Source: an optimization exercise on an open RTL-to-GDS flow (aim: small area). Production flows keep margins and buffers that such runs may drop.
Function was checked by simulation only, so behaviour that the tests miss may differ from the original.
Not every run is shown, and edits may drop behaviour that the tests do not exercise.
No activity file was given, so power comes from the tool's default toggle rates.

File: flow/constraint.sdc
create_clock -name core_clock -period 10.0 [get_ports {clock_12MHz}]
set_input_delay 2.0000 -clock core_clock [delete_from_list [all_inputs] [get_ports {clock_12MHz}]]
set_output_delay 2.0000 -clock core_clock [all_outputs]
set_load 0.01 [all_outputs]
File: flow/config.mk
export PLATFORM = sky130hd
export DESIGN_NAME = top
export DESIGN_NICKNAME = top
export VERILOG_FILES = /design/flow/design.v
export SDC_FILE = /design/flow/constraint.sdc
export NUM_CORES = 4
export LEC_CHECK = 0
export CAP_MARGIN = 20
export CORE_MARGIN = 2
export CORE_UTILIZATION = 40
export SLEW_MARGIN = 20
File: flow/run.sh
#!/bin/bash
# synth_recipe.tcl (not shown) runs the flow's synth.tcl, then flattens the netlist and writes it again
# the make line also repeats each setting of config.mk as NAME=value (left out here)
make -C /OpenROAD-flow-scripts/flow DESIGN_CONFIG=/design/flow/config.mk WORK_HOME=/design/flow/orfs CLKGATE_MAP_FILE= SYNTH_SCRIPT=/design/flow/synth_recipe.tcl finish
File: flow/design.v
`timescale 1ns / 1ps
module bin2seg(
	input [3:0] bin_data,
	output wire [7:0] seg_data
);
assign seg_data = (bin_data==0)?8'b00000011:
						(bin_data==1)?8'b10011111:
						(bin_data==2)?8'b00100101:
						(bin_data==3)?8'b00001101:
						(bin_data==4)?8'b10011001:
						(bin_data==5)?8'b01001001:
						(bin_data==6)?8'b01000001:
						(bin_data==7)?8'b00011011:
						(bin_data==8)?8'b00000001:
						8'b00001001;
endmodule
`timescale 1ns / 1ps
module led_ctrl(
	input RESET,
	input CLK,
	input Mode_Switch,
	input [8:0] KEY,
	output [7:0] LED,
	input		[3:0]	LEFT_KEY
);
reg status_led;
reg [24:0] cnt;
reg [7:0] regLED;
reg [7:0] regLED2;
reg LEFT_K0;
reg LEFT_K1;
reg LEFT_K2;
reg LEFT_K3;
reg Rec_on;
reg [26:0] Rec_cnt;
reg		[26:0] Rec_wait;
reg		Rec_start;
always @ (posedge CLK or posedge RESET)
begin
	if(RESET)
		cnt <= 25'd0;
	else if(cnt<25'd11999)
		cnt <= cnt + 25'd1;
	else
	cnt <= 25'd0;
end
always @ (posedge CLK or posedge RESET)
begin
	if(RESET)
		status_led <= 0;
	else if(cnt==25'd11999)
		status_led <= ~(status_led);
end
always @ (posedge CLK or posedge RESET)
begin
	if(RESET)
	begin
		regLED <= 8'b11111111;
		regLED2 <= 8'b11111111;
		LEFT_K0 <= 0;
		LEFT_K1 <= 0;
		LEFT_K2 <= 0;
		LEFT_K3 <= 0;
		Rec_on <=0;
		Rec_cnt <=27'd0;
		Rec_wait <= 27'd0;
		Rec_start <=0;
	end
	else
	begin
		if(LEFT_KEY[0]==1) begin
			LEFT_K0<=1;
			LEFT_K1<=0;
			LEFT_K2<=0;
			LEFT_K3<=0;
			Rec_on<= 0;
			Rec_start <=0; end
		else if(LEFT_KEY[1]==1) begin
			LEFT_K0<=0;
			LEFT_K1<=1;
			LEFT_K2<=0;
			LEFT_K3<=0;
			Rec_on<= 0;
			Rec_start <=0; end	
		else if(LEFT_KEY[2]==1) begin
			LEFT_K0<=0;
			LEFT_K1<=0;
			LEFT_K2<=1;
			LEFT_K3<=0;end	
		else if(LEFT_KEY[3]==1) begin
			LEFT_K0<=0;
			LEFT_K1<=0;
			LEFT_K2<=0;
			LEFT_K3<=1;
			Rec_on<= 0;
			Rec_start <=0; end	
		if(LEFT_K0==1) begin
				regLED 	<= 8'b11101110; 
				regLED2 	<= 8'b11101110; end
		else if(LEFT_K1==1) begin
				regLED 	<= 8'b11011101;
				regLED2	<= 8'b11011101;end	
		else if(LEFT_K2==1) 
		begin
				if(LEFT_KEY[2]==1)
				begin
					if(Rec_on ==0)
					begin
							if(Rec_cnt >27'd71999)
							begin
									Rec_on <=1;
									Rec_cnt<= 27'd0;
							end
							else	begin	Rec_cnt<= Rec_cnt+ 27'd1;	end
					end
				Rec_wait <=27'd0;	
				end
				else begin Rec_cnt<= 27'd0; end
				if((Rec_on==1) && (LEFT_KEY[2]==0))
				begin 
					if(Rec_wait>27'd71999)
					begin
							Rec_start <=1;
							Rec_wait <=27'd0;
					end
					else begin Rec_wait <= Rec_wait + 27'd1; end
					if(Rec_start==1)
					begin
						if(status_led==1)begin
							regLED<=8'b10111011;
							regLED2<=8'b10111011; end
						else begin
							regLED<=8'b11111111;
							regLED2<=8'b11111111; end
					end
				end
				else
				begin
					regLED<=8'b10111011;	
					regLED2<=8'b10111011;
				end
		end
		else if(LEFT_K3==1) 
				begin
					regLED<=8'b01110111;
					if(status_led==1)begin
						regLED2<=8'b01110111; end
					else begin
						regLED2<=8'b11111111; end
				end
		else begin
				regLED 	<= 8'b11111111;
				regLED	<= 8'b11111111;end	
	end
end
assign LED = (!Mode_Switch) ? regLED : regLED2;       
endmodule
`timescale 1ns / 1ps
module segment(
	input					CLK,
	input					RESET,
	input		[8:0]		KEY,
	input					Mode_Switch,
	output	reg	[3:0]		FND_COM,
	output	reg	[7:0]		FND_DATA
);
reg	[31:0]	cnt_time0;
reg				sec;
reg	[15:0]	cnt64k;
reg	[1:0]		cnt4;
reg	[15:0]	regseg;
wire	[7:0]		seg0;
wire	[7:0]		seg1;
wire	[7:0]		seg2;
wire	[7:0]		seg3;
reg [3:0] off_cnt;
reg [3:0] on_cnt;
reg [24:0] cnt1;
reg [1:0] cnt1_bit;
always @ (posedge CLK or posedge RESET)
begin
	if(RESET)
		cnt1 <= 25'd0;
	else if(cnt1<25'd11999)                          
		cnt1 <= cnt1 + 25'd1;
	else
	cnt1 <= 25'd0;
end
always @ (posedge CLK or posedge RESET)
begin
	if(RESET)
		cnt1_bit <= 0;
	else if(cnt1==25'd11999)
	begin
			if(cnt1_bit == 2'd3)
				cnt1_bit <= 2'd0;
			else
				cnt1_bit<= cnt1_bit + 1'd1;
	end
end
always @ (posedge RESET or posedge CLK)
begin
	if(RESET)
		cnt_time0 <= 32'd0;
	else
		if (cnt_time0 < 32'd23999)	
			cnt_time0 <= cnt_time0 + 32'd1;
		else
			cnt_time0 <= 32'd0;
end
always @ (posedge RESET or posedge CLK)
begin
	if (RESET)
		sec <= 16'd0;
	else
		if (cnt_time0 == 32'd23999)
			sec <= 1'b1;
		else
			sec <= 1'b0;
end
always @ (posedge RESET or posedge CLK)
begin
	if (RESET)
		cnt64k <= 16'd0;
	else
		begin
			if (cnt64k < 16'hffff)
				cnt64k <= cnt64k + 16'd1;
			else
				cnt64k <= 16'd0;
		end
end
always @ (posedge RESET or posedge CLK)
begin
	if (RESET)
		cnt4 <= 2'b00;
	else
		begin
			if (cnt64k == 16'hffff)
				begin
					if (cnt4 < 2'b11)
						cnt4 <= cnt4 + 2'b01;
					else
						cnt4 <= 2'b00;
				end
		end
end
always @ (posedge RESET or posedge CLK)
begin
	if(RESET)
	begin
		regseg <= 16'd0;
		off_cnt <= 4'd0;
		on_cnt <= 4'd0;
	end
	else 
	begin
		if(sec)
			if(regseg == 16'h9999)
				regseg <= 16'h0000;
			else if (regseg[11:0] == 12'h999)
				regseg <= {regseg[15:12] + 4'd1, 12'h000};
			else if (regseg[7:0] == 8'h99)
				regseg[11:0] <= {regseg[11:8] + 4'd1, 8'h00};
			else if (regseg[3:0] == 4'h9)
				regseg[7:0] <= {regseg[7:4] + 4'd1, 4'h0};
			else
				regseg[3:0] <= regseg[3:0] + 4'd1;
	end
end
always @ (cnt4)
begin
	case (cnt4)
		2'b00		:	FND_COM	<=	4'b1000;
		2'b01		:	FND_COM	<=	4'b0100;
		2'b10		:	FND_COM	<=	4'b0010;
		default	:	FND_COM	<=	4'b0001;
	endcase
end
bin2seg u0 (.bin_data(regseg[15:12]), .seg_data(seg0));
bin2seg u1 (.bin_data(regseg[11:8]), .seg_data(seg1));
bin2seg u2 (.bin_data(regseg[7:4]), .seg_data(seg2));
bin2seg u3 (.bin_data(regseg[3:0]), .seg_data(seg3));
always @*
begin
	FND_DATA	<=	8'b11110011;
	if(cnt1_bit ==2'd0)
	begin
		case (FND_COM)
			4'b1000	:	FND_DATA	<=	8'b11101110; 
			4'b0100	:	FND_DATA	<=	8'b11110011; 
			4'b0010	:	FND_DATA	<=	8'b11110011;  
			default	:	FND_DATA	<=	8'b11110011; 
		endcase
	end
	if(cnt1_bit ==2'd1)
	begin
		case (FND_COM)
			4'b1000	:	FND_DATA	<=	8'b11110011; 
			4'b0100	:	FND_DATA	<=	8'b11101110; 
			4'b0010	:	FND_DATA	<=	8'b11110011;  
			default	:	FND_DATA	<=	8'b11110011; 
		endcase
	end
	if(cnt1_bit ==2'd2)
	begin
		case (FND_COM)
			4'b1000	:	FND_DATA	<=	8'b11110011; 
			4'b0100	:	FND_DATA	<=	8'b11110011; 
			4'b0010	:	FND_DATA	<=	8'b11101110;  
			default	:	FND_DATA	<=	8'b11110011; 
		endcase
	end
	if(cnt1_bit ==2'd3)
	begin
		case (FND_COM)
			4'b1000	:	FND_DATA	<=	8'b11110011; 
			4'b0100	:	FND_DATA	<=	8'b11110011; 
			4'b0010	:	FND_DATA	<=	8'b11110011;  
			default	:	FND_DATA	<=	8'b11101110; 
		endcase
	end
end 
endmodule
`timescale 1ns / 1ps
module dot(
	input RESET,
	input CLK,
	output [9:0] DOT_COL,
	output [13:0] DOT_RAW,
	input[8:0] KEY,
	input Mode_Switch,
	input		[3:0]	LEFT_KEY
);
reg [12:0]	cnt;
reg [7:0]	COL_counter;
reg [24:0] 	DOT_Data_counter;
reg [9:0]	dot_COL_reg;
reg [6:0]	dot_raw_reg;
reg [24:0]  Dot_raw_counter;
reg [7:0]   Dot_raw0;
reg [10:0]  Dot_COL0;
reg [7:0]   Dot_raw1;
reg [10:0]  Dot_COL1;
reg [7:0]   Dot_raw2;
reg [10:0]  Dot_COL2;
reg [7:0]   Dot_raw3;
reg [10:0]  Dot_COL3;
reg [7:0]   Dot_raw4; reg[7:0] Dot_raw4_1; reg[7:0] Dot_raw4_2; reg[7:0] Dot_raw4_3; reg[7:0] Dot_raw4_4;
reg [10:0]  Dot_COL4;
reg [7:0]   Dot_raw5;
reg [10:0]  Dot_COL5;
reg [7:0]   Dot_raw6;
reg [10:0]  Dot_COL6;
reg [7:0]   Dot_raw7;
reg [10:0]  Dot_COL7;
reg [7:0]   Dot_raw8;
reg [10:0]  Dot_COL8;
reg n0;	reg n1;	reg n2;	reg n3;	reg n4;	reg n5;	reg n6;	reg n7;	reg n8;
reg c0;	reg c1;	reg c2;	reg c3;	reg c4;	reg c5;	reg c6;	reg c7;	reg c8;
reg [4:0] n4_b;
reg SW[8:0];
reg LEFT_K0;
reg LEFT_K1;
reg LEFT_K2;
reg LEFT_K3;
reg [25:0] cnt_K1;
reg [24:0] cnt_K3;
reg cnt_K3_on;
reg Rec_on;
reg [26:0] Rec_cnt;
reg		[26:0] Rec_wait;
reg [2:0] Rec_start_sec;
always @ (posedge RESET or posedge CLK)
begin
	if (RESET)
		begin
			cnt <= 13'd0;
		end
	else
		begin
			if (cnt < 13'd5)
				cnt <= cnt + 13'd1;
			else
				cnt <= 13'd0;
		end
end
always @ (posedge RESET or posedge CLK)
begin
	if (RESET)
		COL_counter <=8'd0;
	else
		if (cnt > 13'd4)
			if(COL_counter > 8'd89)
				COL_counter <=8'd0;
			else
				COL_counter <= COL_counter + 1'b1;
end
always @ (posedge RESET or posedge CLK)
begin
	if(RESET)
		DOT_Data_counter <=25'd0;
	else
		if(DOT_Data_counter < 25'd23999)
			DOT_Data_counter <= DOT_Data_counter + 25'd1;
		else
			DOT_Data_counter <= 25'd0;
end
always @ (posedge RESET or posedge CLK)
begin
	if(RESET)
		Dot_raw_counter <=25'd0;
	else
		if(Dot_raw_counter < 25'd4799)
			Dot_raw_counter <= Dot_raw_counter + 25'd1;
		else
			Dot_raw_counter <= 25'd0;
end
always @ (posedge RESET or posedge CLK)
begin
	if(RESET)
	begin
		Dot_raw0<=8'b0;	Dot_raw1<=8'b0;		Dot_raw2<=8'b0;		Dot_raw3<=8'b0;		Dot_raw4<=8'b0;	Dot_raw4_1<=8'b0; Dot_raw4_2<=8'b0; Dot_raw4_3<=8'b0; Dot_raw4_4<=8'b0;
		Dot_raw5<=8'b0;	Dot_raw6<=8'b0;		Dot_raw7<=8'b0;		Dot_raw8<=8'b0;	
		Dot_COL0<=11'b0;	Dot_COL1<=11'b0;		Dot_COL2<=11'b0;		Dot_COL3<=11'b0;		Dot_COL4<=11'b0;
		Dot_COL5<=11'b0;	Dot_COL6<=11'b0;		Dot_COL7<=11'b0;		Dot_COL8<=11'b0;
		n0<=0;	n1<=0;	n2<=0;	n3<=0;	n4<=0;	n5<=0;	n6<=0;	n7<=0;	n8<=0;	
		c0<=0;	c1<=0;	c2<=0;	c3<=0;	c4<=0;	c5<=0;	c6<=0;	c7<=0;	c8<=0;
		n4_b<=5'd0;
		LEFT_K0 <= 0;
		LEFT_K1 <= 0;
		LEFT_K2 <= 0;
		LEFT_K3 <= 0;
		cnt_K3 <=25'd0;
		cnt_K3_on <=0;
		cnt_K1 <=26'd0;
		SW[0]<=0; SW[1]<=0; SW[2]<=0; SW[3]<=0; SW[4]<=0; SW[5]<=0; SW[6]<=0; SW[7]<=0; SW[8]<=0;
		Rec_on <=0;
		Rec_cnt <=27'd0;
		Rec_wait <= 27'd0;
		Rec_start_sec <=3'd0;
	end
	else begin
		if(LEFT_KEY[0]==1) begin
				LEFT_K0<=1;
				LEFT_K1<=0;
				LEFT_K2<=0;
				LEFT_K3<=0;
				Rec_on<= 0;
				Rec_start_sec <=3'd0;				
				end
			else if(LEFT_KEY[1]==1) begin
				LEFT_K0<=0;
				LEFT_K1<=1;
				LEFT_K2<=0;
				LEFT_K3<=0;
				Rec_on<= 0;
				Rec_start_sec <=3'd0;
				end	
			else if(LEFT_KEY[2]==1) begin
				LEFT_K0<=0;
				LEFT_K1<=0;
				LEFT_K2<=1;
				LEFT_K3<=0;
				SW[8]<=0;
				end	
			else if(LEFT_KEY[3]==1) begin
				LEFT_K0<=0;
				LEFT_K1<=0;
				LEFT_K2<=0;
				LEFT_K3<=1;
				Rec_on<= 0;
				Rec_start_sec <=3'd0;
				end
		if(LEFT_K0==1) 
		begin
			if(KEY[0] == 1)
			begin
				Dot_raw0<=8'b0;
				Dot_COL0<=11'b0;
				n0<=1;
				c0<=1;
				SW[0]<=1;
			end
			if(KEY[1] == 1)
			begin
				Dot_raw1<=8'b0;
				Dot_COL1<=11'b0;
				n1<=1;
				c1<=1;
				SW[1]<=1; 		
			end
			if(KEY[2] == 1)
			begin
				Dot_raw2<=8'b0;
				Dot_COL2<=11'b0;
				n2<=1;
				c2<=1;
				SW[2]<=1; 
			end
			if(KEY[3] == 1)
			begin
				Dot_raw3<=8'b0;
				Dot_COL3<=11'b0;
				n3<=1;
				c3<=1;
				SW[3]<=1; 
			end
			if(KEY[4] == 1)
			begin
				Dot_raw4<=8'b0;
				Dot_raw4_1 <=8'b0;
				Dot_raw4_2 <=8'b0;
				Dot_raw4_3 <=8'b0;
				Dot_raw4_4 <=8'b0;
				Dot_COL4<=11'b0;
				n4_b<= 5'd0;
				n4<=1;
				c4<=1;
				SW[4]<=1; 
			end
			if(KEY[5] == 1)
			begin
				Dot_raw5<=8'b0;
				Dot_COL5<=11'b0;
				n5<=1;
				c5<=1;
				SW[5]<=1; 
			end		
			if(KEY[6] == 1)
			begin
				Dot_raw6<=8'b0;
				Dot_COL6<=11'b0;
				n6<=1;
				c6<=1;
				SW[6]<=1; 
			end	
			if(KEY[7] == 1)
			begin
				Dot_raw7<=8'b0;
				Dot_COL7<=11'b0;
				n7<=1;
				c7<=1;
				SW[7]<=1; 		
			end
			if(KEY[8] == 1)
			begin
				Dot_raw8<=8'b0;
				Dot_COL8<=11'b0;
				n8<=1;
				c8<=1;
				SW[8]<=1; 
			end		
			if(Dot_raw_counter == 25'd4799)
			begin
				if(n0==1)
				begin
					if(Dot_raw0 == 8'b00000000)
						Dot_raw0 <= 8'b10000000;
					else 
						Dot_raw0 <= (Dot_raw0>>1);
					if(Dot_raw0 == 8'b00000001)
						n0<=0;                         
				end
				if(c0==1)
				begin
					if(Dot_COL0 == 11'b00000000000)
						Dot_COL0 <= 11'b00000000001;
					else
						Dot_COL0 <= (Dot_COL0<<1);
					if(Dot_COL0 == 11'b10000000000)
						c0<=0;
				end
				if(n1==1)
				begin
					if(Dot_raw1 == 8'b00000000)
						Dot_raw1 <= 8'b11111111;
					else
						Dot_raw1 <= 8'b11111111;
				end
				if(c1==1)
				begin
					if(Dot_COL1 == 11'b00000000000)
						Dot_COL1 <= 11'b00000000001;
					else
						Dot_COL1 <= (Dot_COL1<<1)+1'b1;
					if(Dot_COL1 == 11'b11111111111)begin
						c1<=0;
						Dot_COL1 <= 11'b00000000000;
						end
				end
				if(n2==1)
				begin
					if(Dot_raw2 == 8'b00000000)
						Dot_raw2 <= 8'b00000001;
					else 
						Dot_raw2 <= (Dot_raw2<<1);
					if(Dot_raw2 == 8'b10000000)
						n2<=0;                         
				end
				if(c2==1)
				begin
					if(Dot_COL2 == 11'b00000000000)
						Dot_COL2 <= 11'b00000000001;
					else
						Dot_COL2 <= (Dot_COL2<<1);
					if(Dot_COL2 == 11'b10000000000)
						c2<=0;
				end		
				if(n3==1)
				begin
					if(Dot_raw3 == 8'b00000000)
						Dot_raw3 <= 8'b10000000;
					else
						Dot_raw3 <= (Dot_raw3>>1);
					if(Dot_raw3 == 8'b00000001)
						n3<=0;
				end
				if(c3==1)
				begin
					if(Dot_COL3 == 11'b00000000000)
						Dot_COL3 <= 11'b11111111111;
					else
						Dot_COL3 <= 11'b11111111111;
				end
				if(n4==1)
				begin
					if (n4_b > 5'd0  &&	n4_b<5'd31)
					begin
							Dot_raw4 <=~(Dot_raw4); 
							Dot_raw4_1 <=~(Dot_raw4_1);
							Dot_raw4_2 <=~(Dot_raw4_2);
							Dot_raw4_3 <=~(Dot_raw4_3);
							Dot_raw4_4 <=~(Dot_raw4_4);
							n4_b <= n4_b + 5'd1;
					end
					else if(n4_b==5'd31)
					begin
							n4_b <=5'd0;
							n4<=0;
					end
					else if(Dot_raw4 == 8'b00000000)
							Dot_raw4 <= 8'b00001000;
					else if(Dot_raw4 == 8'b00001000)
					begin
							Dot_raw4 <= 8'b00011100;
							Dot_raw4_1 <=8'b00011100;
					end
					else if(Dot_raw4 == 8'b00011100)
					begin
							Dot_raw4 <= 8'b00111110;
							Dot_raw4_1 <=8'b00111110;	
							Dot_raw4_2 <=8'b00111110;					
					end
					else if(Dot_raw4 == 8'b00111110)
					begin
							Dot_raw4 <= 8'b01111111;
							Dot_raw4_1 <=8'b01111111;	
							Dot_raw4_2 <=8'b01111111;	
							Dot_raw4_3 <=8'b01111111;						
					end
					else if(Dot_raw4 == 8'b01111111)
					begin
							Dot_raw4 <= 8'b11111111;
							Dot_raw4_1 <=8'b11111111;	
							Dot_raw4_2 <=8'b11111111;	
							Dot_raw4_3 <=8'b11111111;
							Dot_raw4_4 <=8'b01111111;						
					end
					else if(Dot_raw4 ==8'b11111111)
					begin
							Dot_raw4 <=8'b00000000; 
							Dot_raw4_1 <=8'b00000000;
							Dot_raw4_2 <=8'b00000000;
							Dot_raw4_3 <=8'b00000000;
							Dot_raw4_4 <=8'b00000000;		
							n4_b <= n4_b + 5'd1;
					end				
				end
				if(n5==1)
				begin
					if(Dot_raw5 == 8'b00000000)
						Dot_raw5 <= 8'b00000001;
					else
						Dot_raw5 <= (Dot_raw5<<1);
					if(Dot_raw5 == 8'b10000000)
						n5<=0;
				end
				if(c5==1)
				begin
					if(Dot_COL5 == 11'b00000000000)
						Dot_COL5 <= 11'b11111111111;
					else
						Dot_COL5 <= 11'b11111111111;
				end
				if(n6==1)
				begin
					if(Dot_raw6 == 8'b00000000)
						Dot_raw6 <= 8'b10000000;
					else
						Dot_raw6 <= (Dot_raw6>>1);
					if(Dot_raw6 == 8'b00000001)
						n6<=0;
				end
				if(c6==1)
				begin
					if(Dot_COL6 == 11'b00000000000)
						Dot_COL6 <= 11'b10000000000;
					else
						Dot_COL6 <= (Dot_COL6>>1);
					if(Dot_COL6 == 11'b00000000001)	
						c6<=0;
				end
				if(n7==1)
				begin
					if(Dot_raw7 == 8'b00000000)
						Dot_raw7 <= 8'b11111111;
					else
						Dot_raw7 <= 8'b11111111;
				end
				if(c7==1)
				begin
					if(Dot_COL7 == 11'b00000000000)
						Dot_COL7 <= 11'b10000000000;
					else
						Dot_COL7 <= (Dot_COL7>>1)+11'b10000000000;
					if(Dot_COL7 == 11'b11111111111)
					begin
						c7<=0;
						Dot_COL7 <= 11'b00000000000;
					end
				end
				if(n8==1)
				begin
					if(Dot_raw8 == 8'b00000000)
						Dot_raw8 <= 8'b00000001;
					else
						Dot_raw8 <= (Dot_raw8<<1);
					if(Dot_raw8 == 8'b10000000)
						n8<=0;
				end
				if(c8==1)
				begin
					if(Dot_COL8 == 11'b00000000000)
						Dot_COL8 <= 11'b10000000000;
					else
						Dot_COL8 <= (Dot_COL8>>1);
					if(Dot_COL8 == 11'b00000000001)	
						c8<=0;
				end			
			end
		end 
		else if(LEFT_K1==1)
		begin
			if(KEY[0] == 1)	begin SW[0]<= 1; SW[1]<= 0; SW[2]<= 0; SW[3]<= 0; SW[4]<= 0; SW[5]<= 0; SW[6]<= 0; SW[7]<= 0; SW[8]<= 0; cnt_K1<= 26'd0; end
			if(KEY[1] == 1)	begin SW[0]<= 0; SW[1]<= 1; SW[2]<= 0; SW[3]<= 0; SW[4]<= 0; SW[5]<= 0; SW[6]<= 0; SW[7]<= 0; SW[8]<= 0; cnt_K1<= 26'd0; end
			if(KEY[2] == 1)	begin SW[0]<= 0; SW[1]<= 0; SW[2]<= 1; SW[3]<= 0; SW[4]<= 0; SW[5]<= 0; SW[6]<= 0; SW[7]<= 0; SW[8]<= 0; cnt_K1<= 26'd0; end
			if(KEY[3] == 1)	begin SW[0]<= 0; SW[1]<= 0; SW[2]<= 0; SW[3]<= 1; SW[4]<= 0; SW[5]<= 0; SW[6]<= 0; SW[7]<= 0; SW[8]<= 0; cnt_K1<= 26'd0; end
			if(KEY[4] == 1)	begin SW[0]<= 0; SW[1]<= 0; SW[2]<= 0; SW[3]<= 0; SW[4]<= 1; SW[5]<= 0; SW[6]<= 0; SW[7]<= 0; SW[8]<= 0; cnt_K1<= 26'd0; end
			if(KEY[5] == 1)	begin SW[0]<= 0; SW[1]<= 0; SW[2]<= 0; SW[3]<= 0; SW[4]<= 0; SW[5]<= 1; SW[6]<= 0; SW[7]<= 0; SW[8]<= 0; cnt_K1<= 26'd0; end
			if(KEY[6] == 1)	begin SW[0]<= 0; SW[1]<= 0; SW[2]<= 0; SW[3]<= 0; SW[4]<= 0; SW[5]<= 0; SW[6]<= 1; SW[7]<= 0; SW[8]<= 0; cnt_K1<= 26'd0; end
			if(KEY[7] == 1)	begin SW[0]<= 0; SW[1]<= 0; SW[2]<= 0; SW[3]<= 0; SW[4]<= 0; SW[5]<= 0; SW[6]<= 0; SW[7]<= 1; SW[8]<= 0; cnt_K1<= 26'd0; end
			if(KEY[8] == 1)	begin SW[0]<= 0; SW[1]<= 0; SW[2]<= 0; SW[3]<= 0; SW[4]<= 0; SW[5]<= 0; SW[6]<= 0; SW[7]<= 0; SW[8]<= 1; cnt_K1<= 26'd0; end
			if(SW[0]==1)
			begin
				if(cnt_K1 > 26'd35999)	begin	cnt_K1<= 26'd0;	SW[0]<=0;	end
				else	begin	cnt_K1 <=cnt_K1 + 26'd1;	SW[0]<=1;	end
			end
			else if(SW[1]==1)
			begin
				if(cnt_K1 > 26'd17999)	begin	cnt_K1<= 26'd0;	SW[1]<=0;	end
				else	begin	cnt_K1 <=cnt_K1 + 26'd1;	SW[1]<=1;	end
			end
			else if(SW[2]==1)
			begin
				if(cnt_K1 > 26'd35999)	begin	cnt_K1<= 26'd0;	SW[2]<=0;	end
				else	begin	cnt_K1 <=cnt_K1 + 26'd1;	SW[2]<=1;	end
			end
			else if(SW[3]==1)
			begin
				if(cnt_K1 > 26'd17999)	begin	cnt_K1<= 26'd0;	SW[3]<=0;	end
				else	begin	cnt_K1 <=cnt_K1 + 26'd1;	SW[3]<=1;	end
			end
			else if(SW[4]==1)
			begin
				if(cnt_K1 > 26'd17999)	begin	cnt_K1<= 26'd0;	SW[4]<=0;	end
				else	begin	cnt_K1 <=cnt_K1 + 26'd1;	SW[4]<=1;	end
			end
			else if(SW[5]==1)
			begin
				if(cnt_K1 > 26'd35999)	begin	cnt_K1<= 26'd0;	SW[5]<=0;	end
				else	begin	cnt_K1 <=cnt_K1 + 26'd1;	SW[5]<=1;	end
			end
			else if(SW[6]==1)
			begin
				if(cnt_K1 > 26'd35999)	begin	cnt_K1<= 26'd0;	SW[6]<=0;	end
				else	begin	cnt_K1 <=cnt_K1 + 26'd1;	SW[6]<=1;	end
			end
			else if(SW[7]==1)
			begin
				if(cnt_K1 > 26'd17999)	begin	cnt_K1<= 26'd0;	SW[7]<=0;	end
				else	begin	cnt_K1 <=cnt_K1 + 26'd1;	SW[7]<=1;	end
			end
			else if(SW[8]==1)
			begin
				if(cnt_K1 > 26'd35999)	begin	cnt_K1<= 26'd0;	SW[8]<=0;	end
				else	begin	cnt_K1 <=cnt_K1 + 26'd1;	SW[8]<=1;	end
			end
		end 
					else if(LEFT_K2==1)
					begin
								if(LEFT_KEY[2]==1)
								begin
									if(Rec_on ==0)
									begin
												if(Rec_cnt >27'd71999)
												begin
														Rec_on <=1;
														Rec_start_sec <= 3'd1;
														Rec_cnt<= 27'd0;
												end
												else	begin	Rec_cnt<= Rec_cnt+ 27'd1;	end
									end
									Rec_wait <=27'd0;	
								end
					else begin Rec_cnt<= 27'd0; end
					if((Rec_on==1) && (LEFT_KEY[2]==0))
					begin 
						if(Rec_start_sec <3'd4)
						begin
							if(Rec_wait>27'd23999)
							begin
									Rec_start_sec <= Rec_start_sec + 3'd1;
									Rec_wait <=27'd0;
							end
							else begin Rec_wait <= Rec_wait + 27'd1; end
						end
					end
					if( Rec_start_sec == 3'd4)
					begin
						if(KEY[8])
							SW[8]<=1;
					end
		end 
		else if((LEFT_K3==1) && (Mode_Switch))
		begin
			if(KEY[0] == 1)	begin SW[0]<= 1; SW[1]<= 0; SW[2]<= 0; SW[3]<= 0; SW[4]<= 0; SW[5]<= 0; SW[6]<= 0; SW[7]<= 0; SW[8]<= 0; end
			if(KEY[1] == 1)	begin SW[0]<= 0; SW[1]<= 1; SW[2]<= 0; SW[3]<= 0; SW[4]<= 0; SW[5]<= 0; SW[6]<= 0; SW[7]<= 0; SW[8]<= 0; end
			if(KEY[2] == 1)	begin SW[0]<= 0; SW[1]<= 0; SW[2]<= 1; SW[3]<= 0; SW[4]<= 0; SW[5]<= 0; SW[6]<= 0; SW[7]<= 0; SW[8]<= 0; end
			if(KEY[3] == 1)	begin SW[0]<= 0; SW[1]<= 0; SW[2]<= 0; SW[3]<= 1; SW[4]<= 0; SW[5]<= 0; SW[6]<= 0; SW[7]<= 0; SW[8]<= 0; end
			if(KEY[4] == 1)	begin SW[0]<= 0; SW[1]<= 0; SW[2]<= 0; SW[3]<= 0; SW[4]<= 1; SW[5]<= 0; SW[6]<= 0; SW[7]<= 0; SW[8]<= 0; end
			if(KEY[5] == 1)	begin SW[0]<= 0; SW[1]<= 0; SW[2]<= 0; SW[3]<= 0; SW[4]<= 0; SW[5]<= 1; SW[6]<= 0; SW[7]<= 0; SW[8]<= 0; end
			if(KEY[6] == 1)	begin SW[0]<= 0; SW[1]<= 0; SW[2]<= 0; SW[3]<= 0; SW[4]<= 0; SW[5]<= 0; SW[6]<= 1; SW[7]<= 0; SW[8]<= 0; end
			if(KEY[7] == 1)	begin SW[0]<= 0; SW[1]<= 0; SW[2]<= 0; SW[3]<= 0; SW[4]<= 0; SW[5]<= 0; SW[6]<= 0; SW[7]<= 1; SW[8]<= 0; end
			if(KEY[8] == 1)	begin SW[0]<= 0; SW[1]<= 0; SW[2]<= 0; SW[3]<= 0; SW[4]<= 0; SW[5]<= 0; SW[6]<= 0; SW[7]<= 0; SW[8]<= 1; end
			if(KEY[0]==1 || KEY[1]==1 || KEY[2]==1 || KEY[3]==1 || KEY[4]==1 || KEY[5]==1 || KEY[6]==1 || KEY[7]==1 || KEY[8]==1)
			begin
				cnt_K3_on <=1;
				cnt_K3 <=25'd0;
			end
			if(cnt_K3_on ==1)
			begin
				if(cnt_K3 > 25'd47999)
				begin
					cnt_K3 <= 25'd0;
					cnt_K3_on <=0;
				end
				else
				begin
					cnt_K3 <= cnt_K3+25'd1;
					cnt_K3_on <=1;	
				end
			end	
		end 
	end
end
always @ (posedge CLK or posedge RESET)
begin
	if(RESET)
	begin
		dot_COL_reg<=10'b0000000000;
		dot_raw_reg<=7'b0000000;
	end
	else
	begin
		if(LEFT_K0==1) 
		begin
			if(SW[0] == 1)
			begin
					case(COL_counter)
						8'd0	: begin dot_COL_reg <= 10'b0000000001; dot_raw_reg <= ~{Dot_raw0[7:1]}; end
						8'd1	: begin dot_COL_reg <= Dot_COL0[9:0]; dot_raw_reg <= ~{7'b1000000}; end
						8'd2	: begin dot_COL_reg <= 10'b0000000000; dot_raw_reg <= ~{7'b0000000}; end
						8'd3	: begin dot_COL_reg <= 10'b0000000000; dot_raw_reg <= ~{7'b0000000}; end
						8'd4	: begin dot_COL_reg <= 10'b0000000000; dot_raw_reg <= ~{7'b0000000}; end
						8'd5	: begin dot_COL_reg <= 10'b0000000000; dot_raw_reg <= ~{7'b0000000}; end
						8'd6	: begin dot_COL_reg <= 10'b0000000000; dot_raw_reg <= ~{7'b0000000}; end
						8'd7	: begin dot_COL_reg <= 10'b0000000000; dot_raw_reg <= ~{7'b0000000}; end
						8'd8	: begin dot_COL_reg <= 10'b0000000000; dot_raw_reg <= ~{7'b0000000}; end
						8'd9	: begin dot_COL_reg <= 10'b0000000000; dot_raw_reg <= ~{7'b0000000}; end
					endcase
			end
			if(SW[1] == 1)
			begin
					case(COL_counter)
						8'd10	: begin dot_COL_reg <= Dot_COL1[9:0]; dot_raw_reg <= ~{7'b1111111}; end
						8'd11	: begin dot_COL_reg <= Dot_COL1[9:0]; dot_raw_reg <= ~{7'b1111111}; end
						8'd12	: begin dot_COL_reg <= Dot_COL1[9:0]; dot_raw_reg <= ~{7'b1111111}; end
						8'd13	: begin dot_COL_reg <= Dot_COL1[9:0]; dot_raw_reg <= ~{7'b1111111}; end
						8'd14	: begin dot_COL_reg <= Dot_COL1[9:0]; dot_raw_reg <= ~{7'b1111111}; end
						8'd15	: begin dot_COL_reg <= Dot_COL1[9:0]; dot_raw_reg <= ~{7'b1111111}; end
						8'd16	: begin dot_COL_reg <= Dot_COL1[9:0]; dot_raw_reg <= ~{7'b1111111}; end
						8'd17	: begin dot_COL_reg <= Dot_COL1[9:0]; dot_raw_reg <= ~{7'b1111111}; end
						8'd18	: begin dot_COL_reg <= Dot_COL1[9:0]; dot_raw_reg <= ~{7'b1111111}; end
						8'd19	: begin dot_COL_reg <= Dot_COL1[9:0]; dot_raw_reg <= ~{7'b1111111}; end
					endcase
			end
			if(SW[2] == 1)
			begin
					case(COL_counter)
						8'd20	: begin dot_COL_reg <= 10'b0000000001; dot_raw_reg <= ~{Dot_raw2[6:0]}; end
						8'd21	: begin dot_COL_reg <= 10'b0000000001; dot_raw_reg <= ~{Dot_raw2[6:0]}; end
						8'd22	: begin dot_COL_reg <= 10'b0000000001; dot_raw_reg <= ~{Dot_raw2[6:0]}; end
						8'd23	: begin dot_COL_reg <= 10'b0000000001; dot_raw_reg <= ~{Dot_raw2[6:0]}; end
						8'd24	: begin dot_COL_reg <= 10'b0000000000; dot_raw_reg <= ~{7'b0000000}; end
						8'd25	: begin dot_COL_reg <= 10'b0000000000; dot_raw_reg <= ~{7'b0000000}; end
						8'd26	: begin dot_COL_reg <= Dot_COL2[9:0]; dot_raw_reg <= ~{7'b0000001}; end
						8'd27	: begin dot_COL_reg <= Dot_COL2[9:0]; dot_raw_reg <= ~{7'b0000001}; end
						8'd28	: begin dot_COL_reg <= Dot_COL2[9:0]; dot_raw_reg <= ~{7'b0000001}; end
						8'd29	: begin dot_COL_reg <= Dot_COL2[9:0]; dot_raw_reg <= ~{7'b0000001}; end
					endcase
			end
			if(SW[3] == 1)
			begin
					case(COL_counter)
						8'd30	: begin dot_COL_reg <= 10'b1111111111; dot_raw_reg <= ~{Dot_raw3[7:1]}; end
						8'd31	: begin dot_COL_reg <= 10'b1111111111; dot_raw_reg <= ~{Dot_raw3[7:1]}; end
						8'd32	: begin dot_COL_reg <= 10'b1111111111; dot_raw_reg <= ~{Dot_raw3[7:1]}; end
						8'd33	: begin dot_COL_reg <= 10'b1111111111; dot_raw_reg <= ~{Dot_raw3[7:1]}; end
						8'd34	: begin dot_COL_reg <= 10'b1111111111; dot_raw_reg <= ~{Dot_raw3[7:1]}; end
						8'd35	: begin dot_COL_reg <= 10'b1111111111; dot_raw_reg <= ~{Dot_raw3[7:1]}; end
						8'd36	: begin dot_COL_reg <= 10'b1111111111; dot_raw_reg <= ~{Dot_raw3[7:1]}; end
						8'd37	: begin dot_COL_reg <= 10'b1111111111; dot_raw_reg <= ~{Dot_raw3[7:1]}; end
						8'd38	: begin dot_COL_reg <= 10'b1111111111; dot_raw_reg <= ~{Dot_raw3[7:1]}; end
						8'd39	: begin dot_COL_reg <= 10'b1111111111; dot_raw_reg <= ~{Dot_raw3[7:1]}; end
					endcase
			end
			if(SW[4] == 1)
			begin
					case(COL_counter)
						8'd40	: begin dot_COL_reg <= 10'b1111111111; dot_raw_reg <= ~{Dot_raw4_4[6:0]}; end
						8'd41	: begin dot_COL_reg <= 10'b0111111110; dot_raw_reg <= ~{Dot_raw4_3[6:0]}; end
						8'd42	: begin dot_COL_reg <= 10'b0011111100; dot_raw_reg <= ~{Dot_raw4_2[6:0]}; end
						8'd43	: begin dot_COL_reg <= 10'b0001111000; dot_raw_reg <= ~{Dot_raw4_1[6:0]}; end
						8'd44	: begin dot_COL_reg <= 10'b0000110000; dot_raw_reg <= ~{Dot_raw4[6:0]}; end
						8'd45	: begin dot_COL_reg <= 10'b0000110000; dot_raw_reg <= ~{Dot_raw4[6:0]}; end
						8'd46	: begin dot_COL_reg <= 10'b0001111000; dot_raw_reg <= ~{Dot_raw4_1[6:0]}; end
						8'd47	: begin dot_COL_reg <= 10'b0011111100; dot_raw_reg <= ~{Dot_raw4_2[6:0]}; end
						8'd48	: begin dot_COL_reg <= 10'b0111111110; dot_raw_reg <= ~{Dot_raw4_3[6:0]}; end
						8'd49	: begin dot_COL_reg <= 10'b1111111111; dot_raw_reg <= ~{Dot_raw4_4[6:0]}; end
					endcase
			end
			if(SW[5] == 1)
			begin
					case(COL_counter)
						8'd50	: begin dot_COL_reg <= 10'b1111111111; dot_raw_reg <= ~{Dot_raw5[6:0]}; end
						8'd51	: begin dot_COL_reg <= 10'b1111111111; dot_raw_reg <= ~{Dot_raw5[6:0]}; end
						8'd52	: begin dot_COL_reg <= 10'b1111111111; dot_raw_reg <= ~{Dot_raw5[6:0]}; end
						8'd53	: begin dot_COL_reg <= 10'b1111111111; dot_raw_reg <= ~{Dot_raw5[6:0]}; end
						8'd54	: begin dot_COL_reg <= 10'b1111111111; dot_raw_reg <= ~{Dot_raw5[6:0]}; end
						8'd55	: begin dot_COL_reg <= 10'b1111111111; dot_raw_reg <= ~{Dot_raw5[6:0]}; end
						8'd56	: begin dot_COL_reg <= 10'b1111111111; dot_raw_reg <= ~{Dot_raw5[6:0]}; end
						8'd57	: begin dot_COL_reg <= 10'b1111111111; dot_raw_reg <= ~{Dot_raw5[6:0]}; end
						8'd58	: begin dot_COL_reg <= 10'b1111111111; dot_raw_reg <= ~{Dot_raw5[6:0]}; end
						8'd59	: begin dot_COL_reg <= 10'b1111111111; dot_raw_reg <= ~{Dot_raw5[6:0]}; end
					endcase
			end
			if(SW[6] == 1)
			begin
					case(COL_counter)
						8'd60	: begin dot_COL_reg <= 10'b1000000000; dot_raw_reg <= ~{Dot_raw6[7:1]}; end
						8'd61	: begin dot_COL_reg <= 10'b1000000000; dot_raw_reg <= ~{Dot_raw6[7:1]}; end
						8'd62	: begin dot_COL_reg <= 10'b1000000000; dot_raw_reg <= ~{Dot_raw6[7:1]}; end
						8'd63	: begin dot_COL_reg <= 10'b1000000000; dot_raw_reg <= ~{Dot_raw6[7:1]}; end
						8'd64	: begin dot_COL_reg <= 10'b0000000000; dot_raw_reg <= ~{7'b0000000}; end
						8'd65	: begin dot_COL_reg <= 10'b0000000000; dot_raw_reg <= ~{7'b0000000}; end
						8'd66	: begin dot_COL_reg <= Dot_COL6[10:1]; dot_raw_reg <= ~{7'b1000000}; end
						8'd67	: begin dot_COL_reg <= Dot_COL6[10:1]; dot_raw_reg <= ~{7'b1000000}; end
						8'd68	: begin dot_COL_reg <= Dot_COL6[10:1]; dot_raw_reg <= ~{7'b1000000}; end
						8'd69	: begin dot_COL_reg <= Dot_COL6[10:1]; dot_raw_reg <= ~{7'b1000000}; end
					endcase
			end
			if(SW[7] == 1)
			begin
					case(COL_counter)
						8'd70	: begin dot_COL_reg <= Dot_COL7[10:1]; dot_raw_reg <= ~{7'b1111111}; end
						8'd71	: begin dot_COL_reg <= Dot_COL7[10:1]; dot_raw_reg <= ~{7'b1111111}; end
						8'd72	: begin dot_COL_reg <= Dot_COL7[10:1]; dot_raw_reg <= ~{7'b1111111}; end
						8'd73	: begin dot_COL_reg <= Dot_COL7[10:1]; dot_raw_reg <= ~{7'b1111111}; end
						8'd74	: begin dot_COL_reg <= Dot_COL7[10:1]; dot_raw_reg <= ~{7'b1111111}; end
						8'd75	: begin dot_COL_reg <= Dot_COL7[10:1]; dot_raw_reg <= ~{7'b1111111}; end
						8'd76	: begin dot_COL_reg <= Dot_COL7[10:1]; dot_raw_reg <= ~{7'b1111111}; end
						8'd77	: begin dot_COL_reg <= Dot_COL7[10:1]; dot_raw_reg <= ~{7'b1111111}; end
						8'd78	: begin dot_COL_reg <= Dot_COL7[10:1]; dot_raw_reg <= ~{7'b1111111}; end
						8'd79	: begin dot_COL_reg <= Dot_COL7[10:1]; dot_raw_reg <= ~{7'b1111111}; end
					endcase
			end		
			if(SW[8] == 1)
			begin
					case(COL_counter)
						8'd80	: begin dot_COL_reg <= 10'b1000000000; dot_raw_reg <= ~{Dot_raw8[6:0]}; end
						8'd81	: begin dot_COL_reg <= 10'b1000000000; dot_raw_reg <= ~{Dot_raw8[6:0]}; end
						8'd82	: begin dot_COL_reg <= 10'b1000000000; dot_raw_reg <= ~{Dot_raw8[6:0]}; end
						8'd83	: begin dot_COL_reg <= 10'b1000000000; dot_raw_reg <= ~{Dot_raw8[6:0]}; end
						8'd84	: begin dot_COL_reg <= 10'b0000000000; dot_raw_reg <= ~{7'b0000000}; end
						8'd85	: begin dot_COL_reg <= 10'b0000000000; dot_raw_reg <= ~{7'b0000000}; end
						8'd86	: begin dot_COL_reg <= Dot_COL8[10:1]; dot_raw_reg <= ~{7'b0000001}; end
						8'd87	: begin dot_COL_reg <= Dot_COL8[10:1]; dot_raw_reg <= ~{7'b0000001}; end
						8'd88	: begin dot_COL_reg <= Dot_COL8[10:1]; dot_raw_reg <= ~{7'b0000001}; end
						8'd89	: begin dot_COL_reg <= Dot_COL8[10:1]; dot_raw_reg <= ~{7'b0000001}; end
					endcase
			end
			else
			begin
				case(COL_counter%10)
						8'd0	: begin dot_COL_reg <= 10'b0000000000; dot_raw_reg <= ~{7'b0000000}; end
						8'd1	: begin dot_COL_reg <= 10'b0000000000; dot_raw_reg <= ~{7'b0000000}; end
						8'd2	: begin dot_COL_reg <= 10'b0000000000; dot_raw_reg <= ~{7'b0000000}; end
						8'd3	: begin dot_COL_reg <= 10'b0000000000; dot_raw_reg <= ~{7'b0000000}; end
						8'd4	: begin dot_COL_reg <= 10'b0000000000; dot_raw_reg <= ~{7'b0000000}; end
						8'd5	: begin dot_COL_reg <= 10'b0000000000; dot_raw_reg <= ~{7'b0000000}; end
						8'd6	: begin dot_COL_reg <= 10'b0000000000; dot_raw_reg <= ~{7'b0000000}; end
						8'd7	: begin dot_COL_reg <= 10'b0000000000; dot_raw_reg <= ~{7'b0000000}; end
						8'd8	: begin dot_COL_reg <= 10'b0000000000; dot_raw_reg <= ~{7'b0000000}; end
						8'd9	: begin dot_COL_reg <= 10'b0000000000; dot_raw_reg <= ~{7'b0000000}; end
				endcase
			end
		end 
		else if(LEFT_K1==1)
		begin
			if(SW[0] == 1)
			begin
					case(COL_counter%10)
						8'd0	: begin dot_COL_reg <= 10'b0000000000; dot_raw_reg <= ~{7'b0000000}; end
						8'd1	: begin dot_COL_reg <= 10'b0000000000; dot_raw_reg <= ~{7'b0000000}; end
						8'd2	: begin dot_COL_reg <= 10'b1111111111; dot_raw_reg <= ~{7'b1110111}; end
						8'd3	: begin dot_COL_reg <= 10'b1111111111; dot_raw_reg <= ~{7'b1110111}; end
						8'd4	: begin dot_COL_reg <= 10'b1111111111; dot_raw_reg <= ~{7'b1110111}; end
						8'd5	: begin dot_COL_reg <= 10'b1111111111; dot_raw_reg <= ~{7'b1110111}; end
						8'd6	: begin dot_COL_reg <= 10'b1111111111; dot_raw_reg <= ~{7'b1110111}; end
						8'd7	: begin dot_COL_reg <= 10'b1111111111; dot_raw_reg <= ~{7'b1110111}; end
						8'd8	: begin dot_COL_reg <= 10'b0000000000; dot_raw_reg <= ~{7'b0000000}; end
						8'd9	: begin dot_COL_reg <= 10'b0000000000; dot_raw_reg <= ~{7'b0000000}; end
					endcase
			end
			else if(SW[1] == 1)
			begin
					case(COL_counter%10 +10 )
						8'd10	: begin dot_COL_reg <= 10'b0000000000; dot_raw_reg <= ~{7'b0000000}; end
						8'd11	: begin dot_COL_reg <= 10'b0000000000; dot_raw_reg <= ~{7'b0000000}; end
						8'd12	: begin dot_COL_reg <= 10'b1111111111; dot_raw_reg <= ~{7'b1110111}; end
						8'd13	: begin dot_COL_reg <= 10'b1111111111; dot_raw_reg <= ~{7'b1110111}; end
						8'd14	: begin dot_COL_reg <= 10'b1111111111; dot_raw_reg <= ~{7'b1110111}; end
						8'd15	: begin dot_COL_reg <= 10'b0000000111; dot_raw_reg <= ~{7'b0001000}; end
						8'd16	: begin dot_COL_reg <= 10'b0000000111; dot_raw_reg <= ~{7'b0001000}; end
						8'd17	: begin dot_COL_reg <= 10'b0000000111; dot_raw_reg <= ~{7'b0001000}; end
						8'd18	: begin dot_COL_reg <= 10'b0000000000; dot_raw_reg <= ~{7'b0000000}; end
						8'd19	: begin dot_COL_reg <= 10'b0000000000; dot_raw_reg <= ~{7'b0000000}; end
					endcase
			end
			else if(SW[2] == 1)
			begin
					case(COL_counter%10 + 20)
						8'd20	: begin dot_COL_reg <= 10'b0000000000; dot_raw_reg <= ~{7'b0000000}; end
						8'd21	: begin dot_COL_reg <= 10'b0000000000; dot_raw_reg <= ~{7'b0000000}; end
						8'd22	: begin dot_COL_reg <= 10'b1111111000; dot_raw_reg <= ~{7'b1110111}; end
						8'd23	: begin dot_COL_reg <= 10'b1111111000; dot_raw_reg <= ~{7'b1110111}; end
						8'd24	: begin dot_COL_reg <= 10'b1111111000; dot_raw_reg <= ~{7'b1110111}; end
						8'd25	: begin dot_COL_reg <= 10'b0000000111; dot_raw_reg <= ~{7'b0000111}; end
						8'd26	: begin dot_COL_reg <= 10'b0000000111; dot_raw_reg <= ~{7'b0000111}; end
						8'd27	: begin dot_COL_reg <= 10'b0000000111; dot_raw_reg <= ~{7'b0000111}; end
						8'd28	: begin dot_COL_reg <= 10'b0000000000; dot_raw_reg <= ~{7'b0000000}; end
						8'd29	: begin dot_COL_reg <= 10'b0000000000; dot_raw_reg <= ~{7'b0000000}; end
					endcase
			end
			else if(SW[3] == 1)
			begin
					case(COL_counter%10 + 30)
						8'd30	: begin dot_COL_reg <= 10'b0000000000; dot_raw_reg <= ~{7'b0000000}; end
						8'd31	: begin dot_COL_reg <= 10'b0000000000; dot_raw_reg <= ~{7'b0000000}; end
						8'd32	: begin dot_COL_reg <= 10'b1111111000; dot_raw_reg <= ~{7'b1110111}; end
						8'd33	: begin dot_COL_reg <= 10'b1111111000; dot_raw_reg <= ~{7'b1110111}; end
						8'd34	: begin dot_COL_reg <= 10'b1111111000; dot_raw_reg <= ~{7'b1110111}; end
						8'd35	: begin dot_COL_reg <= 10'b1111111000; dot_raw_reg <= ~{7'b1110111}; end
						8'd36	: begin dot_COL_reg <= 10'b1111111000; dot_raw_reg <= ~{7'b1110111}; end
						8'd37	: begin dot_COL_reg <= 10'b1111111000; dot_raw_reg <= ~{7'b1110111}; end
						8'd38	: begin dot_COL_reg <= 10'b0000000000; dot_raw_reg <= ~{7'b0000000}; end
						8'd39	: begin dot_COL_reg <= 10'b0000000000; dot_raw_reg <= ~{7'b0000000}; end
					endcase
			end
			else if(SW[4] == 1)
			begin
					case(COL_counter%10 +40)
						8'd40	: begin dot_COL_reg <= 10'b0000000000; dot_raw_reg <= ~{7'b0000000}; end
						8'd41	: begin dot_COL_reg <= 10'b0000000000; dot_raw_reg <= ~{7'b0000000}; end
						8'd42	: begin dot_COL_reg <= 10'b1111111111; dot_raw_reg <= ~{7'b1110111}; end
						8'd43	: begin dot_COL_reg <= 10'b1111111111; dot_raw_reg <= ~{7'b1110111}; end
						8'd44	: begin dot_COL_reg <= 10'b1111111111; dot_raw_reg <= ~{7'b1110111}; end
						8'd45	: begin dot_COL_reg <= 10'b0001111111; dot_raw_reg <= ~{7'b0001000}; end
						8'd46	: begin dot_COL_reg <= 10'b0001111111; dot_raw_reg <= ~{7'b0001000}; end
						8'd47	: begin dot_COL_reg <= 10'b0001111111; dot_raw_reg <= ~{7'b0001000}; end
						8'd48	: begin dot_COL_reg <= 10'b0000000000; dot_raw_reg <= ~{7'b0000000}; end
						8'd49	: begin dot_COL_reg <= 10'b0000000000; dot_raw_reg <= ~{7'b0000000}; end
					endcase
			end
			else if(SW[5] == 1)
			begin
					case(COL_counter%10 + 50)
						8'd50	: begin dot_COL_reg <= 10'b0000000000; dot_raw_reg <= ~{7'b0000000}; end
						8'd51	: begin dot_COL_reg <= 10'b0000000000; dot_raw_reg <= ~{7'b0000000}; end
						8'd52	: begin dot_COL_reg <= 10'b1110000000; dot_raw_reg <= ~{7'b1110111}; end
						8'd53	: begin dot_COL_reg <= 10'b1110000000; dot_raw_reg <= ~{7'b1110111}; end
						8'd54	: begin dot_COL_reg <= 10'b1110000000; dot_raw_reg <= ~{7'b1110111}; end
						8'd55	: begin dot_COL_reg <= 10'b0001111000; dot_raw_reg <= ~{7'b0000111}; end
						8'd56	: begin dot_COL_reg <= 10'b0001111000; dot_raw_reg <= ~{7'b0000111}; end
						8'd57	: begin dot_COL_reg <= 10'b0001111000; dot_raw_reg <= ~{7'b0000111}; end
						8'd58	: begin dot_COL_reg <= 10'b0000000000; dot_raw_reg <= ~{7'b0000000}; end
						8'd59	: begin dot_COL_reg <= 10'b0000000000; dot_raw_reg <= ~{7'b0000000}; end
					endcase
			end
			else if(SW[6] == 1)
			begin
					case(COL_counter%10 + 60)
						8'd60	: begin dot_COL_reg <= 10'b0000000000; dot_raw_reg <= ~{7'b0000000}; end
						8'd61	: begin dot_COL_reg <= 10'b0000000000; dot_raw_reg <= ~{7'b0000000}; end
						8'd62	: begin dot_COL_reg <= 10'b1110000000; dot_raw_reg <= ~{7'b1110111}; end
						8'd63	: begin dot_COL_reg <= 10'b1110000000; dot_raw_reg <= ~{7'b1110111}; end
						8'd64	: begin dot_COL_reg <= 10'b1110000000; dot_raw_reg <= ~{7'b1110111}; end
						8'd65	: begin dot_COL_reg <= 10'b1110000000; dot_raw_reg <= ~{7'b1110111}; end
						8'd66	: begin dot_COL_reg <= 10'b1110000000; dot_raw_reg <= ~{7'b1110111}; end
						8'd67	: begin dot_COL_reg <= 10'b1110000000; dot_raw_reg <= ~{7'b1110111}; end
						8'd68	: begin dot_COL_reg <= 10'b0000000000; dot_raw_reg <= ~{7'b0000000}; end
						8'd69	: begin dot_COL_reg <= 10'b0000000000; dot_raw_reg <= ~{7'b0000000}; end
					endcase
			end
			else if(SW[7] == 1)
			begin
					case(COL_counter%10 + 70)
						8'd70	: begin dot_COL_reg <= 10'b0000000000; dot_raw_reg <= ~{7'b0000000}; end
						8'd71	: begin dot_COL_reg <= 10'b0000000000; dot_raw_reg <= ~{7'b0000000}; end
						8'd72	: begin dot_COL_reg <= 10'b1111111111; dot_raw_reg <= ~{7'b1111111}; end
						8'd73	: begin dot_COL_reg <= 10'b1111111111; dot_raw_reg <= ~{7'b1111111}; end
						8'd74	: begin dot_COL_reg <= 10'b1111111111; dot_raw_reg <= ~{7'b1111111}; end
						8'd75	: begin dot_COL_reg <= 10'b1111111111; dot_raw_reg <= ~{7'b1111111}; end
						8'd76	: begin dot_COL_reg <= 10'b1111111111; dot_raw_reg <= ~{7'b1111111}; end
						8'd77	: begin dot_COL_reg <= 10'b1111111111; dot_raw_reg <= ~{7'b1111111}; end
						8'd78	: begin dot_COL_reg <= 10'b0000000000; dot_raw_reg <= ~{7'b0000000}; end
						8'd79	: begin dot_COL_reg <= 10'b0000000000; dot_raw_reg <= ~{7'b0000000}; end
					endcase
			end		
			else if(SW[8] == 1)
			begin
					case(COL_counter%10 + 80)
						8'd80	: begin dot_COL_reg <= 10'b0000000000; dot_raw_reg <= ~{7'b0000000}; end
						8'd81	: begin dot_COL_reg <= 10'b0000000000; dot_raw_reg <= ~{7'b0000000}; end
						8'd82	: begin dot_COL_reg <= 10'b1110000000; dot_raw_reg <= ~{7'b0000111}; end
						8'd83	: begin dot_COL_reg <= 10'b1110000000; dot_raw_reg <= ~{7'b0000111}; end
						8'd84	: begin dot_COL_reg <= 10'b1110000000; dot_raw_reg <= ~{7'b0000111}; end
						8'd85	: begin dot_COL_reg <= 10'b1110000000; dot_raw_reg <= ~{7'b0000111}; end
						8'd86	: begin dot_COL_reg <= 10'b1110000000; dot_raw_reg <= ~{7'b0000111}; end
						8'd87	: begin dot_COL_reg <= 10'b1110000000; dot_raw_reg <= ~{7'b0000111}; end
						8'd88	: begin dot_COL_reg <= 10'b0000000000; dot_raw_reg <= ~{7'b0000000}; end
						8'd89	: begin dot_COL_reg <= 10'b0000000000; dot_raw_reg <= ~{7'b0000000}; end
					endcase
			end
			else
			begin
				case(COL_counter%10)
						8'd0	: begin dot_COL_reg <= 10'b0000000000; dot_raw_reg <= ~{7'b0000000}; end
						8'd1	: begin dot_COL_reg <= 10'b0000000000; dot_raw_reg <= ~{7'b0000000}; end
						8'd2	: begin dot_COL_reg <= 10'b0000000000; dot_raw_reg <= ~{7'b0000000}; end
						8'd3	: begin dot_COL_reg <= 10'b0000000000; dot_raw_reg <= ~{7'b0000000}; end
						8'd4	: begin dot_COL_reg <= 10'b0000000000; dot_raw_reg <= ~{7'b0000000}; end
						8'd5	: begin dot_COL_reg <= 10'b0000000000; dot_raw_reg <= ~{7'b0000000}; end
						8'd6	: begin dot_COL_reg <= 10'b0000000000; dot_raw_reg <= ~{7'b0000000}; end
						8'd7	: begin dot_COL_reg <= 10'b0000000000; dot_raw_reg <= ~{7'b0000000}; end
						8'd8	: begin dot_COL_reg <= 10'b0000000000; dot_raw_reg <= ~{7'b0000000}; end
						8'd9	: begin dot_COL_reg <= 10'b0000000000; dot_raw_reg <= ~{7'b0000000}; end
				endcase
			end
		end 
		else if(LEFT_K2==1)
		begin			
				if(Rec_start_sec==3'd1)
				begin
					case(COL_counter%10)
					4'd0	: begin dot_COL_reg <= 10'b0000000001; dot_raw_reg <= ~{7'b1111111}; end
					4'd1	: begin dot_COL_reg <= 10'b0000000010; dot_raw_reg <= ~{7'b1111111}; end
					4'd2	: begin dot_COL_reg <= 10'b0000000100; dot_raw_reg <= ~{7'b0000011}; end
					4'd3	: begin dot_COL_reg <= 10'b0000001000; dot_raw_reg <= ~{7'b0000011}; end
					4'd4	: begin dot_COL_reg <= 10'b0000010000; dot_raw_reg <= ~{7'b1111111}; end
					4'd5	: begin dot_COL_reg <= 10'b0000100000; dot_raw_reg <= ~{7'b1111111}; end
					4'd6	: begin dot_COL_reg <= 10'b0001000000; dot_raw_reg <= ~{7'b0000011}; end
					4'd7	: begin dot_COL_reg <= 10'b0010000000; dot_raw_reg <= ~{7'b0000011}; end
					4'd8	: begin dot_COL_reg <= 10'b0100000000; dot_raw_reg <= ~{7'b1111111}; end
					4'd9	: begin dot_COL_reg <= 10'b1000000000; dot_raw_reg <= ~{7'b1111111}; end
					endcase
				end
				else if(Rec_start_sec==3'd2)
				begin
					case(COL_counter%10)
					4'd0	: begin dot_COL_reg <= 10'b0000000001; dot_raw_reg <= ~{7'b1111111}; end
					4'd1	: begin dot_COL_reg <= 10'b0000000010; dot_raw_reg <= ~{7'b1111111}; end
					4'd2	: begin dot_COL_reg <= 10'b0000000100; dot_raw_reg <= ~{7'b0000011}; end
					4'd3	: begin dot_COL_reg <= 10'b0000001000; dot_raw_reg <= ~{7'b0000011}; end
					4'd4	: begin dot_COL_reg <= 10'b0000010000; dot_raw_reg <= ~{7'b1111111}; end
					4'd5	: begin dot_COL_reg <= 10'b0000100000; dot_raw_reg <= ~{7'b1111111}; end
					4'd6	: begin dot_COL_reg <= 10'b0001000000; dot_raw_reg <= ~{7'b1100000}; end
					4'd7	: begin dot_COL_reg <= 10'b0010000000; dot_raw_reg <= ~{7'b1100000}; end
					4'd8	: begin dot_COL_reg <= 10'b0100000000; dot_raw_reg <= ~{7'b1111111}; end
					4'd9	: begin dot_COL_reg <= 10'b1000000000; dot_raw_reg <= ~{7'b1111111}; end
					endcase
				end
				else if(Rec_start_sec==3'd3)
				begin
					case(COL_counter%10)
					4'd0	: begin dot_COL_reg <= 10'b0000000001; dot_raw_reg <= ~{7'b0001100}; end
					4'd1	: begin dot_COL_reg <= 10'b0000000010; dot_raw_reg <= ~{7'b0011100}; end
					4'd2	: begin dot_COL_reg <= 10'b0000000100; dot_raw_reg <= ~{7'b0011100}; end
					4'd3	: begin dot_COL_reg <= 10'b0000001000; dot_raw_reg <= ~{7'b0001100}; end
					4'd4	: begin dot_COL_reg <= 10'b0000010000; dot_raw_reg <= ~{7'b0001100}; end
					4'd5	: begin dot_COL_reg <= 10'b0000100000; dot_raw_reg <= ~{7'b0001100}; end
					4'd6	: begin dot_COL_reg <= 10'b0001000000; dot_raw_reg <= ~{7'b0001100}; end
					4'd7	: begin dot_COL_reg <= 10'b0010000000; dot_raw_reg <= ~{7'b0001100}; end
					4'd8	: begin dot_COL_reg <= 10'b0100000000; dot_raw_reg <= ~{7'b0001100}; end
					4'd9	: begin dot_COL_reg <= 10'b1000000000; dot_raw_reg <= ~{7'b0011110}; end
					endcase
				end
				else if(Rec_start_sec==3'd4)
				begin
					if(SW[8]==0)
					begin
							case(COL_counter%10)
							4'd0	: begin dot_COL_reg <= 10'b0000000001; dot_raw_reg <= ~{7'b1111110}; end
							4'd1	: begin dot_COL_reg <= 10'b0000000010; dot_raw_reg <= ~{7'b1111111}; end
							4'd2	: begin dot_COL_reg <= 10'b0000000100; dot_raw_reg <= ~{7'b1100011}; end
							4'd3	: begin dot_COL_reg <= 10'b0000001000; dot_raw_reg <= ~{7'b1100110}; end
							4'd4	: begin dot_COL_reg <= 10'b0000010000; dot_raw_reg <= ~{7'b1101100}; end
							4'd5	: begin dot_COL_reg <= 10'b0000100000; dot_raw_reg <= ~{7'b1111000}; end
							4'd6	: begin dot_COL_reg <= 10'b0001000000; dot_raw_reg <= ~{7'b1110000}; end
							4'd7	: begin dot_COL_reg <= 10'b0010000000; dot_raw_reg <= ~{7'b1101100}; end
							4'd8	: begin dot_COL_reg <= 10'b0100000000; dot_raw_reg <= ~{7'b1100110}; end
							4'd9	: begin dot_COL_reg <= 10'b1000000000; dot_raw_reg <= ~{7'b1100011}; end
							endcase
					end
					else
					begin
							case(COL_counter%10)
							4'd0	: begin dot_COL_reg <= 10'b0000000001; dot_raw_reg <= ~{7'b1111110}; end
							4'd1	: begin dot_COL_reg <= 10'b0000000010; dot_raw_reg <= ~{7'b1111111}; end
							4'd2	: begin dot_COL_reg <= 10'b0000000100; dot_raw_reg <= ~{7'b1100011}; end
							4'd3	: begin dot_COL_reg <= 10'b0000001000; dot_raw_reg <= ~{7'b1100011}; end
							4'd4	: begin dot_COL_reg <= 10'b0000010000; dot_raw_reg <= ~{7'b1111110}; end
							4'd5	: begin dot_COL_reg <= 10'b0000100000; dot_raw_reg <= ~{7'b1111100}; end
							4'd6	: begin dot_COL_reg <= 10'b0001000000; dot_raw_reg <= ~{7'b1100000}; end
							4'd7	: begin dot_COL_reg <= 10'b0010000000; dot_raw_reg <= ~{7'b1100000}; end
							4'd8	: begin dot_COL_reg <= 10'b0100000000; dot_raw_reg <= ~{7'b1100000}; end
							4'd9	: begin dot_COL_reg <= 10'b1000000000; dot_raw_reg <= ~{7'b1100000}; end
							endcase
					end
				end
				else
				begin
						case(COL_counter%10)
							8'd0	: begin dot_COL_reg <= 10'b0000000000; dot_raw_reg <= ~{7'b0000000}; end             
							8'd1	: begin dot_COL_reg <= 10'b0000000000; dot_raw_reg <= ~{7'b0000000}; end
							8'd2	: begin dot_COL_reg <= 10'b0000000000; dot_raw_reg <= ~{7'b0000000}; end
							8'd3	: begin dot_COL_reg <= 10'b0000000000; dot_raw_reg <= ~{7'b0000000}; end
							8'd4	: begin dot_COL_reg <= 10'b0000000000; dot_raw_reg <= ~{7'b0000000}; end
							8'd5	: begin dot_COL_reg <= 10'b0000000000; dot_raw_reg <= ~{7'b0000000}; end
							8'd6	: begin dot_COL_reg <= 10'b0000000000; dot_raw_reg <= ~{7'b0000000}; end
							8'd7	: begin dot_COL_reg <= 10'b0000000000; dot_raw_reg <= ~{7'b0000000}; end
							8'd8	: begin dot_COL_reg <= 10'b0000000000; dot_raw_reg <= ~{7'b0000000}; end
							8'd9	: begin dot_COL_reg <= 10'b0000000000; dot_raw_reg <= ~{7'b0000000}; end
						endcase
				end
		end 
		else if(LEFT_K3==1)
		begin	
			if( (!(Mode_Switch)&&(KEY[0] == 1))		||		((Mode_Switch)&&(SW[0]==1)&&(cnt_K3_on)))
			begin
					case(COL_counter%10)
						8'd0	: begin dot_COL_reg <= 10'b0000000001; dot_raw_reg <= ~{7'b0000000}; end              
						8'd1	: begin dot_COL_reg <= 10'b0000000010; dot_raw_reg <= ~{7'b0000000}; end
						8'd2	: begin dot_COL_reg <= 10'b0000000100; dot_raw_reg <= ~{7'b0011100}; end
						8'd3	: begin dot_COL_reg <= 10'b0000001000; dot_raw_reg <= ~{7'b0100010}; end
						8'd4	: begin dot_COL_reg <= 10'b0000010000; dot_raw_reg <= ~{7'b0100010}; end
						8'd5	: begin dot_COL_reg <= 10'b0000100000; dot_raw_reg <= ~{7'b0100000}; end
						8'd6	: begin dot_COL_reg <= 10'b0001000000; dot_raw_reg <= ~{7'b0100010}; end
						8'd7	: begin dot_COL_reg <= 10'b0010000000; dot_raw_reg <= ~{7'b0011100}; end
						8'd8	: begin dot_COL_reg <= 10'b0100000000; dot_raw_reg <= ~{7'b0000000}; end
						8'd9	: begin dot_COL_reg <= 10'b1000000000; dot_raw_reg <= ~{7'b0000000}; end
					endcase
			end
			else if( (!(Mode_Switch)&&(KEY[1] == 1))		||		((Mode_Switch)&&(SW[1]==1)&&(cnt_K3_on)))
			begin
					case(COL_counter%10)
						8'd0	: begin dot_COL_reg <= 10'b0000000001; dot_raw_reg <= ~{7'b0000000}; end              
						8'd1	: begin dot_COL_reg <= 10'b0000000010; dot_raw_reg <= ~{7'b0000000}; end
						8'd2	: begin dot_COL_reg <= 10'b0000000100; dot_raw_reg <= ~{7'b0111100}; end
						8'd3	: begin dot_COL_reg <= 10'b0000001000; dot_raw_reg <= ~{7'b0100010}; end
						8'd4	: begin dot_COL_reg <= 10'b0000010000; dot_raw_reg <= ~{7'b0100010}; end
						8'd5	: begin dot_COL_reg <= 10'b0000100000; dot_raw_reg <= ~{7'b0100010}; end
						8'd6	: begin dot_COL_reg <= 10'b0001000000; dot_raw_reg <= ~{7'b0100010}; end
						8'd7	: begin dot_COL_reg <= 10'b0010000000; dot_raw_reg <= ~{7'b0111100}; end
						8'd8	: begin dot_COL_reg <= 10'b0100000000; dot_raw_reg <= ~{7'b0000000}; end
						8'd9	: begin dot_COL_reg <= 10'b1000000000; dot_raw_reg <= ~{7'b0000000}; end
					endcase
			end
			else if( (!(Mode_Switch)&&(KEY[2] == 1))		||		((Mode_Switch)&&(SW[2]==1)&&(cnt_K3_on)))
			begin
					case(COL_counter%10)
						8'd0	: begin dot_COL_reg <= 10'b0000000001; dot_raw_reg <= ~{7'b0000000}; end               
						8'd1	: begin dot_COL_reg <= 10'b0000000010; dot_raw_reg <= ~{7'b0000000}; end
						8'd2	: begin dot_COL_reg <= 10'b0000000100; dot_raw_reg <= ~{7'b0111110}; end
						8'd3	: begin dot_COL_reg <= 10'b0000001000; dot_raw_reg <= ~{7'b0100000}; end
						8'd4	: begin dot_COL_reg <= 10'b0000010000; dot_raw_reg <= ~{7'b0111110}; end
						8'd5	: begin dot_COL_reg <= 10'b0000100000; dot_raw_reg <= ~{7'b0100000}; end
						8'd6	: begin dot_COL_reg <= 10'b0001000000; dot_raw_reg <= ~{7'b0100000}; end
						8'd7	: begin dot_COL_reg <= 10'b0010000000; dot_raw_reg <= ~{7'b0111110}; end
						8'd8	: begin dot_COL_reg <= 10'b0100000000; dot_raw_reg <= ~{7'b0000000}; end
						8'd9	: begin dot_COL_reg <= 10'b1000000000; dot_raw_reg <= ~{7'b0000000}; end
					endcase
			end
			else if( (!(Mode_Switch)&&(KEY[3] == 1))		||		((Mode_Switch)&&(SW[3]==1)&&(cnt_K3_on)))
			begin
					case(COL_counter%10)
						8'd0	: begin dot_COL_reg <= 10'b0000000001; dot_raw_reg <= ~{7'b0000000}; end                
						8'd1	: begin dot_COL_reg <= 10'b0000000010; dot_raw_reg <= ~{7'b0000000}; end
						8'd2	: begin dot_COL_reg <= 10'b0000000100; dot_raw_reg <= ~{7'b0111100}; end
						8'd3	: begin dot_COL_reg <= 10'b0000001000; dot_raw_reg <= ~{7'b0100000}; end
						8'd4	: begin dot_COL_reg <= 10'b0000010000; dot_raw_reg <= ~{7'b0100000}; end
						8'd5	: begin dot_COL_reg <= 10'b0000100000; dot_raw_reg <= ~{7'b0111100}; end
						8'd6	: begin dot_COL_reg <= 10'b0001000000; dot_raw_reg <= ~{7'b0100000}; end
						8'd7	: begin dot_COL_reg <= 10'b0010000000; dot_raw_reg <= ~{7'b0100000}; end
						8'd8	: begin dot_COL_reg <= 10'b0100000000; dot_raw_reg <= ~{7'b0000000}; end
						8'd9	: begin dot_COL_reg <= 10'b1000000000; dot_raw_reg <= ~{7'b0000000}; end
					endcase
			end
			else if( (!(Mode_Switch)&&(KEY[4] == 1))		||		((Mode_Switch)&&(SW[4]==1)&&(cnt_K3_on)))
			begin
					case(COL_counter%10)
						8'd0	: begin dot_COL_reg <= 10'b0000000001; dot_raw_reg <= ~{7'b0000000}; end                 
						8'd1	: begin dot_COL_reg <= 10'b0000000010; dot_raw_reg <= ~{7'b0000000}; end
						8'd2	: begin dot_COL_reg <= 10'b0000000100; dot_raw_reg <= ~{7'b0011100}; end
						8'd3	: begin dot_COL_reg <= 10'b0000001000; dot_raw_reg <= ~{7'b0100010}; end
						8'd4	: begin dot_COL_reg <= 10'b0000010000; dot_raw_reg <= ~{7'b0100000}; end
						8'd5	: begin dot_COL_reg <= 10'b0000100000; dot_raw_reg <= ~{7'b0101110}; end
						8'd6	: begin dot_COL_reg <= 10'b0001000000; dot_raw_reg <= ~{7'b0100010}; end
						8'd7	: begin dot_COL_reg <= 10'b0010000000; dot_raw_reg <= ~{7'b0011100}; end
						8'd8	: begin dot_COL_reg <= 10'b0100000000; dot_raw_reg <= ~{7'b0000000}; end
						8'd9	: begin dot_COL_reg <= 10'b1000000000; dot_raw_reg <= ~{7'b0000000}; end
					endcase
			end
			else if( (!(Mode_Switch)&&(KEY[5] == 1))		||		((Mode_Switch)&&(SW[5]==1)&&(cnt_K3_on)))
			begin
					case(COL_counter%10)
						8'd0	: begin dot_COL_reg <= 10'b0000000001; dot_raw_reg <= ~{7'b0000000}; end             
						8'd1	: begin dot_COL_reg <= 10'b0000000010; dot_raw_reg <= ~{7'b0000000}; end
						8'd2	: begin dot_COL_reg <= 10'b0000000100; dot_raw_reg <= ~{7'b0011100}; end
						8'd3	: begin dot_COL_reg <= 10'b0000001000; dot_raw_reg <= ~{7'b0100010}; end
						8'd4	: begin dot_COL_reg <= 10'b0000010000; dot_raw_reg <= ~{7'b0100010}; end
						8'd5	: begin dot_COL_reg <= 10'b0000100000; dot_raw_reg <= ~{7'b0111110}; end
						8'd6	: begin dot_COL_reg <= 10'b0001000000; dot_raw_reg <= ~{7'b0100010}; end
						8'd7	: begin dot_COL_reg <= 10'b0010000000; dot_raw_reg <= ~{7'b0100010}; end
						8'd8	: begin dot_COL_reg <= 10'b0100000000; dot_raw_reg <= ~{7'b0000000}; end
						8'd9	: begin dot_COL_reg <= 10'b1000000000; dot_raw_reg <= ~{7'b0000000}; end
					endcase
			end
			else if( (!(Mode_Switch)&&(KEY[6] == 1))		||		((Mode_Switch)&&(SW[6]==1)&&(cnt_K3_on)))
			begin
					case(COL_counter%10)
						8'd0	: begin dot_COL_reg <= 10'b0000000001; dot_raw_reg <= ~{7'b0000000}; end             
						8'd1	: begin dot_COL_reg <= 10'b0000000010; dot_raw_reg <= ~{7'b0000000}; end
						8'd2	: begin dot_COL_reg <= 10'b0000000100; dot_raw_reg <= ~{7'b0111100}; end
						8'd3	: begin dot_COL_reg <= 10'b0000001000; dot_raw_reg <= ~{7'b0100010}; end
						8'd4	: begin dot_COL_reg <= 10'b0000010000; dot_raw_reg <= ~{7'b0111110}; end
						8'd5	: begin dot_COL_reg <= 10'b0000100000; dot_raw_reg <= ~{7'b0100010}; end
						8'd6	: begin dot_COL_reg <= 10'b0001000000; dot_raw_reg <= ~{7'b0100010}; end
						8'd7	: begin dot_COL_reg <= 10'b0010000000; dot_raw_reg <= ~{7'b0111100}; end
						8'd8	: begin dot_COL_reg <= 10'b0100000000; dot_raw_reg <= ~{7'b0000000}; end
						8'd9	: begin dot_COL_reg <= 10'b1000000000; dot_raw_reg <= ~{7'b0000000}; end
					endcase
			end
			else if( (!(Mode_Switch)&&(KEY[7] == 1))		||		((Mode_Switch)&&(SW[7]==1)&&(cnt_K3_on)))
			begin
					case(COL_counter%10)
						8'd0	: begin dot_COL_reg <= 10'b0000000001; dot_raw_reg <= ~{7'b0000000}; end              
						8'd1	: begin dot_COL_reg <= 10'b0000000010; dot_raw_reg <= ~{7'b0000000}; end
						8'd2	: begin dot_COL_reg <= 10'b0000000100; dot_raw_reg <= ~{7'b0011100}; end
						8'd3	: begin dot_COL_reg <= 10'b0000001000; dot_raw_reg <= ~{7'b0100010}; end
						8'd4	: begin dot_COL_reg <= 10'b0000010000; dot_raw_reg <= ~{7'b0100010}; end
						8'd5	: begin dot_COL_reg <= 10'b0000100000; dot_raw_reg <= ~{7'b0100000}; end
						8'd6	: begin dot_COL_reg <= 10'b0001000000; dot_raw_reg <= ~{7'b0100010}; end
						8'd7	: begin dot_COL_reg <= 10'b0010000000; dot_raw_reg <= ~{7'b0011100}; end
						8'd8	: begin dot_COL_reg <= 10'b0100000000; dot_raw_reg <= ~{7'b0000000}; end
						8'd9	: begin dot_COL_reg <= 10'b1000000000; dot_raw_reg <= ~{7'b0000000}; end
					endcase
			end
			else if( (!(Mode_Switch)&&(KEY[8] == 1))		||		((Mode_Switch)&&(SW[8]==1)&&(cnt_K3_on)))
			begin
					case(COL_counter%10)
						8'd0	: begin dot_COL_reg <= 10'b0000000001; dot_raw_reg <= ~{7'b0000000}; end              
						8'd1	: begin dot_COL_reg <= 10'b0000000010; dot_raw_reg <= ~{7'b0000000}; end
						8'd2	: begin dot_COL_reg <= 10'b0000000100; dot_raw_reg <= ~{7'b0111100}; end
						8'd3	: begin dot_COL_reg <= 10'b0000001000; dot_raw_reg <= ~{7'b0100010}; end
						8'd4	: begin dot_COL_reg <= 10'b0000010000; dot_raw_reg <= ~{7'b0100010}; end
						8'd5	: begin dot_COL_reg <= 10'b0000100000; dot_raw_reg <= ~{7'b0100010}; end
						8'd6	: begin dot_COL_reg <= 10'b0001000000; dot_raw_reg <= ~{7'b0100010}; end
						8'd7	: begin dot_COL_reg <= 10'b0010000000; dot_raw_reg <= ~{7'b0111100}; end
						8'd8	: begin dot_COL_reg <= 10'b0100000000; dot_raw_reg <= ~{7'b0000000}; end
						8'd9	: begin dot_COL_reg <= 10'b1000000000; dot_raw_reg <= ~{7'b0000000}; end
					endcase
			end
			else
			begin
					case(COL_counter%10)
						8'd0	: begin dot_COL_reg <= 10'b0000000000; dot_raw_reg <= ~{7'b0000000}; end              
						8'd1	: begin dot_COL_reg <= 10'b0000000000; dot_raw_reg <= ~{7'b0000000}; end
						8'd2	: begin dot_COL_reg <= 10'b0000000000; dot_raw_reg <= ~{7'b0000000}; end
						8'd3	: begin dot_COL_reg <= 10'b0000000000; dot_raw_reg <= ~{7'b0000000}; end
						8'd4	: begin dot_COL_reg <= 10'b0000000000; dot_raw_reg <= ~{7'b0000000}; end
						8'd5	: begin dot_COL_reg <= 10'b0000000000; dot_raw_reg <= ~{7'b0000000}; end
						8'd6	: begin dot_COL_reg <= 10'b0000000000; dot_raw_reg <= ~{7'b0000000}; end
						8'd7	: begin dot_COL_reg <= 10'b0000000000; dot_raw_reg <= ~{7'b0000000}; end
						8'd8	: begin dot_COL_reg <= 10'b0000000000; dot_raw_reg <= ~{7'b0000000}; end
						8'd9	: begin dot_COL_reg <= 10'b0000000000; dot_raw_reg <= ~{7'b0000000}; end
					endcase
			end
		end 
	end
end	
assign DOT_COL = dot_COL_reg;
assign DOT_RAW[13:7] = dot_raw_reg ;
assign DOT_RAW[6:0] = dot_raw_reg ;
endmodule
`timescale 1ns / 1ps
module textlcd(
	input		RESET,			 
	input		CLK,				 
	output wire	LCD_RS,		 
	output wire	LCD_RW,		 
	output reg	LCD_EN,		 
	output wire	[7:0]	LCD_DATA,
	input		[3:0]	LEFT_KEY,
	input Mode_Switch
);
reg	[31:0] 	cnt;		 
reg	[2:0]		status;	 
reg	[10:0]	delay_lcdclk;	 
reg	[5:0]		count_lcd;		 
reg	[127:0] 	line_1;
reg	[127:0] 	line_2;
reg 	[8:0] 	set_data;
reg LEFT_K0;
reg LEFT_K1;
reg LEFT_K2;
reg LEFT_K3;
reg Rec_on;
reg [26:0] Rec_cnt;
reg		[26:0] Rec_wait;
reg		Rec_start;
always @ (posedge CLK or posedge RESET)
begin
	if (RESET)
		cnt <= 25'd0;
	else
		begin
			if (cnt < 25'd23999)		
				cnt <= cnt + 25'd1;
			else
			   cnt <= 25'd0;
		end
end
always @ (posedge CLK or posedge RESET)
begin
	if (RESET)
		status <= 3'd0;
	else
		begin
			if (cnt == 25'd23999)
			begin
				if(status == 3'd7)		
					status <= 3'd0;
				else
					status <= status + 3'd1;
			end
		end
end
always @(posedge RESET or posedge CLK)
begin
	if(RESET)
		begin
			delay_lcdclk	<=	11'd0;
			count_lcd		<=	6'd0; 
			LCD_EN		<=	1'b0;
			LEFT_K0 <= 0;
			LEFT_K1 <= 0;
			LEFT_K2 <= 0;
			LEFT_K3 <= 0;
			line_1	<= {"Select LEFT_KEY "};
			line_2	<= {"1Fre2REC3BK24BK1"};
			Rec_on <=0;
			Rec_cnt <=27'd0;
			Rec_wait <= 27'd0;
			Rec_start <=0;
		end
	else
		begin
			if (delay_lcdclk < 11'd2000)
				delay_lcdclk <=  delay_lcdclk + 11'd1;
			else
				delay_lcdclk <= 11'd0;
			if (delay_lcdclk == 11'd0)
				begin
					if (count_lcd < 6'd40)
						count_lcd <= count_lcd + 6'd1;
					else
						count_lcd <= 6'd7;
				end
			if (delay_lcdclk == 11'd200)
				LCD_EN <= 1'b1;
			else if (delay_lcdclk == 11'd1800)
				LCD_EN <= 1'b0;
			if(LEFT_KEY[0]==1) begin
				LEFT_K0<=1;
				LEFT_K1<=0;
				LEFT_K2<=0;
				LEFT_K3<=0;
				Rec_on<= 0;
			   Rec_start <=0; end
			else if(LEFT_KEY[1]==1) begin
				LEFT_K0<=0;
				LEFT_K1<=1;
				LEFT_K2<=0;
				LEFT_K3<=0;
				Rec_on<= 0;
			   Rec_start <=0; end	
			else if(LEFT_KEY[2]==1) begin
				LEFT_K0<=0;
				LEFT_K1<=0;
				LEFT_K2<=1;
				LEFT_K3<=0;end	
			else if(LEFT_KEY[3]==1) begin
				LEFT_K0<=0;
				LEFT_K1<=0;
				LEFT_K2<=0;
				LEFT_K3<=1;
				Rec_on<= 0;
			   Rec_start <=0; end
			if(LEFT_K0==1)
				begin
					line_1 <= {"Mode Bank1      "};
					case(status)
						3'd0 : begin line_2 <= {"A Flightless Air"}; end
						3'd1 : begin line_2 <= {" Flightless Airp"}; end
						3'd2 : begin line_2 <= {"Flightless Airpl"}; end
						3'd3 : begin line_2 <= {"lightless Airpla"}; end
						3'd4 : begin line_2 <= {"ightless Airplan"}; end
						3'd5 : begin line_2 <= {"ghtless Airplane"}; end
						3'd6 : begin line_2 <= {"htless Airplane "}; end
						3'd7 : begin line_2 <= {"tless Airplane  "}; end
					endcase
				end
			else if(LEFT_K1==1)
				begin line_1 <= {"Mode Bank2      "}; line_2 <= {"Toy Forest      "}; end
			else if(LEFT_K2==1) 
			begin 
				if(LEFT_KEY[2]==1)
				begin
					if(Rec_on ==0)
					begin
							if(Rec_cnt >27'd71999)
							begin
									Rec_on <=1;
									Rec_cnt<= 27'd0;
							end
							else	begin	Rec_cnt<= Rec_cnt+ 27'd1;	end
					end
				Rec_wait <=27'd0;	
				end
				else begin Rec_cnt<= 27'd0; end
				if((Rec_on==1) && (LEFT_KEY[2]==0))
				begin 
					if(Rec_wait>27'd71999)
					begin
							Rec_start <=1;
							Rec_wait <=27'd0;
					end
					else begin Rec_wait <= Rec_wait + 27'd1; end
					if(Rec_start==1)
					begin
						begin line_1 <= {"Mode Record     "}; line_2 <= {"Recoding...     "}; end
					end
				end
				else
					begin line_1 <= {"Mode Record     "}; line_2 <= {"Stay push L_SW2 "}; end
			end	 
			else if(LEFT_K3==1)
			begin
				if(!Mode_Switch)
					begin line_1 <= {"Mode Free       "}; line_2 <= {"Scale scale     "}; end
				else
					begin line_1 <= {"Mode Free       "}; line_2 <= {"Scale Arpeggio  "}; end
			end		
	end
end
always @(posedge RESET or posedge CLK)
begin
	if (RESET)
		set_data <= 9'd0;
	else
		begin
			case (count_lcd)
				16'd0		:	set_data	<=	{1'b0, 8'h38};	 
				16'd1		:	set_data	<=	{1'b0, 8'h38};	 
				16'd2		:	set_data	<=	{1'b0, 8'h0e};  
				16'd3		:	set_data	<=	{1'b0, 8'h06};  
				16'd4		:	set_data	<=	{1'b0, 8'h02};	 
				16'd5		:	set_data	<=	{1'b0, 8'h01};	 
				16'd6		:	set_data	<=	{1'b0, 8'h80};	 
				16'd7		:	set_data	<=	{1'b1, line_1[127:120]};
				16'd8		:	set_data	<=	{1'b1, line_1[119:112]};
				16'd9		:	set_data	<=	{1'b1, line_1[111:104]};
				16'd10	:	set_data	<=	{1'b1, line_1[103:96]};
				16'd11	:	set_data	<=	{1'b1, line_1[95:88]};
				16'd12	:	set_data	<=	{1'b1, line_1[87:80]};
				16'd13	:	set_data	<=	{1'b1, line_1[79:72]};
				16'd14	:	set_data	<=	{1'b1, line_1[71:64]};
				16'd15	:	set_data	<=	{1'b1, line_1[63:56]};
				16'd16	:	set_data	<=	{1'b1, line_1[55:48]};
				16'd17	:	set_data	<=	{1'b1, line_1[47:40]};
				16'd18	:	set_data	<=	{1'b1, line_1[39:32]};
				16'd19	:	set_data	<=	{1'b1, line_1[31:24]};
				16'd20	:	set_data	<=	{1'b1, line_1[23:16]};
				16'd21	:	set_data	<=	{1'b1, line_1[15:8]};
				16'd22	:	set_data	<=	{1'b1, line_1[7:0]};
				16'd23	:	set_data	<=	{1'b0, 8'hc0};		 
				16'd24	:	set_data	<=	{1'b1, line_2[127:120]};	
				16'd25	:	set_data	<=	{1'b1, line_2[119:112]};
				16'd26	:	set_data	<=	{1'b1, line_2[111:104]};
				16'd27	:	set_data	<=	{1'b1, line_2[103:96]};
				16'd28	:	set_data	<=	{1'b1, line_2[95:88]};	
				16'd29	:	set_data	<=	{1'b1, line_2[87:80]};
				16'd30	:	set_data	<=	{1'b1, line_2[79:72]};
				16'd31	:	set_data	<=	{1'b1, line_2[71:64]};
				16'd32	:	set_data	<=	{1'b1, line_2[63:56]};	
				16'd33	:	set_data	<=	{1'b1, line_2[55:48]};
				16'd34	:	set_data	<=	{1'b1, line_2[47:40]};
				16'd35	:	set_data	<=	{1'b1, line_2[39:32]};
				16'd36	:	set_data	<=	{1'b1, line_2[31:24]};	
				16'd37	:	set_data	<=	{1'b1, line_2[23:16]};
				16'd38	:	set_data	<=	{1'b1, line_2[15:8]};
				16'd39	:	set_data	<=	{1'b1, line_2[7:0]};
				16'd40	:	set_data	<=	{1'b0, 8'h02};	 
				16'd41	:	set_data	<=	{1'b0, 8'h02};	 
				default	:	begin end
			endcase
		end
end
assign LCD_RS = set_data[8];
assign LCD_RW = 1'b0;
assign LCD_DATA = set_data[7:0];
endmodule
`timescale 1ns / 1ps
module motor(
	input		RESET,
	input 	Mode_Switch,
	input		CLK,
	input		[3:0]	LEFT_KEY,
	output	reg 	[3:0]	MOTOR_OUT,
	input[8:0] KEY
);
reg	[31:0]	cnt_motor;
reg	[7:0]		cnt_sw_dir;
reg	[7:0]		cnt_sw_on;
reg			sw_dir;
reg			sw_on;
wire	[31:0]	motor_speed;
reg			reg_MOTOR_DIR;
reg			reg_MOTOR_ON;
reg [8:0] SW;
reg	[31:0] Motor_time;
reg LEFT_K0;
reg LEFT_K1;
reg LEFT_K2;
reg LEFT_K3;
assign motor_speed = 32'd2000;  
always @ (posedge RESET or posedge CLK)
begin
	if(RESET)
		begin
			reg_MOTOR_DIR	<=	1'b0;
			reg_MOTOR_ON		<=	1'b0;
			sw_dir			<=	1'b0;
			sw_on			<=	1'b0;
			SW<=9'b0;
			Motor_time <= 32'd0;
			LEFT_K0 <= 0;
			LEFT_K1 <= 0;
			LEFT_K2 <= 0;
			LEFT_K3 <= 0;
		end
	else
		begin
			if(LEFT_KEY[0]==1) begin
				LEFT_K0<=1;
				LEFT_K1<=0;
				LEFT_K2<=0;
				LEFT_K3<=0;
				sw_on<=1'b0; end
			else if(LEFT_KEY[1]==1) begin
				LEFT_K0<=0;
				LEFT_K1<=1;
				LEFT_K2<=0;
				LEFT_K3<=0;
				sw_on<=1'b0; end	
			else if(LEFT_KEY[2]==1) begin
				LEFT_K0<=0;
				LEFT_K1<=0;
				LEFT_K2<=1;
				LEFT_K3<=0;
				sw_on<=1'b0; end	
			else if(LEFT_KEY[3]==1) begin
				LEFT_K0<=0;
				LEFT_K1<=0;
				LEFT_K2<=0;
				LEFT_K3<=1;
				sw_on<=1'b0; end
			if(KEY[0]==1)
				SW <= 9'b000000001;
			else if(KEY[1]==1)
				SW <= 9'b000000010;
			else if(KEY[2]==1)
				SW <= 9'b000000100;
			else if(KEY[3]==1)
				SW <= 9'b000001000;
			else if(KEY[4]==1)
				SW <= 9'b000010000;
			else if(KEY[5]==1)
				SW <= 9'b000100000;
			else if(KEY[6]==1)
				SW <= 9'b001000000;
			else if(KEY[7]==1)
				SW <= 9'b010000000;
			else if(KEY[8]==1)
				SW <= 9'b100000000;		
			if(LEFT_K0==1) 
			begin
				if(KEY[0]==1||KEY[1]==1||KEY[2]==1||KEY[3]==1||KEY[4]==1||KEY[5]==1||KEY[6]==1||KEY[7]==1||KEY[8]==1)
					sw_on<=1'b1;
				if(sw_on==1)
				begin
					Motor_time<= Motor_time+1'd1;			
					if(SW == 9'b000000001)               
					begin
						if(Motor_time > 32'd95999)     
						begin
							sw_on<=1'b0;
							Motor_time <=32'd0;
							SW <= 9'b000000000;
						end
					end
					else if(SW == 9'b000000010)          
					begin
						if(Motor_time > 32'd47999)     
						begin
							sw_on<=1'b0;
							Motor_time <=32'd0;
							SW <= 9'b000000000;
						end
					end
					else if(SW == 9'b000000100)          
					begin
						if(Motor_time > 32'd95999)     
						begin
							sw_on<=1'b0;
							Motor_time <=32'd0;
							SW <= 9'b000000000;
						end
					end
					else if(SW == 9'b000001000)          
					begin
						if(Motor_time > 32'd47999)     
						begin
							sw_on<=1'b0;
							Motor_time <=32'd0;
							SW <= 9'b000000000;
						end
					end
					else if(SW == 9'b000010000)          
					begin
						if(Motor_time > 32'd191999)    
						begin
							sw_on<=1'b0;
							Motor_time <=32'd0;
							SW <= 9'b000000000;
						end
					end
					else if(SW == 9'b000100000)          
					begin
						if(Motor_time > 32'd47999)     
						begin
							sw_on<=1'b0;
							Motor_time <=32'd0;
							SW <= 9'b000000000;
						end
					end
					else if(SW == 9'b001000000)         
					begin
						if(Motor_time > 32'd95999)     
						begin
							sw_on<=1'b0;
							Motor_time <=32'd0;
							SW <= 9'b000000000;
						end
					end
					else if(SW == 9'b010000000)         
					begin
						if(Motor_time > 32'd47999)     
						begin
							sw_on<=1'b0;
							Motor_time <=32'd0;
							SW <= 9'b000000000;
						end
					end
					else if(SW == 9'b100000000)           
					begin
						if(Motor_time > 32'd95999)     
						begin
							sw_on<=1'b0;
							Motor_time <=32'd0;
							SW <= 9'b000000000;
						end
					end											
				end
			end 
			else if(LEFT_K1==1)
         begin
				if(KEY[0]==1||KEY[1]==1||KEY[2]==1||KEY[3]==1||KEY[4]==1||KEY[5]==1||KEY[6]==1||KEY[7]==1||KEY[8]==1)
					sw_on<=1'b1;
				if(sw_on==1)
				begin
					Motor_time<= Motor_time+1'd1;			
					if(SW == 9'b000000001)               
					begin
						if(Motor_time > 32'd35999)     
						begin
							sw_on<=1'b0;
							Motor_time <=32'd0;
							SW <= 9'b000000000;
						end
					end
					else if(SW == 9'b000000010)          
					begin
						if(Motor_time > 32'd17999)     
						begin
							sw_on<=1'b0;
							Motor_time <=32'd0;
							SW <= 9'b000000000;
						end
					end
					else if(SW == 9'b000000100)          
					begin
						if(Motor_time > 32'd35999)     
						begin
							sw_on<=1'b0;
							Motor_time <=32'd0;
							SW <= 9'b000000000;
						end
					end
					else if(SW == 9'b000001000)          
					begin
						if(Motor_time > 32'd17999)     
						begin
							sw_on<=1'b0;
							Motor_time <=32'd0;
							SW <= 9'b000000000;
						end
					end
					else if(SW == 9'b000010000)          
					begin
						if(Motor_time > 32'd17999)     
						begin
							sw_on<=1'b0;
							Motor_time <=32'd0;
							SW <= 9'b000000000;
						end
					end
					else if(SW == 9'b000100000)          
					begin
						if(Motor_time > 32'd35999)     
						begin
							sw_on<=1'b0;
							Motor_time <=32'd0;
							SW <= 9'b000000000;
						end
					end
					else if(SW == 9'b001000000)         
					begin
						if(Motor_time > 32'd35999)     
						begin
							sw_on<=1'b0;
							Motor_time <=32'd0;
							SW <= 9'b000000000;
						end
					end
					else if(SW == 9'b010000000)         
					begin
						if(Motor_time > 32'd35999)     
						begin
							sw_on<=1'b0;
							Motor_time <=32'd0;
							SW <= 9'b000000000;
						end
					end
					else if(SW == 9'b100000000)           
					begin
						if(Motor_time > 32'd35999)     
						begin
							sw_on<=1'b0;
							Motor_time <=32'd0;
							SW <= 9'b000000000;
						end
					end											
				end
			end 
			else if((LEFT_K3==1)&&(Mode_Switch))
			begin
				if(KEY[0]==1||KEY[1]==1||KEY[2]==1||KEY[3]==1||KEY[4]==1||KEY[5]==1||KEY[6]==1||KEY[7]==1||KEY[8]==1)
					sw_on<=1'b1;
				if(sw_on==1)
				begin
					Motor_time<= Motor_time+1'd1;			
					if(SW == 9'b000000001)               
					begin
						if(Motor_time > 32'd47999)     
						begin
							sw_on<=1'b0;
							Motor_time <=32'd0;
							SW <= 9'b000000000;
						end
					end
					else if(SW == 9'b000000010)          
					begin
						if(Motor_time > 32'd47999)     
						begin
							sw_on<=1'b0;
							Motor_time <=32'd0;
							SW <= 9'b000000000;
						end
					end
					else if(SW == 9'b000000100)          
					begin
						if(Motor_time > 32'd47999)     
						begin
							sw_on<=1'b0;
							Motor_time <=32'd0;
							SW <= 9'b000000000;
						end
					end
					else if(SW == 9'b000001000)          
					begin
						if(Motor_time > 32'd47999)     
						begin
							sw_on<=1'b0;
							Motor_time <=32'd0;
							SW <= 9'b000000000;
						end
					end
					else if(SW == 9'b000010000)          
					begin
						if(Motor_time > 32'd47999)     
						begin
							sw_on<=1'b0;
							Motor_time <=32'd0;
							SW <= 9'b000000000;
						end
					end
					else if(SW == 9'b000100000)          
					begin
						if(Motor_time > 32'd47999)     
						begin
							sw_on<=1'b0;
							Motor_time <=32'd0;
							SW <= 9'b000000000;
						end
					end
					else if(SW == 9'b001000000)         
					begin
						if(Motor_time > 32'd47999)     
						begin
							sw_on<=1'b0;
							Motor_time <=32'd0;
							SW <= 9'b000000000;
						end
					end
					else if(SW == 9'b010000000)         
					begin
						if(Motor_time > 32'd47999)     
						begin
							sw_on<=1'b0;
							Motor_time <=32'd0;
							SW <= 9'b000000000;
						end
					end
					else if(SW == 9'b100000000)           
					begin
						if(Motor_time > 32'd47999)     
						begin
							sw_on<=1'b0;
							Motor_time <=32'd0;
							SW <= 9'b000000000;
						end
					end											
				end
			end
		end
end
always @ (posedge RESET or posedge CLK)
begin
	if(RESET)
		begin
			cnt_motor <= 32'd0;
			MOTOR_OUT <= 4'b1001;
		end
	else
		begin
			if(!sw_on)
				cnt_motor <= 32'd0;
			else if(cnt_motor < (motor_speed-1))
				cnt_motor <= cnt_motor + 32'd1;
			else
				cnt_motor <= 32'd0;
			case (cnt_motor)
				0				:
					if(sw_dir)
						MOTOR_OUT <= 4'b0101;
					else
						MOTOR_OUT <= 4'b1001;
				(motor_speed/4)	:
					if(sw_dir)
						MOTOR_OUT <= 4'b0110;
					else
						MOTOR_OUT <= 4'b1010;
				(motor_speed/4)*2	:
					if(sw_dir)
						MOTOR_OUT <= 4'b1010;
					else
						MOTOR_OUT <= 4'b0110;
				(motor_speed/4)*3	:
					if(sw_dir)
						MOTOR_OUT <= 4'b1001;
					else
						MOTOR_OUT <= 4'b0101;
			endcase
		end
end
endmodule
module piezo(
	input			RESET,
	input			CLK,
	input	[8:0]	KEY,
	output wire	BUZZER,
	input		[3:0]	LEFT_KEY,
	input Mode_Switch
);
parameter	[15:0]	reg_low_low_si	= 16'd3076;
parameter	[15:0]	reg_low_do	= 16'd2902;	    
parameter	[15:0]	reg_low_do_s	= 16'd2744;     
parameter	[15:0]	reg_low_re	= 16'd2585;		 
parameter	[15:0]	reg_low_mi	= 16'd2301;		 
parameter	[15:0]	reg_low_pa	= 16'd2171;		 
parameter	[15:0]	reg_low_pa_s	= 16'd2052;     
parameter	[15:0]	reg_low_sol	= 16'd1933;		 
parameter	[15:0]	reg_low_sol_s	= 16'd1833;     
parameter	[15:0]	reg_low_ra	= 16'd1733;		 
parameter	[15:0]	reg_low_si	= 16'd1544;		 
parameter	[15:0]	reg_do		= 16'd1457;		 
parameter	[15:0]	reg_do_s			= 16'd1377;     
parameter	[15:0]	reg_re		= 16'd1298;		 
parameter	[15:0]	reg_re_s			= 16'd1227;     
parameter	[15:0]	reg_mi		= 16'd1156;			 
parameter	[15:0]	reg_pa		= 16'd1092;			 
parameter	[15:0]	reg_pa_s			= 16'd1032;     
parameter	[15:0]	reg_sol		= 16'd972;			 
parameter	[15:0]	reg_sol_s		= 16'd916;     
parameter	[15:0]	reg_ra		= 16'd866;			 
parameter	[15:0]	reg_si		= 16'd771;			 
parameter	[15:0]	reg_high_do	= 16'd728;			 
parameter	[15:0]	reg_high_do_s	= 16'd688;			 
parameter	[15:0]	reg_high_re	= 16'd649;        
parameter	[15:0]	reg_high_mi	= 16'd578;        
parameter	[15:0]	reg_high_pa	= 16'd545;        
parameter	[15:0]	reg_high_pa_s	= 16'd515;        
parameter	[15:0]	reg_high_sol	= 16'd486;      
reg 						reg_break;
reg		[15:0]	buzzer_counter_max;
reg		[15:0]	buzzer_counter;
reg				regBUZZER;
reg 		[24:0]	cnt;
reg		[6:0]		status;
reg SW[8:0];
reg LEFT_K0;
reg LEFT_K1;
reg LEFT_K2;
reg LEFT_K3;
reg [26:0] Rec_cnt;
reg Rec_on;
reg Rec_play;
reg [15:0] Rec_mel;
reg [15:0] Rec0 ,	 Rec1, Rec2, 	 Rec3, 	 Rec4, 	 Rec5 , 	 Rec6,	 Rec7,	 Rec8, 	 Rec9,	
	  Rec10, Rec11,   Rec12,	 Rec13,	 Rec14, 	 Rec15,	Rec16, Rec17, Rec18, 	 Rec19, 
	  Rec20,  Rec21,   Rec22,	 Rec23,	 Rec24, 	 Rec25, 	 Rec26, 	 Rec27, 	 Rec28, Rec29, 
	  Rec30,  Rec31,  Rec32, 	 Rec33,   Rec34,	 Rec35,	 Rec36, 	 Rec37,  Rec38, 	Rec39,
	  Rec40,  Rec41,  Rec42, 	 Rec43, 	 Rec44, 	 Rec45, 	 Rec46, 	 Rec47, 	 Rec48, 	 Rec49,
	  Rec50,  Rec51,  Rec52,   Rec53,   Rec54,   Rec55,   Rec56,   Rec57,Rec58,   Rec59,
	  Rec60, Rec61 ,  Rec62,  Rec63;
reg 		[24:0]	cnt_Rec;
reg		[6:0]		status_Rec;
reg		[26:0] Rec_wait;
reg		Rec_start;
always @ (posedge CLK or posedge RESET)
begin
	if(RESET)
		cnt <= 25'd0;
	else if(cnt<25'd6000)
		cnt <= cnt + 25'd1;
	else
	cnt <= 25'd0;
end
always @ (posedge CLK or posedge RESET)
begin
	if(RESET)
		status <= 7'd0;
	else 
		if(cnt==25'd6000)                         
			if(status == 7'd64||KEY[0]==1||KEY[1]==1||KEY[2]==1||KEY[3]==1||KEY[4]==1||KEY[5]==1||KEY[6]==1||KEY[7]==1||KEY[8]==1 ||LEFT_KEY[2]==1)            
				status <= 7'd0;
			else
				status <= status + 7'd1;
end
always @ (posedge CLK or posedge RESET)
begin
	if(RESET)
		cnt_Rec <= 25'd0;
	else
	begin
		if((Rec_on==1) && (LEFT_KEY[2]==0) &&	(Rec_start==1))
		begin
			if(cnt_Rec<25'd6000)
				cnt_Rec <= cnt_Rec + 25'd1;
			else
				cnt_Rec <= 25'd0;
		end
		else
			cnt_Rec <= 25'd0;
	end
end
always @ (posedge CLK or posedge RESET)
begin
	if(RESET)
		status_Rec <= 7'd0;
	else
	begin
		if((Rec_on==1) && (LEFT_KEY[2]==0) &&	(Rec_start==1))
		begin
			if(cnt_Rec==25'd6000)                         
				if(status_Rec == 7'd64 )                 
					status_Rec <= 7'd0;
				else
					status_Rec <= status_Rec + 7'd1;
		end
		else
			begin status_Rec<=7'd0; end
	end
end
always @ (posedge CLK or posedge RESET)
begin
	if(RESET)
	begin
		buzzer_counter_max <= 16'd0;
		reg_break <=0;
		SW[0]<=0;
		SW[1]<=0;
		SW[2]<=0;
		SW[3]<=0;
		SW[4]<=0;
		SW[5]<=0;
		SW[6]<=0;
		SW[7]<=0;
		SW[8]<=0;
		LEFT_K0 <= 0;
		LEFT_K1 <= 0;
		LEFT_K2 <= 0;
		LEFT_K3 <= 0;
		Rec_cnt <= 27'd0;
		Rec_on <=0;
		Rec_play <=0;
		Rec_mel <=16'd0;
		Rec_wait <=27'd0;
		Rec_start <=0;
		Rec0<=16'd0; Rec1<=16'd0; Rec2<=16'd0; Rec3<=16'd0; Rec4<=16'd0; Rec5<=16'd0; Rec6<=16'd0; Rec7<=16'd0; Rec8<=16'd0; Rec9<=16'd0; Rec10<=16'd0; Rec11<=16'd0; Rec12<=16'd0; Rec13<=16'd0; Rec14<=16'd0; Rec15<=16'd0; Rec16<=16'd0; Rec17<=16'd0; Rec18<=16'd0; Rec19<=16'd0; Rec20<=16'd0; Rec21<=16'd0; Rec22<=16'd0; Rec23<=16'd0; Rec24<=16'd0; Rec25<=16'd0; Rec26<=16'd0; Rec27<=16'd0; Rec28<=16'd0; Rec29<=16'd0; Rec30<=16'd0; Rec31<=16'd0; Rec32<=16'd0; Rec33<=16'd0; Rec34<=16'd0; Rec35<=16'd0; Rec36<=16'd0; Rec37<=16'd0; Rec38<=16'd0; Rec39<=16'd0; Rec40<=16'd0; Rec41<=16'd0; Rec42<=16'd0; Rec43<=16'd0; Rec44<=16'd0; Rec45<=16'd0; Rec46<=16'd0; Rec47<=16'd0; Rec48<=16'd0; Rec49<=16'd0; Rec50<=16'd0; Rec51<=16'd0; Rec52<=16'd0; Rec53<=16'd0; Rec54<=16'd0; Rec55<=16'd0; Rec56<=16'd0; Rec57<=16'd0; Rec58<=16'd0; Rec59<=16'd0; Rec60<=16'd0; Rec61<=16'd0; Rec62<=16'd0; Rec63<=16'd0; 
	end
	else
	begin
		if(LEFT_KEY[0]==1) begin
			LEFT_K0<=1;
			LEFT_K1<=0;
			LEFT_K2<=0;
			LEFT_K3<=0;
			Rec_on <=0;
			Rec_play <=0;
			reg_break<=1;end
		else if(LEFT_KEY[1]==1) begin
			LEFT_K0<=0;
			LEFT_K1<=1;
			LEFT_K2<=0;
			LEFT_K3<=0;
			Rec_on <=0;
			Rec_play <=0;
			reg_break<=1;end	
		else if(LEFT_KEY[2]==1) begin
			LEFT_K0<=0;
			LEFT_K1<=0;
			LEFT_K2<=1;
			LEFT_K3<=0;
			reg_break<=1;			
			end	
		else if(LEFT_KEY[3]==1) begin
			LEFT_K0<=0;
			LEFT_K1<=0;
			LEFT_K2<=0;
			LEFT_K3<=1;
			Rec_on <=0;
			Rec_play <=0;
			reg_break<=1;end	
		if(LEFT_K0==1) 
		begin
			if(KEY[0]==1)begin
				SW[0]<=1;
				reg_break<=0;end
			if(SW[0]==1)
			begin
				case(status)                                             
					7'd0	:	buzzer_counter_max <= reg_mi; 
					7'd1	:	buzzer_counter_max <= reg_mi;
					7'd2	:	buzzer_counter_max <= reg_mi;
					7'd3	:	buzzer_counter_max <= reg_re;
					7'd4	:	buzzer_counter_max <= reg_do;
					7'd5	:	buzzer_counter_max <= reg_do;
					7'd6	:	buzzer_counter_max <= reg_re;
					7'd7	:	buzzer_counter_max <= reg_re;
					7'd8	:	buzzer_counter_max <= reg_mi;
					7'd9	:	reg_break<=1;
					7'd10	:	begin reg_break<=0; buzzer_counter_max <= reg_mi; end
					7'd11	:	reg_break<=1;
					7'd12	:	begin reg_break<=0; buzzer_counter_max <= reg_mi; end
					7'd13	:	buzzer_counter_max <= reg_mi;
					7'd14	:	buzzer_counter_max <= reg_mi;
					7'd15	:	buzzer_counter_max <= reg_mi;
				endcase
				if(status>7'd15||KEY[1]==1||KEY[2]==1||KEY[3]==1||KEY[4]==1||KEY[5]==1||KEY[6]==1||KEY[7]==1||KEY[8]==1)
					SW[0]<=0;	
			end
			if(KEY[1]==1)begin
				SW[1]<=1;
				reg_break<=0;end
			if(SW[1]==1)
			begin
				case(status)
					7'd0	:	buzzer_counter_max <= reg_high_re; 
					7'd1	:	buzzer_counter_max <= reg_high_re; 
					7'd2	:	buzzer_counter_max <= reg_high_re; 
					7'd3	:	buzzer_counter_max <= reg_high_re; 
					7'd4	:	buzzer_counter_max <= reg_high_re; 
					7'd5	:	buzzer_counter_max <= reg_high_re; 
					7'd6	:	buzzer_counter_max <= reg_high_mi; 
					7'd7	:	buzzer_counter_max <= reg_high_re; 
				endcase
				if(status>7'd7||KEY[0]==1||KEY[2]==1||KEY[3]==1||KEY[4]==1||KEY[5]==1||KEY[6]==1||KEY[7]==1||KEY[8]==1)
					SW[1]<=0;	
			end
			if(KEY[2]==1)begin
				SW[2]<=1;
				reg_break<=0;end
			if(SW[2]==1)
			begin
				case(status)                                              
					7'd0	:	buzzer_counter_max <= reg_re; 
					7'd1	:	reg_break<=1;
					7'd2	:	begin reg_break<=0; buzzer_counter_max <= reg_re; end
					7'd3	:	reg_break<=1;
					7'd4	:	begin reg_break<=0; buzzer_counter_max <= reg_re; end
					7'd5	:	buzzer_counter_max <= reg_re;
					7'd6	:	buzzer_counter_max <= reg_re;
					7'd7	:	buzzer_counter_max <= reg_re;
					7'd8	:	buzzer_counter_max <= reg_mi;
					7'd9	:	buzzer_counter_max <= reg_mi;
					7'd10	:	buzzer_counter_max <= reg_sol;
					7'd11	:	reg_break<=1;
					7'd12	:	begin reg_break<=0; buzzer_counter_max <= reg_sol; end
					7'd13	:	buzzer_counter_max <= reg_sol;
					7'd14	:	buzzer_counter_max <= reg_sol;
					7'd15	:	buzzer_counter_max <= reg_sol;
				endcase
				if(status>7'd15||KEY[0]==1||KEY[1]==1||KEY[3]==1||KEY[4]==1||KEY[5]==1||KEY[6]==1||KEY[7]==1||KEY[8]==1)
					SW[2]<=0;	
			end
			if(KEY[3]==1)begin
				SW[3]<=1;
				reg_break<=0;end
			if(SW[3]==1)
			begin
				case(status)
					7'd0	:	buzzer_counter_max <= reg_high_do; 
					7'd1	:	buzzer_counter_max <= reg_high_do; 
					7'd2	:	buzzer_counter_max <= reg_high_do; 
					7'd3	:	buzzer_counter_max <= reg_high_do; 
					7'd4	:	buzzer_counter_max <= reg_high_do;
					7'd5	:	buzzer_counter_max <= reg_sol;
					7'd6	:	buzzer_counter_max <= reg_high_do;
					7'd7	:	buzzer_counter_max <= reg_high_re;
				endcase
				if(status>7'd7||KEY[0]==1||KEY[1]==1||KEY[2]==1||KEY[4]==1||KEY[5]==1||KEY[6]==1||KEY[7]==1||KEY[8]==1)
					SW[3]<=0;	
			end
			if(KEY[4]==1)begin
				SW[4]<=1;
				reg_break<=0;end
			if(SW[4]==1)
			begin
				case(status)
					7'd0	:	buzzer_counter_max <= reg_do; 
					7'd1	:	buzzer_counter_max <= reg_do; 
					7'd2	:	buzzer_counter_max <= reg_do; 
					7'd3	:	buzzer_counter_max <= reg_do; 
					7'd4	:	buzzer_counter_max <= reg_do; 
					7'd5	:	buzzer_counter_max <= reg_high_do; 
					7'd6	:	buzzer_counter_max <= reg_si;
					7'd7	:	buzzer_counter_max <= reg_ra;
					7'd8	:	buzzer_counter_max <= reg_ra;
					7'd9	:	buzzer_counter_max <= reg_ra;
					7'd10	:	buzzer_counter_max <= reg_ra;
					7'd11	:	reg_break<=1; 
					7'd12	:	begin reg_break<=0; buzzer_counter_max <= reg_ra; end
					7'd13	:	buzzer_counter_max <= reg_ra;
					7'd14	:	buzzer_counter_max <= reg_sol;
					7'd15	:	buzzer_counter_max <= reg_mi;
					7'd16	:	buzzer_counter_max <= reg_mi;
					7'd17	:	buzzer_counter_max <= reg_mi;
					7'd18	:	buzzer_counter_max <= reg_mi;
					7'd19	:	buzzer_counter_max <= reg_mi;
					7'd20	:	reg_break<=1;
					7'd21	:	begin reg_break<=0; buzzer_counter_max <= reg_mi; end
					7'd22	:	buzzer_counter_max <= reg_mi;
					7'd23	:	buzzer_counter_max <= reg_re;
					7'd24	:	buzzer_counter_max <= reg_re;
					7'd25	:	buzzer_counter_max <= reg_re;
					7'd26	:	buzzer_counter_max <= reg_re;
					7'd27	:	buzzer_counter_max <= reg_re;
					7'd28	:	buzzer_counter_max <= reg_mi;
					7'd29	:	buzzer_counter_max <= reg_mi;
					7'd30	:	buzzer_counter_max <= reg_sol;
					7'd31	:	buzzer_counter_max <= reg_sol;
				endcase
				if(status>7'd31||KEY[0]==1||KEY[1]==1||KEY[2]==1||KEY[3]==1||KEY[5]==1||KEY[6]==1||KEY[7]==1||KEY[8]==1)
					SW[4]<=0;	
			end
			if(KEY[5]==1)begin
				SW[5]<=1;
				reg_break<=0;end
			if(SW[5]==1)
			begin
				case(status)
					7'd0	:	buzzer_counter_max <= reg_high_mi; 
					7'd1	:	buzzer_counter_max <= reg_high_mi;
					7'd2	:	buzzer_counter_max <= reg_high_mi;
					7'd3	:	buzzer_counter_max <= reg_high_mi;
					7'd4	:	buzzer_counter_max <= reg_high_mi;
					7'd5	:	reg_break<=1;
					7'd6	:	begin reg_break<=0; buzzer_counter_max <= reg_high_mi; end
					7'd7	:	buzzer_counter_max <= reg_high_mi;
				endcase
				if(status>7'd7||KEY[0]==1||KEY[1]==1||KEY[2]==1||KEY[3]==1||KEY[4]==1||KEY[6]==1||KEY[7]==1||KEY[8]==1)
					SW[5]<=0;	
			end
			if(KEY[6]==1)begin
				SW[6]<=1;
				reg_break<=0;end
			if(SW[6]==1)
			begin
				case(status)                                            
					7'd0	:	buzzer_counter_max <= reg_mi; 
					7'd1	:	buzzer_counter_max <= reg_mi;
					7'd2	:	buzzer_counter_max <= reg_mi;
					7'd3	:	buzzer_counter_max <= reg_re;
					7'd4	:	buzzer_counter_max <= reg_do;
					7'd5	:	buzzer_counter_max <= reg_do;
					7'd6	:	buzzer_counter_max <= reg_re;
					7'd7	:	buzzer_counter_max <= reg_re;
					7'd8	:	buzzer_counter_max <= reg_mi;
					7'd9	:	reg_break<=1;
					7'd10	:	begin reg_break<=0; buzzer_counter_max <= reg_mi; end
					7'd11	:	reg_break<=1;
					7'd12	:	begin reg_break<=0; buzzer_counter_max <= reg_mi; end
					7'd13	:	buzzer_counter_max <= reg_mi;
					7'd14	:	buzzer_counter_max <= reg_mi;
					7'd15	:	buzzer_counter_max <= reg_mi;
				endcase
				if(status>7'd15||KEY[0]==1||KEY[1]==1||KEY[2]==1||KEY[3]==1||KEY[4]==1||KEY[5]==1||KEY[7]==1||KEY[8]==1)
					SW[6]<=0;	
			end
			if(KEY[7]==1)begin
				SW[7]<=1;
				reg_break<=0;end
			if(SW[7]==1)
			begin
				case(status)
					7'd0	:	buzzer_counter_max <= reg_high_do;
					7'd1	:	buzzer_counter_max <= reg_high_do;
					7'd2	:	buzzer_counter_max <= reg_high_do;
					7'd3	:	buzzer_counter_max <= reg_high_do;
					7'd4	:	buzzer_counter_max <= reg_high_do;
					7'd5	:	buzzer_counter_max <= reg_high_do;
					7'd6	:	buzzer_counter_max <= reg_high_do;
					7'd7	:	buzzer_counter_max <= reg_high_do;
				endcase
				if(status>7'd7||KEY[0]==1||KEY[1]==1||KEY[2]==1||KEY[3]==1||KEY[4]==1||KEY[5]==1||KEY[6]==1||KEY[8]==1)
					SW[7]<=0;	
			end
			if(KEY[8]==1)begin
				SW[8]<=1;
				reg_break<=0;end
			if(SW[8]==1)
			begin
				case(status)                                                 
					7'd0	:	buzzer_counter_max <= reg_re; 
					7'd1	:	reg_break<=1;
					7'd2	:	begin reg_break<=0; buzzer_counter_max <= reg_re; end
					7'd3	:	reg_break<=1;
					7'd4	:	begin reg_break<=0; buzzer_counter_max <= reg_mi; end
					7'd5	:	buzzer_counter_max <= reg_mi;
					7'd6	:	buzzer_counter_max <= reg_re;
					7'd7	:	buzzer_counter_max <= reg_re;
					7'd8	:	buzzer_counter_max <= reg_do;
					7'd9	:	buzzer_counter_max <= reg_do;
					7'd10	:	buzzer_counter_max <= reg_do;
					7'd11	:	buzzer_counter_max <= reg_do;
					7'd12	:	buzzer_counter_max <= reg_do;
					7'd13	:	buzzer_counter_max <= reg_do;
					7'd14	:	buzzer_counter_max <= reg_do;
					7'd15	:	buzzer_counter_max <= reg_do;
				endcase
				if(status>7'd15||KEY[0]==1||KEY[1]==1||KEY[2]==1||KEY[3]==1||KEY[4]==1||KEY[5]==1||KEY[6]==1||KEY[7]==1)
					SW[8]<=0;	
			end
		end		 
		else if(LEFT_K1==1)
		begin
			if(KEY[0]==1)begin
				SW[0]<=1;
				reg_break<=0;end
			if(SW[0]==1)
			begin
				case(status)                                             
					7'd0	:	buzzer_counter_max <= reg_re; 
					7'd1	:	buzzer_counter_max <= reg_do_s; 
					7'd2	:	buzzer_counter_max <= reg_low_ra; 
					7'd3	:	buzzer_counter_max <= reg_low_pa_s; 
					7'd4	:	buzzer_counter_max <= reg_low_mi; 
					7'd5	:	buzzer_counter_max <= reg_low_re; 		
				endcase
				if(status>7'd5||KEY[1]==1||KEY[2]==1||KEY[3]==1||KEY[4]==1||KEY[5]==1||KEY[6]==1||KEY[7]==1||KEY[8]==1)
					SW[0]<=0;	
			end
			if(KEY[1]==1)begin
				SW[1]<=1;
				reg_break<=0;end
			if(SW[1]==1)
			begin
				case(status)                                             
					7'd0	:	buzzer_counter_max <= reg_low_low_si; 
					7'd1	:	buzzer_counter_max <= reg_low_do_s; 
					7'd2	:	buzzer_counter_max <= reg_low_re; 		
				endcase
				if(status>7'd2||KEY[0]==1||KEY[2]==1||KEY[3]==1||KEY[4]==1||KEY[5]==1||KEY[6]==1||KEY[7]==1||KEY[8]==1)
					SW[1]<=0;	
			end
			if(KEY[2]==1)begin
				SW[2]<=1;
				reg_break<=0;end
			if(SW[2]==1)
			begin
				case(status)                                             
					7'd0	:	buzzer_counter_max <= reg_low_pa_s; 
					7'd1	:	reg_break<=1;
					7'd2	:	begin reg_break<=0;	buzzer_counter_max <= reg_low_ra; end
					7'd3	:	buzzer_counter_max <= reg_low_mi; 
					7'd4	:	reg_break<=1;
					7'd5	:	begin reg_break<=0;	buzzer_counter_max <= reg_low_ra; end
				endcase
				if(status>7'd5||KEY[0]==1||KEY[1]==1||KEY[3]==1||KEY[4]==1||KEY[5]==1||KEY[6]==1||KEY[7]==1||KEY[8]==1)
					SW[2]<=0;	
			end	
			if(KEY[3]==1)begin
				SW[3]<=1;
				reg_break<=0;end
			if(SW[3]==1)
			begin
				case(status)                                             
					7'd0	:	buzzer_counter_max <= reg_low_pa_s; 
					7'd1	:	buzzer_counter_max <= reg_low_pa_s; 
					7'd2	:	buzzer_counter_max <= reg_low_pa_s;
				endcase
				if(status>7'd2||KEY[0]==1||KEY[1]==1||KEY[2]==1||KEY[4]==1||KEY[5]==1||KEY[6]==1||KEY[7]==1||KEY[8]==1)
					SW[3]<=0;	
			end
			if(KEY[4]==1)begin
				SW[4]<=1;
				reg_break<=0;end
			if(SW[4]==1)
			begin
				case(status)                                             
					7'd0	:	buzzer_counter_max <= reg_low_do_s; 
					7'd1	:	buzzer_counter_max <= reg_low_re; 
					7'd2	:	buzzer_counter_max <= reg_low_mi; 		
				endcase
				if(status>7'd2||KEY[0]==1||KEY[1]==1||KEY[2]==1||KEY[3]==1||KEY[5]==1||KEY[6]==1||KEY[7]==1||KEY[8]==1)
					SW[4]<=0;	
			end
			if(KEY[5]==1)begin
				SW[5]<=1;
				reg_break<=0;end
			if(SW[5]==1)
			begin
				case(status)                                             
					7'd0	:	buzzer_counter_max <= reg_low_si; 
					7'd1	:	buzzer_counter_max <= reg_do_s; 
					7'd2	:	buzzer_counter_max <= reg_re; 
					7'd3	:	buzzer_counter_max <= reg_do_s; 
					7'd4	:	buzzer_counter_max <= reg_low_si; 
					7'd5	:	buzzer_counter_max <= reg_low_ra;
				endcase
				if(status>7'd5||KEY[0]==1||KEY[1]==1||KEY[2]==1||KEY[3]==1||KEY[4]==1||KEY[6]==1||KEY[7]==1||KEY[8]==1)
					SW[5]<=0;	
			end
			if(KEY[6]==1)begin
				SW[6]<=1;
				reg_break<=0;end
			if(SW[6]==1)
			begin
				case(status)                                             
					7'd0	:	buzzer_counter_max <= reg_re; 
					7'd1	:	reg_break<=1;
					7'd2	:	begin reg_break<=0;	buzzer_counter_max <= reg_ra; end
					7'd3	:	buzzer_counter_max <= reg_do_s; 
					7'd4	:	reg_break<=1;
					7'd5	:	begin reg_break<=0;	buzzer_counter_max <= reg_ra; end
				endcase
				if(status>7'd5||KEY[0]==1||KEY[1]==1||KEY[2]==1||KEY[3]==1||KEY[4]==1||KEY[5]==1||KEY[7]==1||KEY[8]==1)
					SW[6]<=0;	
			end	
			if(KEY[7]==1)begin
				SW[7]<=1;
				reg_break<=0;end
			if(SW[7]==1)
			begin
				case(status)                                             
					7'd0	:	buzzer_counter_max <= reg_low_re; 
					7'd1	:	buzzer_counter_max <= reg_low_re; 
					7'd2	:	buzzer_counter_max <= reg_low_re; 		
					7'd3	:	buzzer_counter_max <= reg_low_re; 
					7'd4	:	buzzer_counter_max <= reg_low_re; 
					7'd5	:	buzzer_counter_max <= reg_low_re; 
				endcase
				if(status>7'd5||KEY[0]==1||KEY[1]==1||KEY[2]==1||KEY[3]==1||KEY[4]==1||KEY[5]==1||KEY[6]==1||KEY[8]==1)
					SW[7]<=0;	
			end
			if(KEY[8]==1)begin
				SW[8]<=1;
				reg_break<=0;end
			if(SW[8]==1)
			begin
				case(status)                                             
					7'd0	:	buzzer_counter_max <= reg_pa_s; 
					7'd1	:	reg_break<=1;
					7'd2	:	begin reg_break<=0;	buzzer_counter_max <= reg_ra; end
					7'd3	:	buzzer_counter_max <= reg_mi; 
					7'd4	:	reg_break<=1;
					7'd5	:	begin reg_break<=0;	buzzer_counter_max <= reg_ra; end
				endcase
				if(status>7'd5||KEY[0]==1||KEY[1]==1||KEY[2]==1||KEY[3]==1||KEY[4]==1||KEY[5]==1||KEY[6]==1||KEY[7]==1)
					SW[8]<=0;	
			end	
		end 
		else if(LEFT_K2==1)
		begin
			if(LEFT_KEY[2]==1)
			begin
				if(Rec_on ==0)
				begin
						if(Rec_cnt >27'd71999)
						begin
								Rec_on <=1;
								Rec_cnt<= 27'd0;
								Rec_play <=0;
						end
						else	begin	Rec_cnt<= Rec_cnt+ 27'd1;	end
				end
			Rec0<=16'd0;  Rec1<=16'd0;  Rec2<=16'd0;  Rec3<=16'd0;  Rec4<=16'd0;  Rec5<=16'd0;  Rec6<=16'd0;  Rec7<=16'd0;  Rec8<=16'd0;  Rec9<=16'd0;
			Rec10<=16'd0; Rec11<=16'd0; Rec12<=16'd0; Rec13<=16'd0; Rec14<=16'd0; Rec15<=16'd0; Rec16<=16'd0; Rec17<=16'd0; Rec18<=16'd0; Rec19<=16'd0;
			Rec20<=16'd0; Rec21<=16'd0; Rec22<=16'd0; Rec23<=16'd0; Rec24<=16'd0; Rec25<=16'd0; Rec26<=16'd0; Rec27<=16'd0; Rec28<=16'd0; Rec29<=16'd0;
			Rec30<=16'd0; Rec31<=16'd0; Rec32<=16'd0; Rec33<=16'd0; Rec34<=16'd0; Rec35<=16'd0; Rec36<=16'd0; Rec37<=16'd0; Rec38<=16'd0; Rec39<=16'd0;
			Rec40<=16'd0; Rec41<=16'd0; Rec42<=16'd0; Rec43<=16'd0; Rec44<=16'd0; Rec45<=16'd0; Rec46<=16'd0; Rec47<=16'd0; Rec48<=16'd0; Rec49<=16'd0;
			Rec50<=16'd0; Rec51<=16'd0; Rec52<=16'd0; Rec53<=16'd0; Rec54<=16'd0; Rec55<=16'd0; Rec56<=16'd0; Rec57<=16'd0; Rec58<=16'd0; Rec59<=16'd0;
			Rec60<=16'd0; Rec61<=16'd0; Rec62<=16'd0; Rec63<=16'd0;
			end
			else begin Rec_cnt<= 27'd0; end
			if((Rec_on==1) && (LEFT_KEY[2]==0))
			begin 
				if(Rec_wait>27'd71999)
				begin
						Rec_start <=1;
						Rec_wait <=27'd0;
				end
				else begin Rec_wait <= Rec_wait + 27'd1; end
				if(Rec_start==1)
				begin
						reg_break<=0;
						if(KEY[0]) begin Rec_mel <= reg_do; buzzer_counter_max <= reg_do; end
						else if(KEY[1]) begin Rec_mel <= reg_re; buzzer_counter_max <= reg_re; end
						else if(KEY[2]) begin Rec_mel <= reg_mi; buzzer_counter_max <= reg_mi; end
						else if(KEY[3]) begin Rec_mel <= reg_pa; buzzer_counter_max <= reg_pa; end
						else if(KEY[4]) begin Rec_mel <= reg_sol; buzzer_counter_max <= reg_sol; end
						else if(KEY[5]) begin Rec_mel <= reg_ra; buzzer_counter_max <= reg_ra; end
						else if(KEY[6]) begin Rec_mel <= reg_si; buzzer_counter_max <= reg_si; end
						else if(KEY[7]) begin Rec_mel <= reg_high_do; buzzer_counter_max <= reg_high_do; end
						else begin Rec_mel <= 16'd0 ; end
						case(status_Rec)
							7'd0	:	Rec0 <= Rec_mel;
							7'd1	:	Rec1 <= Rec_mel;
							7'd2	:	Rec2 <= Rec_mel;
							7'd3	:	Rec3 <= Rec_mel;
							7'd4	:	Rec4 <= Rec_mel;
							7'd5	:	Rec5 <= Rec_mel;
							7'd6	:	Rec6 <= Rec_mel;
							7'd7	:	Rec7 <= Rec_mel;
							7'd8	:	Rec8 <= Rec_mel;
							7'd9	:	Rec9 <= Rec_mel;
							7'd10	:	Rec10 <= Rec_mel;
							7'd11	:	Rec11 <= Rec_mel;
							7'd12	:	Rec12 <= Rec_mel;
							7'd13	:	Rec13 <= Rec_mel;
							7'd14	:	Rec14 <= Rec_mel;
							7'd15	:	Rec15 <= Rec_mel;
							7'd16	:	Rec16 <= Rec_mel;
							7'd17	:	Rec17 <= Rec_mel;
							7'd18	:	Rec18 <= Rec_mel;
							7'd19	:	Rec19 <= Rec_mel;
							7'd20	:	Rec20 <= Rec_mel;
							7'd21	:	Rec21 <= Rec_mel;
							7'd22	:	Rec22 <= Rec_mel;
							7'd23	:	Rec23 <= Rec_mel;
							7'd24	:	Rec24 <= Rec_mel;
							7'd25	:	Rec25 <= Rec_mel;
							7'd26	:	Rec26 <= Rec_mel;
							7'd27	:	Rec27 <= Rec_mel;
							7'd28	:	Rec28 <= Rec_mel;
							7'd29	:	Rec29 <= Rec_mel;
							7'd30	:	Rec30 <= Rec_mel;
							7'd31	:	Rec31 <= Rec_mel;
							7'd32	:	Rec32 <= Rec_mel;
							7'd33	:	Rec33 <= Rec_mel;
							7'd34	:	Rec34 <= Rec_mel;
							7'd35	:	Rec35 <= Rec_mel;
							7'd36	:	Rec36 <= Rec_mel;
							7'd37	:	Rec37 <= Rec_mel;
							7'd38	:	Rec38 <= Rec_mel;
							7'd39	:	Rec39 <= Rec_mel;
							7'd40	:	Rec40 <= Rec_mel;
							7'd41	:	Rec41 <= Rec_mel;
							7'd42	:	Rec42 <= Rec_mel;
							7'd43	:	Rec43 <= Rec_mel;
							7'd44	:	Rec44 <= Rec_mel;
							7'd45	:	Rec45 <= Rec_mel;
							7'd46	:	Rec46 <= Rec_mel;
							7'd47	:	Rec47 <= Rec_mel;
							7'd48	:	Rec48 <= Rec_mel;
							7'd49	:	Rec49 <= Rec_mel;
							7'd50	:	Rec50 <= Rec_mel;
							7'd51	:	Rec51 <= Rec_mel;
							7'd52	:	Rec52 <= Rec_mel;
							7'd53	:	Rec53 <= Rec_mel;
							7'd54	:	Rec54 <= Rec_mel;
							7'd55	:	Rec55 <= Rec_mel;
							7'd56	:	Rec56 <= Rec_mel;
							7'd57	:	Rec57 <= Rec_mel;
							7'd58	:	Rec58 <= Rec_mel;
							7'd59	:	Rec59 <= Rec_mel;
							7'd60	:	Rec60 <= Rec_mel;
							7'd61	:	Rec61 <= Rec_mel;
							7'd62	:	Rec62 <= Rec_mel;
							7'd63	:	Rec63 <= Rec_mel;	
						endcase
						if(KEY[8]==1 || status_Rec == 7'd64)
						begin
							Rec_play <=1;
							Rec_on <=0;
							Rec_start<= 0 ;
						end
				end
			end
			if(Rec_play ==1)
				begin
					case(status)                                             
						7'd0	:	begin if(Rec0==16'd0)begin reg_break<=1; end  else begin reg_break<= 0; buzzer_counter_max <= Rec0; end end
						7'd1	:	begin if(Rec1==16'd0)begin reg_break<=1; end  else begin reg_break<= 0; buzzer_counter_max <= Rec1; end end
						7'd2	:	begin if(Rec2==16'd0)begin reg_break<=1; end  else begin reg_break<= 0; buzzer_counter_max <= Rec2; end end
						7'd3	:	begin if(Rec3==16'd0)begin reg_break<=1; end  else begin reg_break<= 0; buzzer_counter_max <= Rec3; end end
						7'd4	:	begin if(Rec4==16'd0)begin reg_break<=1; end  else begin reg_break<= 0; buzzer_counter_max <= Rec4; end end
						7'd5	:	begin if(Rec5==16'd0)begin reg_break<=1; end  else begin reg_break<= 0; buzzer_counter_max <= Rec5; end end
						7'd6	:	begin if(Rec6==16'd0)begin reg_break<=1; end  else begin reg_break<= 0; buzzer_counter_max <= Rec6; end end 
						7'd7	:	begin if(Rec7==16'd0)begin reg_break<=1; end  else begin reg_break<= 0; buzzer_counter_max <= Rec7; end end
						7'd8	:	begin if(Rec8==16'd0)begin reg_break<=1; end  else begin reg_break<= 0; buzzer_counter_max <= Rec8; end end
						7'd9	:	begin if(Rec9==16'd0)begin reg_break<=1; end  else begin reg_break<= 0; buzzer_counter_max <= Rec9; end end
						7'd10	:	begin if(Rec10==16'd0)begin reg_break<=1; end  else begin reg_break<= 0; buzzer_counter_max <= Rec10; end end
						7'd11	:	begin if(Rec11==16'd0)begin reg_break<=1; end  else begin reg_break<= 0; buzzer_counter_max <= Rec11; end end
						7'd12	:	begin if(Rec12==16'd0)begin reg_break<=1; end  else begin reg_break<= 0; buzzer_counter_max <= Rec12; end end
						7'd13	:	begin if(Rec13==16'd0)begin reg_break<=1; end  else begin reg_break<= 0; buzzer_counter_max <= Rec13; end end
						7'd14	:	begin if(Rec14==16'd0)begin reg_break<=1; end  else begin reg_break<= 0; buzzer_counter_max <= Rec14; end end
						7'd15	:	begin if(Rec15==16'd0)begin reg_break<=1; end  else begin reg_break<= 0; buzzer_counter_max <= Rec15; end end
						7'd16	:	begin if(Rec16==16'd0)begin reg_break<=1; end  else begin reg_break<= 0; buzzer_counter_max <= Rec16; end end 
						7'd17	:	begin if(Rec17==16'd0)begin reg_break<=1; end  else begin reg_break<= 0; buzzer_counter_max <= Rec17; end end
						7'd18	:	begin if(Rec18==16'd0)begin reg_break<=1; end  else begin reg_break<= 0; buzzer_counter_max <= Rec18; end end
						7'd19	:	begin if(Rec19==16'd0)begin reg_break<=1; end  else begin reg_break<= 0; buzzer_counter_max <= Rec19; end end
						7'd20	:	begin if(Rec20==16'd0)begin reg_break<=1; end  else begin reg_break<= 0; buzzer_counter_max <= Rec20; end end
						7'd21	:	begin if(Rec21==16'd0)begin reg_break<=1; end  else begin reg_break<= 0; buzzer_counter_max <= Rec21; end end
						7'd22	:	begin if(Rec22==16'd0)begin reg_break<=1; end  else begin reg_break<= 0; buzzer_counter_max <= Rec22; end end
						7'd23	:	begin if(Rec23==16'd0)begin reg_break<=1; end  else begin reg_break<= 0; buzzer_counter_max <= Rec23; end end
						7'd24	:	begin if(Rec24==16'd0)begin reg_break<=1; end  else begin reg_break<= 0; buzzer_counter_max <= Rec24; end end
						7'd25	:	begin if(Rec25==16'd0)begin reg_break<=1; end  else begin reg_break<= 0; buzzer_counter_max <= Rec25; end end
						7'd26	:	begin if(Rec26==16'd0)begin reg_break<=1; end  else begin reg_break<= 0; buzzer_counter_max <= Rec26; end end 
						7'd27	:	begin if(Rec27==16'd0)begin reg_break<=1; end  else begin reg_break<= 0; buzzer_counter_max <= Rec27; end end
						7'd28	:	begin if(Rec28==16'd0)begin reg_break<=1; end  else begin reg_break<= 0; buzzer_counter_max <= Rec28; end end
						7'd29	:	begin if(Rec29==16'd0)begin reg_break<=1; end  else begin reg_break<= 0; buzzer_counter_max <= Rec29; end end
						7'd30	:	begin if(Rec30==16'd0)begin reg_break<=1; end  else begin reg_break<= 0; buzzer_counter_max <= Rec30; end end
						7'd31	:	begin if(Rec31==16'd0)begin reg_break<=1; end  else begin reg_break<= 0; buzzer_counter_max <= Rec31; end end
						7'd32	:	begin if(Rec32==16'd0)begin reg_break<=1; end  else begin reg_break<= 0; buzzer_counter_max <= Rec32; end end
						7'd33	:	begin if(Rec33==16'd0)begin reg_break<=1; end  else begin reg_break<= 0; buzzer_counter_max <= Rec33; end end
						7'd34	:	begin if(Rec34==16'd0)begin reg_break<=1; end  else begin reg_break<= 0; buzzer_counter_max <= Rec34; end end
						7'd35	:	begin if(Rec35==16'd0)begin reg_break<=1; end  else begin reg_break<= 0; buzzer_counter_max <= Rec35; end end
						7'd36	:	begin if(Rec36==16'd0)begin reg_break<=1; end  else begin reg_break<= 0; buzzer_counter_max <= Rec36; end end 
						7'd37	:	begin if(Rec37==16'd0)begin reg_break<=1; end  else begin reg_break<= 0; buzzer_counter_max <= Rec37; end end
						7'd38	:	begin if(Rec38==16'd0)begin reg_break<=1; end  else begin reg_break<= 0; buzzer_counter_max <= Rec38; end end
						7'd39	:	begin if(Rec39==16'd0)begin reg_break<=1; end  else begin reg_break<= 0; buzzer_counter_max <= Rec39; end end
						7'd40	:	begin if(Rec40==16'd0)begin reg_break<=1; end  else begin reg_break<= 0; buzzer_counter_max <= Rec40; end end
						7'd41	:	begin if(Rec41==16'd0)begin reg_break<=1; end  else begin reg_break<= 0; buzzer_counter_max <= Rec41; end end
						7'd42	:	begin if(Rec42==16'd0)begin reg_break<=1; end  else begin reg_break<= 0; buzzer_counter_max <= Rec42; end end
						7'd43	:	begin if(Rec43==16'd0)begin reg_break<=1; end  else begin reg_break<= 0; buzzer_counter_max <= Rec43; end end
						7'd44	:	begin if(Rec44==16'd0)begin reg_break<=1; end  else begin reg_break<= 0; buzzer_counter_max <= Rec44; end end
						7'd45	:	begin if(Rec45==16'd0)begin reg_break<=1; end  else begin reg_break<= 0; buzzer_counter_max <= Rec45; end end
						7'd46	:	begin if(Rec46==16'd0)begin reg_break<=1; end  else begin reg_break<= 0; buzzer_counter_max <= Rec46; end end 
						7'd47	:	begin if(Rec47==16'd0)begin reg_break<=1; end  else begin reg_break<= 0; buzzer_counter_max <= Rec47; end end
						7'd48	:	begin if(Rec48==16'd0)begin reg_break<=1; end  else begin reg_break<= 0; buzzer_counter_max <= Rec48; end end
						7'd49	:	begin if(Rec49==16'd0)begin reg_break<=1; end  else begin reg_break<= 0; buzzer_counter_max <= Rec49; end end
						7'd50	:	begin if(Rec50==16'd0)begin reg_break<=1; end  else begin reg_break<= 0; buzzer_counter_max <= Rec50; end end
						7'd51	:	begin if(Rec51==16'd0)begin reg_break<=1; end  else begin reg_break<= 0; buzzer_counter_max <= Rec51; end end
						7'd52	:	begin if(Rec52==16'd0)begin reg_break<=1; end  else begin reg_break<= 0; buzzer_counter_max <= Rec52; end end
						7'd53	:	begin if(Rec53==16'd0)begin reg_break<=1; end  else begin reg_break<= 0; buzzer_counter_max <= Rec53; end end
						7'd54	:	begin if(Rec54==16'd0)begin reg_break<=1; end  else begin reg_break<= 0; buzzer_counter_max <= Rec54; end end
						7'd55	:	begin if(Rec55==16'd0)begin reg_break<=1; end  else begin reg_break<= 0; buzzer_counter_max <= Rec55; end end
						7'd56	:	begin if(Rec56==16'd0)begin reg_break<=1; end  else begin reg_break<= 0; buzzer_counter_max <= Rec56; end end 
						7'd57	:	begin if(Rec57==16'd0)begin reg_break<=1; end  else begin reg_break<= 0; buzzer_counter_max <= Rec57; end end
						7'd58	:	begin if(Rec58==16'd0)begin reg_break<=1; end  else begin reg_break<= 0; buzzer_counter_max <= Rec58; end end
						7'd59	:	begin if(Rec59==16'd0)begin reg_break<=1; end  else begin reg_break<= 0; buzzer_counter_max <= Rec59; end end
						7'd60	:	begin if(Rec60==16'd0)begin reg_break<=1; end  else begin reg_break<= 0; buzzer_counter_max <= Rec60; end end
						7'd61	:	begin if(Rec61==16'd0)begin reg_break<=1; end  else begin reg_break<= 0; buzzer_counter_max <= Rec61; end end
						7'd62	:	begin if(Rec62==16'd0)begin reg_break<=1; end  else begin reg_break<= 0; buzzer_counter_max <= Rec62; end end
						7'd63	:	begin if(Rec63==16'd0)begin reg_break<=1; end  else begin reg_break<= 0; buzzer_counter_max <= Rec63; end end
					endcase
				end
		end 
		else if(LEFT_K3==1)
		begin
			if(!Mode_Switch)
			begin
				if(KEY[0])	buzzer_counter_max <= reg_do;
				else if(KEY[1])	buzzer_counter_max <= reg_re;
				else if(KEY[2])	buzzer_counter_max <= reg_mi;
				else if(KEY[3])	buzzer_counter_max <= reg_pa;
				else if(KEY[4])	buzzer_counter_max <= reg_sol;
				else if(KEY[5])	buzzer_counter_max <= reg_ra;
				else if(KEY[6])	buzzer_counter_max <= reg_si;
				else if(KEY[7])	buzzer_counter_max <= reg_high_do;
				else if(KEY[8])	buzzer_counter_max <= reg_high_re;
			end
			else
			begin
				if(KEY[0]==1)begin
					SW[0]<=1;
					reg_break<=0;end
				if(SW[0]==1)
				begin
					case(status)                                             
						7'd0	:	buzzer_counter_max <= reg_low_do; 
						7'd1	:	buzzer_counter_max <= reg_low_mi;
						7'd2	:	buzzer_counter_max <= reg_low_sol;
						7'd3	:	buzzer_counter_max <= reg_do;
						7'd4	:	buzzer_counter_max <= reg_mi;
						7'd5	:	buzzer_counter_max <= reg_low_do;
						7'd6	:	buzzer_counter_max <= reg_low_sol;
						7'd7	:	buzzer_counter_max <= reg_low_mi;
					endcase
					if(status>7'd7||KEY[1]==1||KEY[2]==1||KEY[3]==1||KEY[4]==1||KEY[5]==1||KEY[6]==1||KEY[7]==1||KEY[8]==1)
						SW[0]<=0;	
				end
				if(KEY[1]==1)begin
					SW[1]<=1;
					reg_break<=0;end
				if(SW[1]==1)
				begin
					case(status)                                             
						7'd0	:	buzzer_counter_max <= reg_low_re; 
						7'd1	:	buzzer_counter_max <= reg_low_pa_s;
						7'd2	:	buzzer_counter_max <= reg_low_ra;
						7'd3	:	buzzer_counter_max <= reg_re;
						7'd4	:	buzzer_counter_max <= reg_pa_s;
						7'd5	:	buzzer_counter_max <= reg_re;
						7'd6	:	buzzer_counter_max <= reg_low_ra;
						7'd7	:	buzzer_counter_max <= reg_low_pa_s;
					endcase
					if(status>7'd7||KEY[0]==1||KEY[2]==1||KEY[3]==1||KEY[4]==1||KEY[5]==1||KEY[6]==1||KEY[7]==1||KEY[8]==1)
						SW[1]<=0;	
				end
				if(KEY[2]==1)begin
					SW[2]<=1;
					reg_break<=0;end
				if(SW[2]==1)
				begin
					case(status)                                             
						7'd0	:	buzzer_counter_max <= reg_low_mi; 
						7'd1	:	buzzer_counter_max <= reg_low_sol_s;
						7'd2	:	buzzer_counter_max <= reg_low_si;
						7'd3	:	buzzer_counter_max <= reg_mi;
						7'd4	:	buzzer_counter_max <= reg_sol_s;
						7'd5	:	buzzer_counter_max <= reg_mi;
						7'd6	:	buzzer_counter_max <= reg_low_si;
						7'd7	:	buzzer_counter_max <= reg_low_sol_s;
					endcase
					if(status>7'd7||KEY[0]==1||KEY[1]==1||KEY[3]==1||KEY[4]==1||KEY[5]==1||KEY[6]==1||KEY[7]==1||KEY[8]==1)
						SW[2]<=0;	
				end
				if(KEY[3]==1)begin
					SW[3]<=1;
					reg_break<=0;end
				if(SW[3]==1)
				begin
					case(status)                                             
						7'd0	:	buzzer_counter_max <= reg_low_pa; 
						7'd1	:	buzzer_counter_max <= reg_low_ra;
						7'd2	:	buzzer_counter_max <= reg_do;
						7'd3	:	buzzer_counter_max <= reg_pa;
						7'd4	:	buzzer_counter_max <= reg_ra;
						7'd5	:	buzzer_counter_max <= reg_pa;
						7'd6	:	buzzer_counter_max <= reg_do;
						7'd7	:	buzzer_counter_max <= reg_low_ra;
					endcase
					if(status>7'd7||KEY[0]==1||KEY[1]==1||KEY[2]==1||KEY[4]==1||KEY[5]==1||KEY[6]==1||KEY[7]==1||KEY[8]==1)
						SW[3]<=0;	
				end
				if(KEY[4]==1)begin
					SW[4]<=1;
					reg_break<=0;end
				if(SW[4]==1)
				begin
					case(status)                                             
						7'd0	:	buzzer_counter_max <= reg_low_sol; 
						7'd1	:	buzzer_counter_max <= reg_low_si;
						7'd2	:	buzzer_counter_max <= reg_re;
						7'd3	:	buzzer_counter_max <= reg_sol;
						7'd4	:	buzzer_counter_max <= reg_si;
						7'd5	:	buzzer_counter_max <= reg_sol;
						7'd6	:	buzzer_counter_max <= reg_re;
						7'd7	:	buzzer_counter_max <= reg_low_si;
					endcase
					if(status>7'd7||KEY[0]==1||KEY[1]==1||KEY[2]==1||KEY[3]==1||KEY[5]==1||KEY[6]==1||KEY[7]==1||KEY[8]==1)
						SW[4]<=0;	
				end
				if(KEY[5]==1)begin
					SW[5]<=1;
					reg_break<=0;end
				if(SW[5]==1)
				begin
					case(status)                                             
						7'd0	:	buzzer_counter_max <= reg_low_ra; 
						7'd1	:	buzzer_counter_max <= reg_do_s;
						7'd2	:	buzzer_counter_max <= reg_mi;
						7'd3	:	buzzer_counter_max <= reg_ra;
						7'd4	:	buzzer_counter_max <= reg_high_do_s;
						7'd5	:	buzzer_counter_max <= reg_ra;
						7'd6	:	buzzer_counter_max <= reg_mi;
						7'd7	:	buzzer_counter_max <= reg_do_s;
					endcase
					if(status>7'd7||KEY[0]==1||KEY[1]==1||KEY[2]==1||KEY[3]==1||KEY[4]==1||KEY[6]==1||KEY[7]==1||KEY[8]==1)
						SW[5]<=0;	
				end
				if(KEY[6]==1)begin
					SW[6]<=1;
					reg_break<=0;end
				if(SW[6]==1)
				begin
					case(status)                                             
						7'd0	:	buzzer_counter_max <= reg_low_si; 
						7'd1	:	buzzer_counter_max <= reg_re_s;
						7'd2	:	buzzer_counter_max <= reg_pa_s;
						7'd3	:	buzzer_counter_max <= reg_si;
						7'd4	:	buzzer_counter_max <= reg_high_re;
						7'd5	:	buzzer_counter_max <= reg_si;
						7'd6	:	buzzer_counter_max <= reg_pa_s;
						7'd7	:	buzzer_counter_max <= reg_re_s;
					endcase
					if(status>7'd7||KEY[0]==1||KEY[1]==1||KEY[2]==1||KEY[3]==1||KEY[4]==1||KEY[5]==1||KEY[7]==1||KEY[8]==1)
						SW[6]<=0;	
				end
				if(KEY[7]==1)begin
					SW[7]<=1;
					reg_break<=0;end
				if(SW[7]==1)
				begin
					case(status)                                             
						7'd0	:	buzzer_counter_max <= reg_do; 
						7'd1	:	buzzer_counter_max <= reg_mi;
						7'd2	:	buzzer_counter_max <= reg_sol;
						7'd3	:	buzzer_counter_max <= reg_high_do;
						7'd4	:	buzzer_counter_max <= reg_high_mi;
						7'd5	:	buzzer_counter_max <= reg_high_do;
						7'd6	:	buzzer_counter_max <= reg_sol;
						7'd7	:	buzzer_counter_max <= reg_mi;
					endcase
					if(status>7'd7||KEY[0]==1||KEY[1]==1||KEY[2]==1||KEY[3]==1||KEY[4]==1||KEY[5]==1||KEY[6]==1||KEY[8]==1)
						SW[7]<=0;	
				end
				if(KEY[8]==1)begin
					SW[8]<=1;
					reg_break<=0;end
				if(SW[8]==1)
				begin
					case(status)                                             
						7'd0	:	buzzer_counter_max <= reg_re; 
						7'd1	:	buzzer_counter_max <= reg_pa_s;
						7'd2	:	buzzer_counter_max <= reg_ra;
						7'd3	:	buzzer_counter_max <= reg_high_re;
						7'd4	:	buzzer_counter_max <= reg_high_pa_s;
						7'd5	:	buzzer_counter_max <= reg_high_re;
						7'd6	:	buzzer_counter_max <= reg_ra;
						7'd7	:	buzzer_counter_max <= reg_pa_s;
					endcase
					if(status>7'd7||KEY[0]==1||KEY[1]==1||KEY[2]==1||KEY[3]==1||KEY[4]==1||KEY[5]==1||KEY[6]==1||KEY[7]==1)
						SW[8]<=0;	
				end
			end
		end 
	end	
end
always @ (posedge CLK or posedge RESET)
begin
	if(RESET)
		buzzer_counter <= 16'd0;
	else
		if(buzzer_counter > buzzer_counter_max)
			buzzer_counter <= 16'd0;
		else
			buzzer_counter <= buzzer_counter + 1;
end
always @ (posedge CLK or posedge RESET)
begin
	if(RESET)begin
		regBUZZER <= 1'b1;
	end
	else
		begin
			if(LEFT_K0==1 || LEFT_K1==1	||	(LEFT_K3==1 && Mode_Switch))
			begin
						if(SW[0]==0	&&	SW[1]==0	&&	SW[2]==0	&&	SW[3]==0	&&	SW[4]==0	&&	SW[5]==0	&&	SW[6]==0	&&	SW[7]==0	&&	SW[8]== 0 ||reg_break==1)
							regBUZZER <= 1'b1;
						else
						begin
							if(buzzer_counter == 16'd1)
								regBUZZER <= ~regBUZZER;
						end	
			end
			else if(LEFT_K3==1 && !Mode_Switch)
			begin
						if(KEY[8:0] == 0)
							regBUZZER <= 1'b1;
						else
						begin
							if(buzzer_counter == 16'd1)
								regBUZZER <= ~regBUZZER;
						end
			end
			else if(LEFT_K2==1)
			begin
						if((((Rec_on==1) && !(KEY[8:0]==0)) || Rec_play ==1) && reg_break==0)
						begin
							if(buzzer_counter == 16'd1)
								regBUZZER <= ~regBUZZER;
						end
						else
							regBUZZER <= 1'b1;
			end
		end
end
assign	BUZZER = regBUZZER;
endmodule
`timescale 1ns / 1ps
module top(
	input clock_12MHz,
	input RESET,
	input Mode_Switch,
	input [8:0] KEY,
	input [3:0] LEFT_KEY,
	output wire [7:0] LED,
	output wire [3:0] FND_COM,
	output wire [7:0] FND_DATA,
	output wire [9:0] DOT_COL,
	output wire [13:0] DOT_RAW,
	output wire			LCD_RS,
	output wire			LCD_RW,
	output wire			LCD_EN,
	output wire	[7:0]		LCD_DATA,
	output wire [3:0] MOTOR_OUT,
	output wire			BUZZER
); 
wire clock_24MHz = clock_12MHz;
led_ctrl led_ctrl(
	.RESET(RESET),
	.CLK(clock_24MHz),
	.Mode_Switch(Mode_Switch),
	.KEY(KEY),
	.LED(LED),
	.LEFT_KEY(LEFT_KEY)
);
segment segment(
	.RESET(RESET),
	.Mode_Switch(Mode_Switch),
	.KEY(KEY),
	.CLK(clock_24MHz),
	.FND_COM(FND_COM),
	.FND_DATA(FND_DATA)
);
dot dot(
	.RESET(RESET),
	.CLK(clock_24MHz),
	.DOT_COL(DOT_COL),
	.DOT_RAW(DOT_RAW),
	.KEY(KEY),
	.Mode_Switch(Mode_Switch),
	.LEFT_KEY(LEFT_KEY)
);
textlcd textlcd(
	.RESET(RESET),
	.CLK(clock_24MHz),
	.LCD_RS(LCD_RS),
	.LCD_RW(LCD_RW),
	.LCD_EN(LCD_EN),
	.LCD_DATA(LCD_DATA),
	.LEFT_KEY(LEFT_KEY),
	.Mode_Switch(Mode_Switch)
);
motor motor(
	.RESET(RESET),
	.Mode_Switch(Mode_Switch),
	.CLK(clock_24MHz),
	.LEFT_KEY(LEFT_KEY),
	.MOTOR_OUT(MOTOR_OUT),
	.KEY(KEY)
);
piezo piezo(
	.RESET(RESET),
	.CLK(clock_24MHz),
	.KEY(KEY),
	.BUZZER(BUZZER),
	.LEFT_KEY(LEFT_KEY),
	.Mode_Switch(Mode_Switch)
);
endmodule
==> run notes, run 1 <==
status=complete, no violations; Clk network pwr share=34.1%; Largest register FFs=102; cts hold-fix bufs=0; Final period util=78.6%; reg2reg path depth=23; Flop pwr share=roughly 34%; share of layout cells above drive strength 1=9.26%; # DRC=0; clk_skew=96.2 ps; Synth cell types=approximately 120; endpoints failing setup=0; Yosys top cell by area=dfrtp_1; area grow syn2layout=13.4%; Pleak=just over 50 nW; Reg clk slew, reported paths=60 ps; largest fanout on the critical path=29; worst-case clock buffer depth=4; Int Power=0.0162 W; f_max=between 0.1 and 0.15 GHz; HP Class=register to register; RR Startpoint=dot.COL_counter[5]$_DFFE_PP0N_; setup TNS=0 ps; Clock Latency Late Sink=970 ps; Synth Register Bits=1999; first-pass GRT wire length=822000 µm; Crit Reg-Reg Endpoint=dot.dot_raw_reg[4]$_DFFE_PP0P_; FFs w/ async S/R, synth=100%; Die Y=slightly above 500 µm; Hold Path Depth=2; CTS buffer count=228; grt total ovfl=0; register area=50100 µm²; switching power=0.0101 W; nets@finish=11100; Synth Area in Simple Gates=~20%; share of synthesized cell area in full adder, half adder and majority cells=1.08%; largest net degree at the start of global routing=173; CP arrival=8630 ps; num rows=approximately 190; pwr/cell area=225 nW/µm²; Comb pwr share=32.3%; MaxCap Viol Count=0; port buffer count=70; Avg Cell Area, Syn=9.37 µm²; largest family of logic cells by synthesized area=compound AO/OA/AOI/OAI gates; Root Buffer=clkbuf_16; vias in the first global route=95500; Post-synth EDFFs=0; CORE AREA=257000 µm²; WHS Endpoint=textlcd.line_1[67]$_DFFE_PP1P_; Synth top area share=46.9%; nature of the critical path endpoint=register; Worst R2R Setup Slack=around 2100 ps; Slew headroom=4.99%; drt via density=7.13; critical path type=register to register; Post-Syn Instances=11000; Power, Total=0.0263 W; IR drop worst, VDD=approximately 0.40 mV; dpl hpwl=448000 µm; multi-input logic area=between 50000 and 60000 µm²; initial core utilization=40.2%; final hold vios=0; Mapped Area=103000 µm²; Net Sw Frac=38.5%; filler instances=24400; die width=512 µm; gp weighted congestion=1.13; ANT nets after route=0; XOR/XNOR Fraction of Synth Area=1.32%; Tightest Pin Transition=between 1000 and 1500 ps; drt first pass iters=10; Largest Register=textlcd.line_2; initial antenna violation count=between 100 and 150; unrepaired setup endpoints after global routing=no; Synth area leaders=dfrtp_1 47%, a22o_1 6.8%, o21ai_0 4.1%; mux cell area share after synthesis=0.381%; post-cts resize count=0; CP startpoint kind=register; Sink Count=1999; post-layout min period=7860 ps; Worst Path Required=10770 ps; min-delay src=textlcd.line_1[67]$_DFFE_PP1P_; full die area=262000 µm²; H-tree depth=4; Seq/Total Area, Yosys=48.6%; CTS tree=yes; compound-gate portion of the synthesized area=about a quarter; initial detailed-routing violation count=16700; Slew Limit Fails=0; Detailed Route WL=605000 µm; # IOs=76; Post-synth top flop=dfrtp_1; post-CTS setup repair buffer count=0; Ys Warns=8
## run 1: power groups by stage
stage	Combinational (W)	Clock, W	Sequential (W)
6_report	0.00850	0.00897	0.00884
3_5_place_dp	0.00821	0	0.00895
3_3_place_gp	0.00832	0	0.00895
5_1_grt	0.00902	0.00933	0.00884
2_1_floorplan	0.00560	0	0.00872
4_1_cts	0.00825	0.00901	0.00881
## run 1: cell type report
class,count,share of cell area (%)
antenna,89,0.190
clock inverter,97,1.18
tap,3384,3.62
timing repair buffer,447,3.18
clock buffer,314,5.54
inverter,153,0.494
multi-input combinational,8185,43.0
sequential,1999,42.8
## run 1: worst max-delay path, cell delays in order, from the launching register on
cell and delay (ps):
dfrtp_1 930, nor2_1 250, inv_1 110, ha_1 420, nor2b_1 420, a2111o_1 260
a211oi_1 100, a211oi_1 420, nand3_2 450, nand3_1 320, o31a_1 500, nand3_4 290
xnor2_2 370, inv_1 200, ha_1 300, nand2_1 70, o221ai_1 140, buf_4 220
or3_1 360, a21boi_0 330, o221a_2 270, o211a_2 220, and3_1 380, mux2_4 330
## run 1: cells in the mapped netlist (all sizes together) (25+ instances only)
library cell     n
nor2           958
o22ai           53
clkbuf         673
a211oi          54
o31ai          104
o21ai          876
a31oi          139
a221oi         171
nand4          215
or2             33
and4            30
nand3          330
nor4           378
a22o           802
mux2i           25
nand2          996
buf            109
inv            150
a22oi          496
ha              89
a222oi          31
a21o            61
and2           504
dfstp           63
dfrtp         1936
nor3           182
and3           161
xor2            84
nor2b           80
o32ai           26
or3             31
o211ai          49
o41ai           32
xnor2           71
nand2b          64
or4             30
a21oi          514
## run 1: how the worst max path moves through the flow
stage                                              start                             end  slack (ps)
after detailed placement  dot.COL_counter[5]$_DFFE_PP0N_  dot.dot_raw_reg[4]$_DFFE_PP0P_        2350
after floorplan                                    RESET  dot.COL_counter[0]$_DFFE_PP0N_      -19700
after global placement    dot.COL_counter[5]$_DFFE_PP0N_  dot.dot_raw_reg[0]$_DFFE_PP0P_        2320
final                     dot.COL_counter[5]$_DFFE_PP0N_  dot.dot_raw_reg[4]$_DFFE_PP0P_        2140
after global routing      dot.COL_counter[5]$_DFFE_PP0N_  dot.dot_raw_reg[4]$_DFFE_PP0P_        1510
after CTS                 dot.COL_counter[5]$_DFFE_PP0N_  dot.dot_raw_reg[4]$_DFFE_PP0P_        2240
## run 1: cell families (layout without fill, tap and decap cells)
group | count (synthesis) | in the layout
buf+inv | 935 | 1011
compound gates | 3721 | 3721
mux | 37 | 37
simple gates | 4072 | 4072
flops | 1999 | 1999
fa+ha+maj | 89 | 89
xor+xnor | 155 | 155
other cells | 2 | 200
## run 1: metal layers
layer	vias up	global-route usage [%]	share of wire (%)
li1	41500	-	-
met4	38	37.8	10
met2	8093	65.1	42
met1	52600	54.1	37
met5	-	0.511	0.071
met3	2352	15.3	11
## run 1: cells in the final DEF, fill, tap and decap left out, types with 102 or more instances in the layout
| cell type | count |
|---|---|
| dfrtp_1 | 1931 |
| nand2_1 | 989 |
| nor2_1 | 926 |
| o21ai_0 | 850 |
| a22o_1 | 801 |
| a22oi_1 | 491 |
| a21oi_1 | 481 |
| and2_1 | 481 |
| nor4_1 | 362 |
| buf_4 | 344 |
| nand3_1 | 327 |
| clkbuf_16 | 228 |
| nand4_1 | 215 |
| nor3_1 | 175 |
| a221oi_1 | 166 |
| and3_1 | 161 |
| inv_1 | 146 |
| a31oi_1 | 138 |
| conb_1 | 111 |
| o31ai_1 | 102 |
## run 1: per-stage QoR
step           hold slack (ps)  std cells  util [%]  setup WS [ps]  area, µm²
2_1_floorplan              438      11100         -         -19700     104000
3_3_place_gp               448      14100      42.2           2320     108000
3_5_place_dp               450      14100      42.3           2350     109000
4_1_cts                    460      14600      45.3           2240     116000
5_1_grt                    477      14600      45.5           1510     117000
6_report                   457      14700      45.6           2140     117000
run_1/blocks.png
Other sequential cells in the stronger gray, the rest of the logic in the fainter gray.
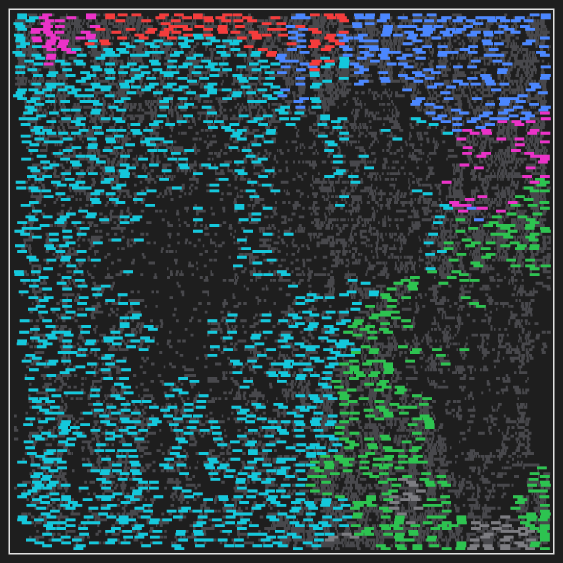
Key: red = `led_ctrl` [flops 90]; magenta = `motor` [flops 80]; green = `dot` [flops 350]; cyan = `piezo` [flops 1199]; blue = `textlcd` [flops 235]

run_1/routed.png
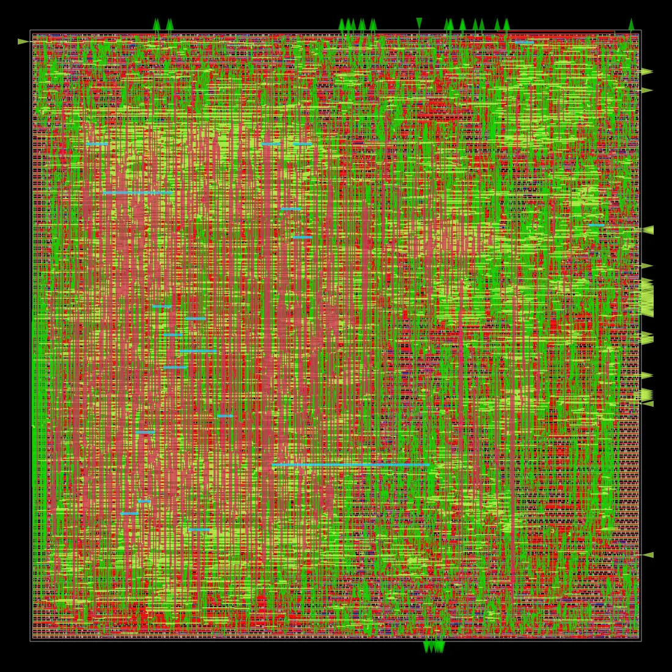
detailed-route wire length per cell: 41.2 µm
met3 WL: 66100 µm
met2 WL: 254000 µm
highest signal layer in the routed design: met5
routed vias: 105000

run_1/congestion_map.png
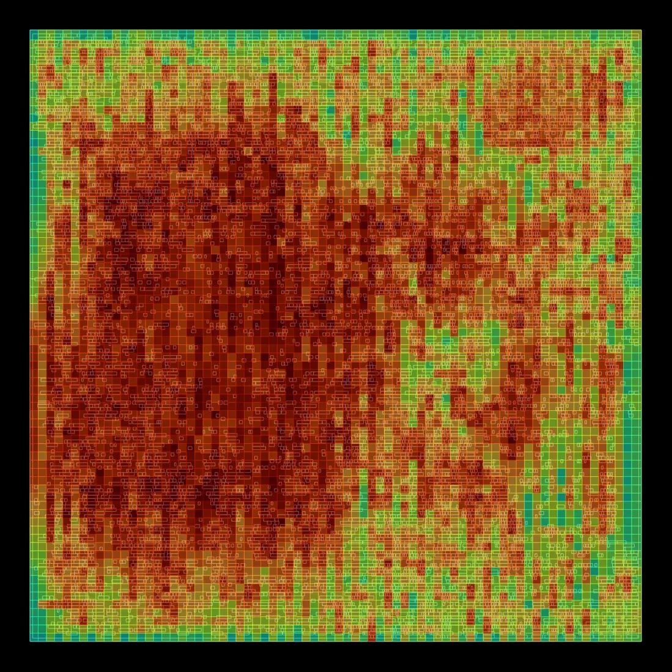
met3 Use GR: 15.3%
met1 GRT Util: 54.1%
grt met2 use: 65.1%
GR peak layer: met2
gr usage total: 45.1%

run_1/port_trees.png
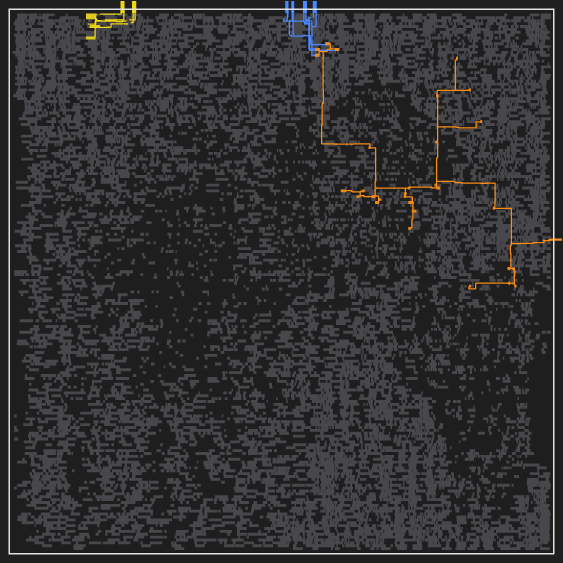

==> run 2: too many edits to list; what changed since run 1 <==
flow/design.v: 3098 -> 2309 lines; modules unchanged: 1
  led_ctrl: edited, 140 -> 41 lines
  segment: edited, 166 -> 22 lines
  dot: edited, 1121 -> 1062 lines
  textlcd: edited, 227 -> 121 lines
  motor: edited, 394 -> 89 lines
  piezo: edited, 957 -> 838 lines
  top: edited, 71 -> 114 lines
==> module led_ctrl as of run 2 <==
module led_ctrl(
	input RESET,
	input CLK,
	input Mode_Switch,
	input K0, K1, K2, K3,
	input status_led,
	input rec_shown,
	input Rec_start,
	output [7:0] LED
);
reg [3:0] n1;	 
reg [3:0] n2;	 
always @ (posedge CLK or posedge RESET)
begin
	if (RESET) begin
		n1 <= 4'b0000;
		n2 <= 4'b0000;
	end else begin
		if (K0) begin
			n1 <= 4'b0001; n2 <= 4'b0001;
		end else if (K1) begin
			n1 <= 4'b0010; n2 <= 4'b0010;
		end else if (K2) begin
			if (rec_shown) begin
				if (Rec_start) begin
					if (status_led) begin n1 <= 4'b0100; n2 <= 4'b0100; end
					else begin n1 <= 4'b0000; n2 <= 4'b0000; end
				end
			end else begin
				n1 <= 4'b0100; n2 <= 4'b0100;
			end
		end else if (K3) begin
			n1 <= 4'b1000;
			n2 <= status_led ? 4'b1000 : 4'b0000;
		end else
			n1 <= 4'b0000;
	end
end
wire [3:0] n = Mode_Switch ? n2 : n1;
assign LED = ~{n, n};
endmodule
==> module segment as of run 2 <==
module segment(
	input				CLK,
	input				RESET,
	input		[1:0]	cnt1_bit,
	output	reg	[3:0]	FND_COM,
	output		[7:0]	FND_DATA
);
reg [17:0] cnt;		 
always @ (posedge RESET or posedge CLK)
	if (RESET)
		cnt <= 18'd0;
	else
		cnt <= cnt + 18'd1;
always @*
	case (cnt[17:16])
		2'b00   : FND_COM = 4'b1000;
		2'b01   : FND_COM = 4'b0100;
		2'b10   : FND_COM = 4'b0010;
		default : FND_COM = 4'b0001;
	endcase
assign FND_DATA = (cnt1_bit == cnt[17:16]) ? 8'b11101110 : 8'b11110011;
endmodule
==> module motor as of run 2 <==
module motor(
	input		RESET,
	input 		Mode_Switch,
	input		CLK,
	input	[3:0]	LEFT_KEY,
	input	[8:0]	KEY,
	input		K0, K1, K3,
	output	[3:0]	MOTOR_OUT
);
reg		[10:0]	cnt_motor;
reg			sw_on;
reg		[3:0]	sw;
reg		[17:0]	Motor_time;
reg			ma, mb;
wire any_key = |KEY;
reg [17:0] lim;
always @* begin
	lim = 18'd0;
	if (K0)
		case (sw)
			4'd2, 4'd4, 4'd6, 4'd8: lim = 18'd47999;
			4'd5:                   lim = 18'd191999;
			default:                lim = 18'd95999;
		endcase
	else if (K1)
		case (sw)
			4'd2, 4'd4, 4'd5:       lim = 18'd17999;
			default:                lim = 18'd35999;
		endcase
	else
		lim = 18'd47999;
end
wire run = K0 | K1 | (K3 & Mode_Switch);
always @ (posedge RESET or posedge CLK)
begin
	if (RESET) begin
		sw_on <= 1'b0;
		sw <= 4'd0;
		Motor_time <= 18'd0;
	end else begin
		if (|LEFT_KEY)
			sw_on <= 1'b0;
		if (KEY[0])      sw <= 4'd1;
		else if (KEY[1]) sw <= 4'd2;
		else if (KEY[2]) sw <= 4'd3;
		else if (KEY[3]) sw <= 4'd4;
		else if (KEY[4]) sw <= 4'd5;
		else if (KEY[5]) sw <= 4'd6;
		else if (KEY[6]) sw <= 4'd7;
		else if (KEY[7]) sw <= 4'd8;
		else if (KEY[8]) sw <= 4'd9;
		if (run) begin
			if (any_key)
				sw_on <= 1'b1;
			if (sw_on) begin
				Motor_time <= Motor_time + 18'd1;
				if (sw != 4'd0 && Motor_time > lim) begin
					sw_on <= 1'b0;
					Motor_time <= 18'd0;
					sw <= 4'd0;
				end
			end
		end
	end
end
always @ (posedge RESET or posedge CLK)
begin
	if (RESET) begin
		cnt_motor <= 11'd0;
		ma <= 1'b1;
		mb <= 1'b0;
	end else begin
		if (!sw_on)
			cnt_motor <= 11'd0;
		else if (cnt_motor < 11'd1999)
			cnt_motor <= cnt_motor + 11'd1;
		else
			cnt_motor <= 11'd0;
		case (cnt_motor)
			11'd0:    begin ma <= 1'b1; mb <= 1'b0; end
			11'd500:  begin ma <= 1'b1; mb <= 1'b1; end
			11'd1000: begin ma <= 1'b0; mb <= 1'b1; end
			11'd1500: begin ma <= 1'b0; mb <= 1'b0; end
			default: ;
		endcase
	end
end
assign MOTOR_OUT = {ma, ~ma, mb, ~mb};
endmodule
==> module textlcd as of run 2 <==
module textlcd(
	input		RESET,
	input		CLK,
	input		Mode_Switch,
	input		K0, K1, K2, K3,
	input	[2:0]	status,
	input		rec_shown,
	input		Rec_start,
	output wire	LCD_RS,
	output wire	LCD_RW,
	output reg	LCD_EN,
	output wire	[7:0]	LCD_DATA
);
localparam [127:0] L1_SEL = "Select LEFT_KEY ";
localparam [127:0] L1_B1  = "Mode Bank1      ";
localparam [127:0] L1_B2  = "Mode Bank2      ";
localparam [127:0] L1_REC = "Mode Record     ";
localparam [127:0] L1_FRE = "Mode Free       ";
localparam [127:0] L2_SEL = "1Fre2REC3BK24BK1";
localparam [183:0] L2_AIR = "A Flightless Airplane  ";
localparam [127:0] L2_TOY = "Toy Forest      ";
localparam [127:0] L2_RCD = "Recoding...     ";
localparam [127:0] L2_STY = "Stay push L_SW2 ";
localparam [127:0] L2_SCL = "Scale scale     ";
localparam [127:0] L2_ARP = "Scale Arpeggio  ";
reg	[10:0]	delay_lcdclk;
reg	[5:0]	count_lcd;
reg	[3:0]	lcode;
reg	[8:0]	set_data;
always @(posedge RESET or posedge CLK)
begin
	if (RESET) begin
		delay_lcdclk <= 11'd0;
		count_lcd <= 6'd0;
		LCD_EN <= 1'b0;
		lcode <= 4'd0;
	end else begin
		if (delay_lcdclk < 11'd2000)
			delay_lcdclk <= delay_lcdclk + 11'd1;
		else
			delay_lcdclk <= 11'd0;
		if (delay_lcdclk == 11'd0) begin
			if (count_lcd < 6'd40)
				count_lcd <= count_lcd + 6'd1;
			else
				count_lcd <= 6'd7;
		end
		if (delay_lcdclk == 11'd200)
			LCD_EN <= 1'b1;
		else if (delay_lcdclk == 11'd1800)
			LCD_EN <= 1'b0;
		if (K0)
			lcode <= {1'b1, status};
		else if (K1)
			lcode <= 4'd1;
		else if (K2) begin
			if (rec_shown) begin
				if (Rec_start) lcode <= 4'd2;
			end else
				lcode <= 4'd3;
		end else if (K3)
			lcode <= Mode_Switch ? 4'd5 : 4'd4;
	end
end
function [7:0] ch1(input [3:0] c, input [3:0] p);
	reg [127:0] s;
	begin
		case (c)
			4'd0: s = L1_SEL;
			4'd1: s = L1_B2;
			4'd2, 4'd3: s = L1_REC;
			4'd4, 4'd5: s = L1_FRE;
			default: s = L1_B1;
		endcase
		ch1 = s[127 - 8*p -: 8];
	end
endfunction
function [7:0] ch2(input [3:0] c, input [3:0] p);
	reg [127:0] s;
	begin
		case (c)
			4'd0: s = L2_SEL;
			4'd1: s = L2_TOY;
			4'd2: s = L2_RCD;
			4'd3: s = L2_STY;
			4'd4: s = L2_SCL;
			4'd5: s = L2_ARP;
			default: s = L2_AIR[183 - 8*c[2:0] -: 128];
		endcase
		ch2 = s[127 - 8*p -: 8];
	end
endfunction
wire [5:0] p1 = count_lcd - 6'd7;
wire [5:0] p2 = count_lcd - 6'd24;
always @(posedge RESET or posedge CLK)
begin
	if (RESET)
		set_data <= 9'd0;
	else begin
		case (count_lcd)
			6'd0, 6'd1 : set_data <= {1'b0, 8'h38};
			6'd2       : set_data <= {1'b0, 8'h0e};
			6'd3       : set_data <= {1'b0, 8'h06};
			6'd4       : set_data <= {1'b0, 8'h02};
			6'd5       : set_data <= {1'b0, 8'h01};
			6'd6       : set_data <= {1'b0, 8'h80};
			6'd23      : set_data <= {1'b0, 8'hc0};
			6'd40, 6'd41 : set_data <= {1'b0, 8'h02};
			default : begin
				if (count_lcd >= 6'd7 && count_lcd <= 6'd22)
					set_data <= {1'b1, ch1(lcode, p1[3:0])};
				else if (count_lcd >= 6'd24 && count_lcd <= 6'd39)
					set_data <= {1'b1, ch2(lcode, p2[3:0])};
			end
		endcase
	end
end
assign LCD_RS = set_data[8];
assign LCD_RW = 1'b0;
assign LCD_DATA = set_data[7:0];
endmodule
==> module top as of run 2 <==
module top(
	input clock_12MHz,
	input RESET,
	input Mode_Switch,
	input [8:0] KEY,
	input [3:0] LEFT_KEY,
	output wire [7:0] LED,
	output wire [3:0] FND_COM,
	output wire [7:0] FND_DATA,
	output wire [9:0] DOT_COL,
	output wire [13:0] DOT_RAW,
	output wire			LCD_RS,
	output wire			LCD_RW,
	output wire			LCD_EN,
	output wire	[7:0]		LCD_DATA,
	output wire [3:0] MOTOR_OUT,
	output wire			BUZZER
);
wire CLK = clock_12MHz;
reg K0, K1, K2, K3;
always @(posedge CLK or posedge RESET)
	if (RESET) begin
		K0 <= 1'b0; K1 <= 1'b0; K2 <= 1'b0; K3 <= 1'b0;
	end else if (LEFT_KEY[0]) begin
		K0 <= 1'b1; K1 <= 1'b0; K2 <= 1'b0; K3 <= 1'b0;
	end else if (LEFT_KEY[1]) begin
		K0 <= 1'b0; K1 <= 1'b1; K2 <= 1'b0; K3 <= 1'b0;
	end else if (LEFT_KEY[2]) begin
		K0 <= 1'b0; K1 <= 1'b0; K2 <= 1'b1; K3 <= 1'b0;
	end else if (LEFT_KEY[3]) begin
		K0 <= 1'b0; K1 <= 1'b0; K2 <= 1'b0; K3 <= 1'b1;
	end
reg [11:0] tb_a;
reg [2:0]  tb_i;
reg [3:0]  tb_k;
wire tb_a_end = (tb_a == 12'd2399);
wire tick12k  = tb_a_end & (tb_i == 3'd4);         
wire tick4800 = tb_a_end & (tb_i[0] ^ tb_k[0]);    
always @(posedge CLK or posedge RESET)
	if (RESET) begin
		tb_a <= 12'd0; tb_i <= 3'd0; tb_k <= 4'd0;
	end else begin
		tb_a <= tb_a_end ? 12'd0 : tb_a + 12'd1;
		if (tb_a_end) tb_i <= (tb_i == 3'd4) ? 3'd0 : tb_i + 3'd1;
		if (tick12k) tb_k <= tb_k + 4'd1;
	end
reg        Rec_on;
reg [16:0] Rec_cnt;
reg [16:0] Rec_wait;
reg        Rec_start;
wire clr_rec = LEFT_KEY[0] | LEFT_KEY[1] | (LEFT_KEY[3] & ~LEFT_KEY[2]);
always @(posedge CLK or posedge RESET)
	if (RESET) begin
		Rec_on <= 1'b0; Rec_cnt <= 17'd0; Rec_wait <= 17'd0; Rec_start <= 1'b0;
	end else begin
		if (clr_rec) begin
			Rec_on <= 1'b0;
			Rec_start <= 1'b0;
		end
		if (K2) begin
			if (LEFT_KEY[2]) begin
				if (!Rec_on) begin
					if (Rec_cnt > 17'd71999) begin
						Rec_on <= 1'b1;
						Rec_cnt <= 17'd0;
					end else
						Rec_cnt <= Rec_cnt + 17'd1;
				end
				Rec_wait <= 17'd0;
			end else
				Rec_cnt <= 17'd0;
			if (Rec_on && !LEFT_KEY[2]) begin
				if (Rec_wait > 17'd71999) begin
					Rec_start <= 1'b1;
					Rec_wait <= 17'd0;
				end else
					Rec_wait <= Rec_wait + 17'd1;
			end
		end
	end
wire rec_shown = Rec_on & ~LEFT_KEY[2];    
led_ctrl led_ctrl(
	.RESET(RESET), .CLK(CLK), .Mode_Switch(Mode_Switch),
	.K0(K0), .K1(K1), .K2(K2), .K3(K3),
	.status_led(tb_k[0]), .rec_shown(rec_shown), .Rec_start(Rec_start),
	.LED(LED)
);
segment segment(
	.RESET(RESET), .CLK(CLK), .cnt1_bit(tb_k[1:0]),
	.FND_COM(FND_COM), .FND_DATA(FND_DATA)
);
dot dot(
	.RESET(RESET), .CLK(CLK), .KEY(KEY), .Mode_Switch(Mode_Switch), .LEFT_KEY(LEFT_KEY),
	.K0(K0), .K1(K1), .K2(K2), .K3(K3),
	.tick4800(tick4800), .Rec_on(Rec_on), .Rec_cnt_done(Rec_cnt > 17'd71999),
	.DOT_COL(DOT_COL), .DOT_RAW(DOT_RAW)
);
textlcd textlcd(
	.RESET(RESET), .CLK(CLK), .Mode_Switch(Mode_Switch),
	.K0(K0), .K1(K1), .K2(K2), .K3(K3),
	.status(tb_k[3:1]), .rec_shown(rec_shown), .Rec_start(Rec_start),
	.LCD_RS(LCD_RS), .LCD_RW(LCD_RW), .LCD_EN(LCD_EN), .LCD_DATA(LCD_DATA)
);
motor motor(
	.RESET(RESET), .CLK(CLK), .Mode_Switch(Mode_Switch), .KEY(KEY), .LEFT_KEY(LEFT_KEY),
	.K0(K0), .K1(K1), .K3(K3),
	.MOTOR_OUT(MOTOR_OUT)
);
piezo piezo(
	.RESET(RESET), .CLK(CLK), .KEY(KEY), .LEFT_KEY(LEFT_KEY), .Mode_Switch(Mode_Switch),
	.K0(K0), .K1(K1), .K2(K2), .K3(K3),
	.BUZZER(BUZZER)
);
endmodule
run_2/port_trees.png
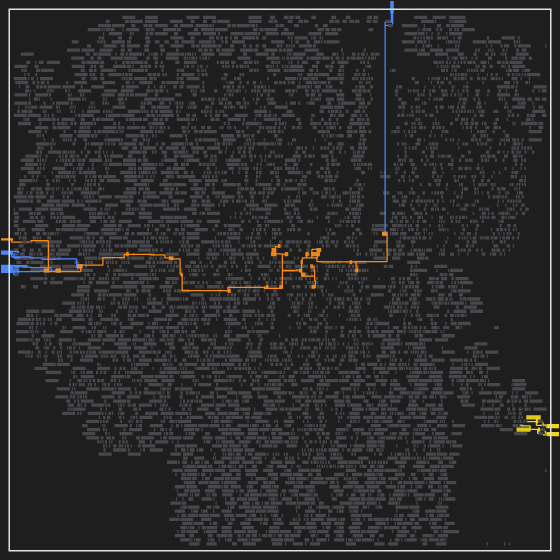
Key: blue = `LED` [bits 8, direction output, end cells 4, buffers 8, wire 316 µm]; yellow = `MOTOR_OUT` [bits 4, direction output, end cells 4, buffers 4, wire 50.9 µm]; orange = `Mode_Switch` [bits 1, direction input, end cells 26, buffers 2, wire 439 µm]
# IOs: 76
port buffer count: 70

run_2/congestion_map.png
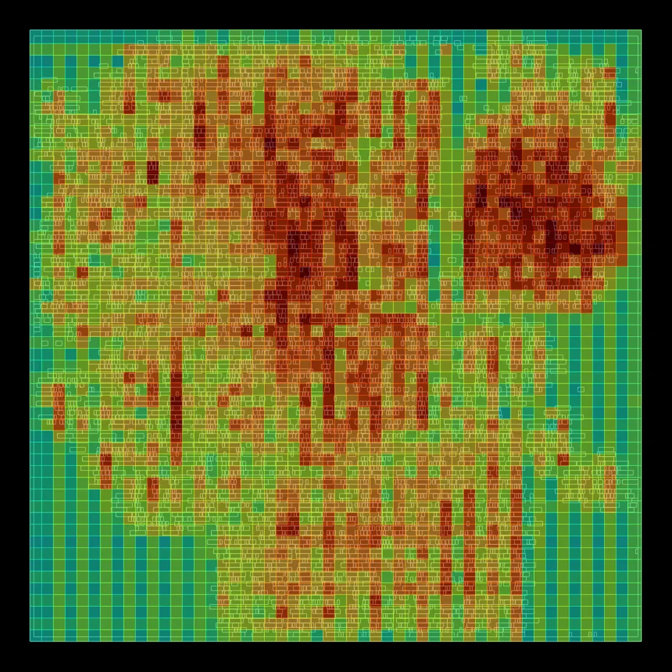
met3 Use GR: 5.12%
gr usage total: 26.7%
post-layout util: 44.3%

==> run notes, run 2 <==
Pleak=22.5 nW; first-pass GRT wire length=roughly 280000 µm; Worst R2R Setup Slack=2780 ps; setup TNS=0 ps; full die area=130000 µm²; routed vias=around 49000; largest family of logic cells by synthesized area=compound AO/OA/AOI/OAI gates; Clock Latency Late Sink=slightly above 700 ps; FFs w/ async S/R, synth=66.8%; Post-synth top cells=828 x nor2_1, 655 x nand2_1, 577 x o21ai_0, 513 x dfrtp_1, 451 x a21oi_1; Ys Warns=9; worst-case clock buffer depth=3; Die Y=360 µm; CTS buffer count=90; post-layout min period=7220 ps; Post-synth top flop=dfrtp_1; filler instances=12500; reg2reg path depth=18; dpl hpwl=123000 µm; gp weighted congestion=1.03; RR Startpoint=dot.COL_counter[4]$_DFFE_PP0P_; endpoints failing setup=0; XOR/XNOR Fraction of Synth Area=2.44%; Detailed Route WL=180000 µm; Post-synth EDFFs=0; most common cell after layout, fill and taps aside=nor2_1; post-cts resize count=0; Post-Syn Instances=6235; detailed-route wire length per cell=23.1 µm; min-delay src=piezo.Rec[181]$_SDFFE_PP0P_; Synth area leaders=dfrtp_1 25%, dfxtp_1 10%, nor2_1 6.1%; largest fanout on the critical path=25; setup slack after layout=roughly 2800 ps; share of layout cells above drive strength 1=7.36%; Setup WS pre-CTS=2960 ps; final hold vios=0; vias in the first global route=45700; critical path type=register to register; Yosys top cell by area=dfrtp_1; WHS Endpoint=piezo.Rec[181]$_SDFFE_PP0P_; post-CTS setup repair buffer count=0; crit-path cells=nor2_4 -> inv_2 -> ha_1 -> and3b_4 -> mux2_4 -> nor3_4 -> nand3_1 -> and4_1 -> o31ai_2 -> nand2_2 -> inv_2 -> ha_1 -> xnor2_1 -> or3_1 -> a21o_1 -> a311o_1 -> nor4_4 -> mux2_2; # DRC=0; largest net degree at the start of global routing=~130; most frequent cells in the layout=827 x nor2_1, 655 x nand2_1, 570 x o21ai_0; CP arrival=7810 ps; initial detailed-routing violation count=about 6000; Hold Path Depth=2; share of synthesized cell area in full adder, half adder and majority cells=2.41%; Reg clk slew, reported paths=60 ps; Avg Cell Area, Syn=roughly 8 µm²; nature of the critical path endpoint=register; Synth Area in Simple Gates=around a fifth; Crit Reg-Reg Endpoint=dot.dot_raw_reg[3]$_DFFE_PP0P_; f_max=0.139 GHz; status=complete, no violations; H-tree depth=3; max incr delay on CP=680 ps; Slew headroom=between 15 and 20%; Worst Path Required=10590 ps; Largest Register=piezo.Rec; drt first pass iters=8; largest delay contributor family on the critical path=simple AND/OR/NAND/NOR gates; cts hold-fix bufs=0; Largest register FFs=256; MaxCap Viol Count=0; post-layout instance area=55700 µm²; ANT nets after route=0; compound-gate portion of the synthesized area=around 26%; CP startpoint kind=register; Slew Limit Fails=0; Root Buffer=clkbuf_16; Mapped Area=50700 µm²; mux cell area share after synthesis=8.37%; Max stage delay cell, worst path=dfrtp_1; initial core utilization=40.3%; unrepaired setup endpoints after global routing=no; WP buf/inv=2; HP Class=register to register; nets@finish=6151; grt total ovfl=0; drt via density=6.35; CTS tree=yes; die width=360 µm; num rows=130; Synth top area share=25.3%; Placed Area=52500 µm²
run_2/ff_map.png
Other sequential cells in the stronger gray, the rest of the logic in the fainter gray.
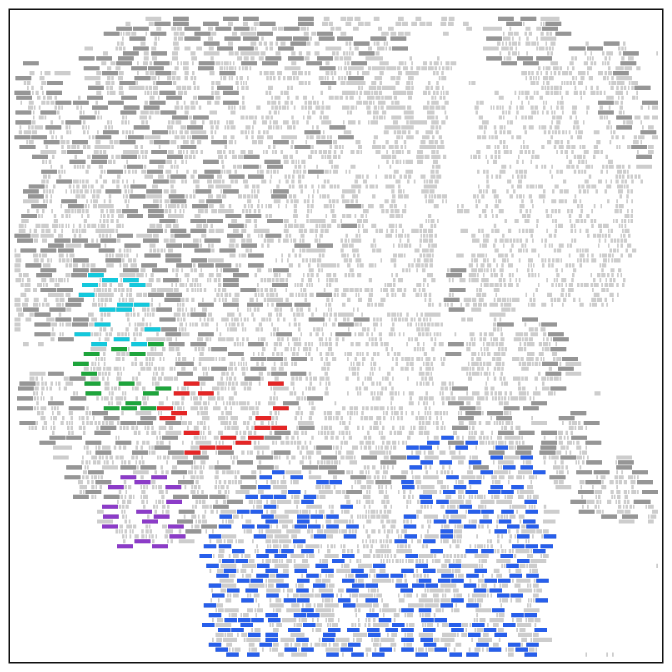
Key: purple = `Rec_wait` [flops 17, where bottom left]; cyan = `dot.cnt_K3` [flops 16, where left middle]; green = `dot.Rec_wait` [flops 15, where left middle]; red = `motor.Motor_time` [flops 18]; blue = `piezo.Rec` [flops 256]
Another 449 sequential cells are not colored.
sequential power: 0.00346 W
register area: 18000 µm²
Seq/total area: 32.4%

run 2: changes by cell type after synthesis, moves of 275 or more:
cell	delta
dfrtp_1	-1423
a22o_1	-697
clkbuf_1	-288
o21ai_0	-275
nor4_1	-324
nand2_1	-341
and2_1	-458
a22oi_1	-458
run 2: how the worst max path moves through the flow:
stage	start	end	slack, ps	cells past startpoint
after floorplan	RESET	K0$_DFFE_PP0P_	1010	1
after global placement	dot.COL_counter[4]$_DFFE_PP0P_	dot.dot_raw_reg[1]$_DFFE_PP0P_	2700	19
after detailed placement	dot.COL_counter[4]$_DFFE_PP0P_	dot.dot_raw_reg[1]$_DFFE_PP0P_	2960	19
after CTS	dot.COL_counter[4]$_DFFE_PP0P_	dot.dot_raw_reg[3]$_DFFE_PP0P_	2910	18
after global routing	dot.COL_counter[4]$_DFFE_PP0P_	dot.dot_raw_reg[1]$_DFFE_PP0P_	2270	19
final	dot.COL_counter[4]$_DFFE_PP0P_	dot.dot_raw_reg[3]$_DFFE_PP0P_	2780	18
run 2: layout make-up:
class | count | area [µm²] | area share (%)
clock inverters | 38 | 533 | 0.958
repair buffers | 170 | 1480 | 2.65
inverters | 136 | 514 | 0.924
clock buffers | 131 | 2630 | 4.72
multi-input cells | 4871 | 30400 | 54.6
well taps | 1650 | 2060 | 3.71
diodes | 1 | 2.50 | 0.00450
flip-flops and latches | 771 | 18000 | 32.4
run 2: worst register-to-register path, stage by stage, from the launching register on:
cell	delay, ps
dfrtp_1	680
nor2_4	370
inv_2	80
ha_1	420
and3b_4	270
mux2_4	290
nor3_4	510
nand3_1	260
and4_1	500
o31ai_2	510
nand2_2	230
inv_2	220
ha_1	360
xnor2_1	310
or3_1	470
a21o_1	190
a311o_1	380
nor4_4	650
mux2_2	410
run 2: cells by family after synthesis:
kind of cell	Yosys count
compound gates	1984
fa+ha+maj	98
flops	771
xor+xnor	140
other cells	2
buf+inv	596
mux	332
simple gates	2312
run 2: through the flow:
stage / hold slack, ps / power (W) / cells
2_1_floorplan: 429 / 0.00453 / 6238
3_3_place_gp: 439 / 0.00512 / 7597
3_5_place_dp: 448 / 0.00512 / 7597
4_1_cts: 457 / 0.00865 / 7766
5_1_grt: 471 / 0.00901 / 7767
6_report: 454 / 0.00865 / 7768
run 2: layer usage:
| metal | share of wire [%] | GRT usage, % | vias to the layer above | wire, µm |
|---|---|---|---|---|
| li1 | - | - | 22500 | - |
| met1 | 44 | 38.3 | 24000 | 79900 |
| met2 | 43 | 39.4 | 2375 | 76400 |
| met3 | 8.9 | 5.12 | 453 | 16000 |
| met4 | 4.0 | 10.7 | 10 | 7190 |
| met5 | 0.035 | 0 | - | 62 |
run 2: power by group:
group	switching, W	internal, W	total [W]
sequential	0.000267	0.00319	0.00346
combinational	0.00110	0.000583	0.00168
clock	0.00144	0.00208	0.00351

separate check: timing with driven ports:
In the flow no input, the clock included, has a driving cell. The finished layouts below were timed again as built, in two steps.
Step 1: set_driving_cell puts a clkbuf_16 on clock_12MHz and a buf_2 on each other input, an assumption about the parent block.
Step 2 also shifts input and output timing later by t, the mid clock arrival at the registers, as if the neighbouring blocks saw the same clock.
a / b / c = ideal / step 1 / step 2; a / b = the first two.
run | t (ns) | slack for setup (ns) | hold slack, ns | latest minus earliest clock arrival (ns) | worst slew at a driven data input, ns
run 1 | 1.036 | 2.137 / 2.137 / 2.137 | 0.457 / 0.457 / 0.457 | 0.100 / 0.099 | 0.09
run 2 | 0.790 | 2.785 / 2.785 / 2.785 | 0.454 / 0.454 / 0.454 | 0.036 / 0.035 | 0.09
After both steps setup and hold are still met in every run listed.
